Source: an optimization exercise on an open RTL-to-GDS flow (aim: small area and a short achievable clock period). Production flows keep margins and buffers that such runs may drop.
RTL that was checked went through simulation tests only; none was proved equivalent to the original.
Some runs may be left out. An edit can pass the tests and still lose a function that they never use.
The RTL of runs 2 and 3 was laid out without a check of its function.

==> flow/design.v <==
module AccumulatorScale(
  input         clock,
  input         reset,
  output        io_in_ready,
  input         io_in_valid,
  input  [31:0] io_in_bits_acc_read_resp_data_0_0,
  input  [31:0] io_in_bits_acc_read_resp_data_1_0,
  input  [31:0] io_in_bits_acc_read_resp_data_2_0,
  input  [31:0] io_in_bits_acc_read_resp_data_3_0,
  input  [31:0] io_in_bits_acc_read_resp_data_4_0,
  input  [31:0] io_in_bits_acc_read_resp_data_5_0,
  input  [31:0] io_in_bits_acc_read_resp_data_6_0,
  input  [31:0] io_in_bits_acc_read_resp_data_7_0,
  input         io_in_bits_acc_read_resp_fromDMA,
  input  [31:0] io_in_bits_acc_read_resp_scale_bits,
  input  [2:0]  io_in_bits_acc_read_resp_act,
  input  [1:0]  io_in_bits_acc_read_resp_acc_bank_id,
  input         io_out_ready,
  output        io_out_valid,
  output [31:0] io_out_bits_full_data_0_0,
  output [31:0] io_out_bits_full_data_1_0,
  output [31:0] io_out_bits_full_data_2_0,
  output [31:0] io_out_bits_full_data_3_0,
  output [31:0] io_out_bits_full_data_4_0,
  output [31:0] io_out_bits_full_data_5_0,
  output [31:0] io_out_bits_full_data_6_0,
  output [31:0] io_out_bits_full_data_7_0,
  output [7:0]  io_out_bits_data_0_0,
  output [7:0]  io_out_bits_data_1_0,
  output [7:0]  io_out_bits_data_2_0,
  output [7:0]  io_out_bits_data_3_0,
  output [7:0]  io_out_bits_data_4_0,
  output [7:0]  io_out_bits_data_5_0,
  output [7:0]  io_out_bits_data_6_0,
  output [7:0]  io_out_bits_data_7_0,
  output [1:0]  io_out_bits_acc_bank_id,
  output        io_out_bits_fromDMA
);
  reg          valid_0, valid_1, valid_2, valid_3, valid_4, valid_5, valid_6, valid_7;
  wire [7:0]   valid = {valid_7, valid_6, valid_5, valid_4, valid_3, valid_2, valid_1, valid_0};
  wire [7:0]   stalled;
  assign stalled[7] = valid_7 & ~io_out_ready;
  genvar g;
  generate for (g = 0; g < 7; g = g + 1) begin : stall_chain
    assign stalled[g] = valid[g] & stalled[g + 1];
  end endgenerate
  wire         load0 = io_in_valid & ~stalled[0];
  assign io_in_ready  = ~stalled[0];
  assign io_out_valid = valid_7;
  always @(posedge clock) begin
    if (reset) begin
      valid_0 <= 1'b0; valid_1 <= 1'b0; valid_2 <= 1'b0; valid_3 <= 1'b0;
      valid_4 <= 1'b0; valid_5 <= 1'b0; valid_6 <= 1'b0; valid_7 <= 1'b0;
    end else begin
      valid_0 <= load0 | stalled[1] & valid_0;
      valid_1 <= valid_0 | stalled[2] & valid_1;
      valid_2 <= valid_1 | stalled[3] & valid_2;
      valid_3 <= valid_2 | stalled[4] & valid_3;
      valid_4 <= valid_3 | stalled[5] & valid_4;
      valid_5 <= valid_4 | stalled[6] & valid_5;
      valid_6 <= valid_5 | stalled[7] & valid_6;
      valid_7 <= valid_6 | ~io_out_ready & valid_7;
    end
  end
  reg [255:0] fd0, fd1, fd2, fd3, fd4, fd5, fd6, fd7;
  reg [2:0]   sb0, sb1, sb2, sb3, sb4, sb5, sb6, sb7;
  reg [32:0]  sc0, sc1, sc2, sc3, sc4, sc5, sc6;
  reg [63:0]  res7;
  wire [63:0] res6;
  always @(posedge clock) begin
    if (load0) begin
      fd0 <= {io_in_bits_acc_read_resp_data_7_0, io_in_bits_acc_read_resp_data_6_0, io_in_bits_acc_read_resp_data_5_0, io_in_bits_acc_read_resp_data_4_0, io_in_bits_acc_read_resp_data_3_0, io_in_bits_acc_read_resp_data_2_0, io_in_bits_acc_read_resp_data_1_0, io_in_bits_acc_read_resp_data_0_0};
      sb0 <= {io_in_bits_acc_read_resp_acc_bank_id, io_in_bits_acc_read_resp_fromDMA};
      sc0 <= {io_in_bits_acc_read_resp_act == 3'd1, io_in_bits_acc_read_resp_scale_bits};
    end
    if (~stalled[1]) begin fd1 <= fd0; sb1 <= sb0; sc1 <= sc0; end
    if (~stalled[2]) begin fd2 <= fd1; sb2 <= sb1; sc2 <= sc1; end
    if (~stalled[3]) begin fd3 <= fd2; sb3 <= sb2; sc3 <= sc2; end
    if (~stalled[4]) begin fd4 <= fd3; sb4 <= sb3; sc4 <= sc3; end
    if (~stalled[5]) begin fd5 <= fd4; sb5 <= sb4; sc5 <= sc4; end
    if (~stalled[6]) begin fd6 <= fd5; sb6 <= sb5; sc6 <= sc5; end
    if (~stalled[7]) begin fd7 <= fd6; sb7 <= sb6; res7 <= res6; end
  end
  ScaleRow scale_row (
    .x     (fd6),
    .relu  (sc6[32]),
    .scale (sc6[31:0]),
    .y     (res6)
  );
  assign io_out_bits_full_data_0_0 = fd7[31:0];
  assign io_out_bits_full_data_1_0 = fd7[63:32];
  assign io_out_bits_full_data_2_0 = fd7[95:64];
  assign io_out_bits_full_data_3_0 = fd7[127:96];
  assign io_out_bits_full_data_4_0 = fd7[159:128];
  assign io_out_bits_full_data_5_0 = fd7[191:160];
  assign io_out_bits_full_data_6_0 = fd7[223:192];
  assign io_out_bits_full_data_7_0 = fd7[255:224];
  assign io_out_bits_data_0_0 = res7[7:0];
  assign io_out_bits_data_1_0 = res7[15:8];
  assign io_out_bits_data_2_0 = res7[23:16];
  assign io_out_bits_data_3_0 = res7[31:24];
  assign io_out_bits_data_4_0 = res7[39:32];
  assign io_out_bits_data_5_0 = res7[47:40];
  assign io_out_bits_data_6_0 = res7[55:48];
  assign io_out_bits_data_7_0 = res7[63:56];
  assign io_out_bits_fromDMA     = sb7[0];
  assign io_out_bits_acc_bank_id = sb7[2:1];
endmodule
module ScaleLane(
  input  [31:0] x,       
  input         relu,    
  input  [23:0] m1,      
  input  [25:0] m3,      
  input  [7:0]  es,      
  input         ssign,   
  input         sinf,    
  input         snan,    
  input         szero,   
  output [7:0]  y
);
  wire sx = x[31] & ~relu;
  wire zx = ~|x | (x[31] & relu);
  wire [31:0] below;    
  assign below[0] = 1'b0;
  genvar gi;
  generate for (gi = 1; gi < 32; gi = gi + 1) begin : pfx
    assign below[gi] = below[gi-1] | x[gi-1];
  end endgenerate
  wire [31:0] mag = x ^ (below & {32{sx}});
  wire z16 = ~|mag[31:16];
  wire [31:0] n1 = z16 ? {mag[15:0], 16'd0} : mag;
  wire z8 = ~|n1[31:24];
  wire [31:0] n2 = z8 ? {n1[23:0], 8'd0} : n1;
  wire z4 = ~|n2[31:28];
  wire [31:0] n3 = z4 ? {n2[27:0], 4'd0} : n2;
  wire z2 = ~|n3[31:30];
  wire [31:0] n4 = z2 ? {n3[29:0], 2'd0} : n3;
  wire z1 = ~n4[31];
  wire [30:0] n5 = z1 ? n4[29:0] << 1 : n4[30:0];
  wire [4:0] lz = {z16, z8, z4, z2, z1};
  wire [23:0] T = {1'b1, n5[30:8]};
  wire inc = n5[7] & (n5[8] | (|n5[6:0]));    
  wire e0_1 = T[0] & ~T[1];
  wire e0_2 = ~T[0] & T[1];
  wire e0_3 = T[0] & T[1];
  wire pn0_0 = ~((e0_1 & m1[0]) | (e0_3 & m3[0]));
  wire pn0_1; PPS upn0_1 (.e1(e0_1), .e2(e0_2), .e3(e0_3), .a(m1[1]), .b(m1[0]), .c(m3[1]), .pn(pn0_1));
  wire pn0_2; PPS upn0_2 (.e1(e0_1), .e2(e0_2), .e3(e0_3), .a(m1[2]), .b(m1[1]), .c(m3[2]), .pn(pn0_2));
  wire pn0_3; PPS upn0_3 (.e1(e0_1), .e2(e0_2), .e3(e0_3), .a(m1[3]), .b(m1[2]), .c(m3[3]), .pn(pn0_3));
  wire pn0_4; PPS upn0_4 (.e1(e0_1), .e2(e0_2), .e3(e0_3), .a(m1[4]), .b(m1[3]), .c(m3[4]), .pn(pn0_4));
  wire pn0_5; PPS upn0_5 (.e1(e0_1), .e2(e0_2), .e3(e0_3), .a(m1[5]), .b(m1[4]), .c(m3[5]), .pn(pn0_5));
  wire pn0_6; PPS upn0_6 (.e1(e0_1), .e2(e0_2), .e3(e0_3), .a(m1[6]), .b(m1[5]), .c(m3[6]), .pn(pn0_6));
  wire pn0_7; PPS upn0_7 (.e1(e0_1), .e2(e0_2), .e3(e0_3), .a(m1[7]), .b(m1[6]), .c(m3[7]), .pn(pn0_7));
  wire pn0_8; PPS upn0_8 (.e1(e0_1), .e2(e0_2), .e3(e0_3), .a(m1[8]), .b(m1[7]), .c(m3[8]), .pn(pn0_8));
  wire pn0_9; PPS upn0_9 (.e1(e0_1), .e2(e0_2), .e3(e0_3), .a(m1[9]), .b(m1[8]), .c(m3[9]), .pn(pn0_9));
  wire pn0_10; PPS upn0_10 (.e1(e0_1), .e2(e0_2), .e3(e0_3), .a(m1[10]), .b(m1[9]), .c(m3[10]), .pn(pn0_10));
  wire pn0_11; PPS upn0_11 (.e1(e0_1), .e2(e0_2), .e3(e0_3), .a(m1[11]), .b(m1[10]), .c(m3[11]), .pn(pn0_11));
  wire pn0_12; PPS upn0_12 (.e1(e0_1), .e2(e0_2), .e3(e0_3), .a(m1[12]), .b(m1[11]), .c(m3[12]), .pn(pn0_12));
  wire pn0_13; PPS upn0_13 (.e1(e0_1), .e2(e0_2), .e3(e0_3), .a(m1[13]), .b(m1[12]), .c(m3[13]), .pn(pn0_13));
  wire pn0_14; PPS upn0_14 (.e1(e0_1), .e2(e0_2), .e3(e0_3), .a(m1[14]), .b(m1[13]), .c(m3[14]), .pn(pn0_14));
  wire pn0_15; PPS upn0_15 (.e1(e0_1), .e2(e0_2), .e3(e0_3), .a(m1[15]), .b(m1[14]), .c(m3[15]), .pn(pn0_15));
  wire pn0_16; PPS upn0_16 (.e1(e0_1), .e2(e0_2), .e3(e0_3), .a(m1[16]), .b(m1[15]), .c(m3[16]), .pn(pn0_16));
  wire pn0_17; PPS upn0_17 (.e1(e0_1), .e2(e0_2), .e3(e0_3), .a(m1[17]), .b(m1[16]), .c(m3[17]), .pn(pn0_17));
  wire pn0_18; PPS upn0_18 (.e1(e0_1), .e2(e0_2), .e3(e0_3), .a(m1[18]), .b(m1[17]), .c(m3[18]), .pn(pn0_18));
  wire pn0_19; PPS upn0_19 (.e1(e0_1), .e2(e0_2), .e3(e0_3), .a(m1[19]), .b(m1[18]), .c(m3[19]), .pn(pn0_19));
  wire pn0_20; PPS upn0_20 (.e1(e0_1), .e2(e0_2), .e3(e0_3), .a(m1[20]), .b(m1[19]), .c(m3[20]), .pn(pn0_20));
  wire pn0_21; PPS upn0_21 (.e1(e0_1), .e2(e0_2), .e3(e0_3), .a(m1[21]), .b(m1[20]), .c(m3[21]), .pn(pn0_21));
  wire pn0_22; PPS upn0_22 (.e1(e0_1), .e2(e0_2), .e3(e0_3), .a(m1[22]), .b(m1[21]), .c(m3[22]), .pn(pn0_22));
  wire pn0_23; PPS upn0_23 (.e1(e0_1), .e2(e0_2), .e3(e0_3), .a(m1[23]), .b(m1[22]), .c(m3[23]), .pn(pn0_23));
  wire pn0_24 = ~((e0_2 & m1[23]) | (e0_3 & m3[24]));
  wire pn0_25 = ~(e0_3 & m3[25]);
  wire e1_1 = T[2] & ~T[3];
  wire e1_2 = ~T[2] & T[3];
  wire e1_3 = T[2] & T[3];
  wire pn1_0 = ~((e1_1 & m1[0]) | (e1_3 & m3[0]));
  wire pn1_1; PPS upn1_1 (.e1(e1_1), .e2(e1_2), .e3(e1_3), .a(m1[1]), .b(m1[0]), .c(m3[1]), .pn(pn1_1));
  wire pn1_2; PPS upn1_2 (.e1(e1_1), .e2(e1_2), .e3(e1_3), .a(m1[2]), .b(m1[1]), .c(m3[2]), .pn(pn1_2));
  wire pn1_3; PPS upn1_3 (.e1(e1_1), .e2(e1_2), .e3(e1_3), .a(m1[3]), .b(m1[2]), .c(m3[3]), .pn(pn1_3));
  wire pn1_4; PPS upn1_4 (.e1(e1_1), .e2(e1_2), .e3(e1_3), .a(m1[4]), .b(m1[3]), .c(m3[4]), .pn(pn1_4));
  wire pn1_5; PPS upn1_5 (.e1(e1_1), .e2(e1_2), .e3(e1_3), .a(m1[5]), .b(m1[4]), .c(m3[5]), .pn(pn1_5));
  wire pn1_6; PPS upn1_6 (.e1(e1_1), .e2(e1_2), .e3(e1_3), .a(m1[6]), .b(m1[5]), .c(m3[6]), .pn(pn1_6));
  wire pn1_7; PPS upn1_7 (.e1(e1_1), .e2(e1_2), .e3(e1_3), .a(m1[7]), .b(m1[6]), .c(m3[7]), .pn(pn1_7));
  wire pn1_8; PPS upn1_8 (.e1(e1_1), .e2(e1_2), .e3(e1_3), .a(m1[8]), .b(m1[7]), .c(m3[8]), .pn(pn1_8));
  wire pn1_9; PPS upn1_9 (.e1(e1_1), .e2(e1_2), .e3(e1_3), .a(m1[9]), .b(m1[8]), .c(m3[9]), .pn(pn1_9));
  wire pn1_10; PPS upn1_10 (.e1(e1_1), .e2(e1_2), .e3(e1_3), .a(m1[10]), .b(m1[9]), .c(m3[10]), .pn(pn1_10));
  wire pn1_11; PPS upn1_11 (.e1(e1_1), .e2(e1_2), .e3(e1_3), .a(m1[11]), .b(m1[10]), .c(m3[11]), .pn(pn1_11));
  wire pn1_12; PPS upn1_12 (.e1(e1_1), .e2(e1_2), .e3(e1_3), .a(m1[12]), .b(m1[11]), .c(m3[12]), .pn(pn1_12));
  wire pn1_13; PPS upn1_13 (.e1(e1_1), .e2(e1_2), .e3(e1_3), .a(m1[13]), .b(m1[12]), .c(m3[13]), .pn(pn1_13));
  wire pn1_14; PPS upn1_14 (.e1(e1_1), .e2(e1_2), .e3(e1_3), .a(m1[14]), .b(m1[13]), .c(m3[14]), .pn(pn1_14));
  wire pn1_15; PPS upn1_15 (.e1(e1_1), .e2(e1_2), .e3(e1_3), .a(m1[15]), .b(m1[14]), .c(m3[15]), .pn(pn1_15));
  wire pn1_16; PPS upn1_16 (.e1(e1_1), .e2(e1_2), .e3(e1_3), .a(m1[16]), .b(m1[15]), .c(m3[16]), .pn(pn1_16));
  wire pn1_17; PPS upn1_17 (.e1(e1_1), .e2(e1_2), .e3(e1_3), .a(m1[17]), .b(m1[16]), .c(m3[17]), .pn(pn1_17));
  wire pn1_18; PPS upn1_18 (.e1(e1_1), .e2(e1_2), .e3(e1_3), .a(m1[18]), .b(m1[17]), .c(m3[18]), .pn(pn1_18));
  wire pn1_19; PPS upn1_19 (.e1(e1_1), .e2(e1_2), .e3(e1_3), .a(m1[19]), .b(m1[18]), .c(m3[19]), .pn(pn1_19));
  wire pn1_20; PPS upn1_20 (.e1(e1_1), .e2(e1_2), .e3(e1_3), .a(m1[20]), .b(m1[19]), .c(m3[20]), .pn(pn1_20));
  wire pn1_21; PPS upn1_21 (.e1(e1_1), .e2(e1_2), .e3(e1_3), .a(m1[21]), .b(m1[20]), .c(m3[21]), .pn(pn1_21));
  wire pn1_22; PPS upn1_22 (.e1(e1_1), .e2(e1_2), .e3(e1_3), .a(m1[22]), .b(m1[21]), .c(m3[22]), .pn(pn1_22));
  wire pn1_23; PPS upn1_23 (.e1(e1_1), .e2(e1_2), .e3(e1_3), .a(m1[23]), .b(m1[22]), .c(m3[23]), .pn(pn1_23));
  wire pn1_24 = ~((e1_2 & m1[23]) | (e1_3 & m3[24]));
  wire pn1_25 = ~(e1_3 & m3[25]);
  wire e2_1 = T[4] & ~T[5];
  wire e2_2 = ~T[4] & T[5];
  wire e2_3 = T[4] & T[5];
  wire pn2_0 = ~((e2_1 & m1[0]) | (e2_3 & m3[0]));
  wire pn2_1; PPS upn2_1 (.e1(e2_1), .e2(e2_2), .e3(e2_3), .a(m1[1]), .b(m1[0]), .c(m3[1]), .pn(pn2_1));
  wire pn2_2; PPS upn2_2 (.e1(e2_1), .e2(e2_2), .e3(e2_3), .a(m1[2]), .b(m1[1]), .c(m3[2]), .pn(pn2_2));
  wire pn2_3; PPS upn2_3 (.e1(e2_1), .e2(e2_2), .e3(e2_3), .a(m1[3]), .b(m1[2]), .c(m3[3]), .pn(pn2_3));
  wire pn2_4; PPS upn2_4 (.e1(e2_1), .e2(e2_2), .e3(e2_3), .a(m1[4]), .b(m1[3]), .c(m3[4]), .pn(pn2_4));
  wire pn2_5; PPS upn2_5 (.e1(e2_1), .e2(e2_2), .e3(e2_3), .a(m1[5]), .b(m1[4]), .c(m3[5]), .pn(pn2_5));
  wire pn2_6; PPS upn2_6 (.e1(e2_1), .e2(e2_2), .e3(e2_3), .a(m1[6]), .b(m1[5]), .c(m3[6]), .pn(pn2_6));
  wire pn2_7; PPS upn2_7 (.e1(e2_1), .e2(e2_2), .e3(e2_3), .a(m1[7]), .b(m1[6]), .c(m3[7]), .pn(pn2_7));
  wire pn2_8; PPS upn2_8 (.e1(e2_1), .e2(e2_2), .e3(e2_3), .a(m1[8]), .b(m1[7]), .c(m3[8]), .pn(pn2_8));
  wire pn2_9; PPS upn2_9 (.e1(e2_1), .e2(e2_2), .e3(e2_3), .a(m1[9]), .b(m1[8]), .c(m3[9]), .pn(pn2_9));
  wire pn2_10; PPS upn2_10 (.e1(e2_1), .e2(e2_2), .e3(e2_3), .a(m1[10]), .b(m1[9]), .c(m3[10]), .pn(pn2_10));
  wire pn2_11; PPS upn2_11 (.e1(e2_1), .e2(e2_2), .e3(e2_3), .a(m1[11]), .b(m1[10]), .c(m3[11]), .pn(pn2_11));
  wire pn2_12; PPS upn2_12 (.e1(e2_1), .e2(e2_2), .e3(e2_3), .a(m1[12]), .b(m1[11]), .c(m3[12]), .pn(pn2_12));
  wire pn2_13; PPS upn2_13 (.e1(e2_1), .e2(e2_2), .e3(e2_3), .a(m1[13]), .b(m1[12]), .c(m3[13]), .pn(pn2_13));
  wire pn2_14; PPS upn2_14 (.e1(e2_1), .e2(e2_2), .e3(e2_3), .a(m1[14]), .b(m1[13]), .c(m3[14]), .pn(pn2_14));
  wire pn2_15; PPS upn2_15 (.e1(e2_1), .e2(e2_2), .e3(e2_3), .a(m1[15]), .b(m1[14]), .c(m3[15]), .pn(pn2_15));
  wire pn2_16; PPS upn2_16 (.e1(e2_1), .e2(e2_2), .e3(e2_3), .a(m1[16]), .b(m1[15]), .c(m3[16]), .pn(pn2_16));
  wire pn2_17; PPS upn2_17 (.e1(e2_1), .e2(e2_2), .e3(e2_3), .a(m1[17]), .b(m1[16]), .c(m3[17]), .pn(pn2_17));
  wire pn2_18; PPS upn2_18 (.e1(e2_1), .e2(e2_2), .e3(e2_3), .a(m1[18]), .b(m1[17]), .c(m3[18]), .pn(pn2_18));
  wire pn2_19; PPS upn2_19 (.e1(e2_1), .e2(e2_2), .e3(e2_3), .a(m1[19]), .b(m1[18]), .c(m3[19]), .pn(pn2_19));
  wire pn2_20; PPS upn2_20 (.e1(e2_1), .e2(e2_2), .e3(e2_3), .a(m1[20]), .b(m1[19]), .c(m3[20]), .pn(pn2_20));
  wire pn2_21; PPS upn2_21 (.e1(e2_1), .e2(e2_2), .e3(e2_3), .a(m1[21]), .b(m1[20]), .c(m3[21]), .pn(pn2_21));
  wire pn2_22; PPS upn2_22 (.e1(e2_1), .e2(e2_2), .e3(e2_3), .a(m1[22]), .b(m1[21]), .c(m3[22]), .pn(pn2_22));
  wire pn2_23; PPS upn2_23 (.e1(e2_1), .e2(e2_2), .e3(e2_3), .a(m1[23]), .b(m1[22]), .c(m3[23]), .pn(pn2_23));
  wire pn2_24 = ~((e2_2 & m1[23]) | (e2_3 & m3[24]));
  wire pn2_25 = ~(e2_3 & m3[25]);
  wire e3_1 = T[6] & ~T[7];
  wire e3_2 = ~T[6] & T[7];
  wire e3_3 = T[6] & T[7];
  wire pn3_0 = ~((e3_1 & m1[0]) | (e3_3 & m3[0]));
  wire pn3_1; PPS upn3_1 (.e1(e3_1), .e2(e3_2), .e3(e3_3), .a(m1[1]), .b(m1[0]), .c(m3[1]), .pn(pn3_1));
  wire pn3_2; PPS upn3_2 (.e1(e3_1), .e2(e3_2), .e3(e3_3), .a(m1[2]), .b(m1[1]), .c(m3[2]), .pn(pn3_2));
  wire pn3_3; PPS upn3_3 (.e1(e3_1), .e2(e3_2), .e3(e3_3), .a(m1[3]), .b(m1[2]), .c(m3[3]), .pn(pn3_3));
  wire pn3_4; PPS upn3_4 (.e1(e3_1), .e2(e3_2), .e3(e3_3), .a(m1[4]), .b(m1[3]), .c(m3[4]), .pn(pn3_4));
  wire pn3_5; PPS upn3_5 (.e1(e3_1), .e2(e3_2), .e3(e3_3), .a(m1[5]), .b(m1[4]), .c(m3[5]), .pn(pn3_5));
  wire pn3_6; PPS upn3_6 (.e1(e3_1), .e2(e3_2), .e3(e3_3), .a(m1[6]), .b(m1[5]), .c(m3[6]), .pn(pn3_6));
  wire pn3_7; PPS upn3_7 (.e1(e3_1), .e2(e3_2), .e3(e3_3), .a(m1[7]), .b(m1[6]), .c(m3[7]), .pn(pn3_7));
  wire pn3_8; PPS upn3_8 (.e1(e3_1), .e2(e3_2), .e3(e3_3), .a(m1[8]), .b(m1[7]), .c(m3[8]), .pn(pn3_8));
  wire pn3_9; PPS upn3_9 (.e1(e3_1), .e2(e3_2), .e3(e3_3), .a(m1[9]), .b(m1[8]), .c(m3[9]), .pn(pn3_9));
  wire pn3_10; PPS upn3_10 (.e1(e3_1), .e2(e3_2), .e3(e3_3), .a(m1[10]), .b(m1[9]), .c(m3[10]), .pn(pn3_10));
  wire pn3_11; PPS upn3_11 (.e1(e3_1), .e2(e3_2), .e3(e3_3), .a(m1[11]), .b(m1[10]), .c(m3[11]), .pn(pn3_11));
  wire pn3_12; PPS upn3_12 (.e1(e3_1), .e2(e3_2), .e3(e3_3), .a(m1[12]), .b(m1[11]), .c(m3[12]), .pn(pn3_12));
  wire pn3_13; PPS upn3_13 (.e1(e3_1), .e2(e3_2), .e3(e3_3), .a(m1[13]), .b(m1[12]), .c(m3[13]), .pn(pn3_13));
  wire pn3_14; PPS upn3_14 (.e1(e3_1), .e2(e3_2), .e3(e3_3), .a(m1[14]), .b(m1[13]), .c(m3[14]), .pn(pn3_14));
  wire pn3_15; PPS upn3_15 (.e1(e3_1), .e2(e3_2), .e3(e3_3), .a(m1[15]), .b(m1[14]), .c(m3[15]), .pn(pn3_15));
  wire pn3_16; PPS upn3_16 (.e1(e3_1), .e2(e3_2), .e3(e3_3), .a(m1[16]), .b(m1[15]), .c(m3[16]), .pn(pn3_16));
  wire pn3_17; PPS upn3_17 (.e1(e3_1), .e2(e3_2), .e3(e3_3), .a(m1[17]), .b(m1[16]), .c(m3[17]), .pn(pn3_17));
  wire pn3_18; PPS upn3_18 (.e1(e3_1), .e2(e3_2), .e3(e3_3), .a(m1[18]), .b(m1[17]), .c(m3[18]), .pn(pn3_18));
  wire pn3_19; PPS upn3_19 (.e1(e3_1), .e2(e3_2), .e3(e3_3), .a(m1[19]), .b(m1[18]), .c(m3[19]), .pn(pn3_19));
  wire pn3_20; PPS upn3_20 (.e1(e3_1), .e2(e3_2), .e3(e3_3), .a(m1[20]), .b(m1[19]), .c(m3[20]), .pn(pn3_20));
  wire pn3_21; PPS upn3_21 (.e1(e3_1), .e2(e3_2), .e3(e3_3), .a(m1[21]), .b(m1[20]), .c(m3[21]), .pn(pn3_21));
  wire pn3_22; PPS upn3_22 (.e1(e3_1), .e2(e3_2), .e3(e3_3), .a(m1[22]), .b(m1[21]), .c(m3[22]), .pn(pn3_22));
  wire pn3_23; PPS upn3_23 (.e1(e3_1), .e2(e3_2), .e3(e3_3), .a(m1[23]), .b(m1[22]), .c(m3[23]), .pn(pn3_23));
  wire pn3_24 = ~((e3_2 & m1[23]) | (e3_3 & m3[24]));
  wire pn3_25 = ~(e3_3 & m3[25]);
  wire e4_1 = T[8] & ~T[9];
  wire e4_2 = ~T[8] & T[9];
  wire e4_3 = T[8] & T[9];
  wire pn4_0 = ~((e4_1 & m1[0]) | (e4_3 & m3[0]));
  wire pn4_1; PPS upn4_1 (.e1(e4_1), .e2(e4_2), .e3(e4_3), .a(m1[1]), .b(m1[0]), .c(m3[1]), .pn(pn4_1));
  wire pn4_2; PPS upn4_2 (.e1(e4_1), .e2(e4_2), .e3(e4_3), .a(m1[2]), .b(m1[1]), .c(m3[2]), .pn(pn4_2));
  wire pn4_3; PPS upn4_3 (.e1(e4_1), .e2(e4_2), .e3(e4_3), .a(m1[3]), .b(m1[2]), .c(m3[3]), .pn(pn4_3));
  wire pn4_4; PPS upn4_4 (.e1(e4_1), .e2(e4_2), .e3(e4_3), .a(m1[4]), .b(m1[3]), .c(m3[4]), .pn(pn4_4));
  wire pn4_5; PPS upn4_5 (.e1(e4_1), .e2(e4_2), .e3(e4_3), .a(m1[5]), .b(m1[4]), .c(m3[5]), .pn(pn4_5));
  wire pn4_6; PPS upn4_6 (.e1(e4_1), .e2(e4_2), .e3(e4_3), .a(m1[6]), .b(m1[5]), .c(m3[6]), .pn(pn4_6));
  wire pn4_7; PPS upn4_7 (.e1(e4_1), .e2(e4_2), .e3(e4_3), .a(m1[7]), .b(m1[6]), .c(m3[7]), .pn(pn4_7));
  wire pn4_8; PPS upn4_8 (.e1(e4_1), .e2(e4_2), .e3(e4_3), .a(m1[8]), .b(m1[7]), .c(m3[8]), .pn(pn4_8));
  wire pn4_9; PPS upn4_9 (.e1(e4_1), .e2(e4_2), .e3(e4_3), .a(m1[9]), .b(m1[8]), .c(m3[9]), .pn(pn4_9));
  wire pn4_10; PPS upn4_10 (.e1(e4_1), .e2(e4_2), .e3(e4_3), .a(m1[10]), .b(m1[9]), .c(m3[10]), .pn(pn4_10));
  wire pn4_11; PPS upn4_11 (.e1(e4_1), .e2(e4_2), .e3(e4_3), .a(m1[11]), .b(m1[10]), .c(m3[11]), .pn(pn4_11));
  wire pn4_12; PPS upn4_12 (.e1(e4_1), .e2(e4_2), .e3(e4_3), .a(m1[12]), .b(m1[11]), .c(m3[12]), .pn(pn4_12));
  wire pn4_13; PPS upn4_13 (.e1(e4_1), .e2(e4_2), .e3(e4_3), .a(m1[13]), .b(m1[12]), .c(m3[13]), .pn(pn4_13));
  wire pn4_14; PPS upn4_14 (.e1(e4_1), .e2(e4_2), .e3(e4_3), .a(m1[14]), .b(m1[13]), .c(m3[14]), .pn(pn4_14));
  wire pn4_15; PPS upn4_15 (.e1(e4_1), .e2(e4_2), .e3(e4_3), .a(m1[15]), .b(m1[14]), .c(m3[15]), .pn(pn4_15));
  wire pn4_16; PPS upn4_16 (.e1(e4_1), .e2(e4_2), .e3(e4_3), .a(m1[16]), .b(m1[15]), .c(m3[16]), .pn(pn4_16));
  wire pn4_17; PPS upn4_17 (.e1(e4_1), .e2(e4_2), .e3(e4_3), .a(m1[17]), .b(m1[16]), .c(m3[17]), .pn(pn4_17));
  wire pn4_18; PPS upn4_18 (.e1(e4_1), .e2(e4_2), .e3(e4_3), .a(m1[18]), .b(m1[17]), .c(m3[18]), .pn(pn4_18));
  wire pn4_19; PPS upn4_19 (.e1(e4_1), .e2(e4_2), .e3(e4_3), .a(m1[19]), .b(m1[18]), .c(m3[19]), .pn(pn4_19));
  wire pn4_20; PPS upn4_20 (.e1(e4_1), .e2(e4_2), .e3(e4_3), .a(m1[20]), .b(m1[19]), .c(m3[20]), .pn(pn4_20));
  wire pn4_21; PPS upn4_21 (.e1(e4_1), .e2(e4_2), .e3(e4_3), .a(m1[21]), .b(m1[20]), .c(m3[21]), .pn(pn4_21));
  wire pn4_22; PPS upn4_22 (.e1(e4_1), .e2(e4_2), .e3(e4_3), .a(m1[22]), .b(m1[21]), .c(m3[22]), .pn(pn4_22));
  wire pn4_23; PPS upn4_23 (.e1(e4_1), .e2(e4_2), .e3(e4_3), .a(m1[23]), .b(m1[22]), .c(m3[23]), .pn(pn4_23));
  wire pn4_24 = ~((e4_2 & m1[23]) | (e4_3 & m3[24]));
  wire pn4_25 = ~(e4_3 & m3[25]);
  wire e5_1 = T[10] & ~T[11];
  wire e5_2 = ~T[10] & T[11];
  wire e5_3 = T[10] & T[11];
  wire pn5_0 = ~((e5_1 & m1[0]) | (e5_3 & m3[0]));
  wire pn5_1; PPS upn5_1 (.e1(e5_1), .e2(e5_2), .e3(e5_3), .a(m1[1]), .b(m1[0]), .c(m3[1]), .pn(pn5_1));
  wire pn5_2; PPS upn5_2 (.e1(e5_1), .e2(e5_2), .e3(e5_3), .a(m1[2]), .b(m1[1]), .c(m3[2]), .pn(pn5_2));
  wire pn5_3; PPS upn5_3 (.e1(e5_1), .e2(e5_2), .e3(e5_3), .a(m1[3]), .b(m1[2]), .c(m3[3]), .pn(pn5_3));
  wire pn5_4; PPS upn5_4 (.e1(e5_1), .e2(e5_2), .e3(e5_3), .a(m1[4]), .b(m1[3]), .c(m3[4]), .pn(pn5_4));
  wire pn5_5; PPS upn5_5 (.e1(e5_1), .e2(e5_2), .e3(e5_3), .a(m1[5]), .b(m1[4]), .c(m3[5]), .pn(pn5_5));
  wire pn5_6; PPS upn5_6 (.e1(e5_1), .e2(e5_2), .e3(e5_3), .a(m1[6]), .b(m1[5]), .c(m3[6]), .pn(pn5_6));
  wire pn5_7; PPS upn5_7 (.e1(e5_1), .e2(e5_2), .e3(e5_3), .a(m1[7]), .b(m1[6]), .c(m3[7]), .pn(pn5_7));
  wire pn5_8; PPS upn5_8 (.e1(e5_1), .e2(e5_2), .e3(e5_3), .a(m1[8]), .b(m1[7]), .c(m3[8]), .pn(pn5_8));
  wire pn5_9; PPS upn5_9 (.e1(e5_1), .e2(e5_2), .e3(e5_3), .a(m1[9]), .b(m1[8]), .c(m3[9]), .pn(pn5_9));
  wire pn5_10; PPS upn5_10 (.e1(e5_1), .e2(e5_2), .e3(e5_3), .a(m1[10]), .b(m1[9]), .c(m3[10]), .pn(pn5_10));
  wire pn5_11; PPS upn5_11 (.e1(e5_1), .e2(e5_2), .e3(e5_3), .a(m1[11]), .b(m1[10]), .c(m3[11]), .pn(pn5_11));
  wire pn5_12; PPS upn5_12 (.e1(e5_1), .e2(e5_2), .e3(e5_3), .a(m1[12]), .b(m1[11]), .c(m3[12]), .pn(pn5_12));
  wire pn5_13; PPS upn5_13 (.e1(e5_1), .e2(e5_2), .e3(e5_3), .a(m1[13]), .b(m1[12]), .c(m3[13]), .pn(pn5_13));
  wire pn5_14; PPS upn5_14 (.e1(e5_1), .e2(e5_2), .e3(e5_3), .a(m1[14]), .b(m1[13]), .c(m3[14]), .pn(pn5_14));
  wire pn5_15; PPS upn5_15 (.e1(e5_1), .e2(e5_2), .e3(e5_3), .a(m1[15]), .b(m1[14]), .c(m3[15]), .pn(pn5_15));
  wire pn5_16; PPS upn5_16 (.e1(e5_1), .e2(e5_2), .e3(e5_3), .a(m1[16]), .b(m1[15]), .c(m3[16]), .pn(pn5_16));
  wire pn5_17; PPS upn5_17 (.e1(e5_1), .e2(e5_2), .e3(e5_3), .a(m1[17]), .b(m1[16]), .c(m3[17]), .pn(pn5_17));
  wire pn5_18; PPS upn5_18 (.e1(e5_1), .e2(e5_2), .e3(e5_3), .a(m1[18]), .b(m1[17]), .c(m3[18]), .pn(pn5_18));
  wire pn5_19; PPS upn5_19 (.e1(e5_1), .e2(e5_2), .e3(e5_3), .a(m1[19]), .b(m1[18]), .c(m3[19]), .pn(pn5_19));
  wire pn5_20; PPS upn5_20 (.e1(e5_1), .e2(e5_2), .e3(e5_3), .a(m1[20]), .b(m1[19]), .c(m3[20]), .pn(pn5_20));
  wire pn5_21; PPS upn5_21 (.e1(e5_1), .e2(e5_2), .e3(e5_3), .a(m1[21]), .b(m1[20]), .c(m3[21]), .pn(pn5_21));
  wire pn5_22; PPS upn5_22 (.e1(e5_1), .e2(e5_2), .e3(e5_3), .a(m1[22]), .b(m1[21]), .c(m3[22]), .pn(pn5_22));
  wire pn5_23; PPS upn5_23 (.e1(e5_1), .e2(e5_2), .e3(e5_3), .a(m1[23]), .b(m1[22]), .c(m3[23]), .pn(pn5_23));
  wire pn5_24 = ~((e5_2 & m1[23]) | (e5_3 & m3[24]));
  wire pn5_25 = ~(e5_3 & m3[25]);
  wire e6_1 = T[12] & ~T[13];
  wire e6_2 = ~T[12] & T[13];
  wire e6_3 = T[12] & T[13];
  wire pn6_0 = ~((e6_1 & m1[0]) | (e6_3 & m3[0]));
  wire pn6_1; PPS upn6_1 (.e1(e6_1), .e2(e6_2), .e3(e6_3), .a(m1[1]), .b(m1[0]), .c(m3[1]), .pn(pn6_1));
  wire pn6_2; PPS upn6_2 (.e1(e6_1), .e2(e6_2), .e3(e6_3), .a(m1[2]), .b(m1[1]), .c(m3[2]), .pn(pn6_2));
  wire pn6_3; PPS upn6_3 (.e1(e6_1), .e2(e6_2), .e3(e6_3), .a(m1[3]), .b(m1[2]), .c(m3[3]), .pn(pn6_3));
  wire pn6_4; PPS upn6_4 (.e1(e6_1), .e2(e6_2), .e3(e6_3), .a(m1[4]), .b(m1[3]), .c(m3[4]), .pn(pn6_4));
  wire pn6_5; PPS upn6_5 (.e1(e6_1), .e2(e6_2), .e3(e6_3), .a(m1[5]), .b(m1[4]), .c(m3[5]), .pn(pn6_5));
  wire pn6_6; PPS upn6_6 (.e1(e6_1), .e2(e6_2), .e3(e6_3), .a(m1[6]), .b(m1[5]), .c(m3[6]), .pn(pn6_6));
  wire pn6_7; PPS upn6_7 (.e1(e6_1), .e2(e6_2), .e3(e6_3), .a(m1[7]), .b(m1[6]), .c(m3[7]), .pn(pn6_7));
  wire pn6_8; PPS upn6_8 (.e1(e6_1), .e2(e6_2), .e3(e6_3), .a(m1[8]), .b(m1[7]), .c(m3[8]), .pn(pn6_8));
  wire pn6_9; PPS upn6_9 (.e1(e6_1), .e2(e6_2), .e3(e6_3), .a(m1[9]), .b(m1[8]), .c(m3[9]), .pn(pn6_9));
  wire pn6_10; PPS upn6_10 (.e1(e6_1), .e2(e6_2), .e3(e6_3), .a(m1[10]), .b(m1[9]), .c(m3[10]), .pn(pn6_10));
  wire pn6_11; PPS upn6_11 (.e1(e6_1), .e2(e6_2), .e3(e6_3), .a(m1[11]), .b(m1[10]), .c(m3[11]), .pn(pn6_11));
  wire pn6_12; PPS upn6_12 (.e1(e6_1), .e2(e6_2), .e3(e6_3), .a(m1[12]), .b(m1[11]), .c(m3[12]), .pn(pn6_12));
  wire pn6_13; PPS upn6_13 (.e1(e6_1), .e2(e6_2), .e3(e6_3), .a(m1[13]), .b(m1[12]), .c(m3[13]), .pn(pn6_13));
  wire pn6_14; PPS upn6_14 (.e1(e6_1), .e2(e6_2), .e3(e6_3), .a(m1[14]), .b(m1[13]), .c(m3[14]), .pn(pn6_14));
  wire pn6_15; PPS upn6_15 (.e1(e6_1), .e2(e6_2), .e3(e6_3), .a(m1[15]), .b(m1[14]), .c(m3[15]), .pn(pn6_15));
  wire pn6_16; PPS upn6_16 (.e1(e6_1), .e2(e6_2), .e3(e6_3), .a(m1[16]), .b(m1[15]), .c(m3[16]), .pn(pn6_16));
  wire pn6_17; PPS upn6_17 (.e1(e6_1), .e2(e6_2), .e3(e6_3), .a(m1[17]), .b(m1[16]), .c(m3[17]), .pn(pn6_17));
  wire pn6_18; PPS upn6_18 (.e1(e6_1), .e2(e6_2), .e3(e6_3), .a(m1[18]), .b(m1[17]), .c(m3[18]), .pn(pn6_18));
  wire pn6_19; PPS upn6_19 (.e1(e6_1), .e2(e6_2), .e3(e6_3), .a(m1[19]), .b(m1[18]), .c(m3[19]), .pn(pn6_19));
  wire pn6_20; PPS upn6_20 (.e1(e6_1), .e2(e6_2), .e3(e6_3), .a(m1[20]), .b(m1[19]), .c(m3[20]), .pn(pn6_20));
  wire pn6_21; PPS upn6_21 (.e1(e6_1), .e2(e6_2), .e3(e6_3), .a(m1[21]), .b(m1[20]), .c(m3[21]), .pn(pn6_21));
  wire pn6_22; PPS upn6_22 (.e1(e6_1), .e2(e6_2), .e3(e6_3), .a(m1[22]), .b(m1[21]), .c(m3[22]), .pn(pn6_22));
  wire pn6_23; PPS upn6_23 (.e1(e6_1), .e2(e6_2), .e3(e6_3), .a(m1[23]), .b(m1[22]), .c(m3[23]), .pn(pn6_23));
  wire pn6_24 = ~((e6_2 & m1[23]) | (e6_3 & m3[24]));
  wire pn6_25 = ~(e6_3 & m3[25]);
  wire e7_1 = T[14] & ~T[15];
  wire e7_2 = ~T[14] & T[15];
  wire e7_3 = T[14] & T[15];
  wire pn7_0 = ~((e7_1 & m1[0]) | (e7_3 & m3[0]));
  wire pn7_1; PPS upn7_1 (.e1(e7_1), .e2(e7_2), .e3(e7_3), .a(m1[1]), .b(m1[0]), .c(m3[1]), .pn(pn7_1));
  wire pn7_2; PPS upn7_2 (.e1(e7_1), .e2(e7_2), .e3(e7_3), .a(m1[2]), .b(m1[1]), .c(m3[2]), .pn(pn7_2));
  wire pn7_3; PPS upn7_3 (.e1(e7_1), .e2(e7_2), .e3(e7_3), .a(m1[3]), .b(m1[2]), .c(m3[3]), .pn(pn7_3));
  wire pn7_4; PPS upn7_4 (.e1(e7_1), .e2(e7_2), .e3(e7_3), .a(m1[4]), .b(m1[3]), .c(m3[4]), .pn(pn7_4));
  wire pn7_5; PPS upn7_5 (.e1(e7_1), .e2(e7_2), .e3(e7_3), .a(m1[5]), .b(m1[4]), .c(m3[5]), .pn(pn7_5));
  wire pn7_6; PPS upn7_6 (.e1(e7_1), .e2(e7_2), .e3(e7_3), .a(m1[6]), .b(m1[5]), .c(m3[6]), .pn(pn7_6));
  wire pn7_7; PPS upn7_7 (.e1(e7_1), .e2(e7_2), .e3(e7_3), .a(m1[7]), .b(m1[6]), .c(m3[7]), .pn(pn7_7));
  wire pn7_8; PPS upn7_8 (.e1(e7_1), .e2(e7_2), .e3(e7_3), .a(m1[8]), .b(m1[7]), .c(m3[8]), .pn(pn7_8));
  wire pn7_9; PPS upn7_9 (.e1(e7_1), .e2(e7_2), .e3(e7_3), .a(m1[9]), .b(m1[8]), .c(m3[9]), .pn(pn7_9));
  wire pn7_10; PPS upn7_10 (.e1(e7_1), .e2(e7_2), .e3(e7_3), .a(m1[10]), .b(m1[9]), .c(m3[10]), .pn(pn7_10));
  wire pn7_11; PPS upn7_11 (.e1(e7_1), .e2(e7_2), .e3(e7_3), .a(m1[11]), .b(m1[10]), .c(m3[11]), .pn(pn7_11));
  wire pn7_12; PPS upn7_12 (.e1(e7_1), .e2(e7_2), .e3(e7_3), .a(m1[12]), .b(m1[11]), .c(m3[12]), .pn(pn7_12));
  wire pn7_13; PPS upn7_13 (.e1(e7_1), .e2(e7_2), .e3(e7_3), .a(m1[13]), .b(m1[12]), .c(m3[13]), .pn(pn7_13));
  wire pn7_14; PPS upn7_14 (.e1(e7_1), .e2(e7_2), .e3(e7_3), .a(m1[14]), .b(m1[13]), .c(m3[14]), .pn(pn7_14));
  wire pn7_15; PPS upn7_15 (.e1(e7_1), .e2(e7_2), .e3(e7_3), .a(m1[15]), .b(m1[14]), .c(m3[15]), .pn(pn7_15));
  wire pn7_16; PPS upn7_16 (.e1(e7_1), .e2(e7_2), .e3(e7_3), .a(m1[16]), .b(m1[15]), .c(m3[16]), .pn(pn7_16));
  wire pn7_17; PPS upn7_17 (.e1(e7_1), .e2(e7_2), .e3(e7_3), .a(m1[17]), .b(m1[16]), .c(m3[17]), .pn(pn7_17));
  wire pn7_18; PPS upn7_18 (.e1(e7_1), .e2(e7_2), .e3(e7_3), .a(m1[18]), .b(m1[17]), .c(m3[18]), .pn(pn7_18));
  wire pn7_19; PPS upn7_19 (.e1(e7_1), .e2(e7_2), .e3(e7_3), .a(m1[19]), .b(m1[18]), .c(m3[19]), .pn(pn7_19));
  wire pn7_20; PPS upn7_20 (.e1(e7_1), .e2(e7_2), .e3(e7_3), .a(m1[20]), .b(m1[19]), .c(m3[20]), .pn(pn7_20));
  wire pn7_21; PPS upn7_21 (.e1(e7_1), .e2(e7_2), .e3(e7_3), .a(m1[21]), .b(m1[20]), .c(m3[21]), .pn(pn7_21));
  wire pn7_22; PPS upn7_22 (.e1(e7_1), .e2(e7_2), .e3(e7_3), .a(m1[22]), .b(m1[21]), .c(m3[22]), .pn(pn7_22));
  wire pn7_23; PPS upn7_23 (.e1(e7_1), .e2(e7_2), .e3(e7_3), .a(m1[23]), .b(m1[22]), .c(m3[23]), .pn(pn7_23));
  wire pn7_24 = ~((e7_2 & m1[23]) | (e7_3 & m3[24]));
  wire pn7_25 = ~(e7_3 & m3[25]);
  wire e8_1 = T[16] & ~T[17];
  wire e8_2 = ~T[16] & T[17];
  wire e8_3 = T[16] & T[17];
  wire pn8_0 = ~((e8_1 & m1[0]) | (e8_3 & m3[0]));
  wire pn8_1; PPS upn8_1 (.e1(e8_1), .e2(e8_2), .e3(e8_3), .a(m1[1]), .b(m1[0]), .c(m3[1]), .pn(pn8_1));
  wire pn8_2; PPS upn8_2 (.e1(e8_1), .e2(e8_2), .e3(e8_3), .a(m1[2]), .b(m1[1]), .c(m3[2]), .pn(pn8_2));
  wire pn8_3; PPS upn8_3 (.e1(e8_1), .e2(e8_2), .e3(e8_3), .a(m1[3]), .b(m1[2]), .c(m3[3]), .pn(pn8_3));
  wire pn8_4; PPS upn8_4 (.e1(e8_1), .e2(e8_2), .e3(e8_3), .a(m1[4]), .b(m1[3]), .c(m3[4]), .pn(pn8_4));
  wire pn8_5; PPS upn8_5 (.e1(e8_1), .e2(e8_2), .e3(e8_3), .a(m1[5]), .b(m1[4]), .c(m3[5]), .pn(pn8_5));
  wire pn8_6; PPS upn8_6 (.e1(e8_1), .e2(e8_2), .e3(e8_3), .a(m1[6]), .b(m1[5]), .c(m3[6]), .pn(pn8_6));
  wire pn8_7; PPS upn8_7 (.e1(e8_1), .e2(e8_2), .e3(e8_3), .a(m1[7]), .b(m1[6]), .c(m3[7]), .pn(pn8_7));
  wire pn8_8; PPS upn8_8 (.e1(e8_1), .e2(e8_2), .e3(e8_3), .a(m1[8]), .b(m1[7]), .c(m3[8]), .pn(pn8_8));
  wire pn8_9; PPS upn8_9 (.e1(e8_1), .e2(e8_2), .e3(e8_3), .a(m1[9]), .b(m1[8]), .c(m3[9]), .pn(pn8_9));
  wire pn8_10; PPS upn8_10 (.e1(e8_1), .e2(e8_2), .e3(e8_3), .a(m1[10]), .b(m1[9]), .c(m3[10]), .pn(pn8_10));
  wire pn8_11; PPS upn8_11 (.e1(e8_1), .e2(e8_2), .e3(e8_3), .a(m1[11]), .b(m1[10]), .c(m3[11]), .pn(pn8_11));
  wire pn8_12; PPS upn8_12 (.e1(e8_1), .e2(e8_2), .e3(e8_3), .a(m1[12]), .b(m1[11]), .c(m3[12]), .pn(pn8_12));
  wire pn8_13; PPS upn8_13 (.e1(e8_1), .e2(e8_2), .e3(e8_3), .a(m1[13]), .b(m1[12]), .c(m3[13]), .pn(pn8_13));
  wire pn8_14; PPS upn8_14 (.e1(e8_1), .e2(e8_2), .e3(e8_3), .a(m1[14]), .b(m1[13]), .c(m3[14]), .pn(pn8_14));
  wire pn8_15; PPS upn8_15 (.e1(e8_1), .e2(e8_2), .e3(e8_3), .a(m1[15]), .b(m1[14]), .c(m3[15]), .pn(pn8_15));
  wire pn8_16; PPS upn8_16 (.e1(e8_1), .e2(e8_2), .e3(e8_3), .a(m1[16]), .b(m1[15]), .c(m3[16]), .pn(pn8_16));
  wire pn8_17; PPS upn8_17 (.e1(e8_1), .e2(e8_2), .e3(e8_3), .a(m1[17]), .b(m1[16]), .c(m3[17]), .pn(pn8_17));
  wire pn8_18; PPS upn8_18 (.e1(e8_1), .e2(e8_2), .e3(e8_3), .a(m1[18]), .b(m1[17]), .c(m3[18]), .pn(pn8_18));
  wire pn8_19; PPS upn8_19 (.e1(e8_1), .e2(e8_2), .e3(e8_3), .a(m1[19]), .b(m1[18]), .c(m3[19]), .pn(pn8_19));
  wire pn8_20; PPS upn8_20 (.e1(e8_1), .e2(e8_2), .e3(e8_3), .a(m1[20]), .b(m1[19]), .c(m3[20]), .pn(pn8_20));
  wire pn8_21; PPS upn8_21 (.e1(e8_1), .e2(e8_2), .e3(e8_3), .a(m1[21]), .b(m1[20]), .c(m3[21]), .pn(pn8_21));
  wire pn8_22; PPS upn8_22 (.e1(e8_1), .e2(e8_2), .e3(e8_3), .a(m1[22]), .b(m1[21]), .c(m3[22]), .pn(pn8_22));
  wire pn8_23; PPS upn8_23 (.e1(e8_1), .e2(e8_2), .e3(e8_3), .a(m1[23]), .b(m1[22]), .c(m3[23]), .pn(pn8_23));
  wire pn8_24 = ~((e8_2 & m1[23]) | (e8_3 & m3[24]));
  wire pn8_25 = ~(e8_3 & m3[25]);
  wire e9_1 = T[18] & ~T[19];
  wire e9_2 = ~T[18] & T[19];
  wire e9_3 = T[18] & T[19];
  wire pn9_0 = ~((e9_1 & m1[0]) | (e9_3 & m3[0]));
  wire pn9_1; PPS upn9_1 (.e1(e9_1), .e2(e9_2), .e3(e9_3), .a(m1[1]), .b(m1[0]), .c(m3[1]), .pn(pn9_1));
  wire pn9_2; PPS upn9_2 (.e1(e9_1), .e2(e9_2), .e3(e9_3), .a(m1[2]), .b(m1[1]), .c(m3[2]), .pn(pn9_2));
  wire pn9_3; PPS upn9_3 (.e1(e9_1), .e2(e9_2), .e3(e9_3), .a(m1[3]), .b(m1[2]), .c(m3[3]), .pn(pn9_3));
  wire pn9_4; PPS upn9_4 (.e1(e9_1), .e2(e9_2), .e3(e9_3), .a(m1[4]), .b(m1[3]), .c(m3[4]), .pn(pn9_4));
  wire pn9_5; PPS upn9_5 (.e1(e9_1), .e2(e9_2), .e3(e9_3), .a(m1[5]), .b(m1[4]), .c(m3[5]), .pn(pn9_5));
  wire pn9_6; PPS upn9_6 (.e1(e9_1), .e2(e9_2), .e3(e9_3), .a(m1[6]), .b(m1[5]), .c(m3[6]), .pn(pn9_6));
  wire pn9_7; PPS upn9_7 (.e1(e9_1), .e2(e9_2), .e3(e9_3), .a(m1[7]), .b(m1[6]), .c(m3[7]), .pn(pn9_7));
  wire pn9_8; PPS upn9_8 (.e1(e9_1), .e2(e9_2), .e3(e9_3), .a(m1[8]), .b(m1[7]), .c(m3[8]), .pn(pn9_8));
  wire pn9_9; PPS upn9_9 (.e1(e9_1), .e2(e9_2), .e3(e9_3), .a(m1[9]), .b(m1[8]), .c(m3[9]), .pn(pn9_9));
  wire pn9_10; PPS upn9_10 (.e1(e9_1), .e2(e9_2), .e3(e9_3), .a(m1[10]), .b(m1[9]), .c(m3[10]), .pn(pn9_10));
  wire pn9_11; PPS upn9_11 (.e1(e9_1), .e2(e9_2), .e3(e9_3), .a(m1[11]), .b(m1[10]), .c(m3[11]), .pn(pn9_11));
  wire pn9_12; PPS upn9_12 (.e1(e9_1), .e2(e9_2), .e3(e9_3), .a(m1[12]), .b(m1[11]), .c(m3[12]), .pn(pn9_12));
  wire pn9_13; PPS upn9_13 (.e1(e9_1), .e2(e9_2), .e3(e9_3), .a(m1[13]), .b(m1[12]), .c(m3[13]), .pn(pn9_13));
  wire pn9_14; PPS upn9_14 (.e1(e9_1), .e2(e9_2), .e3(e9_3), .a(m1[14]), .b(m1[13]), .c(m3[14]), .pn(pn9_14));
  wire pn9_15; PPS upn9_15 (.e1(e9_1), .e2(e9_2), .e3(e9_3), .a(m1[15]), .b(m1[14]), .c(m3[15]), .pn(pn9_15));
  wire pn9_16; PPS upn9_16 (.e1(e9_1), .e2(e9_2), .e3(e9_3), .a(m1[16]), .b(m1[15]), .c(m3[16]), .pn(pn9_16));
  wire pn9_17; PPS upn9_17 (.e1(e9_1), .e2(e9_2), .e3(e9_3), .a(m1[17]), .b(m1[16]), .c(m3[17]), .pn(pn9_17));
  wire pn9_18; PPS upn9_18 (.e1(e9_1), .e2(e9_2), .e3(e9_3), .a(m1[18]), .b(m1[17]), .c(m3[18]), .pn(pn9_18));
  wire pn9_19; PPS upn9_19 (.e1(e9_1), .e2(e9_2), .e3(e9_3), .a(m1[19]), .b(m1[18]), .c(m3[19]), .pn(pn9_19));
  wire pn9_20; PPS upn9_20 (.e1(e9_1), .e2(e9_2), .e3(e9_3), .a(m1[20]), .b(m1[19]), .c(m3[20]), .pn(pn9_20));
  wire pn9_21; PPS upn9_21 (.e1(e9_1), .e2(e9_2), .e3(e9_3), .a(m1[21]), .b(m1[20]), .c(m3[21]), .pn(pn9_21));
  wire pn9_22; PPS upn9_22 (.e1(e9_1), .e2(e9_2), .e3(e9_3), .a(m1[22]), .b(m1[21]), .c(m3[22]), .pn(pn9_22));
  wire pn9_23; PPS upn9_23 (.e1(e9_1), .e2(e9_2), .e3(e9_3), .a(m1[23]), .b(m1[22]), .c(m3[23]), .pn(pn9_23));
  wire pn9_24 = ~((e9_2 & m1[23]) | (e9_3 & m3[24]));
  wire pn9_25 = ~(e9_3 & m3[25]);
  wire e10_1 = T[20] & ~T[21];
  wire e10_2 = ~T[20] & T[21];
  wire e10_3 = T[20] & T[21];
  wire pn10_0 = ~((e10_1 & m1[0]) | (e10_3 & m3[0]));
  wire pn10_1; PPS upn10_1 (.e1(e10_1), .e2(e10_2), .e3(e10_3), .a(m1[1]), .b(m1[0]), .c(m3[1]), .pn(pn10_1));
  wire pn10_2; PPS upn10_2 (.e1(e10_1), .e2(e10_2), .e3(e10_3), .a(m1[2]), .b(m1[1]), .c(m3[2]), .pn(pn10_2));
  wire pn10_3; PPS upn10_3 (.e1(e10_1), .e2(e10_2), .e3(e10_3), .a(m1[3]), .b(m1[2]), .c(m3[3]), .pn(pn10_3));
  wire pn10_4; PPS upn10_4 (.e1(e10_1), .e2(e10_2), .e3(e10_3), .a(m1[4]), .b(m1[3]), .c(m3[4]), .pn(pn10_4));
  wire pn10_5; PPS upn10_5 (.e1(e10_1), .e2(e10_2), .e3(e10_3), .a(m1[5]), .b(m1[4]), .c(m3[5]), .pn(pn10_5));
  wire pn10_6; PPS upn10_6 (.e1(e10_1), .e2(e10_2), .e3(e10_3), .a(m1[6]), .b(m1[5]), .c(m3[6]), .pn(pn10_6));
  wire pn10_7; PPS upn10_7 (.e1(e10_1), .e2(e10_2), .e3(e10_3), .a(m1[7]), .b(m1[6]), .c(m3[7]), .pn(pn10_7));
  wire pn10_8; PPS upn10_8 (.e1(e10_1), .e2(e10_2), .e3(e10_3), .a(m1[8]), .b(m1[7]), .c(m3[8]), .pn(pn10_8));
  wire pn10_9; PPS upn10_9 (.e1(e10_1), .e2(e10_2), .e3(e10_3), .a(m1[9]), .b(m1[8]), .c(m3[9]), .pn(pn10_9));
  wire pn10_10; PPS upn10_10 (.e1(e10_1), .e2(e10_2), .e3(e10_3), .a(m1[10]), .b(m1[9]), .c(m3[10]), .pn(pn10_10));
  wire pn10_11; PPS upn10_11 (.e1(e10_1), .e2(e10_2), .e3(e10_3), .a(m1[11]), .b(m1[10]), .c(m3[11]), .pn(pn10_11));
  wire pn10_12; PPS upn10_12 (.e1(e10_1), .e2(e10_2), .e3(e10_3), .a(m1[12]), .b(m1[11]), .c(m3[12]), .pn(pn10_12));
  wire pn10_13; PPS upn10_13 (.e1(e10_1), .e2(e10_2), .e3(e10_3), .a(m1[13]), .b(m1[12]), .c(m3[13]), .pn(pn10_13));
  wire pn10_14; PPS upn10_14 (.e1(e10_1), .e2(e10_2), .e3(e10_3), .a(m1[14]), .b(m1[13]), .c(m3[14]), .pn(pn10_14));
  wire pn10_15; PPS upn10_15 (.e1(e10_1), .e2(e10_2), .e3(e10_3), .a(m1[15]), .b(m1[14]), .c(m3[15]), .pn(pn10_15));
  wire pn10_16; PPS upn10_16 (.e1(e10_1), .e2(e10_2), .e3(e10_3), .a(m1[16]), .b(m1[15]), .c(m3[16]), .pn(pn10_16));
  wire pn10_17; PPS upn10_17 (.e1(e10_1), .e2(e10_2), .e3(e10_3), .a(m1[17]), .b(m1[16]), .c(m3[17]), .pn(pn10_17));
  wire pn10_18; PPS upn10_18 (.e1(e10_1), .e2(e10_2), .e3(e10_3), .a(m1[18]), .b(m1[17]), .c(m3[18]), .pn(pn10_18));
  wire pn10_19; PPS upn10_19 (.e1(e10_1), .e2(e10_2), .e3(e10_3), .a(m1[19]), .b(m1[18]), .c(m3[19]), .pn(pn10_19));
  wire pn10_20; PPS upn10_20 (.e1(e10_1), .e2(e10_2), .e3(e10_3), .a(m1[20]), .b(m1[19]), .c(m3[20]), .pn(pn10_20));
  wire pn10_21; PPS upn10_21 (.e1(e10_1), .e2(e10_2), .e3(e10_3), .a(m1[21]), .b(m1[20]), .c(m3[21]), .pn(pn10_21));
  wire pn10_22; PPS upn10_22 (.e1(e10_1), .e2(e10_2), .e3(e10_3), .a(m1[22]), .b(m1[21]), .c(m3[22]), .pn(pn10_22));
  wire pn10_23; PPS upn10_23 (.e1(e10_1), .e2(e10_2), .e3(e10_3), .a(m1[23]), .b(m1[22]), .c(m3[23]), .pn(pn10_23));
  wire pn10_24 = ~((e10_2 & m1[23]) | (e10_3 & m3[24]));
  wire pn10_25 = ~(e10_3 & m3[25]);
  wire pn11_0 = ~(T[22] ? m3[0] : 1'b0);
  wire pn11_1 = ~(T[22] ? m3[1] : m1[0]);
  wire pn11_2 = ~(T[22] ? m3[2] : m1[1]);
  wire pn11_3 = ~(T[22] ? m3[3] : m1[2]);
  wire pn11_4 = ~(T[22] ? m3[4] : m1[3]);
  wire pn11_5 = ~(T[22] ? m3[5] : m1[4]);
  wire pn11_6 = ~(T[22] ? m3[6] : m1[5]);
  wire pn11_7 = ~(T[22] ? m3[7] : m1[6]);
  wire pn11_8 = ~(T[22] ? m3[8] : m1[7]);
  wire pn11_9 = ~(T[22] ? m3[9] : m1[8]);
  wire pn11_10 = ~(T[22] ? m3[10] : m1[9]);
  wire pn11_11 = ~(T[22] ? m3[11] : m1[10]);
  wire pn11_12 = ~(T[22] ? m3[12] : m1[11]);
  wire pn11_13 = ~(T[22] ? m3[13] : m1[12]);
  wire pn11_14 = ~(T[22] ? m3[14] : m1[13]);
  wire pn11_15 = ~(T[22] ? m3[15] : m1[14]);
  wire pn11_16 = ~(T[22] ? m3[16] : m1[15]);
  wire pn11_17 = ~(T[22] ? m3[17] : m1[16]);
  wire pn11_18 = ~(T[22] ? m3[18] : m1[17]);
  wire pn11_19 = ~(T[22] ? m3[19] : m1[18]);
  wire pn11_20 = ~(T[22] ? m3[20] : m1[19]);
  wire pn11_21 = ~(T[22] ? m3[21] : m1[20]);
  wire pn11_22 = ~(T[22] ? m3[22] : m1[21]);
  wire pn11_23 = ~(T[22] ? m3[23] : m1[22]);
  wire pn11_24 = ~(T[22] ? m3[24] : m1[23]);
  wire pn11_25 = ~(T[22] ? m3[25] : 1'b0);
  wire pni_0 = ~(inc & m1[0]);
  wire pni_1 = ~(inc & m1[1]);
  wire pni_2 = ~(inc & m1[2]);
  wire pni_3 = ~(inc & m1[3]);
  wire pni_4 = ~(inc & m1[4]);
  wire pni_5 = ~(inc & m1[5]);
  wire pni_6 = ~(inc & m1[6]);
  wire pni_7 = ~(inc & m1[7]);
  wire pni_8 = ~(inc & m1[8]);
  wire pni_9 = ~(inc & m1[9]);
  wire pni_10 = ~(inc & m1[10]);
  wire pni_11 = ~(inc & m1[11]);
  wire pni_12 = ~(inc & m1[12]);
  wire pni_13 = ~(inc & m1[13]);
  wire pni_14 = ~(inc & m1[14]);
  wire pni_15 = ~(inc & m1[15]);
  wire pni_16 = ~(inc & m1[16]);
  wire pni_17 = ~(inc & m1[17]);
  wire pni_18 = ~(inc & m1[18]);
  wire pni_19 = ~(inc & m1[19]);
  wire pni_20 = ~(inc & m1[20]);
  wire pni_21 = ~(inc & m1[21]);
  wire pni_22 = ~(inc & m1[22]);
  wire pni_23 = ~(inc & m1[23]);
  wire s1, c2;
  HAN us1 (.an(pn0_16), .bn(pn1_14), .sn(s1), .con(c2));
  wire s3, c4;
  FA us3 (.a(pn0_17), .b(pn1_15), .ci(pn2_13), .s(s3), .co(c4));
  wire s5, c6;
  FA us5 (.a(pn0_18), .b(pn1_16), .ci(pn2_14), .s(s5), .co(c6));
  wire s7, c8;
  HAN us7 (.an(pn3_12), .bn(pn4_10), .sn(s7), .con(c8));
  wire s9, c10;
  FA us9 (.a(pn0_19), .b(pn1_17), .ci(pn2_15), .s(s9), .co(c10));
  wire s11, c12;
  FA us11 (.a(pn3_13), .b(pn4_11), .ci(pn5_9), .s(s11), .co(c12));
  wire s13, c14;
  FA us13 (.a(pn0_20), .b(pn1_18), .ci(pn2_16), .s(s13), .co(c14));
  wire s15, c16;
  FA us15 (.a(pn3_14), .b(pn4_12), .ci(pn5_10), .s(s15), .co(c16));
  wire s17, c18;
  HAN us17 (.an(pn6_8), .bn(pn7_6), .sn(s17), .con(c18));
  wire s19, c20;
  FA us19 (.a(pn0_21), .b(pn1_19), .ci(pn2_17), .s(s19), .co(c20));
  wire s21, c22;
  FA us21 (.a(pn3_15), .b(pn4_13), .ci(pn5_11), .s(s21), .co(c22));
  wire s23, c24;
  FA us23 (.a(pn6_9), .b(pn7_7), .ci(pn8_5), .s(s23), .co(c24));
  wire s25, c26;
  FA us25 (.a(pn0_22), .b(pn1_20), .ci(pn2_18), .s(s25), .co(c26));
  wire s27, c28;
  FA us27 (.a(pn3_16), .b(pn4_14), .ci(pn5_12), .s(s27), .co(c28));
  wire s29, c30;
  FA us29 (.a(pn6_10), .b(pn7_8), .ci(pn8_6), .s(s29), .co(c30));
  wire s31, c32;
  HAN us31 (.an(pn9_4), .bn(pn10_2), .sn(s31), .con(c32));
  wire s33, c34;
  FA us33 (.a(pn0_23), .b(pn1_21), .ci(pn2_19), .s(s33), .co(c34));
  wire s35, c36;
  FA us35 (.a(pn3_17), .b(pn4_15), .ci(pn5_13), .s(s35), .co(c36));
  wire s37, c38;
  FA us37 (.a(pn6_11), .b(pn7_9), .ci(pn8_7), .s(s37), .co(c38));
  wire s39, c40;
  FA us39 (.a(pn9_5), .b(pn10_3), .ci(pn11_1), .s(s39), .co(c40));
  wire s41, c42;
  FA us41 (.a(pn0_24), .b(pn1_22), .ci(pn2_20), .s(s41), .co(c42));
  wire s43, c44;
  FA us43 (.a(pn3_18), .b(pn4_16), .ci(pn5_14), .s(s43), .co(c44));
  wire s45, c46;
  FA us45 (.a(pn6_12), .b(pn7_10), .ci(pn8_8), .s(s45), .co(c46));
  wire s47, c48;
  HAN us47 (.an(pn9_6), .bn(pn10_4), .sn(s47), .con(c48));
  wire s49, c50;
  FA us49 (.a(pn0_25), .b(pn1_23), .ci(pn2_21), .s(s49), .co(c50));
  wire s51, c52;
  FA us51 (.a(pn3_19), .b(pn4_17), .ci(pn5_15), .s(s51), .co(c52));
  wire s53, c54;
  FA us53 (.a(pn6_13), .b(pn7_11), .ci(pn8_9), .s(s53), .co(c54));
  wire s55, c56;
  HAN us55 (.an(pn9_7), .bn(pn10_5), .sn(s55), .con(c56));
  wire s57, c58;
  FA us57 (.a(pn1_24), .b(pn2_22), .ci(pn3_20), .s(s57), .co(c58));
  wire s59, c60;
  FA us59 (.a(pn4_18), .b(pn5_16), .ci(pn6_14), .s(s59), .co(c60));
  wire s61, c62;
  FA us61 (.a(pn7_12), .b(pn8_10), .ci(pn9_8), .s(s61), .co(c62));
  wire s63, c64;
  FA us63 (.a(pn1_25), .b(pn2_23), .ci(pn3_21), .s(s63), .co(c64));
  wire s65, c66;
  FA us65 (.a(pn4_19), .b(pn5_17), .ci(pn6_15), .s(s65), .co(c66));
  wire s67, c68;
  HAN us67 (.an(pn7_13), .bn(pn8_11), .sn(s67), .con(c68));
  wire s69, c70;
  FA us69 (.a(pn2_24), .b(pn3_22), .ci(pn4_20), .s(s69), .co(c70));
  wire s71, c72;
  FA us71 (.a(pn5_18), .b(pn6_16), .ci(pn7_14), .s(s71), .co(c72));
  wire s73, c74;
  FA us73 (.a(pn2_25), .b(pn3_23), .ci(pn4_21), .s(s73), .co(c74));
  wire s75, c76;
  HAN us75 (.an(pn5_19), .bn(pn6_17), .sn(s75), .con(c76));
  wire s77, c78;
  FA us77 (.a(pn3_24), .b(pn4_22), .ci(pn5_20), .s(s77), .co(c78));
  wire s79, c80;
  HAN us79 (.an(pn3_25), .bn(pn4_23), .sn(s79), .con(c80));
  wire s81, c82;
  HAN us81 (.an(pn0_10), .bn(pn1_8), .sn(s81), .con(c82));
  wire s83, c84;
  FA us83 (.a(pn0_11), .b(pn1_9), .ci(pn2_7), .s(s83), .co(c84));
  wire s85, c86;
  FA us85 (.a(pn0_12), .b(pn1_10), .ci(pn2_8), .s(s85), .co(c86));
  wire s87, c88;
  HAN us87 (.an(pn3_6), .bn(pn4_4), .sn(s87), .con(c88));
  wire s89, c90;
  FA us89 (.a(pn0_13), .b(pn1_11), .ci(pn2_9), .s(s89), .co(c90));
  wire s91, c92;
  FA us91 (.a(pn3_7), .b(pn4_5), .ci(pn5_3), .s(s91), .co(c92));
  wire s93, c94;
  FA us93 (.a(pn0_14), .b(pn1_12), .ci(pn2_10), .s(s93), .co(c94));
  wire s95, c96;
  FA us95 (.a(pn3_8), .b(pn4_6), .ci(pn5_4), .s(s95), .co(c96));
  wire s97, c98;
  HAN us97 (.an(pn6_2), .bn(pn7_0), .sn(s97), .con(c98));
  wire s99, c100;
  FA us99 (.a(pn0_15), .b(pn1_13), .ci(pn2_11), .s(s99), .co(c100));
  wire s101, c102;
  FA us101 (.a(pn3_9), .b(pn4_7), .ci(pn5_5), .s(s101), .co(c102));
  wire s103, c104;
  FA us103 (.a(pn6_3), .b(pn7_1), .ci(pni_15), .s(s103), .co(c104));
  wire s105, c106;
  FA us105 (.a(s1), .b(pn2_12), .ci(pn3_10), .s(s105), .co(c106));
  wire s107, c108;
  FA us107 (.a(pn4_8), .b(pn5_6), .ci(pn6_4), .s(s107), .co(c108));
  wire s109, c110;
  FA us109 (.a(pn7_2), .b(pn8_0), .ci(pni_16), .s(s109), .co(c110));
  wire s111, c112;
  FA us111 (.a(s3), .b(pn3_11), .ci(pn4_9), .s(s111), .co(c112));
  wire s113, c114;
  FA us113 (.a(pn5_7), .b(pn6_5), .ci(pn7_3), .s(s113), .co(c114));
  wire s115, c116;
  FA us115 (.a(pn8_1), .b(pni_17), .ci(c2), .s(s115), .co(c116));
  wire s117, c118;
  FA us117 (.a(s5), .b(s7), .ci(pn5_8), .s(s117), .co(c118));
  wire s119, c120;
  FA us119 (.a(pn6_6), .b(pn7_4), .ci(pn8_2), .s(s119), .co(c120));
  wire s121, c122;
  FA us121 (.a(pn9_0), .b(pni_18), .ci(c4), .s(s121), .co(c122));
  wire s123, c124;
  FA us123 (.a(s9), .b(s11), .ci(pn6_7), .s(s123), .co(c124));
  wire s125, c126;
  FA us125 (.a(pn7_5), .b(pn8_3), .ci(pn9_1), .s(s125), .co(c126));
  wire s127, c128;
  FA us127 (.a(pni_19), .b(c6), .ci(c8), .s(s127), .co(c128));
  wire s129, c130;
  FA us129 (.a(s13), .b(s15), .ci(s17), .s(s129), .co(c130));
  wire s131, c132;
  FA us131 (.a(pn8_4), .b(pn9_2), .ci(pn10_0), .s(s131), .co(c132));
  wire s133, c134;
  FA us133 (.a(pni_20), .b(c10), .ci(c12), .s(s133), .co(c134));
  wire s135, c136;
  FA us135 (.a(s19), .b(s21), .ci(s23), .s(s135), .co(c136));
  wire s137, c138;
  FA us137 (.a(pn9_3), .b(pn10_1), .ci(pni_21), .s(s137), .co(c138));
  wire s139, c140;
  FA us139 (.a(c14), .b(c16), .ci(c18), .s(s139), .co(c140));
  wire s141, c142;
  FA us141 (.a(s25), .b(s27), .ci(s29), .s(s141), .co(c142));
  wire s143, c144;
  FA us143 (.a(s31), .b(pn11_0), .ci(pni_22), .s(s143), .co(c144));
  wire s145, c146;
  FA us145 (.a(c20), .b(c22), .ci(c24), .s(s145), .co(c146));
  wire s147, c148;
  FA us147 (.a(s33), .b(s35), .ci(s37), .s(s147), .co(c148));
  wire s149, c150;
  FA us149 (.a(s39), .b(pni_23), .ci(c26), .s(s149), .co(c150));
  wire s151, c152;
  FA us151 (.a(c28), .b(c30), .ci(c32), .s(s151), .co(c152));
  wire s153, c154;
  FA us153 (.a(s41), .b(s43), .ci(s45), .s(s153), .co(c154));
  wire s155, c156;
  FA us155 (.a(s47), .b(pn11_2), .ci(c34), .s(s155), .co(c156));
  wire s157, c158;
  FA us157 (.a(c36), .b(c38), .ci(c40), .s(s157), .co(c158));
  wire s159, c160;
  FA us159 (.a(s49), .b(s51), .ci(s53), .s(s159), .co(c160));
  wire s161, c162;
  FA us161 (.a(s55), .b(pn11_3), .ci(c42), .s(s161), .co(c162));
  wire s163, c164;
  FA us163 (.a(c44), .b(c46), .ci(c48), .s(s163), .co(c164));
  wire s165, c166;
  FA us165 (.a(s57), .b(s59), .ci(s61), .s(s165), .co(c166));
  wire s167, c168;
  FA us167 (.a(pn10_6), .b(pn11_4), .ci(c50), .s(s167), .co(c168));
  wire s169, c170;
  FA us169 (.a(c52), .b(c54), .ci(c56), .s(s169), .co(c170));
  wire s171, c172;
  FA us171 (.a(s63), .b(s65), .ci(s67), .s(s171), .co(c172));
  wire s173, c174;
  FA us173 (.a(pn9_9), .b(pn10_7), .ci(pn11_5), .s(s173), .co(c174));
  wire s175, c176;
  FA us175 (.a(c58), .b(c60), .ci(c62), .s(s175), .co(c176));
  wire s177, c178;
  FA us177 (.a(s69), .b(s71), .ci(pn8_12), .s(s177), .co(c178));
  wire s179, c180;
  FA us179 (.a(pn9_10), .b(pn10_8), .ci(pn11_6), .s(s179), .co(c180));
  wire s181, c182;
  FA us181 (.a(c64), .b(c66), .ci(c68), .s(s181), .co(c182));
  wire s183, c184;
  FA us183 (.a(s73), .b(s75), .ci(pn7_15), .s(s183), .co(c184));
  wire s185, c186;
  FA us185 (.a(pn8_13), .b(pn9_11), .ci(pn10_9), .s(s185), .co(c186));
  wire s187, c188;
  FA us187 (.a(pn11_7), .b(c70), .ci(c72), .s(s187), .co(c188));
  wire s189, c190;
  FA us189 (.a(s77), .b(pn6_18), .ci(pn7_16), .s(s189), .co(c190));
  wire s191, c192;
  FA us191 (.a(pn8_14), .b(pn9_12), .ci(pn10_10), .s(s191), .co(c192));
  wire s193, c194;
  FA us193 (.a(pn11_8), .b(c74), .ci(c76), .s(s193), .co(c194));
  wire s195, c196;
  FA us195 (.a(s79), .b(pn5_21), .ci(pn6_19), .s(s195), .co(c196));
  wire s197, c198;
  FA us197 (.a(pn7_17), .b(pn8_15), .ci(pn9_13), .s(s197), .co(c198));
  wire s199, c200;
  FA us199 (.a(pn10_11), .b(pn11_9), .ci(c78), .s(s199), .co(c200));
  wire s201, c202;
  FA us201 (.a(pn4_24), .b(pn5_22), .ci(pn6_20), .s(s201), .co(c202));
  wire s203, c204;
  FA us203 (.a(pn7_18), .b(pn8_16), .ci(pn9_14), .s(s203), .co(c204));
  wire s205, c206;
  FA us205 (.a(pn10_12), .b(pn11_10), .ci(c80), .s(s205), .co(c206));
  wire s207, c208;
  FA us207 (.a(pn4_25), .b(pn5_23), .ci(pn6_21), .s(s207), .co(c208));
  wire s209, c210;
  FA us209 (.a(pn7_19), .b(pn8_17), .ci(pn9_15), .s(s209), .co(c210));
  wire s211, c212;
  HAN us211 (.an(pn10_13), .bn(pn11_11), .sn(s211), .con(c212));
  wire s213, c214;
  FA us213 (.a(pn5_24), .b(pn6_22), .ci(pn7_20), .s(s213), .co(c214));
  wire s215, c216;
  FA us215 (.a(pn8_18), .b(pn9_16), .ci(pn10_14), .s(s215), .co(c216));
  wire s217, c218;
  FA us217 (.a(pn5_25), .b(pn6_23), .ci(pn7_21), .s(s217), .co(c218));
  wire s219, c220;
  HAN us219 (.an(pn8_19), .bn(pn9_17), .sn(s219), .con(c220));
  wire s221, c222;
  FA us221 (.a(pn6_24), .b(pn7_22), .ci(pn8_20), .s(s221), .co(c222));
  wire s223, c224;
  HAN us223 (.an(pn6_25), .bn(pn7_23), .sn(s223), .con(c224));
  wire s225, c226;
  HAN us225 (.an(pn0_6), .bn(pn1_4), .sn(s225), .con(c226));
  wire s227, c228;
  FA us227 (.a(pn0_7), .b(pn1_5), .ci(pn2_3), .s(s227), .co(c228));
  wire s229, c230;
  FA us229 (.a(pn0_8), .b(pn1_6), .ci(pn2_4), .s(s229), .co(c230));
  wire s231, c232;
  HAN us231 (.an(pn3_2), .bn(pn4_0), .sn(s231), .con(c232));
  wire s233, c234;
  FA us233 (.a(pn0_9), .b(pn1_7), .ci(pn2_5), .s(s233), .co(c234));
  wire s235, c236;
  FA us235 (.a(pn3_3), .b(pn4_1), .ci(pni_9), .s(s235), .co(c236));
  wire s237, c238;
  FA us237 (.a(s81), .b(pn2_6), .ci(pn3_4), .s(s237), .co(c238));
  wire s239, c240;
  FA us239 (.a(pn4_2), .b(pn5_0), .ci(pni_10), .s(s239), .co(c240));
  wire s241, c242;
  FA us241 (.a(s83), .b(pn3_5), .ci(pn4_3), .s(s241), .co(c242));
  wire s243, c244;
  FA us243 (.a(pn5_1), .b(pni_11), .ci(c82), .s(s243), .co(c244));
  wire s245, c246;
  FA us245 (.a(s85), .b(s87), .ci(pn5_2), .s(s245), .co(c246));
  wire s247, c248;
  FA us247 (.a(pn6_0), .b(pni_12), .ci(c84), .s(s247), .co(c248));
  wire s249, c250;
  FA us249 (.a(s89), .b(s91), .ci(pn6_1), .s(s249), .co(c250));
  wire s251, c252;
  FA us251 (.a(pni_13), .b(c86), .ci(c88), .s(s251), .co(c252));
  wire s253, c254;
  FA us253 (.a(s93), .b(s95), .ci(s97), .s(s253), .co(c254));
  wire s255, c256;
  FA us255 (.a(pni_14), .b(c90), .ci(c92), .s(s255), .co(c256));
  wire s257, c258;
  FA us257 (.a(s99), .b(s101), .ci(s103), .s(s257), .co(c258));
  wire s259, c260;
  FA us259 (.a(c94), .b(c96), .ci(c98), .s(s259), .co(c260));
  wire s261, c262;
  FA us261 (.a(s105), .b(s107), .ci(s109), .s(s261), .co(c262));
  wire s263, c264;
  FA us263 (.a(c100), .b(c102), .ci(c104), .s(s263), .co(c264));
  wire s265, c266;
  FA us265 (.a(s111), .b(s113), .ci(s115), .s(s265), .co(c266));
  wire s267, c268;
  FA us267 (.a(c106), .b(c108), .ci(c110), .s(s267), .co(c268));
  wire s269, c270;
  FA us269 (.a(s117), .b(s119), .ci(s121), .s(s269), .co(c270));
  wire s271, c272;
  FA us271 (.a(c112), .b(c114), .ci(c116), .s(s271), .co(c272));
  wire s273, c274;
  FA us273 (.a(s123), .b(s125), .ci(s127), .s(s273), .co(c274));
  wire s275, c276;
  FA us275 (.a(c118), .b(c120), .ci(c122), .s(s275), .co(c276));
  wire s277, c278;
  FA us277 (.a(s129), .b(s131), .ci(s133), .s(s277), .co(c278));
  wire s279, c280;
  FA us279 (.a(c124), .b(c126), .ci(c128), .s(s279), .co(c280));
  wire s281, c282;
  FA us281 (.a(s135), .b(s137), .ci(s139), .s(s281), .co(c282));
  wire s283, c284;
  FA us283 (.a(c130), .b(c132), .ci(c134), .s(s283), .co(c284));
  wire s285, c286;
  FA us285 (.a(s141), .b(s143), .ci(s145), .s(s285), .co(c286));
  wire s287, c288;
  FA us287 (.a(c136), .b(c138), .ci(c140), .s(s287), .co(c288));
  wire s289, c290;
  FA us289 (.a(s147), .b(s149), .ci(s151), .s(s289), .co(c290));
  wire s291, c292;
  FA us291 (.a(c142), .b(c144), .ci(c146), .s(s291), .co(c292));
  wire s293, c294;
  FA us293 (.a(s153), .b(s155), .ci(s157), .s(s293), .co(c294));
  wire s295, c296;
  FA us295 (.a(c148), .b(c150), .ci(c152), .s(s295), .co(c296));
  wire s297, c298;
  FA us297 (.a(s159), .b(s161), .ci(s163), .s(s297), .co(c298));
  wire s299, c300;
  FA us299 (.a(c154), .b(c156), .ci(c158), .s(s299), .co(c300));
  wire s301, c302;
  FA us301 (.a(s165), .b(s167), .ci(s169), .s(s301), .co(c302));
  wire s303, c304;
  FA us303 (.a(c160), .b(c162), .ci(c164), .s(s303), .co(c304));
  wire s305, c306;
  FA us305 (.a(s171), .b(s173), .ci(s175), .s(s305), .co(c306));
  wire s307, c308;
  FA us307 (.a(c166), .b(c168), .ci(c170), .s(s307), .co(c308));
  wire s309, c310;
  FA us309 (.a(s177), .b(s179), .ci(s181), .s(s309), .co(c310));
  wire s311, c312;
  FA us311 (.a(c172), .b(c174), .ci(c176), .s(s311), .co(c312));
  wire s313, c314;
  FA us313 (.a(s183), .b(s185), .ci(s187), .s(s313), .co(c314));
  wire s315, c316;
  FA us315 (.a(c178), .b(c180), .ci(c182), .s(s315), .co(c316));
  wire s317, c318;
  FA us317 (.a(s189), .b(s191), .ci(s193), .s(s317), .co(c318));
  wire s319, c320;
  FA us319 (.a(c184), .b(c186), .ci(c188), .s(s319), .co(c320));
  wire s321, c322;
  FA us321 (.a(s195), .b(s197), .ci(s199), .s(s321), .co(c322));
  wire s323, c324;
  FA us323 (.a(c190), .b(c192), .ci(c194), .s(s323), .co(c324));
  wire s325, c326;
  FA us325 (.a(s201), .b(s203), .ci(s205), .s(s325), .co(c326));
  wire s327, c328;
  FA us327 (.a(c196), .b(c198), .ci(c200), .s(s327), .co(c328));
  wire s329, c330;
  FA us329 (.a(s207), .b(s209), .ci(s211), .s(s329), .co(c330));
  wire s331, c332;
  FA us331 (.a(c202), .b(c204), .ci(c206), .s(s331), .co(c332));
  wire s333, c334;
  FA us333 (.a(s213), .b(s215), .ci(pn11_12), .s(s333), .co(c334));
  wire s335, c336;
  FA us335 (.a(c208), .b(c210), .ci(c212), .s(s335), .co(c336));
  wire s337, c338;
  FA us337 (.a(s217), .b(s219), .ci(pn10_15), .s(s337), .co(c338));
  wire s339, c340;
  FA us339 (.a(pn11_13), .b(c214), .ci(c216), .s(s339), .co(c340));
  wire s341, c342;
  FA us341 (.a(s221), .b(pn9_18), .ci(pn10_16), .s(s341), .co(c342));
  wire s343, c344;
  FA us343 (.a(pn11_14), .b(c218), .ci(c220), .s(s343), .co(c344));
  wire s345, c346;
  FA us345 (.a(s223), .b(pn8_21), .ci(pn9_19), .s(s345), .co(c346));
  wire s347, c348;
  FA us347 (.a(pn10_17), .b(pn11_15), .ci(c222), .s(s347), .co(c348));
  wire s349, c350;
  FA us349 (.a(pn7_24), .b(pn8_22), .ci(pn9_20), .s(s349), .co(c350));
  wire s351, c352;
  FA us351 (.a(pn10_18), .b(pn11_16), .ci(c224), .s(s351), .co(c352));
  wire s353, c354;
  FA us353 (.a(pn7_25), .b(pn8_23), .ci(pn9_21), .s(s353), .co(c354));
  wire s355, c356;
  HAN us355 (.an(pn10_19), .bn(pn11_17), .sn(s355), .con(c356));
  wire s357, c358;
  FA us357 (.a(pn8_24), .b(pn9_22), .ci(pn10_20), .s(s357), .co(c358));
  wire s359, c360;
  HAN us359 (.an(pn8_25), .bn(pn9_23), .sn(s359), .con(c360));
  wire s361, c362;
  HAN us361 (.an(pn0_4), .bn(pn1_2), .sn(s361), .con(c362));
  wire s363, c364;
  FA us363 (.a(pn0_5), .b(pn1_3), .ci(pn2_1), .s(s363), .co(c364));
  wire s365, c366;
  FA us365 (.a(s225), .b(pn2_2), .ci(pn3_0), .s(s365), .co(c366));
  wire s367, c368;
  FA us367 (.a(s227), .b(pn3_1), .ci(pni_7), .s(s367), .co(c368));
  wire s369, c370;
  FA us369 (.a(s229), .b(s231), .ci(pni_8), .s(s369), .co(c370));
  wire s371, c372;
  FA us371 (.a(s233), .b(s235), .ci(c230), .s(s371), .co(c372));
  wire s373, c374;
  FA us373 (.a(s237), .b(s239), .ci(c234), .s(s373), .co(c374));
  wire s375, c376;
  FA us375 (.a(s241), .b(s243), .ci(c238), .s(s375), .co(c376));
  wire s377, c378;
  FA us377 (.a(s245), .b(s247), .ci(c242), .s(s377), .co(c378));
  wire s379, c380;
  FA us379 (.a(s249), .b(s251), .ci(c246), .s(s379), .co(c380));
  wire s381, c382;
  FA us381 (.a(s253), .b(s255), .ci(c250), .s(s381), .co(c382));
  wire s383, c384;
  FA us383 (.a(s257), .b(s259), .ci(c254), .s(s383), .co(c384));
  wire s385, c386;
  FA us385 (.a(s261), .b(s263), .ci(c258), .s(s385), .co(c386));
  wire s387, c388;
  FA us387 (.a(s265), .b(s267), .ci(c262), .s(s387), .co(c388));
  wire s389, c390;
  FA us389 (.a(s269), .b(s271), .ci(c266), .s(s389), .co(c390));
  wire s391, c392;
  FA us391 (.a(s273), .b(s275), .ci(c270), .s(s391), .co(c392));
  wire s393, c394;
  FA us393 (.a(s277), .b(s279), .ci(c274), .s(s393), .co(c394));
  wire s395, c396;
  FA us395 (.a(s281), .b(s283), .ci(c278), .s(s395), .co(c396));
  wire s397, c398;
  FA us397 (.a(s285), .b(s287), .ci(c282), .s(s397), .co(c398));
  wire s399, c400;
  FA us399 (.a(s289), .b(s291), .ci(c286), .s(s399), .co(c400));
  wire s401, c402;
  FA us401 (.a(s293), .b(s295), .ci(c290), .s(s401), .co(c402));
  wire s403, c404;
  FA us403 (.a(s297), .b(s299), .ci(c294), .s(s403), .co(c404));
  wire s405, c406;
  FA us405 (.a(s301), .b(s303), .ci(c298), .s(s405), .co(c406));
  wire s407, c408;
  FA us407 (.a(s305), .b(s307), .ci(c302), .s(s407), .co(c408));
  wire s409, c410;
  FA us409 (.a(s309), .b(s311), .ci(c306), .s(s409), .co(c410));
  wire s411, c412;
  FA us411 (.a(s313), .b(s315), .ci(c310), .s(s411), .co(c412));
  wire s413, c414;
  FA us413 (.a(s317), .b(s319), .ci(c314), .s(s413), .co(c414));
  wire s415, c416;
  FA us415 (.a(s321), .b(s323), .ci(c318), .s(s415), .co(c416));
  wire s417, c418;
  FA us417 (.a(s325), .b(s327), .ci(c322), .s(s417), .co(c418));
  wire s419, c420;
  FA us419 (.a(s329), .b(s331), .ci(c326), .s(s419), .co(c420));
  wire s421, c422;
  FA us421 (.a(s333), .b(s335), .ci(c330), .s(s421), .co(c422));
  wire s423, c424;
  FA us423 (.a(s337), .b(s339), .ci(c334), .s(s423), .co(c424));
  wire s425, c426;
  FA us425 (.a(s341), .b(s343), .ci(c338), .s(s425), .co(c426));
  wire s427, c428;
  FA us427 (.a(s345), .b(s347), .ci(c342), .s(s427), .co(c428));
  wire s429, c430;
  FA us429 (.a(s349), .b(s351), .ci(c346), .s(s429), .co(c430));
  wire s431, c432;
  FA us431 (.a(s353), .b(s355), .ci(c350), .s(s431), .co(c432));
  wire s433, c434;
  FA us433 (.a(s357), .b(pn11_18), .ci(c354), .s(s433), .co(c434));
  wire s435, c436;
  FA us435 (.a(s359), .b(pn10_21), .ci(pn11_19), .s(s435), .co(c436));
  wire s437, c438;
  FA us437 (.a(pn9_24), .b(pn10_22), .ci(pn11_20), .s(s437), .co(c438));
  wire s439, c440;
  HAN us439 (.an(pn9_25), .bn(pn10_23), .sn(s439), .con(c440));
  wire s441, c442;
  HAN us441 (.an(pn0_2), .bn(pn1_0), .sn(s441), .con(c442));
  wire s443, c444;
  FA us443 (.a(pn0_3), .b(pn1_1), .ci(pni_3), .s(s443), .co(c444));
  wire s445, c446;
  FA us445 (.a(s361), .b(pn2_0), .ci(pni_4), .s(s445), .co(c446));
  wire s447, c448;
  FA us447 (.a(s363), .b(pni_5), .ci(c362), .s(s447), .co(c448));
  wire s449, c450;
  FA us449 (.a(s365), .b(pni_6), .ci(c364), .s(s449), .co(c450));
  wire s451, c452;
  FA us451 (.a(s367), .b(c226), .ci(c366), .s(s451), .co(c452));
  wire s453, c454;
  FA us453 (.a(s369), .b(c228), .ci(c368), .s(s453), .co(c454));
  wire s455, c456;
  FA us455 (.a(s371), .b(c232), .ci(c370), .s(s455), .co(c456));
  wire s457, c458;
  FA us457 (.a(s373), .b(c236), .ci(c372), .s(s457), .co(c458));
  wire s459, c460;
  FA us459 (.a(s375), .b(c240), .ci(c374), .s(s459), .co(c460));
  wire s461, c462;
  FA us461 (.a(s377), .b(c244), .ci(c376), .s(s461), .co(c462));
  wire s463, c464;
  FA us463 (.a(s379), .b(c248), .ci(c378), .s(s463), .co(c464));
  wire s465, c466;
  FA us465 (.a(s381), .b(c252), .ci(c380), .s(s465), .co(c466));
  wire s467, c468;
  FA us467 (.a(s383), .b(c256), .ci(c382), .s(s467), .co(c468));
  wire s469, c470;
  FA us469 (.a(s385), .b(c260), .ci(c384), .s(s469), .co(c470));
  wire s471, c472;
  FA us471 (.a(s387), .b(c264), .ci(c386), .s(s471), .co(c472));
  wire s473, c474;
  FA us473 (.a(s389), .b(c268), .ci(c388), .s(s473), .co(c474));
  wire s475, c476;
  FA us475 (.a(s391), .b(c272), .ci(c390), .s(s475), .co(c476));
  wire s477, c478;
  FA us477 (.a(s393), .b(c276), .ci(c392), .s(s477), .co(c478));
  wire s479, c480;
  FA us479 (.a(s395), .b(c280), .ci(c394), .s(s479), .co(c480));
  wire s481, c482;
  FA us481 (.a(s397), .b(c284), .ci(c396), .s(s481), .co(c482));
  wire s483, c484;
  FA us483 (.a(s399), .b(c288), .ci(c398), .s(s483), .co(c484));
  wire s485, c486;
  FA us485 (.a(s401), .b(c292), .ci(c400), .s(s485), .co(c486));
  wire s487, c488;
  FA us487 (.a(s403), .b(c296), .ci(c402), .s(s487), .co(c488));
  wire s489, c490;
  FA us489 (.a(s405), .b(c300), .ci(c404), .s(s489), .co(c490));
  wire s491, c492;
  FA us491 (.a(s407), .b(c304), .ci(c406), .s(s491), .co(c492));
  wire s493, c494;
  FA us493 (.a(s409), .b(c308), .ci(c408), .s(s493), .co(c494));
  wire s495, c496;
  FA us495 (.a(s411), .b(c312), .ci(c410), .s(s495), .co(c496));
  wire s497, c498;
  FA us497 (.a(s413), .b(c316), .ci(c412), .s(s497), .co(c498));
  wire s499, c500;
  FA us499 (.a(s415), .b(c320), .ci(c414), .s(s499), .co(c500));
  wire s501, c502;
  FA us501 (.a(s417), .b(c324), .ci(c416), .s(s501), .co(c502));
  wire s503, c504;
  FA us503 (.a(s419), .b(c328), .ci(c418), .s(s503), .co(c504));
  wire s505, c506;
  FA us505 (.a(s421), .b(c332), .ci(c420), .s(s505), .co(c506));
  wire s507, c508;
  FA us507 (.a(s423), .b(c336), .ci(c422), .s(s507), .co(c508));
  wire s509, c510;
  FA us509 (.a(s425), .b(c340), .ci(c424), .s(s509), .co(c510));
  wire s511, c512;
  FA us511 (.a(s427), .b(c344), .ci(c426), .s(s511), .co(c512));
  wire s513, c514;
  FA us513 (.a(s429), .b(c348), .ci(c428), .s(s513), .co(c514));
  wire s515, c516;
  FA us515 (.a(s431), .b(c352), .ci(c430), .s(s515), .co(c516));
  wire s517, c518;
  FA us517 (.a(s433), .b(c356), .ci(c432), .s(s517), .co(c518));
  wire s519, c520;
  FA us519 (.a(s435), .b(c358), .ci(c434), .s(s519), .co(c520));
  wire s521, c522;
  FA us521 (.a(s437), .b(c360), .ci(c436), .s(s521), .co(c522));
  wire s523, c524;
  FA us523 (.a(s439), .b(pn11_21), .ci(c438), .s(s523), .co(c524));
  wire s525, c526;
  FA us525 (.a(pn10_24), .b(pn11_22), .ci(c440), .s(s525), .co(c526));
  wire s527, c528;
  HAN us527 (.an(pn10_25), .bn(pn11_23), .sn(s527), .con(c528));
  wire [47:0] ra = {~pn11_25, ~pn11_24, ~s527, ~s525, ~s523, ~s521, ~s519, ~s517, ~s515, ~s513, ~s511, ~s509, ~s507, ~s505, ~s503, ~s501, ~s499, ~s497, ~s495, ~s493, ~s491, ~s489, ~s487, ~s485, ~s483, ~s481, ~s479, ~s477, ~s475, ~s473, ~s471, ~s469, ~s467, ~s465, ~s463, ~s461, ~s459, ~s457, ~s455, ~s453, ~s451, ~s449, ~s447, ~s445, ~s443, ~s441, ~pn0_1, ~pn0_0};
  wire [47:0] rb = {1'b0, ~c528, ~c526, ~c524, ~c522, ~c520, ~c518, ~c516, ~c514, ~c512, ~c510, ~c508, ~c506, ~c504, ~c502, ~c500, ~c498, ~c496, ~c494, ~c492, ~c490, ~c488, ~c486, ~c484, ~c482, ~c480, ~c478, ~c476, ~c474, ~c472, ~c470, ~c468, ~c466, ~c464, ~c462, ~c460, ~c458, ~c456, ~c454, ~c452, ~c450, ~c448, ~c446, ~c444, ~c442, ~pni_2, ~pni_1, ~pni_0};
  wire [47:0] gg = ra & rb;
  wire [47:0] pp = ra ^ rb;
  wire bg529 = gg[1] | (pp[1] & gg[0]);
  wire bg531 = gg[3] | (pp[3] & gg[2]);
  wire bp532 = pp[3] & pp[2];
  wire bg533 = gg[5] | (pp[5] & gg[4]);
  wire bp534 = pp[5] & pp[4];
  wire bg535 = gg[7] | (pp[7] & gg[6]);
  wire bp536 = pp[7] & pp[6];
  wire bg537 = gg[9] | (pp[9] & gg[8]);
  wire bp538 = pp[9] & pp[8];
  wire bg539 = gg[11] | (pp[11] & gg[10]);
  wire bp540 = pp[11] & pp[10];
  wire bg541 = gg[13] | (pp[13] & gg[12]);
  wire bp542 = pp[13] & pp[12];
  wire bg543 = gg[15] | (pp[15] & gg[14]);
  wire bp544 = pp[15] & pp[14];
  wire bg545 = gg[17] | (pp[17] & gg[16]);
  wire bp546 = pp[17] & pp[16];
  wire bg547 = gg[19] | (pp[19] & gg[18]);
  wire bp548 = pp[19] & pp[18];
  wire bg549 = gg[21] | (pp[21] & gg[20]);
  wire bp550 = pp[21] & pp[20];
  wire bg551 = gg[23] | (pp[23] & gg[22]);
  wire bp552 = pp[23] & pp[22];
  wire bg553 = gg[25] | (pp[25] & gg[24]);
  wire bp554 = pp[25] & pp[24];
  wire bg555 = gg[27] | (pp[27] & gg[26]);
  wire bp556 = pp[27] & pp[26];
  wire bg557 = gg[29] | (pp[29] & gg[28]);
  wire bp558 = pp[29] & pp[28];
  wire bg559 = gg[31] | (pp[31] & gg[30]);
  wire bp560 = pp[31] & pp[30];
  wire bg561 = gg[33] | (pp[33] & gg[32]);
  wire bp562 = pp[33] & pp[32];
  wire bg563 = gg[35] | (pp[35] & gg[34]);
  wire bp564 = pp[35] & pp[34];
  wire bg565 = gg[37] | (pp[37] & gg[36]);
  wire bp566 = pp[37] & pp[36];
  wire bg567 = gg[39] | (pp[39] & gg[38]);
  wire bp568 = pp[39] & pp[38];
  wire bg569 = gg[41] | (pp[41] & gg[40]);
  wire bp570 = pp[41] & pp[40];
  wire bg571 = gg[43] | (pp[43] & gg[42]);
  wire bp572 = pp[43] & pp[42];
  wire bg573 = gg[45] | (pp[45] & gg[44]);
  wire bp574 = pp[45] & pp[44];
  wire bg575 = gg[47] | (pp[47] & gg[46]);
  wire bp576 = pp[47] & pp[46];
  wire bg577 = bg531 | (bp532 & bg529);
  wire bg579 = bg535 | (bp536 & bg533);
  wire bp580 = bp536 & bp534;
  wire bg581 = bg539 | (bp540 & bg537);
  wire bp582 = bp540 & bp538;
  wire bg583 = bg543 | (bp544 & bg541);
  wire bp584 = bp544 & bp542;
  wire bg585 = bg547 | (bp548 & bg545);
  wire bp586 = bp548 & bp546;
  wire bg587 = bg551 | (bp552 & bg549);
  wire bp588 = bp552 & bp550;
  wire bg589 = bg555 | (bp556 & bg553);
  wire bp590 = bp556 & bp554;
  wire bg591 = bg559 | (bp560 & bg557);
  wire bp592 = bp560 & bp558;
  wire bg593 = bg563 | (bp564 & bg561);
  wire bp594 = bp564 & bp562;
  wire bg595 = bg567 | (bp568 & bg565);
  wire bp596 = bp568 & bp566;
  wire bg597 = bg571 | (bp572 & bg569);
  wire bp598 = bp572 & bp570;
  wire bg599 = bg575 | (bp576 & bg573);
  wire bp600 = bp576 & bp574;
  wire bg601 = bg579 | (bp580 & bg577);
  wire bg603 = bg583 | (bp584 & bg581);
  wire bp604 = bp584 & bp582;
  wire bg605 = bg587 | (bp588 & bg585);
  wire bp606 = bp588 & bp586;
  wire bg607 = bg591 | (bp592 & bg589);
  wire bp608 = bp592 & bp590;
  wire bg609 = bg595 | (bp596 & bg593);
  wire bp610 = bp596 & bp594;
  wire bg611 = bg599 | (bp600 & bg597);
  wire bp612 = bp600 & bp598;
  wire bg613 = bg603 | (bp604 & bg601);
  wire bg615 = bg607 | (bp608 & bg605);
  wire bp616 = bp608 & bp606;
  wire bg617 = bg611 | (bp612 & bg609);
  wire bp618 = bp612 & bp610;
  wire bg619 = bg615 | (bp616 & bg613);
  wire bg621 = bg617 | (bp618 & bg619);
  wire bg623 = bg605 | (bp606 & bg613);
  wire bg625 = bg609 | (bp610 & bg619);
  wire bg627 = bg581 | (bp582 & bg601);
  wire bg629 = bg585 | (bp586 & bg613);
  wire bg631 = bg589 | (bp590 & bg623);
  wire bg633 = bg593 | (bp594 & bg619);
  wire bg635 = bg597 | (bp598 & bg625);
  wire bg637 = bg533 | (bp534 & bg577);
  wire bg639 = bg537 | (bp538 & bg601);
  wire bg641 = bg541 | (bp542 & bg627);
  wire bg643 = bg545 | (bp546 & bg613);
  wire bg645 = bg549 | (bp550 & bg629);
  wire bg647 = bg553 | (bp554 & bg623);
  wire bg649 = bg557 | (bp558 & bg631);
  wire bg651 = bg561 | (bp562 & bg619);
  wire bg653 = bg565 | (bp566 & bg633);
  wire bg655 = bg569 | (bp570 & bg625);
  wire bg657 = bg573 | (bp574 & bg635);
  wire bg659 = gg[2] | (pp[2] & bg529);
  wire bg661 = gg[4] | (pp[4] & bg577);
  wire bg663 = gg[6] | (pp[6] & bg637);
  wire bg665 = gg[8] | (pp[8] & bg601);
  wire bg667 = gg[10] | (pp[10] & bg639);
  wire bg669 = gg[12] | (pp[12] & bg627);
  wire bg671 = gg[14] | (pp[14] & bg641);
  wire bg673 = gg[16] | (pp[16] & bg613);
  wire bg675 = gg[18] | (pp[18] & bg643);
  wire bg677 = gg[20] | (pp[20] & bg629);
  wire bg679 = gg[22] | (pp[22] & bg645);
  wire bg681 = gg[24] | (pp[24] & bg623);
  wire bg683 = gg[26] | (pp[26] & bg647);
  wire bg685 = gg[28] | (pp[28] & bg631);
  wire bg687 = gg[30] | (pp[30] & bg649);
  wire bg689 = gg[32] | (pp[32] & bg619);
  wire bg691 = gg[34] | (pp[34] & bg651);
  wire bg693 = gg[36] | (pp[36] & bg633);
  wire bg695 = gg[38] | (pp[38] & bg653);
  wire bg697 = gg[40] | (pp[40] & bg625);
  wire bg699 = gg[42] | (pp[42] & bg655);
  wire bg701 = gg[44] | (pp[44] & bg635);
  wire bg703 = gg[46] | (pp[46] & bg657);
  wire [47:0] cy = {bg703, bg657, bg701, bg635, bg699, bg655, bg697, bg625, bg695, bg653, bg693, bg633, bg691, bg651, bg689, bg619, bg687, bg649, bg685, bg631, bg683, bg647, bg681, bg623, bg679, bg645, bg677, bg629, bg675, bg643, bg673, bg613, bg671, bg641, bg669, bg627, bg667, bg639, bg665, bg601, bg663, bg637, bg661, bg577, bg659, bg529, gg[0], 1'b0};
  wire [47:0] Q = pp ^ cy;    
  wire q47 = Q[47];
  wire [8:0] el = {1'b0, es} - {4'd0, lz};
  wire hlo = ~el[8] & (el[7:0] > 8'd102);    
  wire hhi = el[8] | (el[7:0] < 8'd94);      
  wire [3:0] sh = 8'd102 - el[7:0];           
  wire [16:0] qs = Q[47:31] >> sh;
  wire [7:0] A = qs[16:9];                    
  wire H = qs[8];                             
  wire [7:0] mm = (8'd1 << sh) - 8'd1;        
  wire mid_zero = ~|Q[38:24] & (q47 | ~Q[23]) & ~|(Q[46:39] & mm);
  wire mid_ones = &Q[38:24] & (q47 | Q[23]) & &(Q[46:39] | ~mm);
  wire L0 = q47 ? Q[24] : Q[23];
  wire G  = q47 ? Q[23] : Q[22];
  wire S  = (|Q[21:0]) | (q47 & Q[22]);
  wire incF = G & (S | L0);
  wire dlt = incF ? (mid_ones ? (H | A[0]) : H) : (H & (~mid_zero | A[0]));
  wire neg = sx ^ ssign;
  wire [7:0] ymag = (A ^ {8{neg}}) + {7'd0, dlt ^ neg};
  wire satR = A[7] | ((A == 8'd127) & dlt);
  wire [7:0] ysat = neg ? 8'h80 : 8'h7F;
  assign y = (snan | (sinf & zx)) ? 8'h7F :
             sinf ? ysat :
             (szero | zx | hhi) ? 8'h00 :
             (hlo | satR) ? ysat : ymag;
endmodule
module FA(input a, input b, input ci, output s, output co);
  assign s  = a ^ b ^ ci;
  assign co = (a & b) | (a & ci) | (b & ci);
endmodule
module HA(input a, input b, output s, output co);
  assign s  = a ^ b;
  assign co = a & b;
endmodule
module HAN(input an, input bn, output sn, output con);
  assign sn  = ~(an ^ bn);
  assign con = an | bn;
endmodule
module PPS(input e1, input e2, input e3, input a, input b, input c, output pn);
  assign pn = ~((e1 & a) | (e2 & b) | (e3 & c));
endmodule
module ScaleRow(
  input  [255:0] x,
  input          relu,
  input  [31:0]  scale,
  output [63:0]  y
);
  wire [7:0]  es = scale[30:23];
  wire [23:0] m1 = {1'b1, scale[22:0]};
  wire [25:0] m3 = {2'b0, m1} + {1'b0, m1, 1'b0};
  wire        emax = &es;
  wire        fz = ~|scale[22:0];
  genvar k;
  generate for (k = 0; k < 8; k = k + 1) begin : lane
    ScaleLane l (
      .x(x[k*32 +: 32]), .relu(relu), .m1(m1), .m3(m3), .es(es), .ssign(scale[31]),
      .sinf(emax & fz), .snan(emax & ~fz), .szero(~|es), .y(y[k*8 +: 8])
    );
  end endgenerate
endmodule
==> flow/run.sh <==
#!/bin/bash
# synth_recipe.tcl (not shown) runs the flow's synth.tcl, then flattens the netlist and writes it again
# the make line also repeats each setting of config.mk as NAME=value (left out here)
make -C /OpenROAD-flow-scripts/flow DESIGN_CONFIG=/design/flow/config.mk WORK_HOME=/design/flow/orfs CLKGATE_MAP_FILE= SYNTH_SCRIPT=/design/flow/synth_recipe.tcl finish
==> flow/config.mk <==
export PLATFORM = sky130hd
export DESIGN_NAME = AccumulatorScale
export DESIGN_NICKNAME = AccumulatorScale
export VERILOG_FILES = /design/flow/design.v
export SDC_FILE = /design/flow/constraint.sdc
export NUM_CORES = 8
export LEC_CHECK = 0
export ABC_AREA = 1
export CAP_MARGIN = 20
export CORE_MARGIN = 2
export CORE_UTILIZATION = 40
export SLEW_MARGIN = 20
export SYNTH_HIERARCHICAL = 1
export SYNTH_MINIMUM_KEEP_SIZE = 0
==> flow/constraint.sdc <==
create_clock -name core_clock -period 48.0 [get_ports {clock}]
set_input_delay 9.6000 -clock core_clock [delete_from_list [all_inputs] [get_ports {clock}]]
set_output_delay 9.6000 -clock core_clock [all_outputs]
set_load 0.01 [all_outputs]
### M1 wires, run 1

Drawn at 1 px/um. Supply wires on this layer in grey.
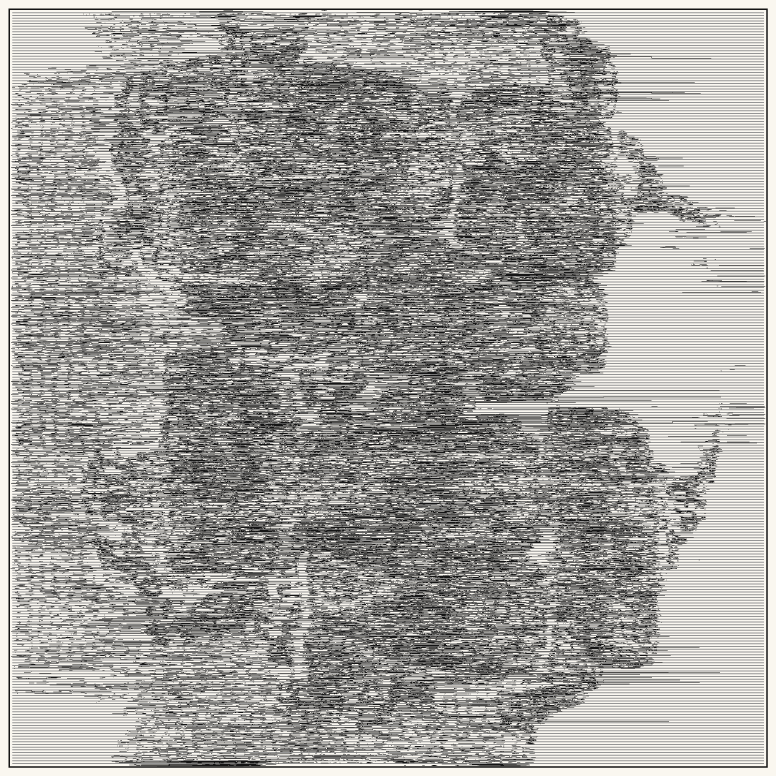
nets with wire on the layer	31,065
longest straight run	158 um
main direction	horizontal
share of all routed wire	41%
total wire length: 854 mm
total number of vias: 197,000

### M2 wires, run 1

Drawn at 1 px/um.
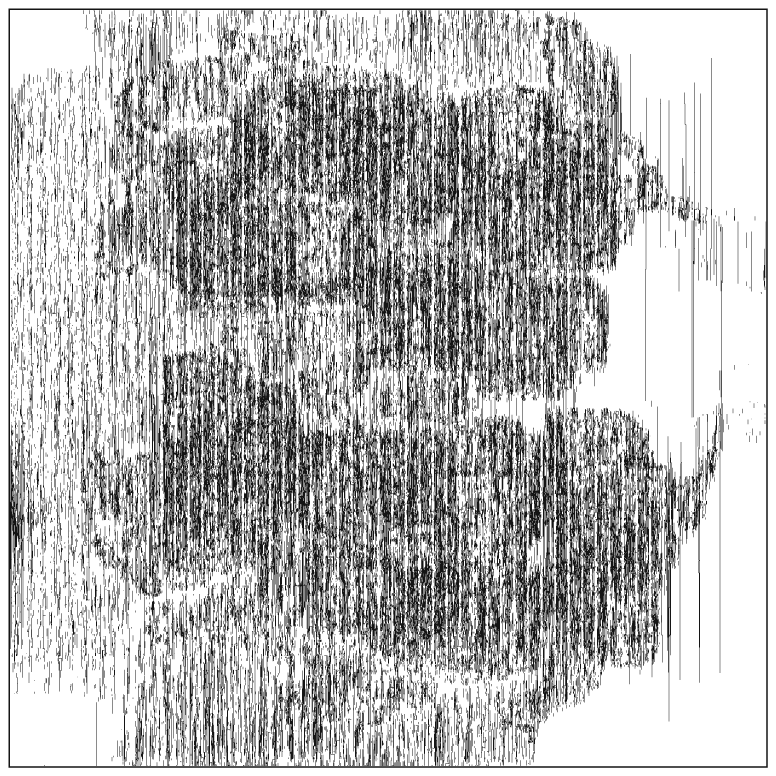
share of all routed wire	42%
nets with wire on the layer	23,974
met2 usage in global routing: 43.7%

### M3 wires, run 1

Drawn at 1 px/um. Cells faint in the background.
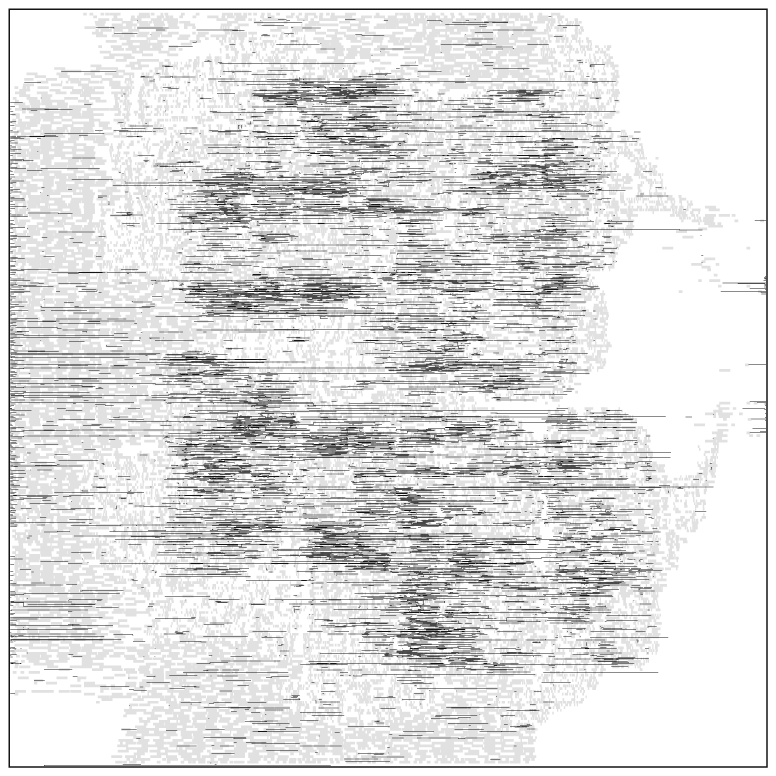
main direction	horizontal
wire length on this layer	98.7 mm
nets with wire on the layer	2,177
GR Util met3: 7.93%

### Met4 routing, run 1

Drawn at 1 px/um. Supply wires on this layer in grey.
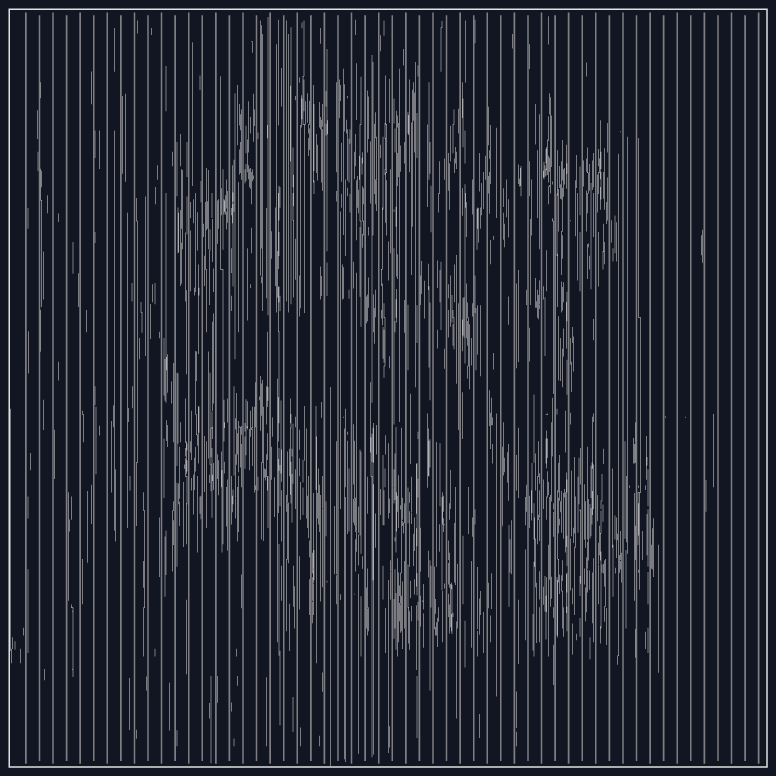
longest straight run	502 um
share of all routed wire	5.9%
main direction	vertical

==> metrics.log, run 1 <==
INFO  metric io_buffers = 622
INFO  metric worstSetupEndpoint = io_in_ready
INFO  metric ant_nets = 0
INFO  metric post_synth_and_or_nand_nor_area_fraction = 30.2%
INFO  metric final_nets = 33,200
INFO  metric rsz_0062_raised_after_global_routing = false
INFO  metric met2RoutedLength = 357 mm
INFO  metric finalSetupViolCount = 0
INFO  metric ys_dominant_reg_cell = edfxtp_1
INFO  metric nMultiInputCombCells = 21,000
INFO  metric yosys_register_bits = 2,375
INFO  metric wl_per_cell = 22.6 um
INFO  metric tns = 0 ps
INFO  metric worstPathRequired = 38,400 ps
INFO  metric wire_length_on_met3 = 98.7 mm
INFO  metric nWellTaps = 7,506
INFO  metric route.detailed.drc = 0
INFO  metric floorplan.die.height = 756 um
INFO  metric post-synth-top-area-cell = edfxtp_1
INFO  metric inv_count = 5,257
INFO  metric syn_to_final_growth = 12.3%
INFO  metric synth.area.mux_share = 0.814%
INFO  metric grt_pass1_vias = 191,000
INFO  metric reg2reg_setup_slack = 31,440 ps
INFO  metric synth_enable_flop_cells = 2,367
INFO  metric tmin_final = 21,130 ps
INFO  metric timing.critical_path.mode_cell = clkdlybuf4s50_1
INFO  metric path_class = input port to output port
INFO  metric yosysWarningCount = 7
INFO  metric die-area = 572,000 sq um
INFO  metric nonClkBufAreaFrac = 4.25%
INFO  metric placed_cells = 37,400
INFO  metric postPlaceCellArea = 246,000 sq um
INFO  metric place_worst_setup_slack = 26,880 ps
INFO  metric seqCellArea = 71,200 sq um
INFO  metric timing.max_cap.violations = 0
INFO  metric use_met1 = 39.3%
INFO  metric status = no timing/DRC/antenna violations
INFO  metric topRoutingLayerUsed = met5
INFO  metric cp_max_fo = 5
INFO  metric worst_setup_path_startpoint = io_out_ready
INFO  metric synth.top_cell.area_share = 31.4%
INFO  metric synth_area = 226,000 sq um
INFO  metric yosys.cell_types.count = 58
INFO  metric slew_headroom = 15.5%
INFO  metric final_worst_hold_slack = 319 ps
INFO  metric post_cts.repair.setup_buffers = 0
INFO  metric hold_viol_final = 0
INFO  metric worstPathCellList = clkdlybuf4s50_1 > inv_1 > nand4_4 > nor3_4 > nand4_2 > clkdlybuf4s50_1
INFO  metric worst_hold_path.num_cells = 0
INFO  metric numClockSinks = 2,375
INFO  metric syn-instance-count = 28,800
INFO  metric stdcell_count = 37,800
INFO  metric starting_density_of_the_core = 40.1%
INFO  metric holdCritStartpoint = fd2[247]$_DFFE_PN_
INFO  metric drive_above_1_share = 12.0%
INFO  metric critPathLaunchType = input port
INFO  metric layout_common_cells = 11,300 x nand2_1, 5,149 x inv_1, 2,367 x edfxtp_1
INFO  metric antenna_violations_before_repair = 35
INFO  metric yosys.cell_count.top_type = nand2_1
INFO  metric dominant_combinational_cell_family_by_area_after_synthesis = simple AND/OR/NAND/NOR gates
INFO  metric clock_tree.root_cell = clkbuf_16
INFO  metric worst-path-stages = 6
INFO  metric tightestPinTransition = 1260 ps
INFO  metric share_of_flip_flops_with_an_asynchronous_set_or_reset_after_synthesis = 0%
INFO  metric timing.hold.worst_endpoint = fd3[247]$_DFFE_PN_
INFO  metric cts_inserted_buffers = 236
INFO  metric dominant-cell-class = multi-input gates
INFO  metric cts.path.max_buffers = 4
INFO  metric ioPinCount = 623
INFO  metric crit_path_top_delay_cell = clkdlybuf4s50_1
INFO  metric final_max_slew_viol_count = 0
INFO  metric nFlopsAndLatches = 2,375
INFO  metric core_area = 564,000 sq um
INFO  metric netlist_top_cells_area = edfxtp_1 31%, fa_1 19%, nand2_1 19%, inv_1 8.5%, nor2_2 5.8%
INFO  metric cts.hold.buffers_added = 0
INFO  metric grt_most_used_layer = met2
INFO  metric synthTopCellsByCount = 11,300 x nand2_1, 5,152 x inv_1, 2,367 x edfxtp_1, 2,121 x fa_1, 2,089 x nor2_2
INFO  metric synth_seq_area_share = 31.5%
INFO  metric reg2reg_from = sc6[32]$_DFFE_PP_
INFO  metric detailedRoute.firstIterationViolations = 21,800
INFO  metric synth-xor-area-share = 1.37%
INFO  metric critical_path.top_delay_family = buffers and inverters
INFO  metric level_count_of_the_clock_h_tree = 4
INFO  metric clk_latency = 1020 ps
INFO  metric postLayoutCellArea = 254,000 sq um
INFO  metric clk_pin_slew_worst_paths = 60 ps
INFO  metric clock_tree_from_tritoncts = done
## Run 2: what changed since run 1
--- a/flow/design.v
+++ b/flow/design.v
@@ -37,8 +37,7 @@
   output        io_out_bits_fromDMA
 );
-  reg          valid_0, valid_1, valid_2, valid_3, valid_4, valid_5, valid_6, valid_7;
-  wire [7:0]   valid = {valid_7, valid_6, valid_5, valid_4, valid_3, valid_2, valid_1, valid_0};
+  reg  [7:0]   valid;
   wire [7:0]   stalled;
-  assign stalled[7] = valid_7 & ~io_out_ready;
+  assign stalled[7] = valid[7] & ~io_out_ready;
   genvar g;
   generate for (g = 0; g < 7; g = g + 1) begin : stall_chain
@@ -47,19 +46,8 @@
   wire         load0 = io_in_valid & ~stalled[0];
   assign io_in_ready  = ~stalled[0];
-  assign io_out_valid = valid_7;
+  assign io_out_valid = valid[7];
   always @(posedge clock) begin
-    if (reset) begin
-      valid_0 <= 1'b0; valid_1 <= 1'b0; valid_2 <= 1'b0; valid_3 <= 1'b0;
-      valid_4 <= 1'b0; valid_5 <= 1'b0; valid_6 <= 1'b0; valid_7 <= 1'b0;
-    end else begin
-      valid_0 <= load0 | stalled[1] & valid_0;
-      valid_1 <= valid_0 | stalled[2] & valid_1;
-      valid_2 <= valid_1 | stalled[3] & valid_2;
-      valid_3 <= valid_2 | stalled[4] & valid_3;
-      valid_4 <= valid_3 | stalled[5] & valid_4;
-      valid_5 <= valid_4 | stalled[6] & valid_5;
-      valid_6 <= valid_5 | stalled[7] & valid_6;
-      valid_7 <= valid_6 | ~io_out_ready & valid_7;
-    end
+    if (reset) valid <= 8'h0;
+    else valid <= {valid[6:0], load0} | (valid & stalled);
   end
   reg [255:0] fd0, fd1, fd2, fd3, fd4, fd5, fd6, fd7;
==> run 2 against run 1 <==
Effect of this change: clock skew decreased by 58 ps; synthesized area about the same; sequential share of layout area about the same; utilization decreased by 0.066 points; first-iteration DRC count decreased by 0.82%; worst setup slack got worse by 640 ps; wire length decreased by 2.3%; critical path type unchanged; critical endpoint unchanged.
==> metrics.log, run 2 <==
INFO  metric inv_count = 5,255 (-0.038%)
INFO  metric antenna_violations_before_repair = 42 (+20%)
INFO  metric share_of_flip_flops_with_an_asynchronous_set_or_reset_after_synthesis = 0% (unchanged)
INFO  metric final_worst_hold_slack = 369 ps (+49.3 ps)
INFO  metric ys_dominant_reg_cell = edfxtp_1
INFO  metric postPlaceCellArea = 246,000 sq um (-0.11%)
INFO  metric nonClkBufAreaFrac = 4.21% (-0.040 points)
INFO  metric stdcell_count = 37,800 (-0.066%)
INFO  metric reg2reg_setup_slack = 31,100 ps (-340 ps)
INFO  metric netlist_top_cells_area = edfxtp_1 31%, fa_1 19%, nand2_1 19%, inv_1 8.5%, nor2_2 5.8%
INFO  metric status = no timing/DRC/antenna violations
INFO  metric io_buffers = 622 (unchanged)
INFO  metric die-area = 572,000 sq um (unchanged)
INFO  metric rsz_0062_raised_after_global_routing = false
INFO  metric cts_inserted_buffers = 242 (+2.5%)
INFO  metric ant_nets = 0 (unchanged)
INFO  metric clock_tree.root_cell = clkbuf_16
INFO  metric postLayoutCellArea = 254,000 sq um (-0.15%)
INFO  metric syn_to_final_growth = 12.2%
INFO  metric dominant_combinational_cell_family_by_area_after_synthesis = simple AND/OR/NAND/NOR gates
INFO  metric tmin_final = 21,760 ps (+637 ps)
INFO  metric critical_path.top_delay_family = simple AND/OR/NAND/NOR gates
INFO  metric core_area = 564,000 sq um (unchanged)
INFO  metric detailedRoute.firstIterationViolations = 21,600 (-0.82%)
INFO  metric wl_per_cell = 22.1 um (-2.2%)
INFO  metric final_nets = 33,200 (-0.075%)
INFO  metric slew_headroom = 12.7% (-2.8 points)
INFO  metric worst_setup_path_startpoint = io_out_ready
INFO  metric dominant-cell-class = multi-input gates
INFO  metric starting_density_of_the_core = 40.1% (about the same)
INFO  metric finalSetupViolCount = 0 (unchanged)
INFO  metric clock_tree_from_tritoncts = done
INFO  metric seqCellArea = 71,200 sq um (unchanged)
INFO  metric layout_common_cells = 11,200 x nand2_1, 5,139 x inv_1, 2,367 x edfxtp_1
INFO  metric synth.top_cell.area_share = 31.4% (about the same)
INFO  metric post_synth_and_or_nand_nor_area_fraction = 30.2% (about the same)
INFO  metric nWellTaps = 7,506 (unchanged)
INFO  metric synth_seq_area_share = 31.5% (about the same)
INFO  metric ioPinCount = 623 (unchanged)
### Met4 routing, run 2

Drawn at 1 px/um. Supply wires on this layer in grey.
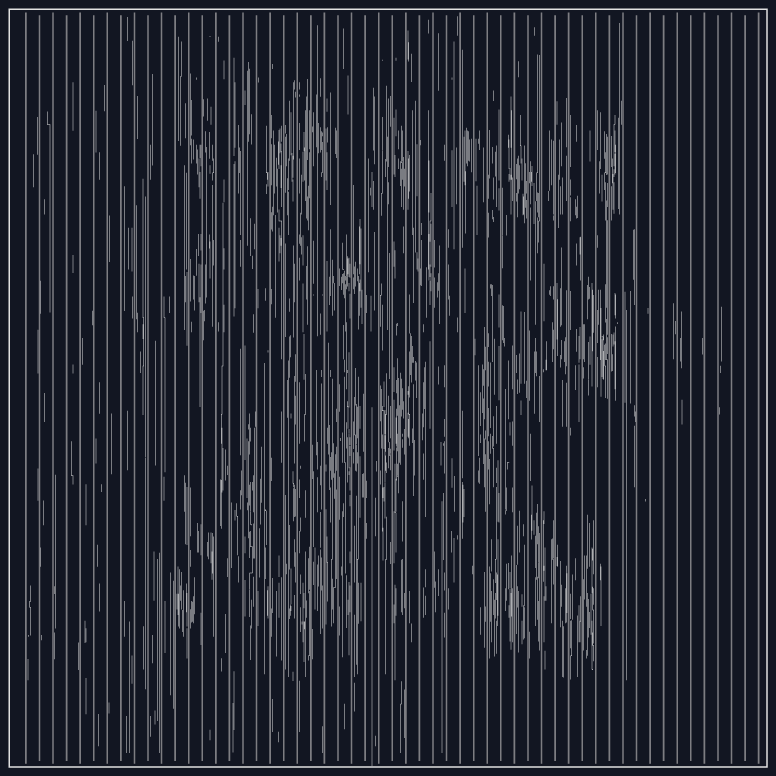
longest straight run	370 um
main direction	vertical
total number of vias: 197,000
total wire length: 835 mm

### M1 wires, run 2

Drawn at 1 px/um. Supply wires on this layer in grey.
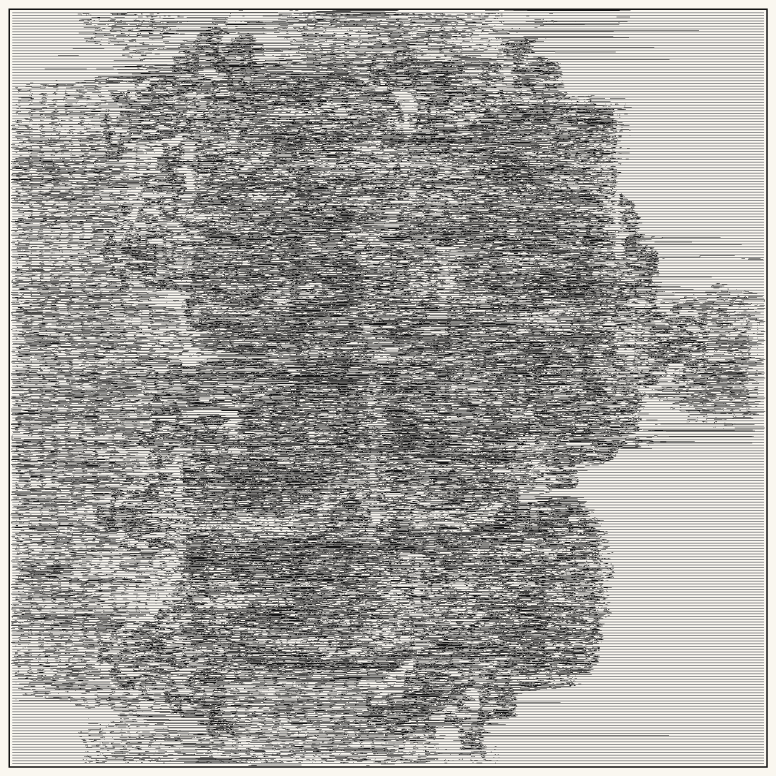
share of all routed wire	41%
longest straight run	206 um
met1 capacity usage during global routing: 38.5%

==> run 3: too many edits to list; what changed since run 2 <==
flow/design.v: 1221 -> 1774 lines; modules unchanged: 3
  AccumulatorScale: edited, 96 -> 108 lines
  ScaleRow: edited, 19 -> 158 lines
  ScaleLane: edited, 1091 -> 1398 lines
  LaneNorm: new, 50 lines
  LaneRound: new, 40 lines
  ReadyGate: new, 3 lines
  HXNOR: new, 3 lines
  HOR: new, 3 lines
  removed: HAN
==> module HOR as of run 3 <==
module HOR(input a, input b, output y);
  assign y = a | b;
endmodule
==> module LaneNorm as of run 3 <==
module LaneNorm(
  input  [31:0] x,
  input         relu,
  output        sx,
  output        zx,
  output [4:0]  lz,
  output [23:0] T,
  output        inc
);
  assign sx = x[31] & ~relu;
  wire [31:0] o1, o2, o3, o4, o5;
  genvar i;
  generate for (i = 0; i < 32; i = i + 1) begin : sk
    assign o1[i] = (i % 2 >= 1)  ? x[i]  | x[(i / 2) * 2]           : x[i];
    assign o2[i] = (i % 4 >= 2)  ? o1[i] | o1[(i / 4) * 4 + 1]      : o1[i];
    assign o3[i] = (i % 8 >= 4)  ? o2[i] | o2[(i / 8) * 8 + 3]      : o2[i];
    assign o4[i] = (i % 16 >= 8) ? o3[i] | o3[(i / 16) * 16 + 7]    : o3[i];
    assign o5[i] = (i >= 16)     ? o4[i] | o4[15]                   : o4[i];
  end endgenerate
  assign zx = ~o5[31] | (x[31] & relu);
  wire [31:0] mag = x ^ ({o5[30:0], 1'b0} & {32{sx}});
  wire [15:0] z2;
  wire [7:0]  z4;
  wire [3:0]  z8;
  generate for (i = 0; i < 16; i = i + 1) begin : zz2
    assign z2[i] = ~(mag[2*i] | mag[2*i+1]);
  end endgenerate
  generate for (i = 0; i < 8; i = i + 1) begin : zz4
    assign z4[i] = z2[2*i] & z2[2*i+1];
  end endgenerate
  generate for (i = 0; i < 4; i = i + 1) begin : zz8
    assign z8[i] = z4[2*i] & z4[2*i+1];
  end endgenerate
  wire l4 = z8[2] & z8[3];
  wire l3 = l4 ? z8[1] : z8[3];
  wire [1:0] s43 = {l4, l3};
  wire l2 = s43 == 2'b11 ? z4[1] : s43 == 2'b10 ? z4[3] : s43 == 2'b01 ? z4[5] : z4[7];
  wire [2:0] ns42 = ~{l4, l3, l2};
  wire l1 = z2[{ns42, 1'b1}];
  wire [3:0] ns41 = ~{l4, l3, l2, l1};
  wire l0 = ~mag[{ns41, 1'b1}];
  assign lz = {l4, l3, l2, l1, l0};
  wire [31:0] n1 = l4 ? {mag[15:0], 16'd0} : mag;
  wire [31:0] n2 = l3 ? {n1[23:0], 8'd0} : n1;
  wire [31:0] n3 = l2 ? {n2[27:0], 4'd0} : n2;
  wire [31:0] n4 = l1 ? {n3[29:0], 2'd0} : n3;
  wire [30:0] n5 = l0 ? n4[29:0] << 1 : n4[30:0];
  assign T = {1'b1, n5[30:8]};
  assign inc = n5[7] & (n5[8] | (|n5[6:0]));
endmodule
==> module ScaleRow as of run 3 <==
module ScaleRow(
  input  [255:0] x,
  input          relu,
  input  [31:0]  scale,
  output [63:0]  y
);
  wire [7:0]  es = scale[30:23];
  wire [23:0] m1 = {1'b1, scale[22:0]};
  wire g1 = m1[1] & m1[0];
  wire p2 = m1[1] ^ m1[0];
  wire g3 = m1[2] & m1[1];
  wire p4 = m1[2] ^ m1[1];
  wire g5 = m1[3] & m1[2];
  wire p6 = m1[3] ^ m1[2];
  wire g7 = m1[4] & m1[3];
  wire p8 = m1[4] ^ m1[3];
  wire g9 = m1[5] & m1[4];
  wire p10 = m1[5] ^ m1[4];
  wire g11 = m1[6] & m1[5];
  wire p12 = m1[6] ^ m1[5];
  wire g13 = m1[7] & m1[6];
  wire p14 = m1[7] ^ m1[6];
  wire g15 = m1[8] & m1[7];
  wire p16 = m1[8] ^ m1[7];
  wire g17 = m1[9] & m1[8];
  wire p18 = m1[9] ^ m1[8];
  wire g19 = m1[10] & m1[9];
  wire p20 = m1[10] ^ m1[9];
  wire g21 = m1[11] & m1[10];
  wire p22 = m1[11] ^ m1[10];
  wire g23 = m1[12] & m1[11];
  wire p24 = m1[12] ^ m1[11];
  wire g25 = m1[13] & m1[12];
  wire p26 = m1[13] ^ m1[12];
  wire g27 = m1[14] & m1[13];
  wire p28 = m1[14] ^ m1[13];
  wire g29 = m1[15] & m1[14];
  wire p30 = m1[15] ^ m1[14];
  wire g31 = m1[16] & m1[15];
  wire p32 = m1[16] ^ m1[15];
  wire g33 = m1[17] & m1[16];
  wire p34 = m1[17] ^ m1[16];
  wire g35 = m1[18] & m1[17];
  wire p36 = m1[18] ^ m1[17];
  wire g37 = m1[19] & m1[18];
  wire p38 = m1[19] ^ m1[18];
  wire g39 = m1[20] & m1[19];
  wire p40 = m1[20] ^ m1[19];
  wire g41 = m1[21] & m1[20];
  wire p42 = m1[21] ^ m1[20];
  wire g43 = m1[22] & m1[21];
  wire p44 = m1[22] ^ m1[21];
  wire g45 = m1[23] & m1[22];
  wire p46 = m1[23] ^ m1[22];
  wire bg47 = g1 | (p2 & 1'b0);
  wire bg48 = g5 | (p6 & g3);
  wire bp49 = p6 & p4;
  wire bg50 = g9 | (p10 & g7);
  wire bp51 = p10 & p8;
  wire bg52 = g13 | (p14 & g11);
  wire bp53 = p14 & p12;
  wire bg54 = g17 | (p18 & g15);
  wire bp55 = p18 & p16;
  wire bg56 = g21 | (p22 & g19);
  wire bp57 = p22 & p20;
  wire bg58 = g25 | (p26 & g23);
  wire bp59 = p26 & p24;
  wire bg60 = g29 | (p30 & g27);
  wire bp61 = p30 & p28;
  wire bg62 = g33 | (p34 & g31);
  wire bp63 = p34 & p32;
  wire bg64 = g37 | (p38 & g35);
  wire bp65 = p38 & p36;
  wire bg66 = g41 | (p42 & g39);
  wire bp67 = p42 & p40;
  wire bg68 = g45 | (p46 & g43);
  wire bp69 = p46 & p44;
  wire bg70 = 1'b0 | (1'b0 & 1'b0);
  wire bp71 = 1'b0 & m1[23];
  wire bg72 = bg48 | (bp49 & bg47);
  wire bg73 = bg52 | (bp53 & bg50);
  wire bp74 = bp53 & bp51;
  wire bg75 = bg56 | (bp57 & bg54);
  wire bp76 = bp57 & bp55;
  wire bg77 = bg60 | (bp61 & bg58);
  wire bp78 = bp61 & bp59;
  wire bg79 = bg64 | (bp65 & bg62);
  wire bp80 = bp65 & bp63;
  wire bg81 = bg68 | (bp69 & bg66);
  wire bp82 = bp69 & bp67;
  wire bg83 = bg73 | (bp74 & bg72);
  wire bg84 = bg77 | (bp78 & bg75);
  wire bp85 = bp78 & bp76;
  wire bg86 = bg81 | (bp82 & bg79);
  wire bp87 = bp82 & bp80;
  wire bg88 = bg84 | (bp85 & bg83);
  wire bg89 = bg86 | (bp87 & bg88);
  wire bg90 = bg75 | (bp76 & bg83);
  wire bg91 = bg79 | (bp80 & bg88);
  wire bg92 = bg50 | (bp51 & bg72);
  wire bg93 = bg54 | (bp55 & bg83);
  wire bg94 = bg58 | (bp59 & bg90);
  wire bg95 = bg62 | (bp63 & bg88);
  wire bg96 = bg66 | (bp67 & bg91);
  wire bg97 = bg70 | (bp71 & bg89);
  wire bg98 = g3 | (p4 & bg47);
  wire bg99 = g7 | (p8 & bg72);
  wire bg100 = g11 | (p12 & bg92);
  wire bg101 = g15 | (p16 & bg83);
  wire bg102 = g19 | (p20 & bg93);
  wire bg103 = g23 | (p24 & bg90);
  wire bg104 = g27 | (p28 & bg94);
  wire bg105 = g31 | (p32 & bg88);
  wire bg106 = g35 | (p36 & bg95);
  wire bg107 = g39 | (p40 & bg91);
  wire bg108 = g43 | (p44 & bg96);
  wire bg109 = 1'b0 | (m1[23] & bg89);
  wire [25:0] m3;
  assign m3[0] = m1[0];
  assign m3[1] = p2 ^ 1'b0;
  assign m3[2] = p4 ^ bg47;
  assign m3[3] = p6 ^ bg98;
  assign m3[4] = p8 ^ bg72;
  assign m3[5] = p10 ^ bg99;
  assign m3[6] = p12 ^ bg92;
  assign m3[7] = p14 ^ bg100;
  assign m3[8] = p16 ^ bg83;
  assign m3[9] = p18 ^ bg101;
  assign m3[10] = p20 ^ bg93;
  assign m3[11] = p22 ^ bg102;
  assign m3[12] = p24 ^ bg90;
  assign m3[13] = p26 ^ bg103;
  assign m3[14] = p28 ^ bg94;
  assign m3[15] = p30 ^ bg104;
  assign m3[16] = p32 ^ bg88;
  assign m3[17] = p34 ^ bg105;
  assign m3[18] = p36 ^ bg95;
  assign m3[19] = p38 ^ bg106;
  assign m3[20] = p40 ^ bg91;
  assign m3[21] = p42 ^ bg107;
  assign m3[22] = p44 ^ bg96;
  assign m3[23] = p46 ^ bg108;
  assign m3[24] = m1[23] ^ bg89;
  assign m3[25] = 1'b0 ^ bg109;
  wire [8:0]  e102 = 9'd102 - {1'b0, es};
  wire        emax = &es;
  wire        fz = ~|scale[22:0];
  wire        sinf = emax & fz;
  wire        snan = emax & ~fz;
  wire        szero = ~|es;
  genvar k;
  generate for (k = 0; k < 8; k = k + 1) begin : lane
    ScaleLane l (
      .x(x[k*32 +: 32]), .relu(relu), .m1(m1[22:0]), .m3(m3), .e102(e102), .ssign(scale[31]),
      .sinf(sinf), .snan(snan), .szero(szero), .y(y[k*8 +: 8])
    );
  end endgenerate
endmodule
==> module ReadyGate as of run 3 <==
module ReadyGate(input all_valid, input out_ready, output in_ready);
  assign in_ready = ~all_valid | out_ready;
endmodule
==> module HXNOR as of run 3 <==
module HXNOR(input a, input b, output y);
  assign y = ~(a ^ b);
endmodule
==> module LaneRound as of run 3 <==
module LaneRound(
  input  [47:0] Q,
  input  [4:0]  lz,
  input  [8:0]  e102,
  input         sx,
  input         zx,
  input         ssign,
  input         sinf,
  input         snan,
  input         szero,
  output [7:0]  y
);
  wire [8:0] t = e102 + {4'd0, lz};           
  wire hlo = t[8];                            
  wire hhi = ~t[8] & (t[7:4] != 4'd0 | t[3] & (t[2:0] != 3'd0));    
  wire [3:0] sh = t[3:0];
  wire q47 = Q[47];
  wire [16:0] qs = Q[47:31] >> sh;
  wire [7:0] A = qs[16:9];                    
  wire H = qs[8];                             
  wire [7:0] mm = (8'd1 << sh) - 8'd1;        
  wire mid_zero = ~|Q[38:24] & (q47 | ~Q[23]) & ~|(Q[46:39] & mm);
  wire mid_ones = &Q[38:24] & (q47 | Q[23]) & &(Q[46:39] | ~mm);
  wire L0 = q47 ? Q[24] : Q[23];
  wire G  = q47 ? Q[23] : Q[22];
  wire S  = (|Q[21:0]) | (q47 & Q[22]);
  wire incF = G & (S | L0);
  wire dlt = incF ? (mid_ones ? (H | A[0]) : H) : (H & (~mid_zero | A[0]));
  wire neg = sx ^ ssign;
  wire [7:0] An = A ^ {8{neg}};
  wire [7:0] Aup = An + 8'd1;
  wire [7:0] ysat = neg ? 8'h80 : 8'h7F;
  wire force7f = snan | (sinf & zx);
  wire force0 = ~sinf & (szero | zx | hhi);
  wire sat0 = sinf | hlo | A[7];
  wire sat1 = sat0 | (A == 8'd127);
  wire [7:0] y0 = force7f ? 8'h7F : force0 ? 8'h00 : sat0 ? ysat : (neg ? Aup : An);
  wire [7:0] y1 = force7f ? 8'h7F : force0 ? 8'h00 : sat1 ? ysat : (neg ? An : Aup);
  assign y = dlt ? y1 : y0;
endmodule
==> module AccumulatorScale as of run 3 <==
module AccumulatorScale(
  input         clock,
  input         reset,
  output        io_in_ready,
  input         io_in_valid,
  input  [31:0] io_in_bits_acc_read_resp_data_0_0,
  input  [31:0] io_in_bits_acc_read_resp_data_1_0,
  input  [31:0] io_in_bits_acc_read_resp_data_2_0,
  input  [31:0] io_in_bits_acc_read_resp_data_3_0,
  input  [31:0] io_in_bits_acc_read_resp_data_4_0,
  input  [31:0] io_in_bits_acc_read_resp_data_5_0,
  input  [31:0] io_in_bits_acc_read_resp_data_6_0,
  input  [31:0] io_in_bits_acc_read_resp_data_7_0,
  input         io_in_bits_acc_read_resp_fromDMA,
  input  [31:0] io_in_bits_acc_read_resp_scale_bits,
  input  [2:0]  io_in_bits_acc_read_resp_act,
  input  [1:0]  io_in_bits_acc_read_resp_acc_bank_id,
  input         io_out_ready,
  output        io_out_valid,
  output [31:0] io_out_bits_full_data_0_0,
  output [31:0] io_out_bits_full_data_1_0,
  output [31:0] io_out_bits_full_data_2_0,
  output [31:0] io_out_bits_full_data_3_0,
  output [31:0] io_out_bits_full_data_4_0,
  output [31:0] io_out_bits_full_data_5_0,
  output [31:0] io_out_bits_full_data_6_0,
  output [31:0] io_out_bits_full_data_7_0,
  output [7:0]  io_out_bits_data_0_0,
  output [7:0]  io_out_bits_data_1_0,
  output [7:0]  io_out_bits_data_2_0,
  output [7:0]  io_out_bits_data_3_0,
  output [7:0]  io_out_bits_data_4_0,
  output [7:0]  io_out_bits_data_5_0,
  output [7:0]  io_out_bits_data_6_0,
  output [7:0]  io_out_bits_data_7_0,
  output [1:0]  io_out_bits_acc_bank_id,
  output        io_out_bits_fromDMA
);
  reg          valid_0, valid_1, valid_2, valid_3, valid_4, valid_5, valid_6, valid_7;
  wire [7:0]   valid = {valid_7, valid_6, valid_5, valid_4, valid_3, valid_2, valid_1, valid_0};
  wire [7:0]   stalled;
  assign stalled[7] = valid_7 & ~io_out_ready;
  genvar g;
  generate for (g = 0; g < 7; g = g + 1) begin : stall_chain
    assign stalled[g] = valid[g] & stalled[g + 1];
  end endgenerate
  wire         load0 = io_in_valid & ~stalled[0];
  ReadyGate ready_gate (.all_valid(&valid), .out_ready(io_out_ready), .in_ready(io_in_ready));
  assign io_out_valid = valid_7;
  always @(posedge clock) begin
    if (reset) begin
      valid_0 <= 1'b0; valid_1 <= 1'b0; valid_2 <= 1'b0; valid_3 <= 1'b0;
      valid_4 <= 1'b0; valid_5 <= 1'b0; valid_6 <= 1'b0; valid_7 <= 1'b0;
    end else begin
      valid_0 <= load0 | stalled[1] & valid_0;
      valid_1 <= valid_0 | stalled[2] & valid_1;
      valid_2 <= valid_1 | stalled[3] & valid_2;
      valid_3 <= valid_2 | stalled[4] & valid_3;
      valid_4 <= valid_3 | stalled[5] & valid_4;
      valid_5 <= valid_4 | stalled[6] & valid_5;
      valid_6 <= valid_5 | stalled[7] & valid_6;
      valid_7 <= valid_6 | ~io_out_ready & valid_7;
    end
  end
  reg [255:0] fd0, fd1, fd2, fd3, fd4, fd5, fd6, fd7;
  reg [2:0]   sb0, sb1, sb2, sb3, sb4, sb5, sb6, sb7;
  reg [32:0]  sc0, sc1, sc2, sc3, sc4, sc5, sc6;
  reg [63:0]  res7;
  wire [63:0] res6;
  always @(posedge clock) begin
    if (load0) begin
      fd0 <= {io_in_bits_acc_read_resp_data_7_0, io_in_bits_acc_read_resp_data_6_0, io_in_bits_acc_read_resp_data_5_0, io_in_bits_acc_read_resp_data_4_0, io_in_bits_acc_read_resp_data_3_0, io_in_bits_acc_read_resp_data_2_0, io_in_bits_acc_read_resp_data_1_0, io_in_bits_acc_read_resp_data_0_0};
      sb0 <= {io_in_bits_acc_read_resp_acc_bank_id, io_in_bits_acc_read_resp_fromDMA};
      sc0 <= {io_in_bits_acc_read_resp_act == 3'd1, io_in_bits_acc_read_resp_scale_bits};
    end
    if (~stalled[1]) begin fd1 <= fd0; sb1 <= sb0; sc1 <= sc0; end
    if (~stalled[2]) begin fd2 <= fd1; sb2 <= sb1; sc2 <= sc1; end
    if (~stalled[3]) begin fd3 <= fd2; sb3 <= sb2; sc3 <= sc2; end
    if (~stalled[4]) begin fd4 <= fd3; sb4 <= sb3; sc4 <= sc3; end
    if (~stalled[5]) begin fd5 <= fd4; sb5 <= sb4; sc5 <= sc4; end
    if (~stalled[6]) begin fd6 <= fd5; sb6 <= sb5; sc6 <= sc5; end
    if (~stalled[7]) begin fd7 <= fd6; sb7 <= sb6; res7 <= res6; end
  end
  ScaleRow scale_row (
    .x     (fd6),
    .relu  (sc6[32]),
    .scale (sc6[31:0]),
    .y     (res6)
  );
  assign io_out_bits_full_data_0_0 = fd7[31:0];
  assign io_out_bits_full_data_1_0 = fd7[63:32];
  assign io_out_bits_full_data_2_0 = fd7[95:64];
  assign io_out_bits_full_data_3_0 = fd7[127:96];
  assign io_out_bits_full_data_4_0 = fd7[159:128];
  assign io_out_bits_full_data_5_0 = fd7[191:160];
  assign io_out_bits_full_data_6_0 = fd7[223:192];
  assign io_out_bits_full_data_7_0 = fd7[255:224];
  assign io_out_bits_data_0_0 = res7[7:0];
  assign io_out_bits_data_1_0 = res7[15:8];
  assign io_out_bits_data_2_0 = res7[23:16];
  assign io_out_bits_data_3_0 = res7[31:24];
  assign io_out_bits_data_4_0 = res7[39:32];
  assign io_out_bits_data_5_0 = res7[47:40];
  assign io_out_bits_data_6_0 = res7[55:48];
  assign io_out_bits_data_7_0 = res7[63:56];
  assign io_out_bits_fromDMA     = sb7[0];
  assign io_out_bits_acc_bank_id = sb7[2:1];
endmodule
==> flow/flow/run.sh (new file) <==
#!/bin/bash
# Layout flow: the standard ORFS flow, with one change to synthesis: the
# technology mapping (ABC) is run per module with scripts chosen for area
# (see myabc.tcl). Registers are untouched by that step; the script checks
# that the netlist keeps the standard synthesis's registers (names and cell
# types) and falls back to the standard netlist if not.
set -uo pipefail
W=$PWD
F=$W/flow
R=$W/orfs/results/sky130hd/AccumulatorScale/base
EXTRA_VARS="$(cat $F/extra_vars.txt 2>/dev/null | tr '\n' ' ')"

# 1. standard synthesis (reference for the registers)
bash standard.sh synth > $W/log_synth_std.log 2>&1 || { echo "standard synth failed"; exit 1; }
cp $R/1_2_yosys.v $W/std_1_2_yosys.v

# 2. own synthesis: ORFS synth.tcl with the abc call replaced
sed 's|^\(\s*\)log_cmd abc {\*}\$abc_args|\1source $::env(MYABC_TCL)|' $FLOW_HOME/scripts/synth.tcl > $W/my_synth.tcl
grep -q 'MYABC_TCL' $W/my_synth.tcl || { echo "patch of synth.tcl failed"; exit 1; }
sed "s|source \$::env(SCRIPTS_DIR)/synth.tcl|source $W/my_synth.tcl|" synth_recipe.tcl > $W/my_synth_recipe.tcl
grep -q "my_synth.tcl" $W/my_synth_recipe.tcl || { echo "patch of synth_recipe.tcl failed"; exit 1; }
sed "s|SYNTH_SCRIPT=[^ ]*|SYNTH_SCRIPT=$W/my_synth_recipe.tcl|" standard.sh > $W/my_synth.sh
export MYABC_TCL=$F/myabc.tcl MYABC_DIR=$F
if bash $W/my_synth.sh do-yosys > $W/log_synth_own.log 2>&1 && \
   python3 $F/regcheck.py $W/std_1_2_yosys.v $R/1_2_yosys.v > $W/log_regcheck.log 2>&1; then
  echo "own synthesis used"
else
  echo "own synthesis not used; standard netlist restored"
  cp $W/std_1_2_yosys.v $R/1_2_yosys.v
fi
rm -f $R/1_synth.odb $R/1_synth.sdc
touch $R/1_2_yosys.v

# 3. the rest of the standard flow (optionally with extra ORFS variables)
sed "s|\"\${@:-finish}\"|$EXTRA_VARS \"\${@:-finish}\"|" standard.sh > $W/my_standard.sh
bash $W/my_standard.sh finish > $W/log_layout.log 2>&1 || { echo "layout failed"; tail -20 $W/log_layout.log; exit 1; }
test -f out/final.def || { echo "no final.def"; exit 1; }
echo "done"
==> flow/flow/abc_cell.scr (new file) <==
strash; dch; amap; topo; stime -c
==> flow/flow/abc_lane.scr (new file) <==
strash; dch; map -D 3000; topo; stime -c; upsize -c; dnsize -c
==> flow/flow/abc_norm.scr (new file) <==
strash; dch; map -D 3000; topo; stime -c; upsize -c; dnsize -c
==> flow/flow/abc_round.scr (new file) <==
strash; dch; map -D 2500; topo; stime -c; upsize -c; dnsize -c
==> flow/flow/extra_vars.txt (new file) <==
BUFFER_PORTS_ARGS="-buffer_cell sky130_fd_sc_hd__buf_1"
SETUP_SLACK_MARGIN=28
==> flow/flow/myabc.tcl (new file) <==
# Technology mapping, run per module (sourced by synth.tcl in place of its
# single abc call). abc_args holds ORFS's arguments: liberty, dont_use, constr.
set myabc_base {}
set myabc_skip 0
foreach a $abc_args {
  if {$myabc_skip} { set myabc_skip 0; continue }
  if {$a eq "-script" || $a eq "-D"} { set myabc_skip 1; continue }
  lappend myabc_base $a
}
set myabc_dir $::env(MYABC_DIR)
set myabc_mods {}
foreach l [split [tee -q -s result.string ls] "\n"] {
  set t [string trim $l]
  if {$t ne "" && ![string match "*modules:" $t] && ![string match "*:" $t]} { lappend myabc_mods $t }
}
proc myabc_run {script mods} {
  global myabc_base myabc_mods
  foreach m $mods {
    if {[lsearch -exact $myabc_mods $m] < 0} { continue }
    log_cmd abc -script $script {*}$myabc_base $m
  }
}
# small cell modules: area-optimal mapping (each becomes one or two cells)
myabc_run $myabc_dir/abc_cell.scr {PPS HXOR HNOR HXNOR HOR HA ReadyGate}
# datapath modules on the critical path: delay-constrained mapping
myabc_run $myabc_dir/abc_norm.scr {LaneNorm}
myabc_run $myabc_dir/abc_round.scr {LaneRound}
myabc_run $myabc_dir/abc_lane.scr {ScaleLane ScaleRow}
# whatever is left (pipeline control): ORFS's own script
log_cmd abc -script $::env(SCRIPTS_DIR)/abc_area.script {*}$myabc_base -D 48000
==> flow/flow/regcheck.py (new file) <==
#!/usr/bin/env python3
"""Compare the sequential cells (instance name -> cell type) of two netlists."""
import re, sys
SEQ = re.compile(r'^\s*(sky130_fd_sc_hd__(?:e?dfx\w*|df\w*|sdf\w*|dl\w*))\s+(\S+)\s*\(', re.M)
def regs(path):
    txt = open(path).read()
    out = {}
    for typ, name in SEQ.findall(txt):
        out[name] = re.sub(r'_\d+$', '', typ)
    return out
a, b = regs(sys.argv[1]), regs(sys.argv[2])
print(f"standard: {len(a)} registers, own: {len(b)} registers")
bad = 0
for n in sorted(set(a) | set(b)):
    if a.get(n) != b.get(n):
        bad += 1
        if bad <= 20:
            print("mismatch", n, a.get(n), b.get(n))
print("mismatches:", bad)
sys.exit(1 if bad or not a else 0)
==> flow/standard.sh (new file) <==
#!/bin/bash
# synth_recipe.tcl (not shown) runs the flow's synth.tcl, then flattens the netlist and writes it again
# the make line also repeats each setting of config.mk as NAME=value (left out here)
make -C /OpenROAD-flow-scripts/flow DESIGN_CONFIG=/design/flow/config.mk WORK_HOME=/design/flow/orfs CLKGATE_MAP_FILE= SYNTH_SCRIPT=/design/flow/synth_recipe.tcl "${@:-finish}"
--- a/flow/config.mk
+++ b/flow/config.mk
@@ -8,6 +8,10 @@
 export ABC_AREA = 1
 export CAP_MARGIN = 20
+export CELL_PAD_IN_SITES_DETAIL_PLACEMENT = 1
+export CELL_PAD_IN_SITES_GLOBAL_PLACEMENT = 1
 export CORE_MARGIN = 2
-export CORE_UTILIZATION = 40
+export CORE_UTILIZATION = 35
+export CTS_BUF_LIST = sky130_fd_sc_hd__clkbuf_8
+export PLACE_DENSITY = 0.5
 export SLEW_MARGIN = 20
 export SYNTH_HIERARCHICAL = 1
removed: flow/run.sh
==> run 3 against run 2 <==
Effect of this change: sequential share of layout area is 6.7 points higher; flip-flop and latch count stayed put; critical path depth is 3 lower; critical path type unchanged.
==> metrics.log, run 3 <==
INFO  metric path_class = input port to output port
INFO  metric dominant-cell-class = multi-input gates
INFO  metric stdcell_count = 23,800 (-37%)
INFO  metric cts_inserted_buffers = 391 (+62%)
INFO  metric starting_density_of_the_core = 35.1% (-5.1 points)
INFO  metric syn_to_final_growth = 12.6%
INFO  metric io_buffers = 622 (unchanged)
INFO  metric worst_hold_path.num_cells = 0
INFO  metric tmin_final = 19,590 ps (-2170 ps)
INFO  metric clock_tree_from_tritoncts = done
INFO  metric core_area = 520,000 sq um (-7.9%)
INFO  metric layout_common_cells = 2,367 x edfxtp_1, 1,943 x fa_1, 1,936 x a222oi_1
INFO  metric reg2reg_setup_slack = 31,210 ps (+110 ps)
INFO  metric final_worst_hold_slack = 214 ps (-155 ps)
INFO  metric met1_length = 349 mm
INFO  metric rsz_0062_raised_after_global_routing = false
INFO  metric num-nonclk-buffers = 1,146
INFO  metric slew_headroom = 10.6% (-2.1 points)
INFO  metric clock_tree.root_cell = clkbuf_8
INFO  metric die-area = 527,000 sq um (-7.9%)
INFO  metric antenna_violations_before_repair = 33 (-21%)
INFO  metric postPlaceCellArea = 198,000 sq um (-20%)
INFO  metric reg2reg_to = res7[22]$_DFFE_PP_
INFO  metric critical_path.top_delay_family = buffers and inverters
INFO  metric nWellTaps = 6,942 (-7.5%)
INFO  metric final_nets = 19,300 (-42%)
INFO  metric seqCellArea = 71,200 sq um (unchanged)
INFO  metric wl_per_cell = 33.7 um (+53%)
INFO  metric detailedRoute.firstIterationViolations = 27,200 (+26%)
INFO  metric timing.max_cap.violations = 0
INFO  metric ioPinCount = 623 (unchanged)
INFO  metric ant_nets = 0 (unchanged)
INFO  metric worst_setup_path_startpoint = io_out_ready
INFO  metric postLayoutCellArea = 205,000 sq um (-19%)
INFO  metric nonClkBufAreaFrac = 3.23% (-0.98 points)
INFO  metric finalSetupViolCount = 0 (unchanged)
INFO  metric inv_count = 1,377 (-74%)
INFO  metric synth_area = 182,000 sq um
INFO  metric topRoutingLayerUsed = met5
INFO  metric num_rows = 265
INFO  metric status = no timing/DRC/antenna violations
### M3 wires, run 3

Drawn at 1 px/um. Cells faint in the background.
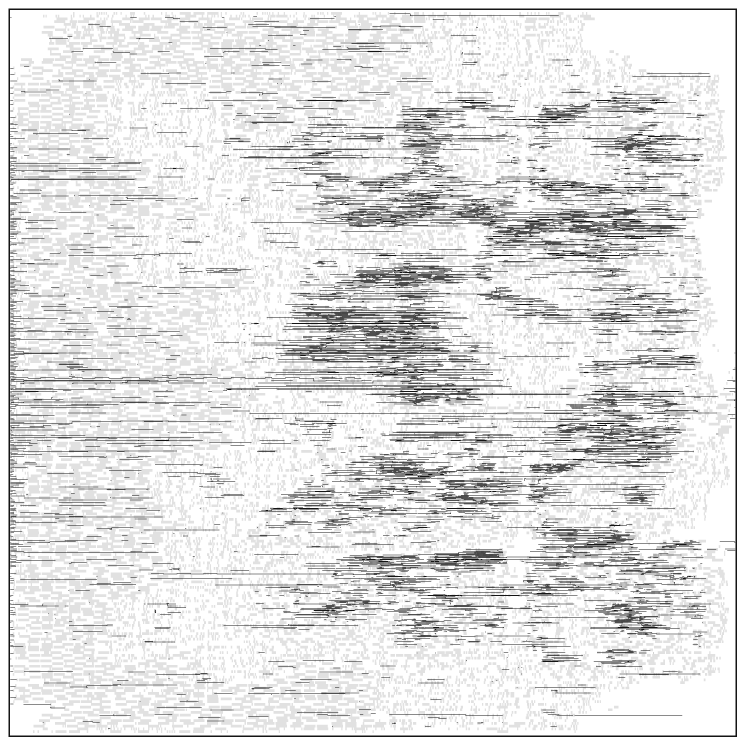
main direction	horizontal
wire length on this layer	83.9 mm
GR Util met3: 7.69%
total number of vias: 152,000

### M1 wires, run 3

Drawn at 1 px/um. Supply wires on this layer in grey.
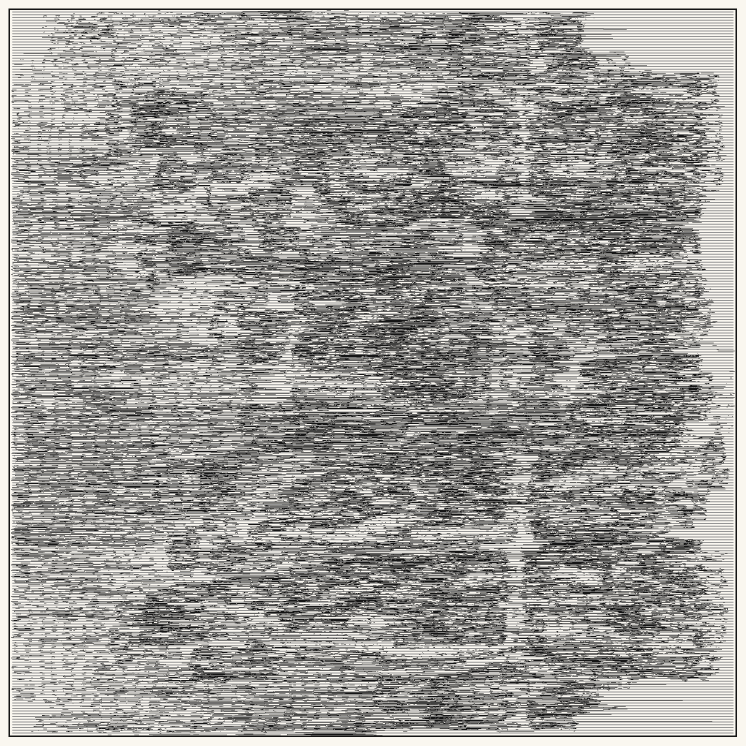
wire length on this layer	349 mm
nets with wire on the layer	18,046
main direction	horizontal
longest straight run	183 um
met1 capacity usage during global routing: 41.9%
total wire length: 803 mm

## Run 4: large edit since run 3, in outline
flow/design.v: 1774 -> 1507 lines; modules unchanged: 8
  ScaleLane: edited, 1398 -> 1221 lines
  removed: LaneNorm, LaneRound
==> flow/flow/run.sh (replaced) <==
#!/bin/bash
# Layout flow: the standard ORFS flow (standard.sh, synthesis included,
# unchanged) with extra ORFS variables for the layout steps, read from
# extra_vars.txt beside this script: the cell used for the port buffers and
# the setup margin that timing repair aims for.
# Each tool's output goes to log_layout.log in the work folder (and ORFS's
# own per-step logs under orfs/logs).
set -uo pipefail
W=$PWD
EXTRA_VARS="$(cat $W/flow/extra_vars.txt | tr '\n' ' ')"
sed "s|\"\${@:-finish}\"|$EXTRA_VARS \"\${@:-finish}\"|" standard.sh > $W/my_standard.sh
grep -q "SETUP_SLACK_MARGIN" $W/my_standard.sh || { echo "could not add the extra variables"; exit 1; }
bash $W/my_standard.sh finish > $W/log_layout.log 2>&1 || { echo "layout failed"; tail -20 $W/log_layout.log; exit 1; }
test -f out/final.def || { echo "no final.def"; exit 1; }
echo "done"
--- a/flow/config.mk
+++ b/flow/config.mk
@@ -11,7 +11,9 @@
 export CELL_PAD_IN_SITES_GLOBAL_PLACEMENT = 1
 export CORE_MARGIN = 2
-export CORE_UTILIZATION = 35
+export CORE_UTILIZATION = 30
 export CTS_BUF_LIST = sky130_fd_sc_hd__clkbuf_8
-export PLACE_DENSITY = 0.5
+export CTS_CLUSTER_DIAMETER = 50
+export CTS_CLUSTER_SIZE = 16
+export PLACE_DENSITY = 0.45
 export SLEW_MARGIN = 20
 export SYNTH_HIERARCHICAL = 1
removed: flow/flow/abc_cell.scr
removed: flow/flow/abc_lane.scr
removed: flow/flow/abc_norm.scr
removed: flow/flow/abc_round.scr
removed: flow/flow/myabc.tcl
removed: flow/flow/regcheck.py
==> run 4 against run 3 <==
Effect of this change: global-route usage decreased by 2.4 points; synthesized area is 9.4% higher; still clean; utilization is 6.5 points lower; maximum frequency fell by 0.23%; critical path type unchanged.
==> metrics.log, run 4 <==
INFO  metric status = no timing/DRC/antenna violations
INFO  metric critical_path.top_delay_family = buffers and inverters
INFO  metric tmin_final = 19,640 ps (+45.6 ps)
INFO  metric seqCellArea = 71,200 sq um (unchanged)
INFO  metric ioPinCount = 623 (unchanged)
INFO  metric worst_hold_path.num_cells = 0 (unchanged)
INFO  metric inv_count = 3,192 (+130%)
INFO  metric viasPerCell = 5.51
INFO  metric reg2reg_to = res7[4]$_DFFE_PP_
INFO  metric path_class = input port to output port
INFO  metric cts_inserted_buffers = 245 (-37%)
INFO  metric use_met1 = 38.0% (-3.9 points)
INFO  metric slew_headroom = 20.3% (+9.7 points)
INFO  metric cts.hold.buffers_added = 0
INFO  metric wl_per_cell = 29.8 um (-12%)
INFO  metric stdcell_count = 31,300 (+31%)
INFO  metric nonClkBufAreaFrac = 3.06% (-0.17 points)
INFO  metric syn_to_final_growth = 9.53%
INFO  metric io_buffers = 622 (unchanged)
INFO  metric starting_density_of_the_core = 30.1% (-5.0 points)
INFO  metric layout_common_cells = 4,037 x nand2_1, 2,792 x inv_1, 2,367 x edfxtp_1
INFO  metric worst_setup_path_startpoint = io_out_ready
INFO  metric ant_nets = 0 (unchanged)
INFO  metric core_area = 663,000 sq um (+27%)
INFO  metric final_worst_hold_slack = 338 ps (+125 ps)
INFO  metric final_nets = 24,900 (+29%)
INFO  metric nWellTaps = 8,879 (+28%)
INFO  metric timing.max_cap.violations = 0 (unchanged)
INFO  metric postLayoutCellArea = 218,000 sq um (+6.4%)
INFO  metric met1_length = 418 mm (+20%)
INFO  metric rsz_0062_raised_after_global_routing = false
INFO  metric finalSetupViolCount = 0 (unchanged)
INFO  metric postPlaceCellArea = 213,000 sq um (+7.4%)
INFO  metric antenna_violations_before_repair = 42 (+27%)
INFO  metric topRoutingLayerUsed = met5
INFO  metric reg2reg_setup_slack = 32,170 ps (+960 ps)
INFO  metric clock_tree.root_cell = clkbuf_8
INFO  metric dominant-cell-class = multi-input gates
INFO  metric detailedRoute.firstIterationViolations = 15,300 (-44%)
INFO  metric num_rows = 299 (+13%)
INFO  metric num-nonclk-buffers = 1,161 (+1.3%)
INFO  metric cts_repair_resize_count = 0
INFO  metric synth_area = 199,000 sq um (+9.4%)
### M3 wires, run 4

Drawn at 1 px/um. Cells faint in the background.
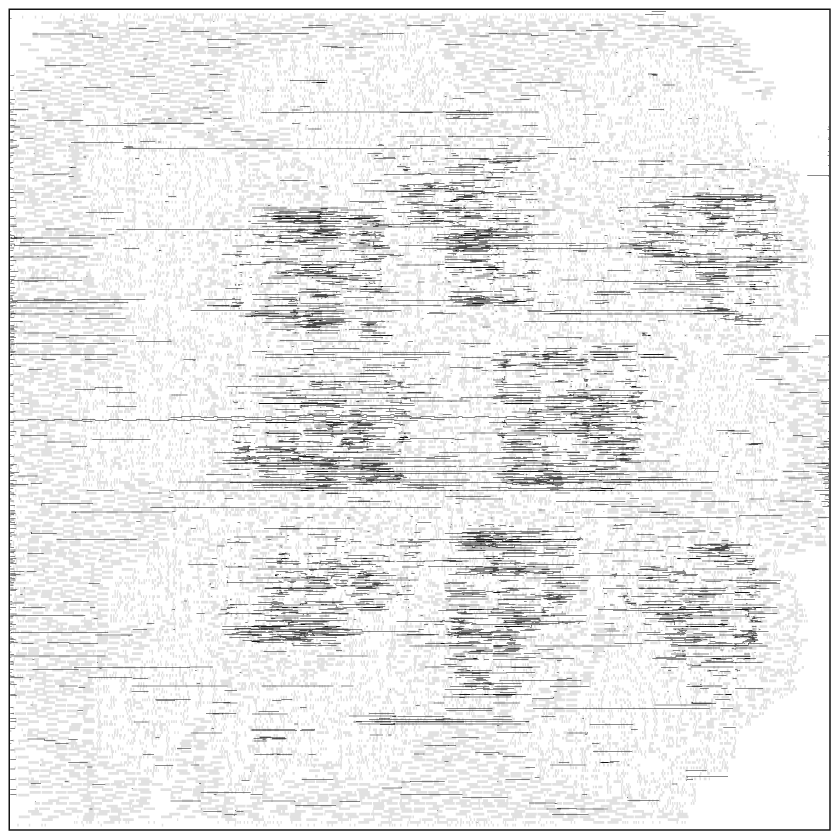
wire length on this layer	67.4 mm
share of all routed wire	7.2%
main direction	horizontal
total wire length: 931 mm
GR Util met3: 4.90%

### Met4 routing, run 4

Drawn at 1 px/um. Supply wires on this layer in grey.
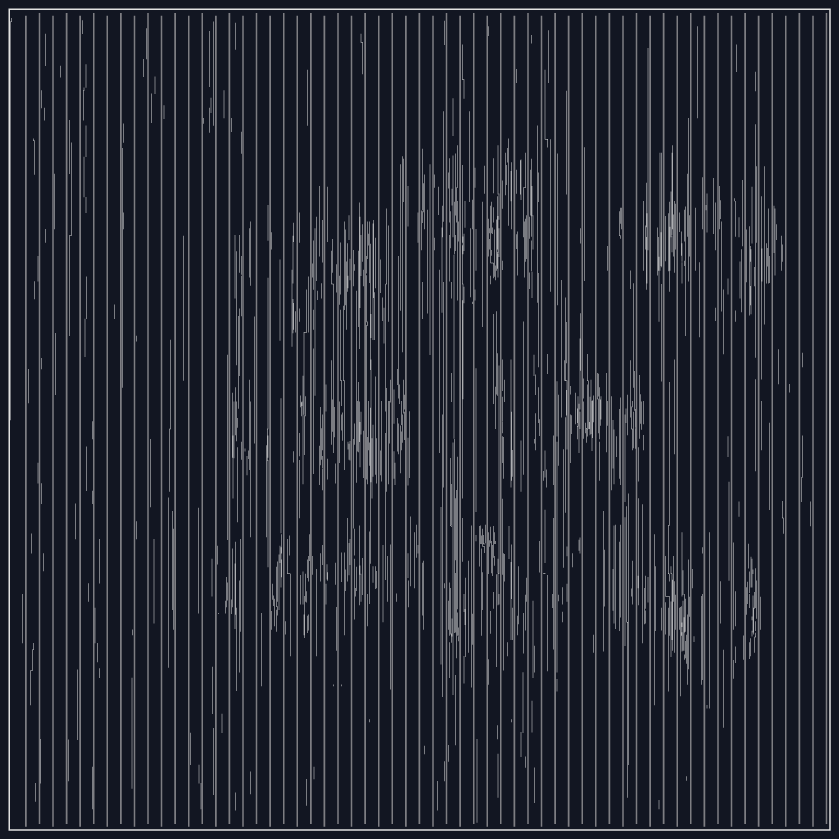
nets with wire on the layer	445
share of all routed wire	4.4%
longest straight run	398 um
wire length on this layer	40.6 mm
total number of vias: 172,000

-- port drivers added, routing unchanged --
The flow's constraints put no driver on any port. The routed layouts listed below were extracted and timed again, unchanged, in two steps. Step 1: set_driving_cell puts a clkbuf_16 on clock and a buf_2 on each other input, an assumption about the parent block. Step 2 also shifts input and output timing later by t, the mid clock arrival at the registers, as if the neighbouring blocks saw the same clock. Three values: no drivers, after step 1, after step 2; two values: the first two.
| run | t, ns | setup WS [ns] | hold slack, ns | clock arrival spread, ns | slew at the worst register clock pin (ns) |
|---|---|---|---|---|---|
| run 1 | 1.103 | 26.872 / 26.850 / 26.850 | 0.319 / 0.319 / 0.319 | 0.163 / 0.163 | 0.10 / 0.10 |
| run 2 | 1.087 | 26.236 / 26.214 / 26.214 | 0.369 / 0.369 / 0.369 | 0.083 / 0.083 | 0.08 / 0.08 |
| run 3 | 1.306 | 28.405 / 28.384 / 28.384 | 0.214 / 0.214 / 0.214 | 0.259 / 0.259 | 0.09 / 0.09 |
| run 4 | 1.321 | 28.360 / 28.338 / 28.338 | 0.338 / 0.338 / 0.338 | 0.171 / 0.171 | 0.11 / 0.11 |
After both steps setup and hold are still met in every run listed.
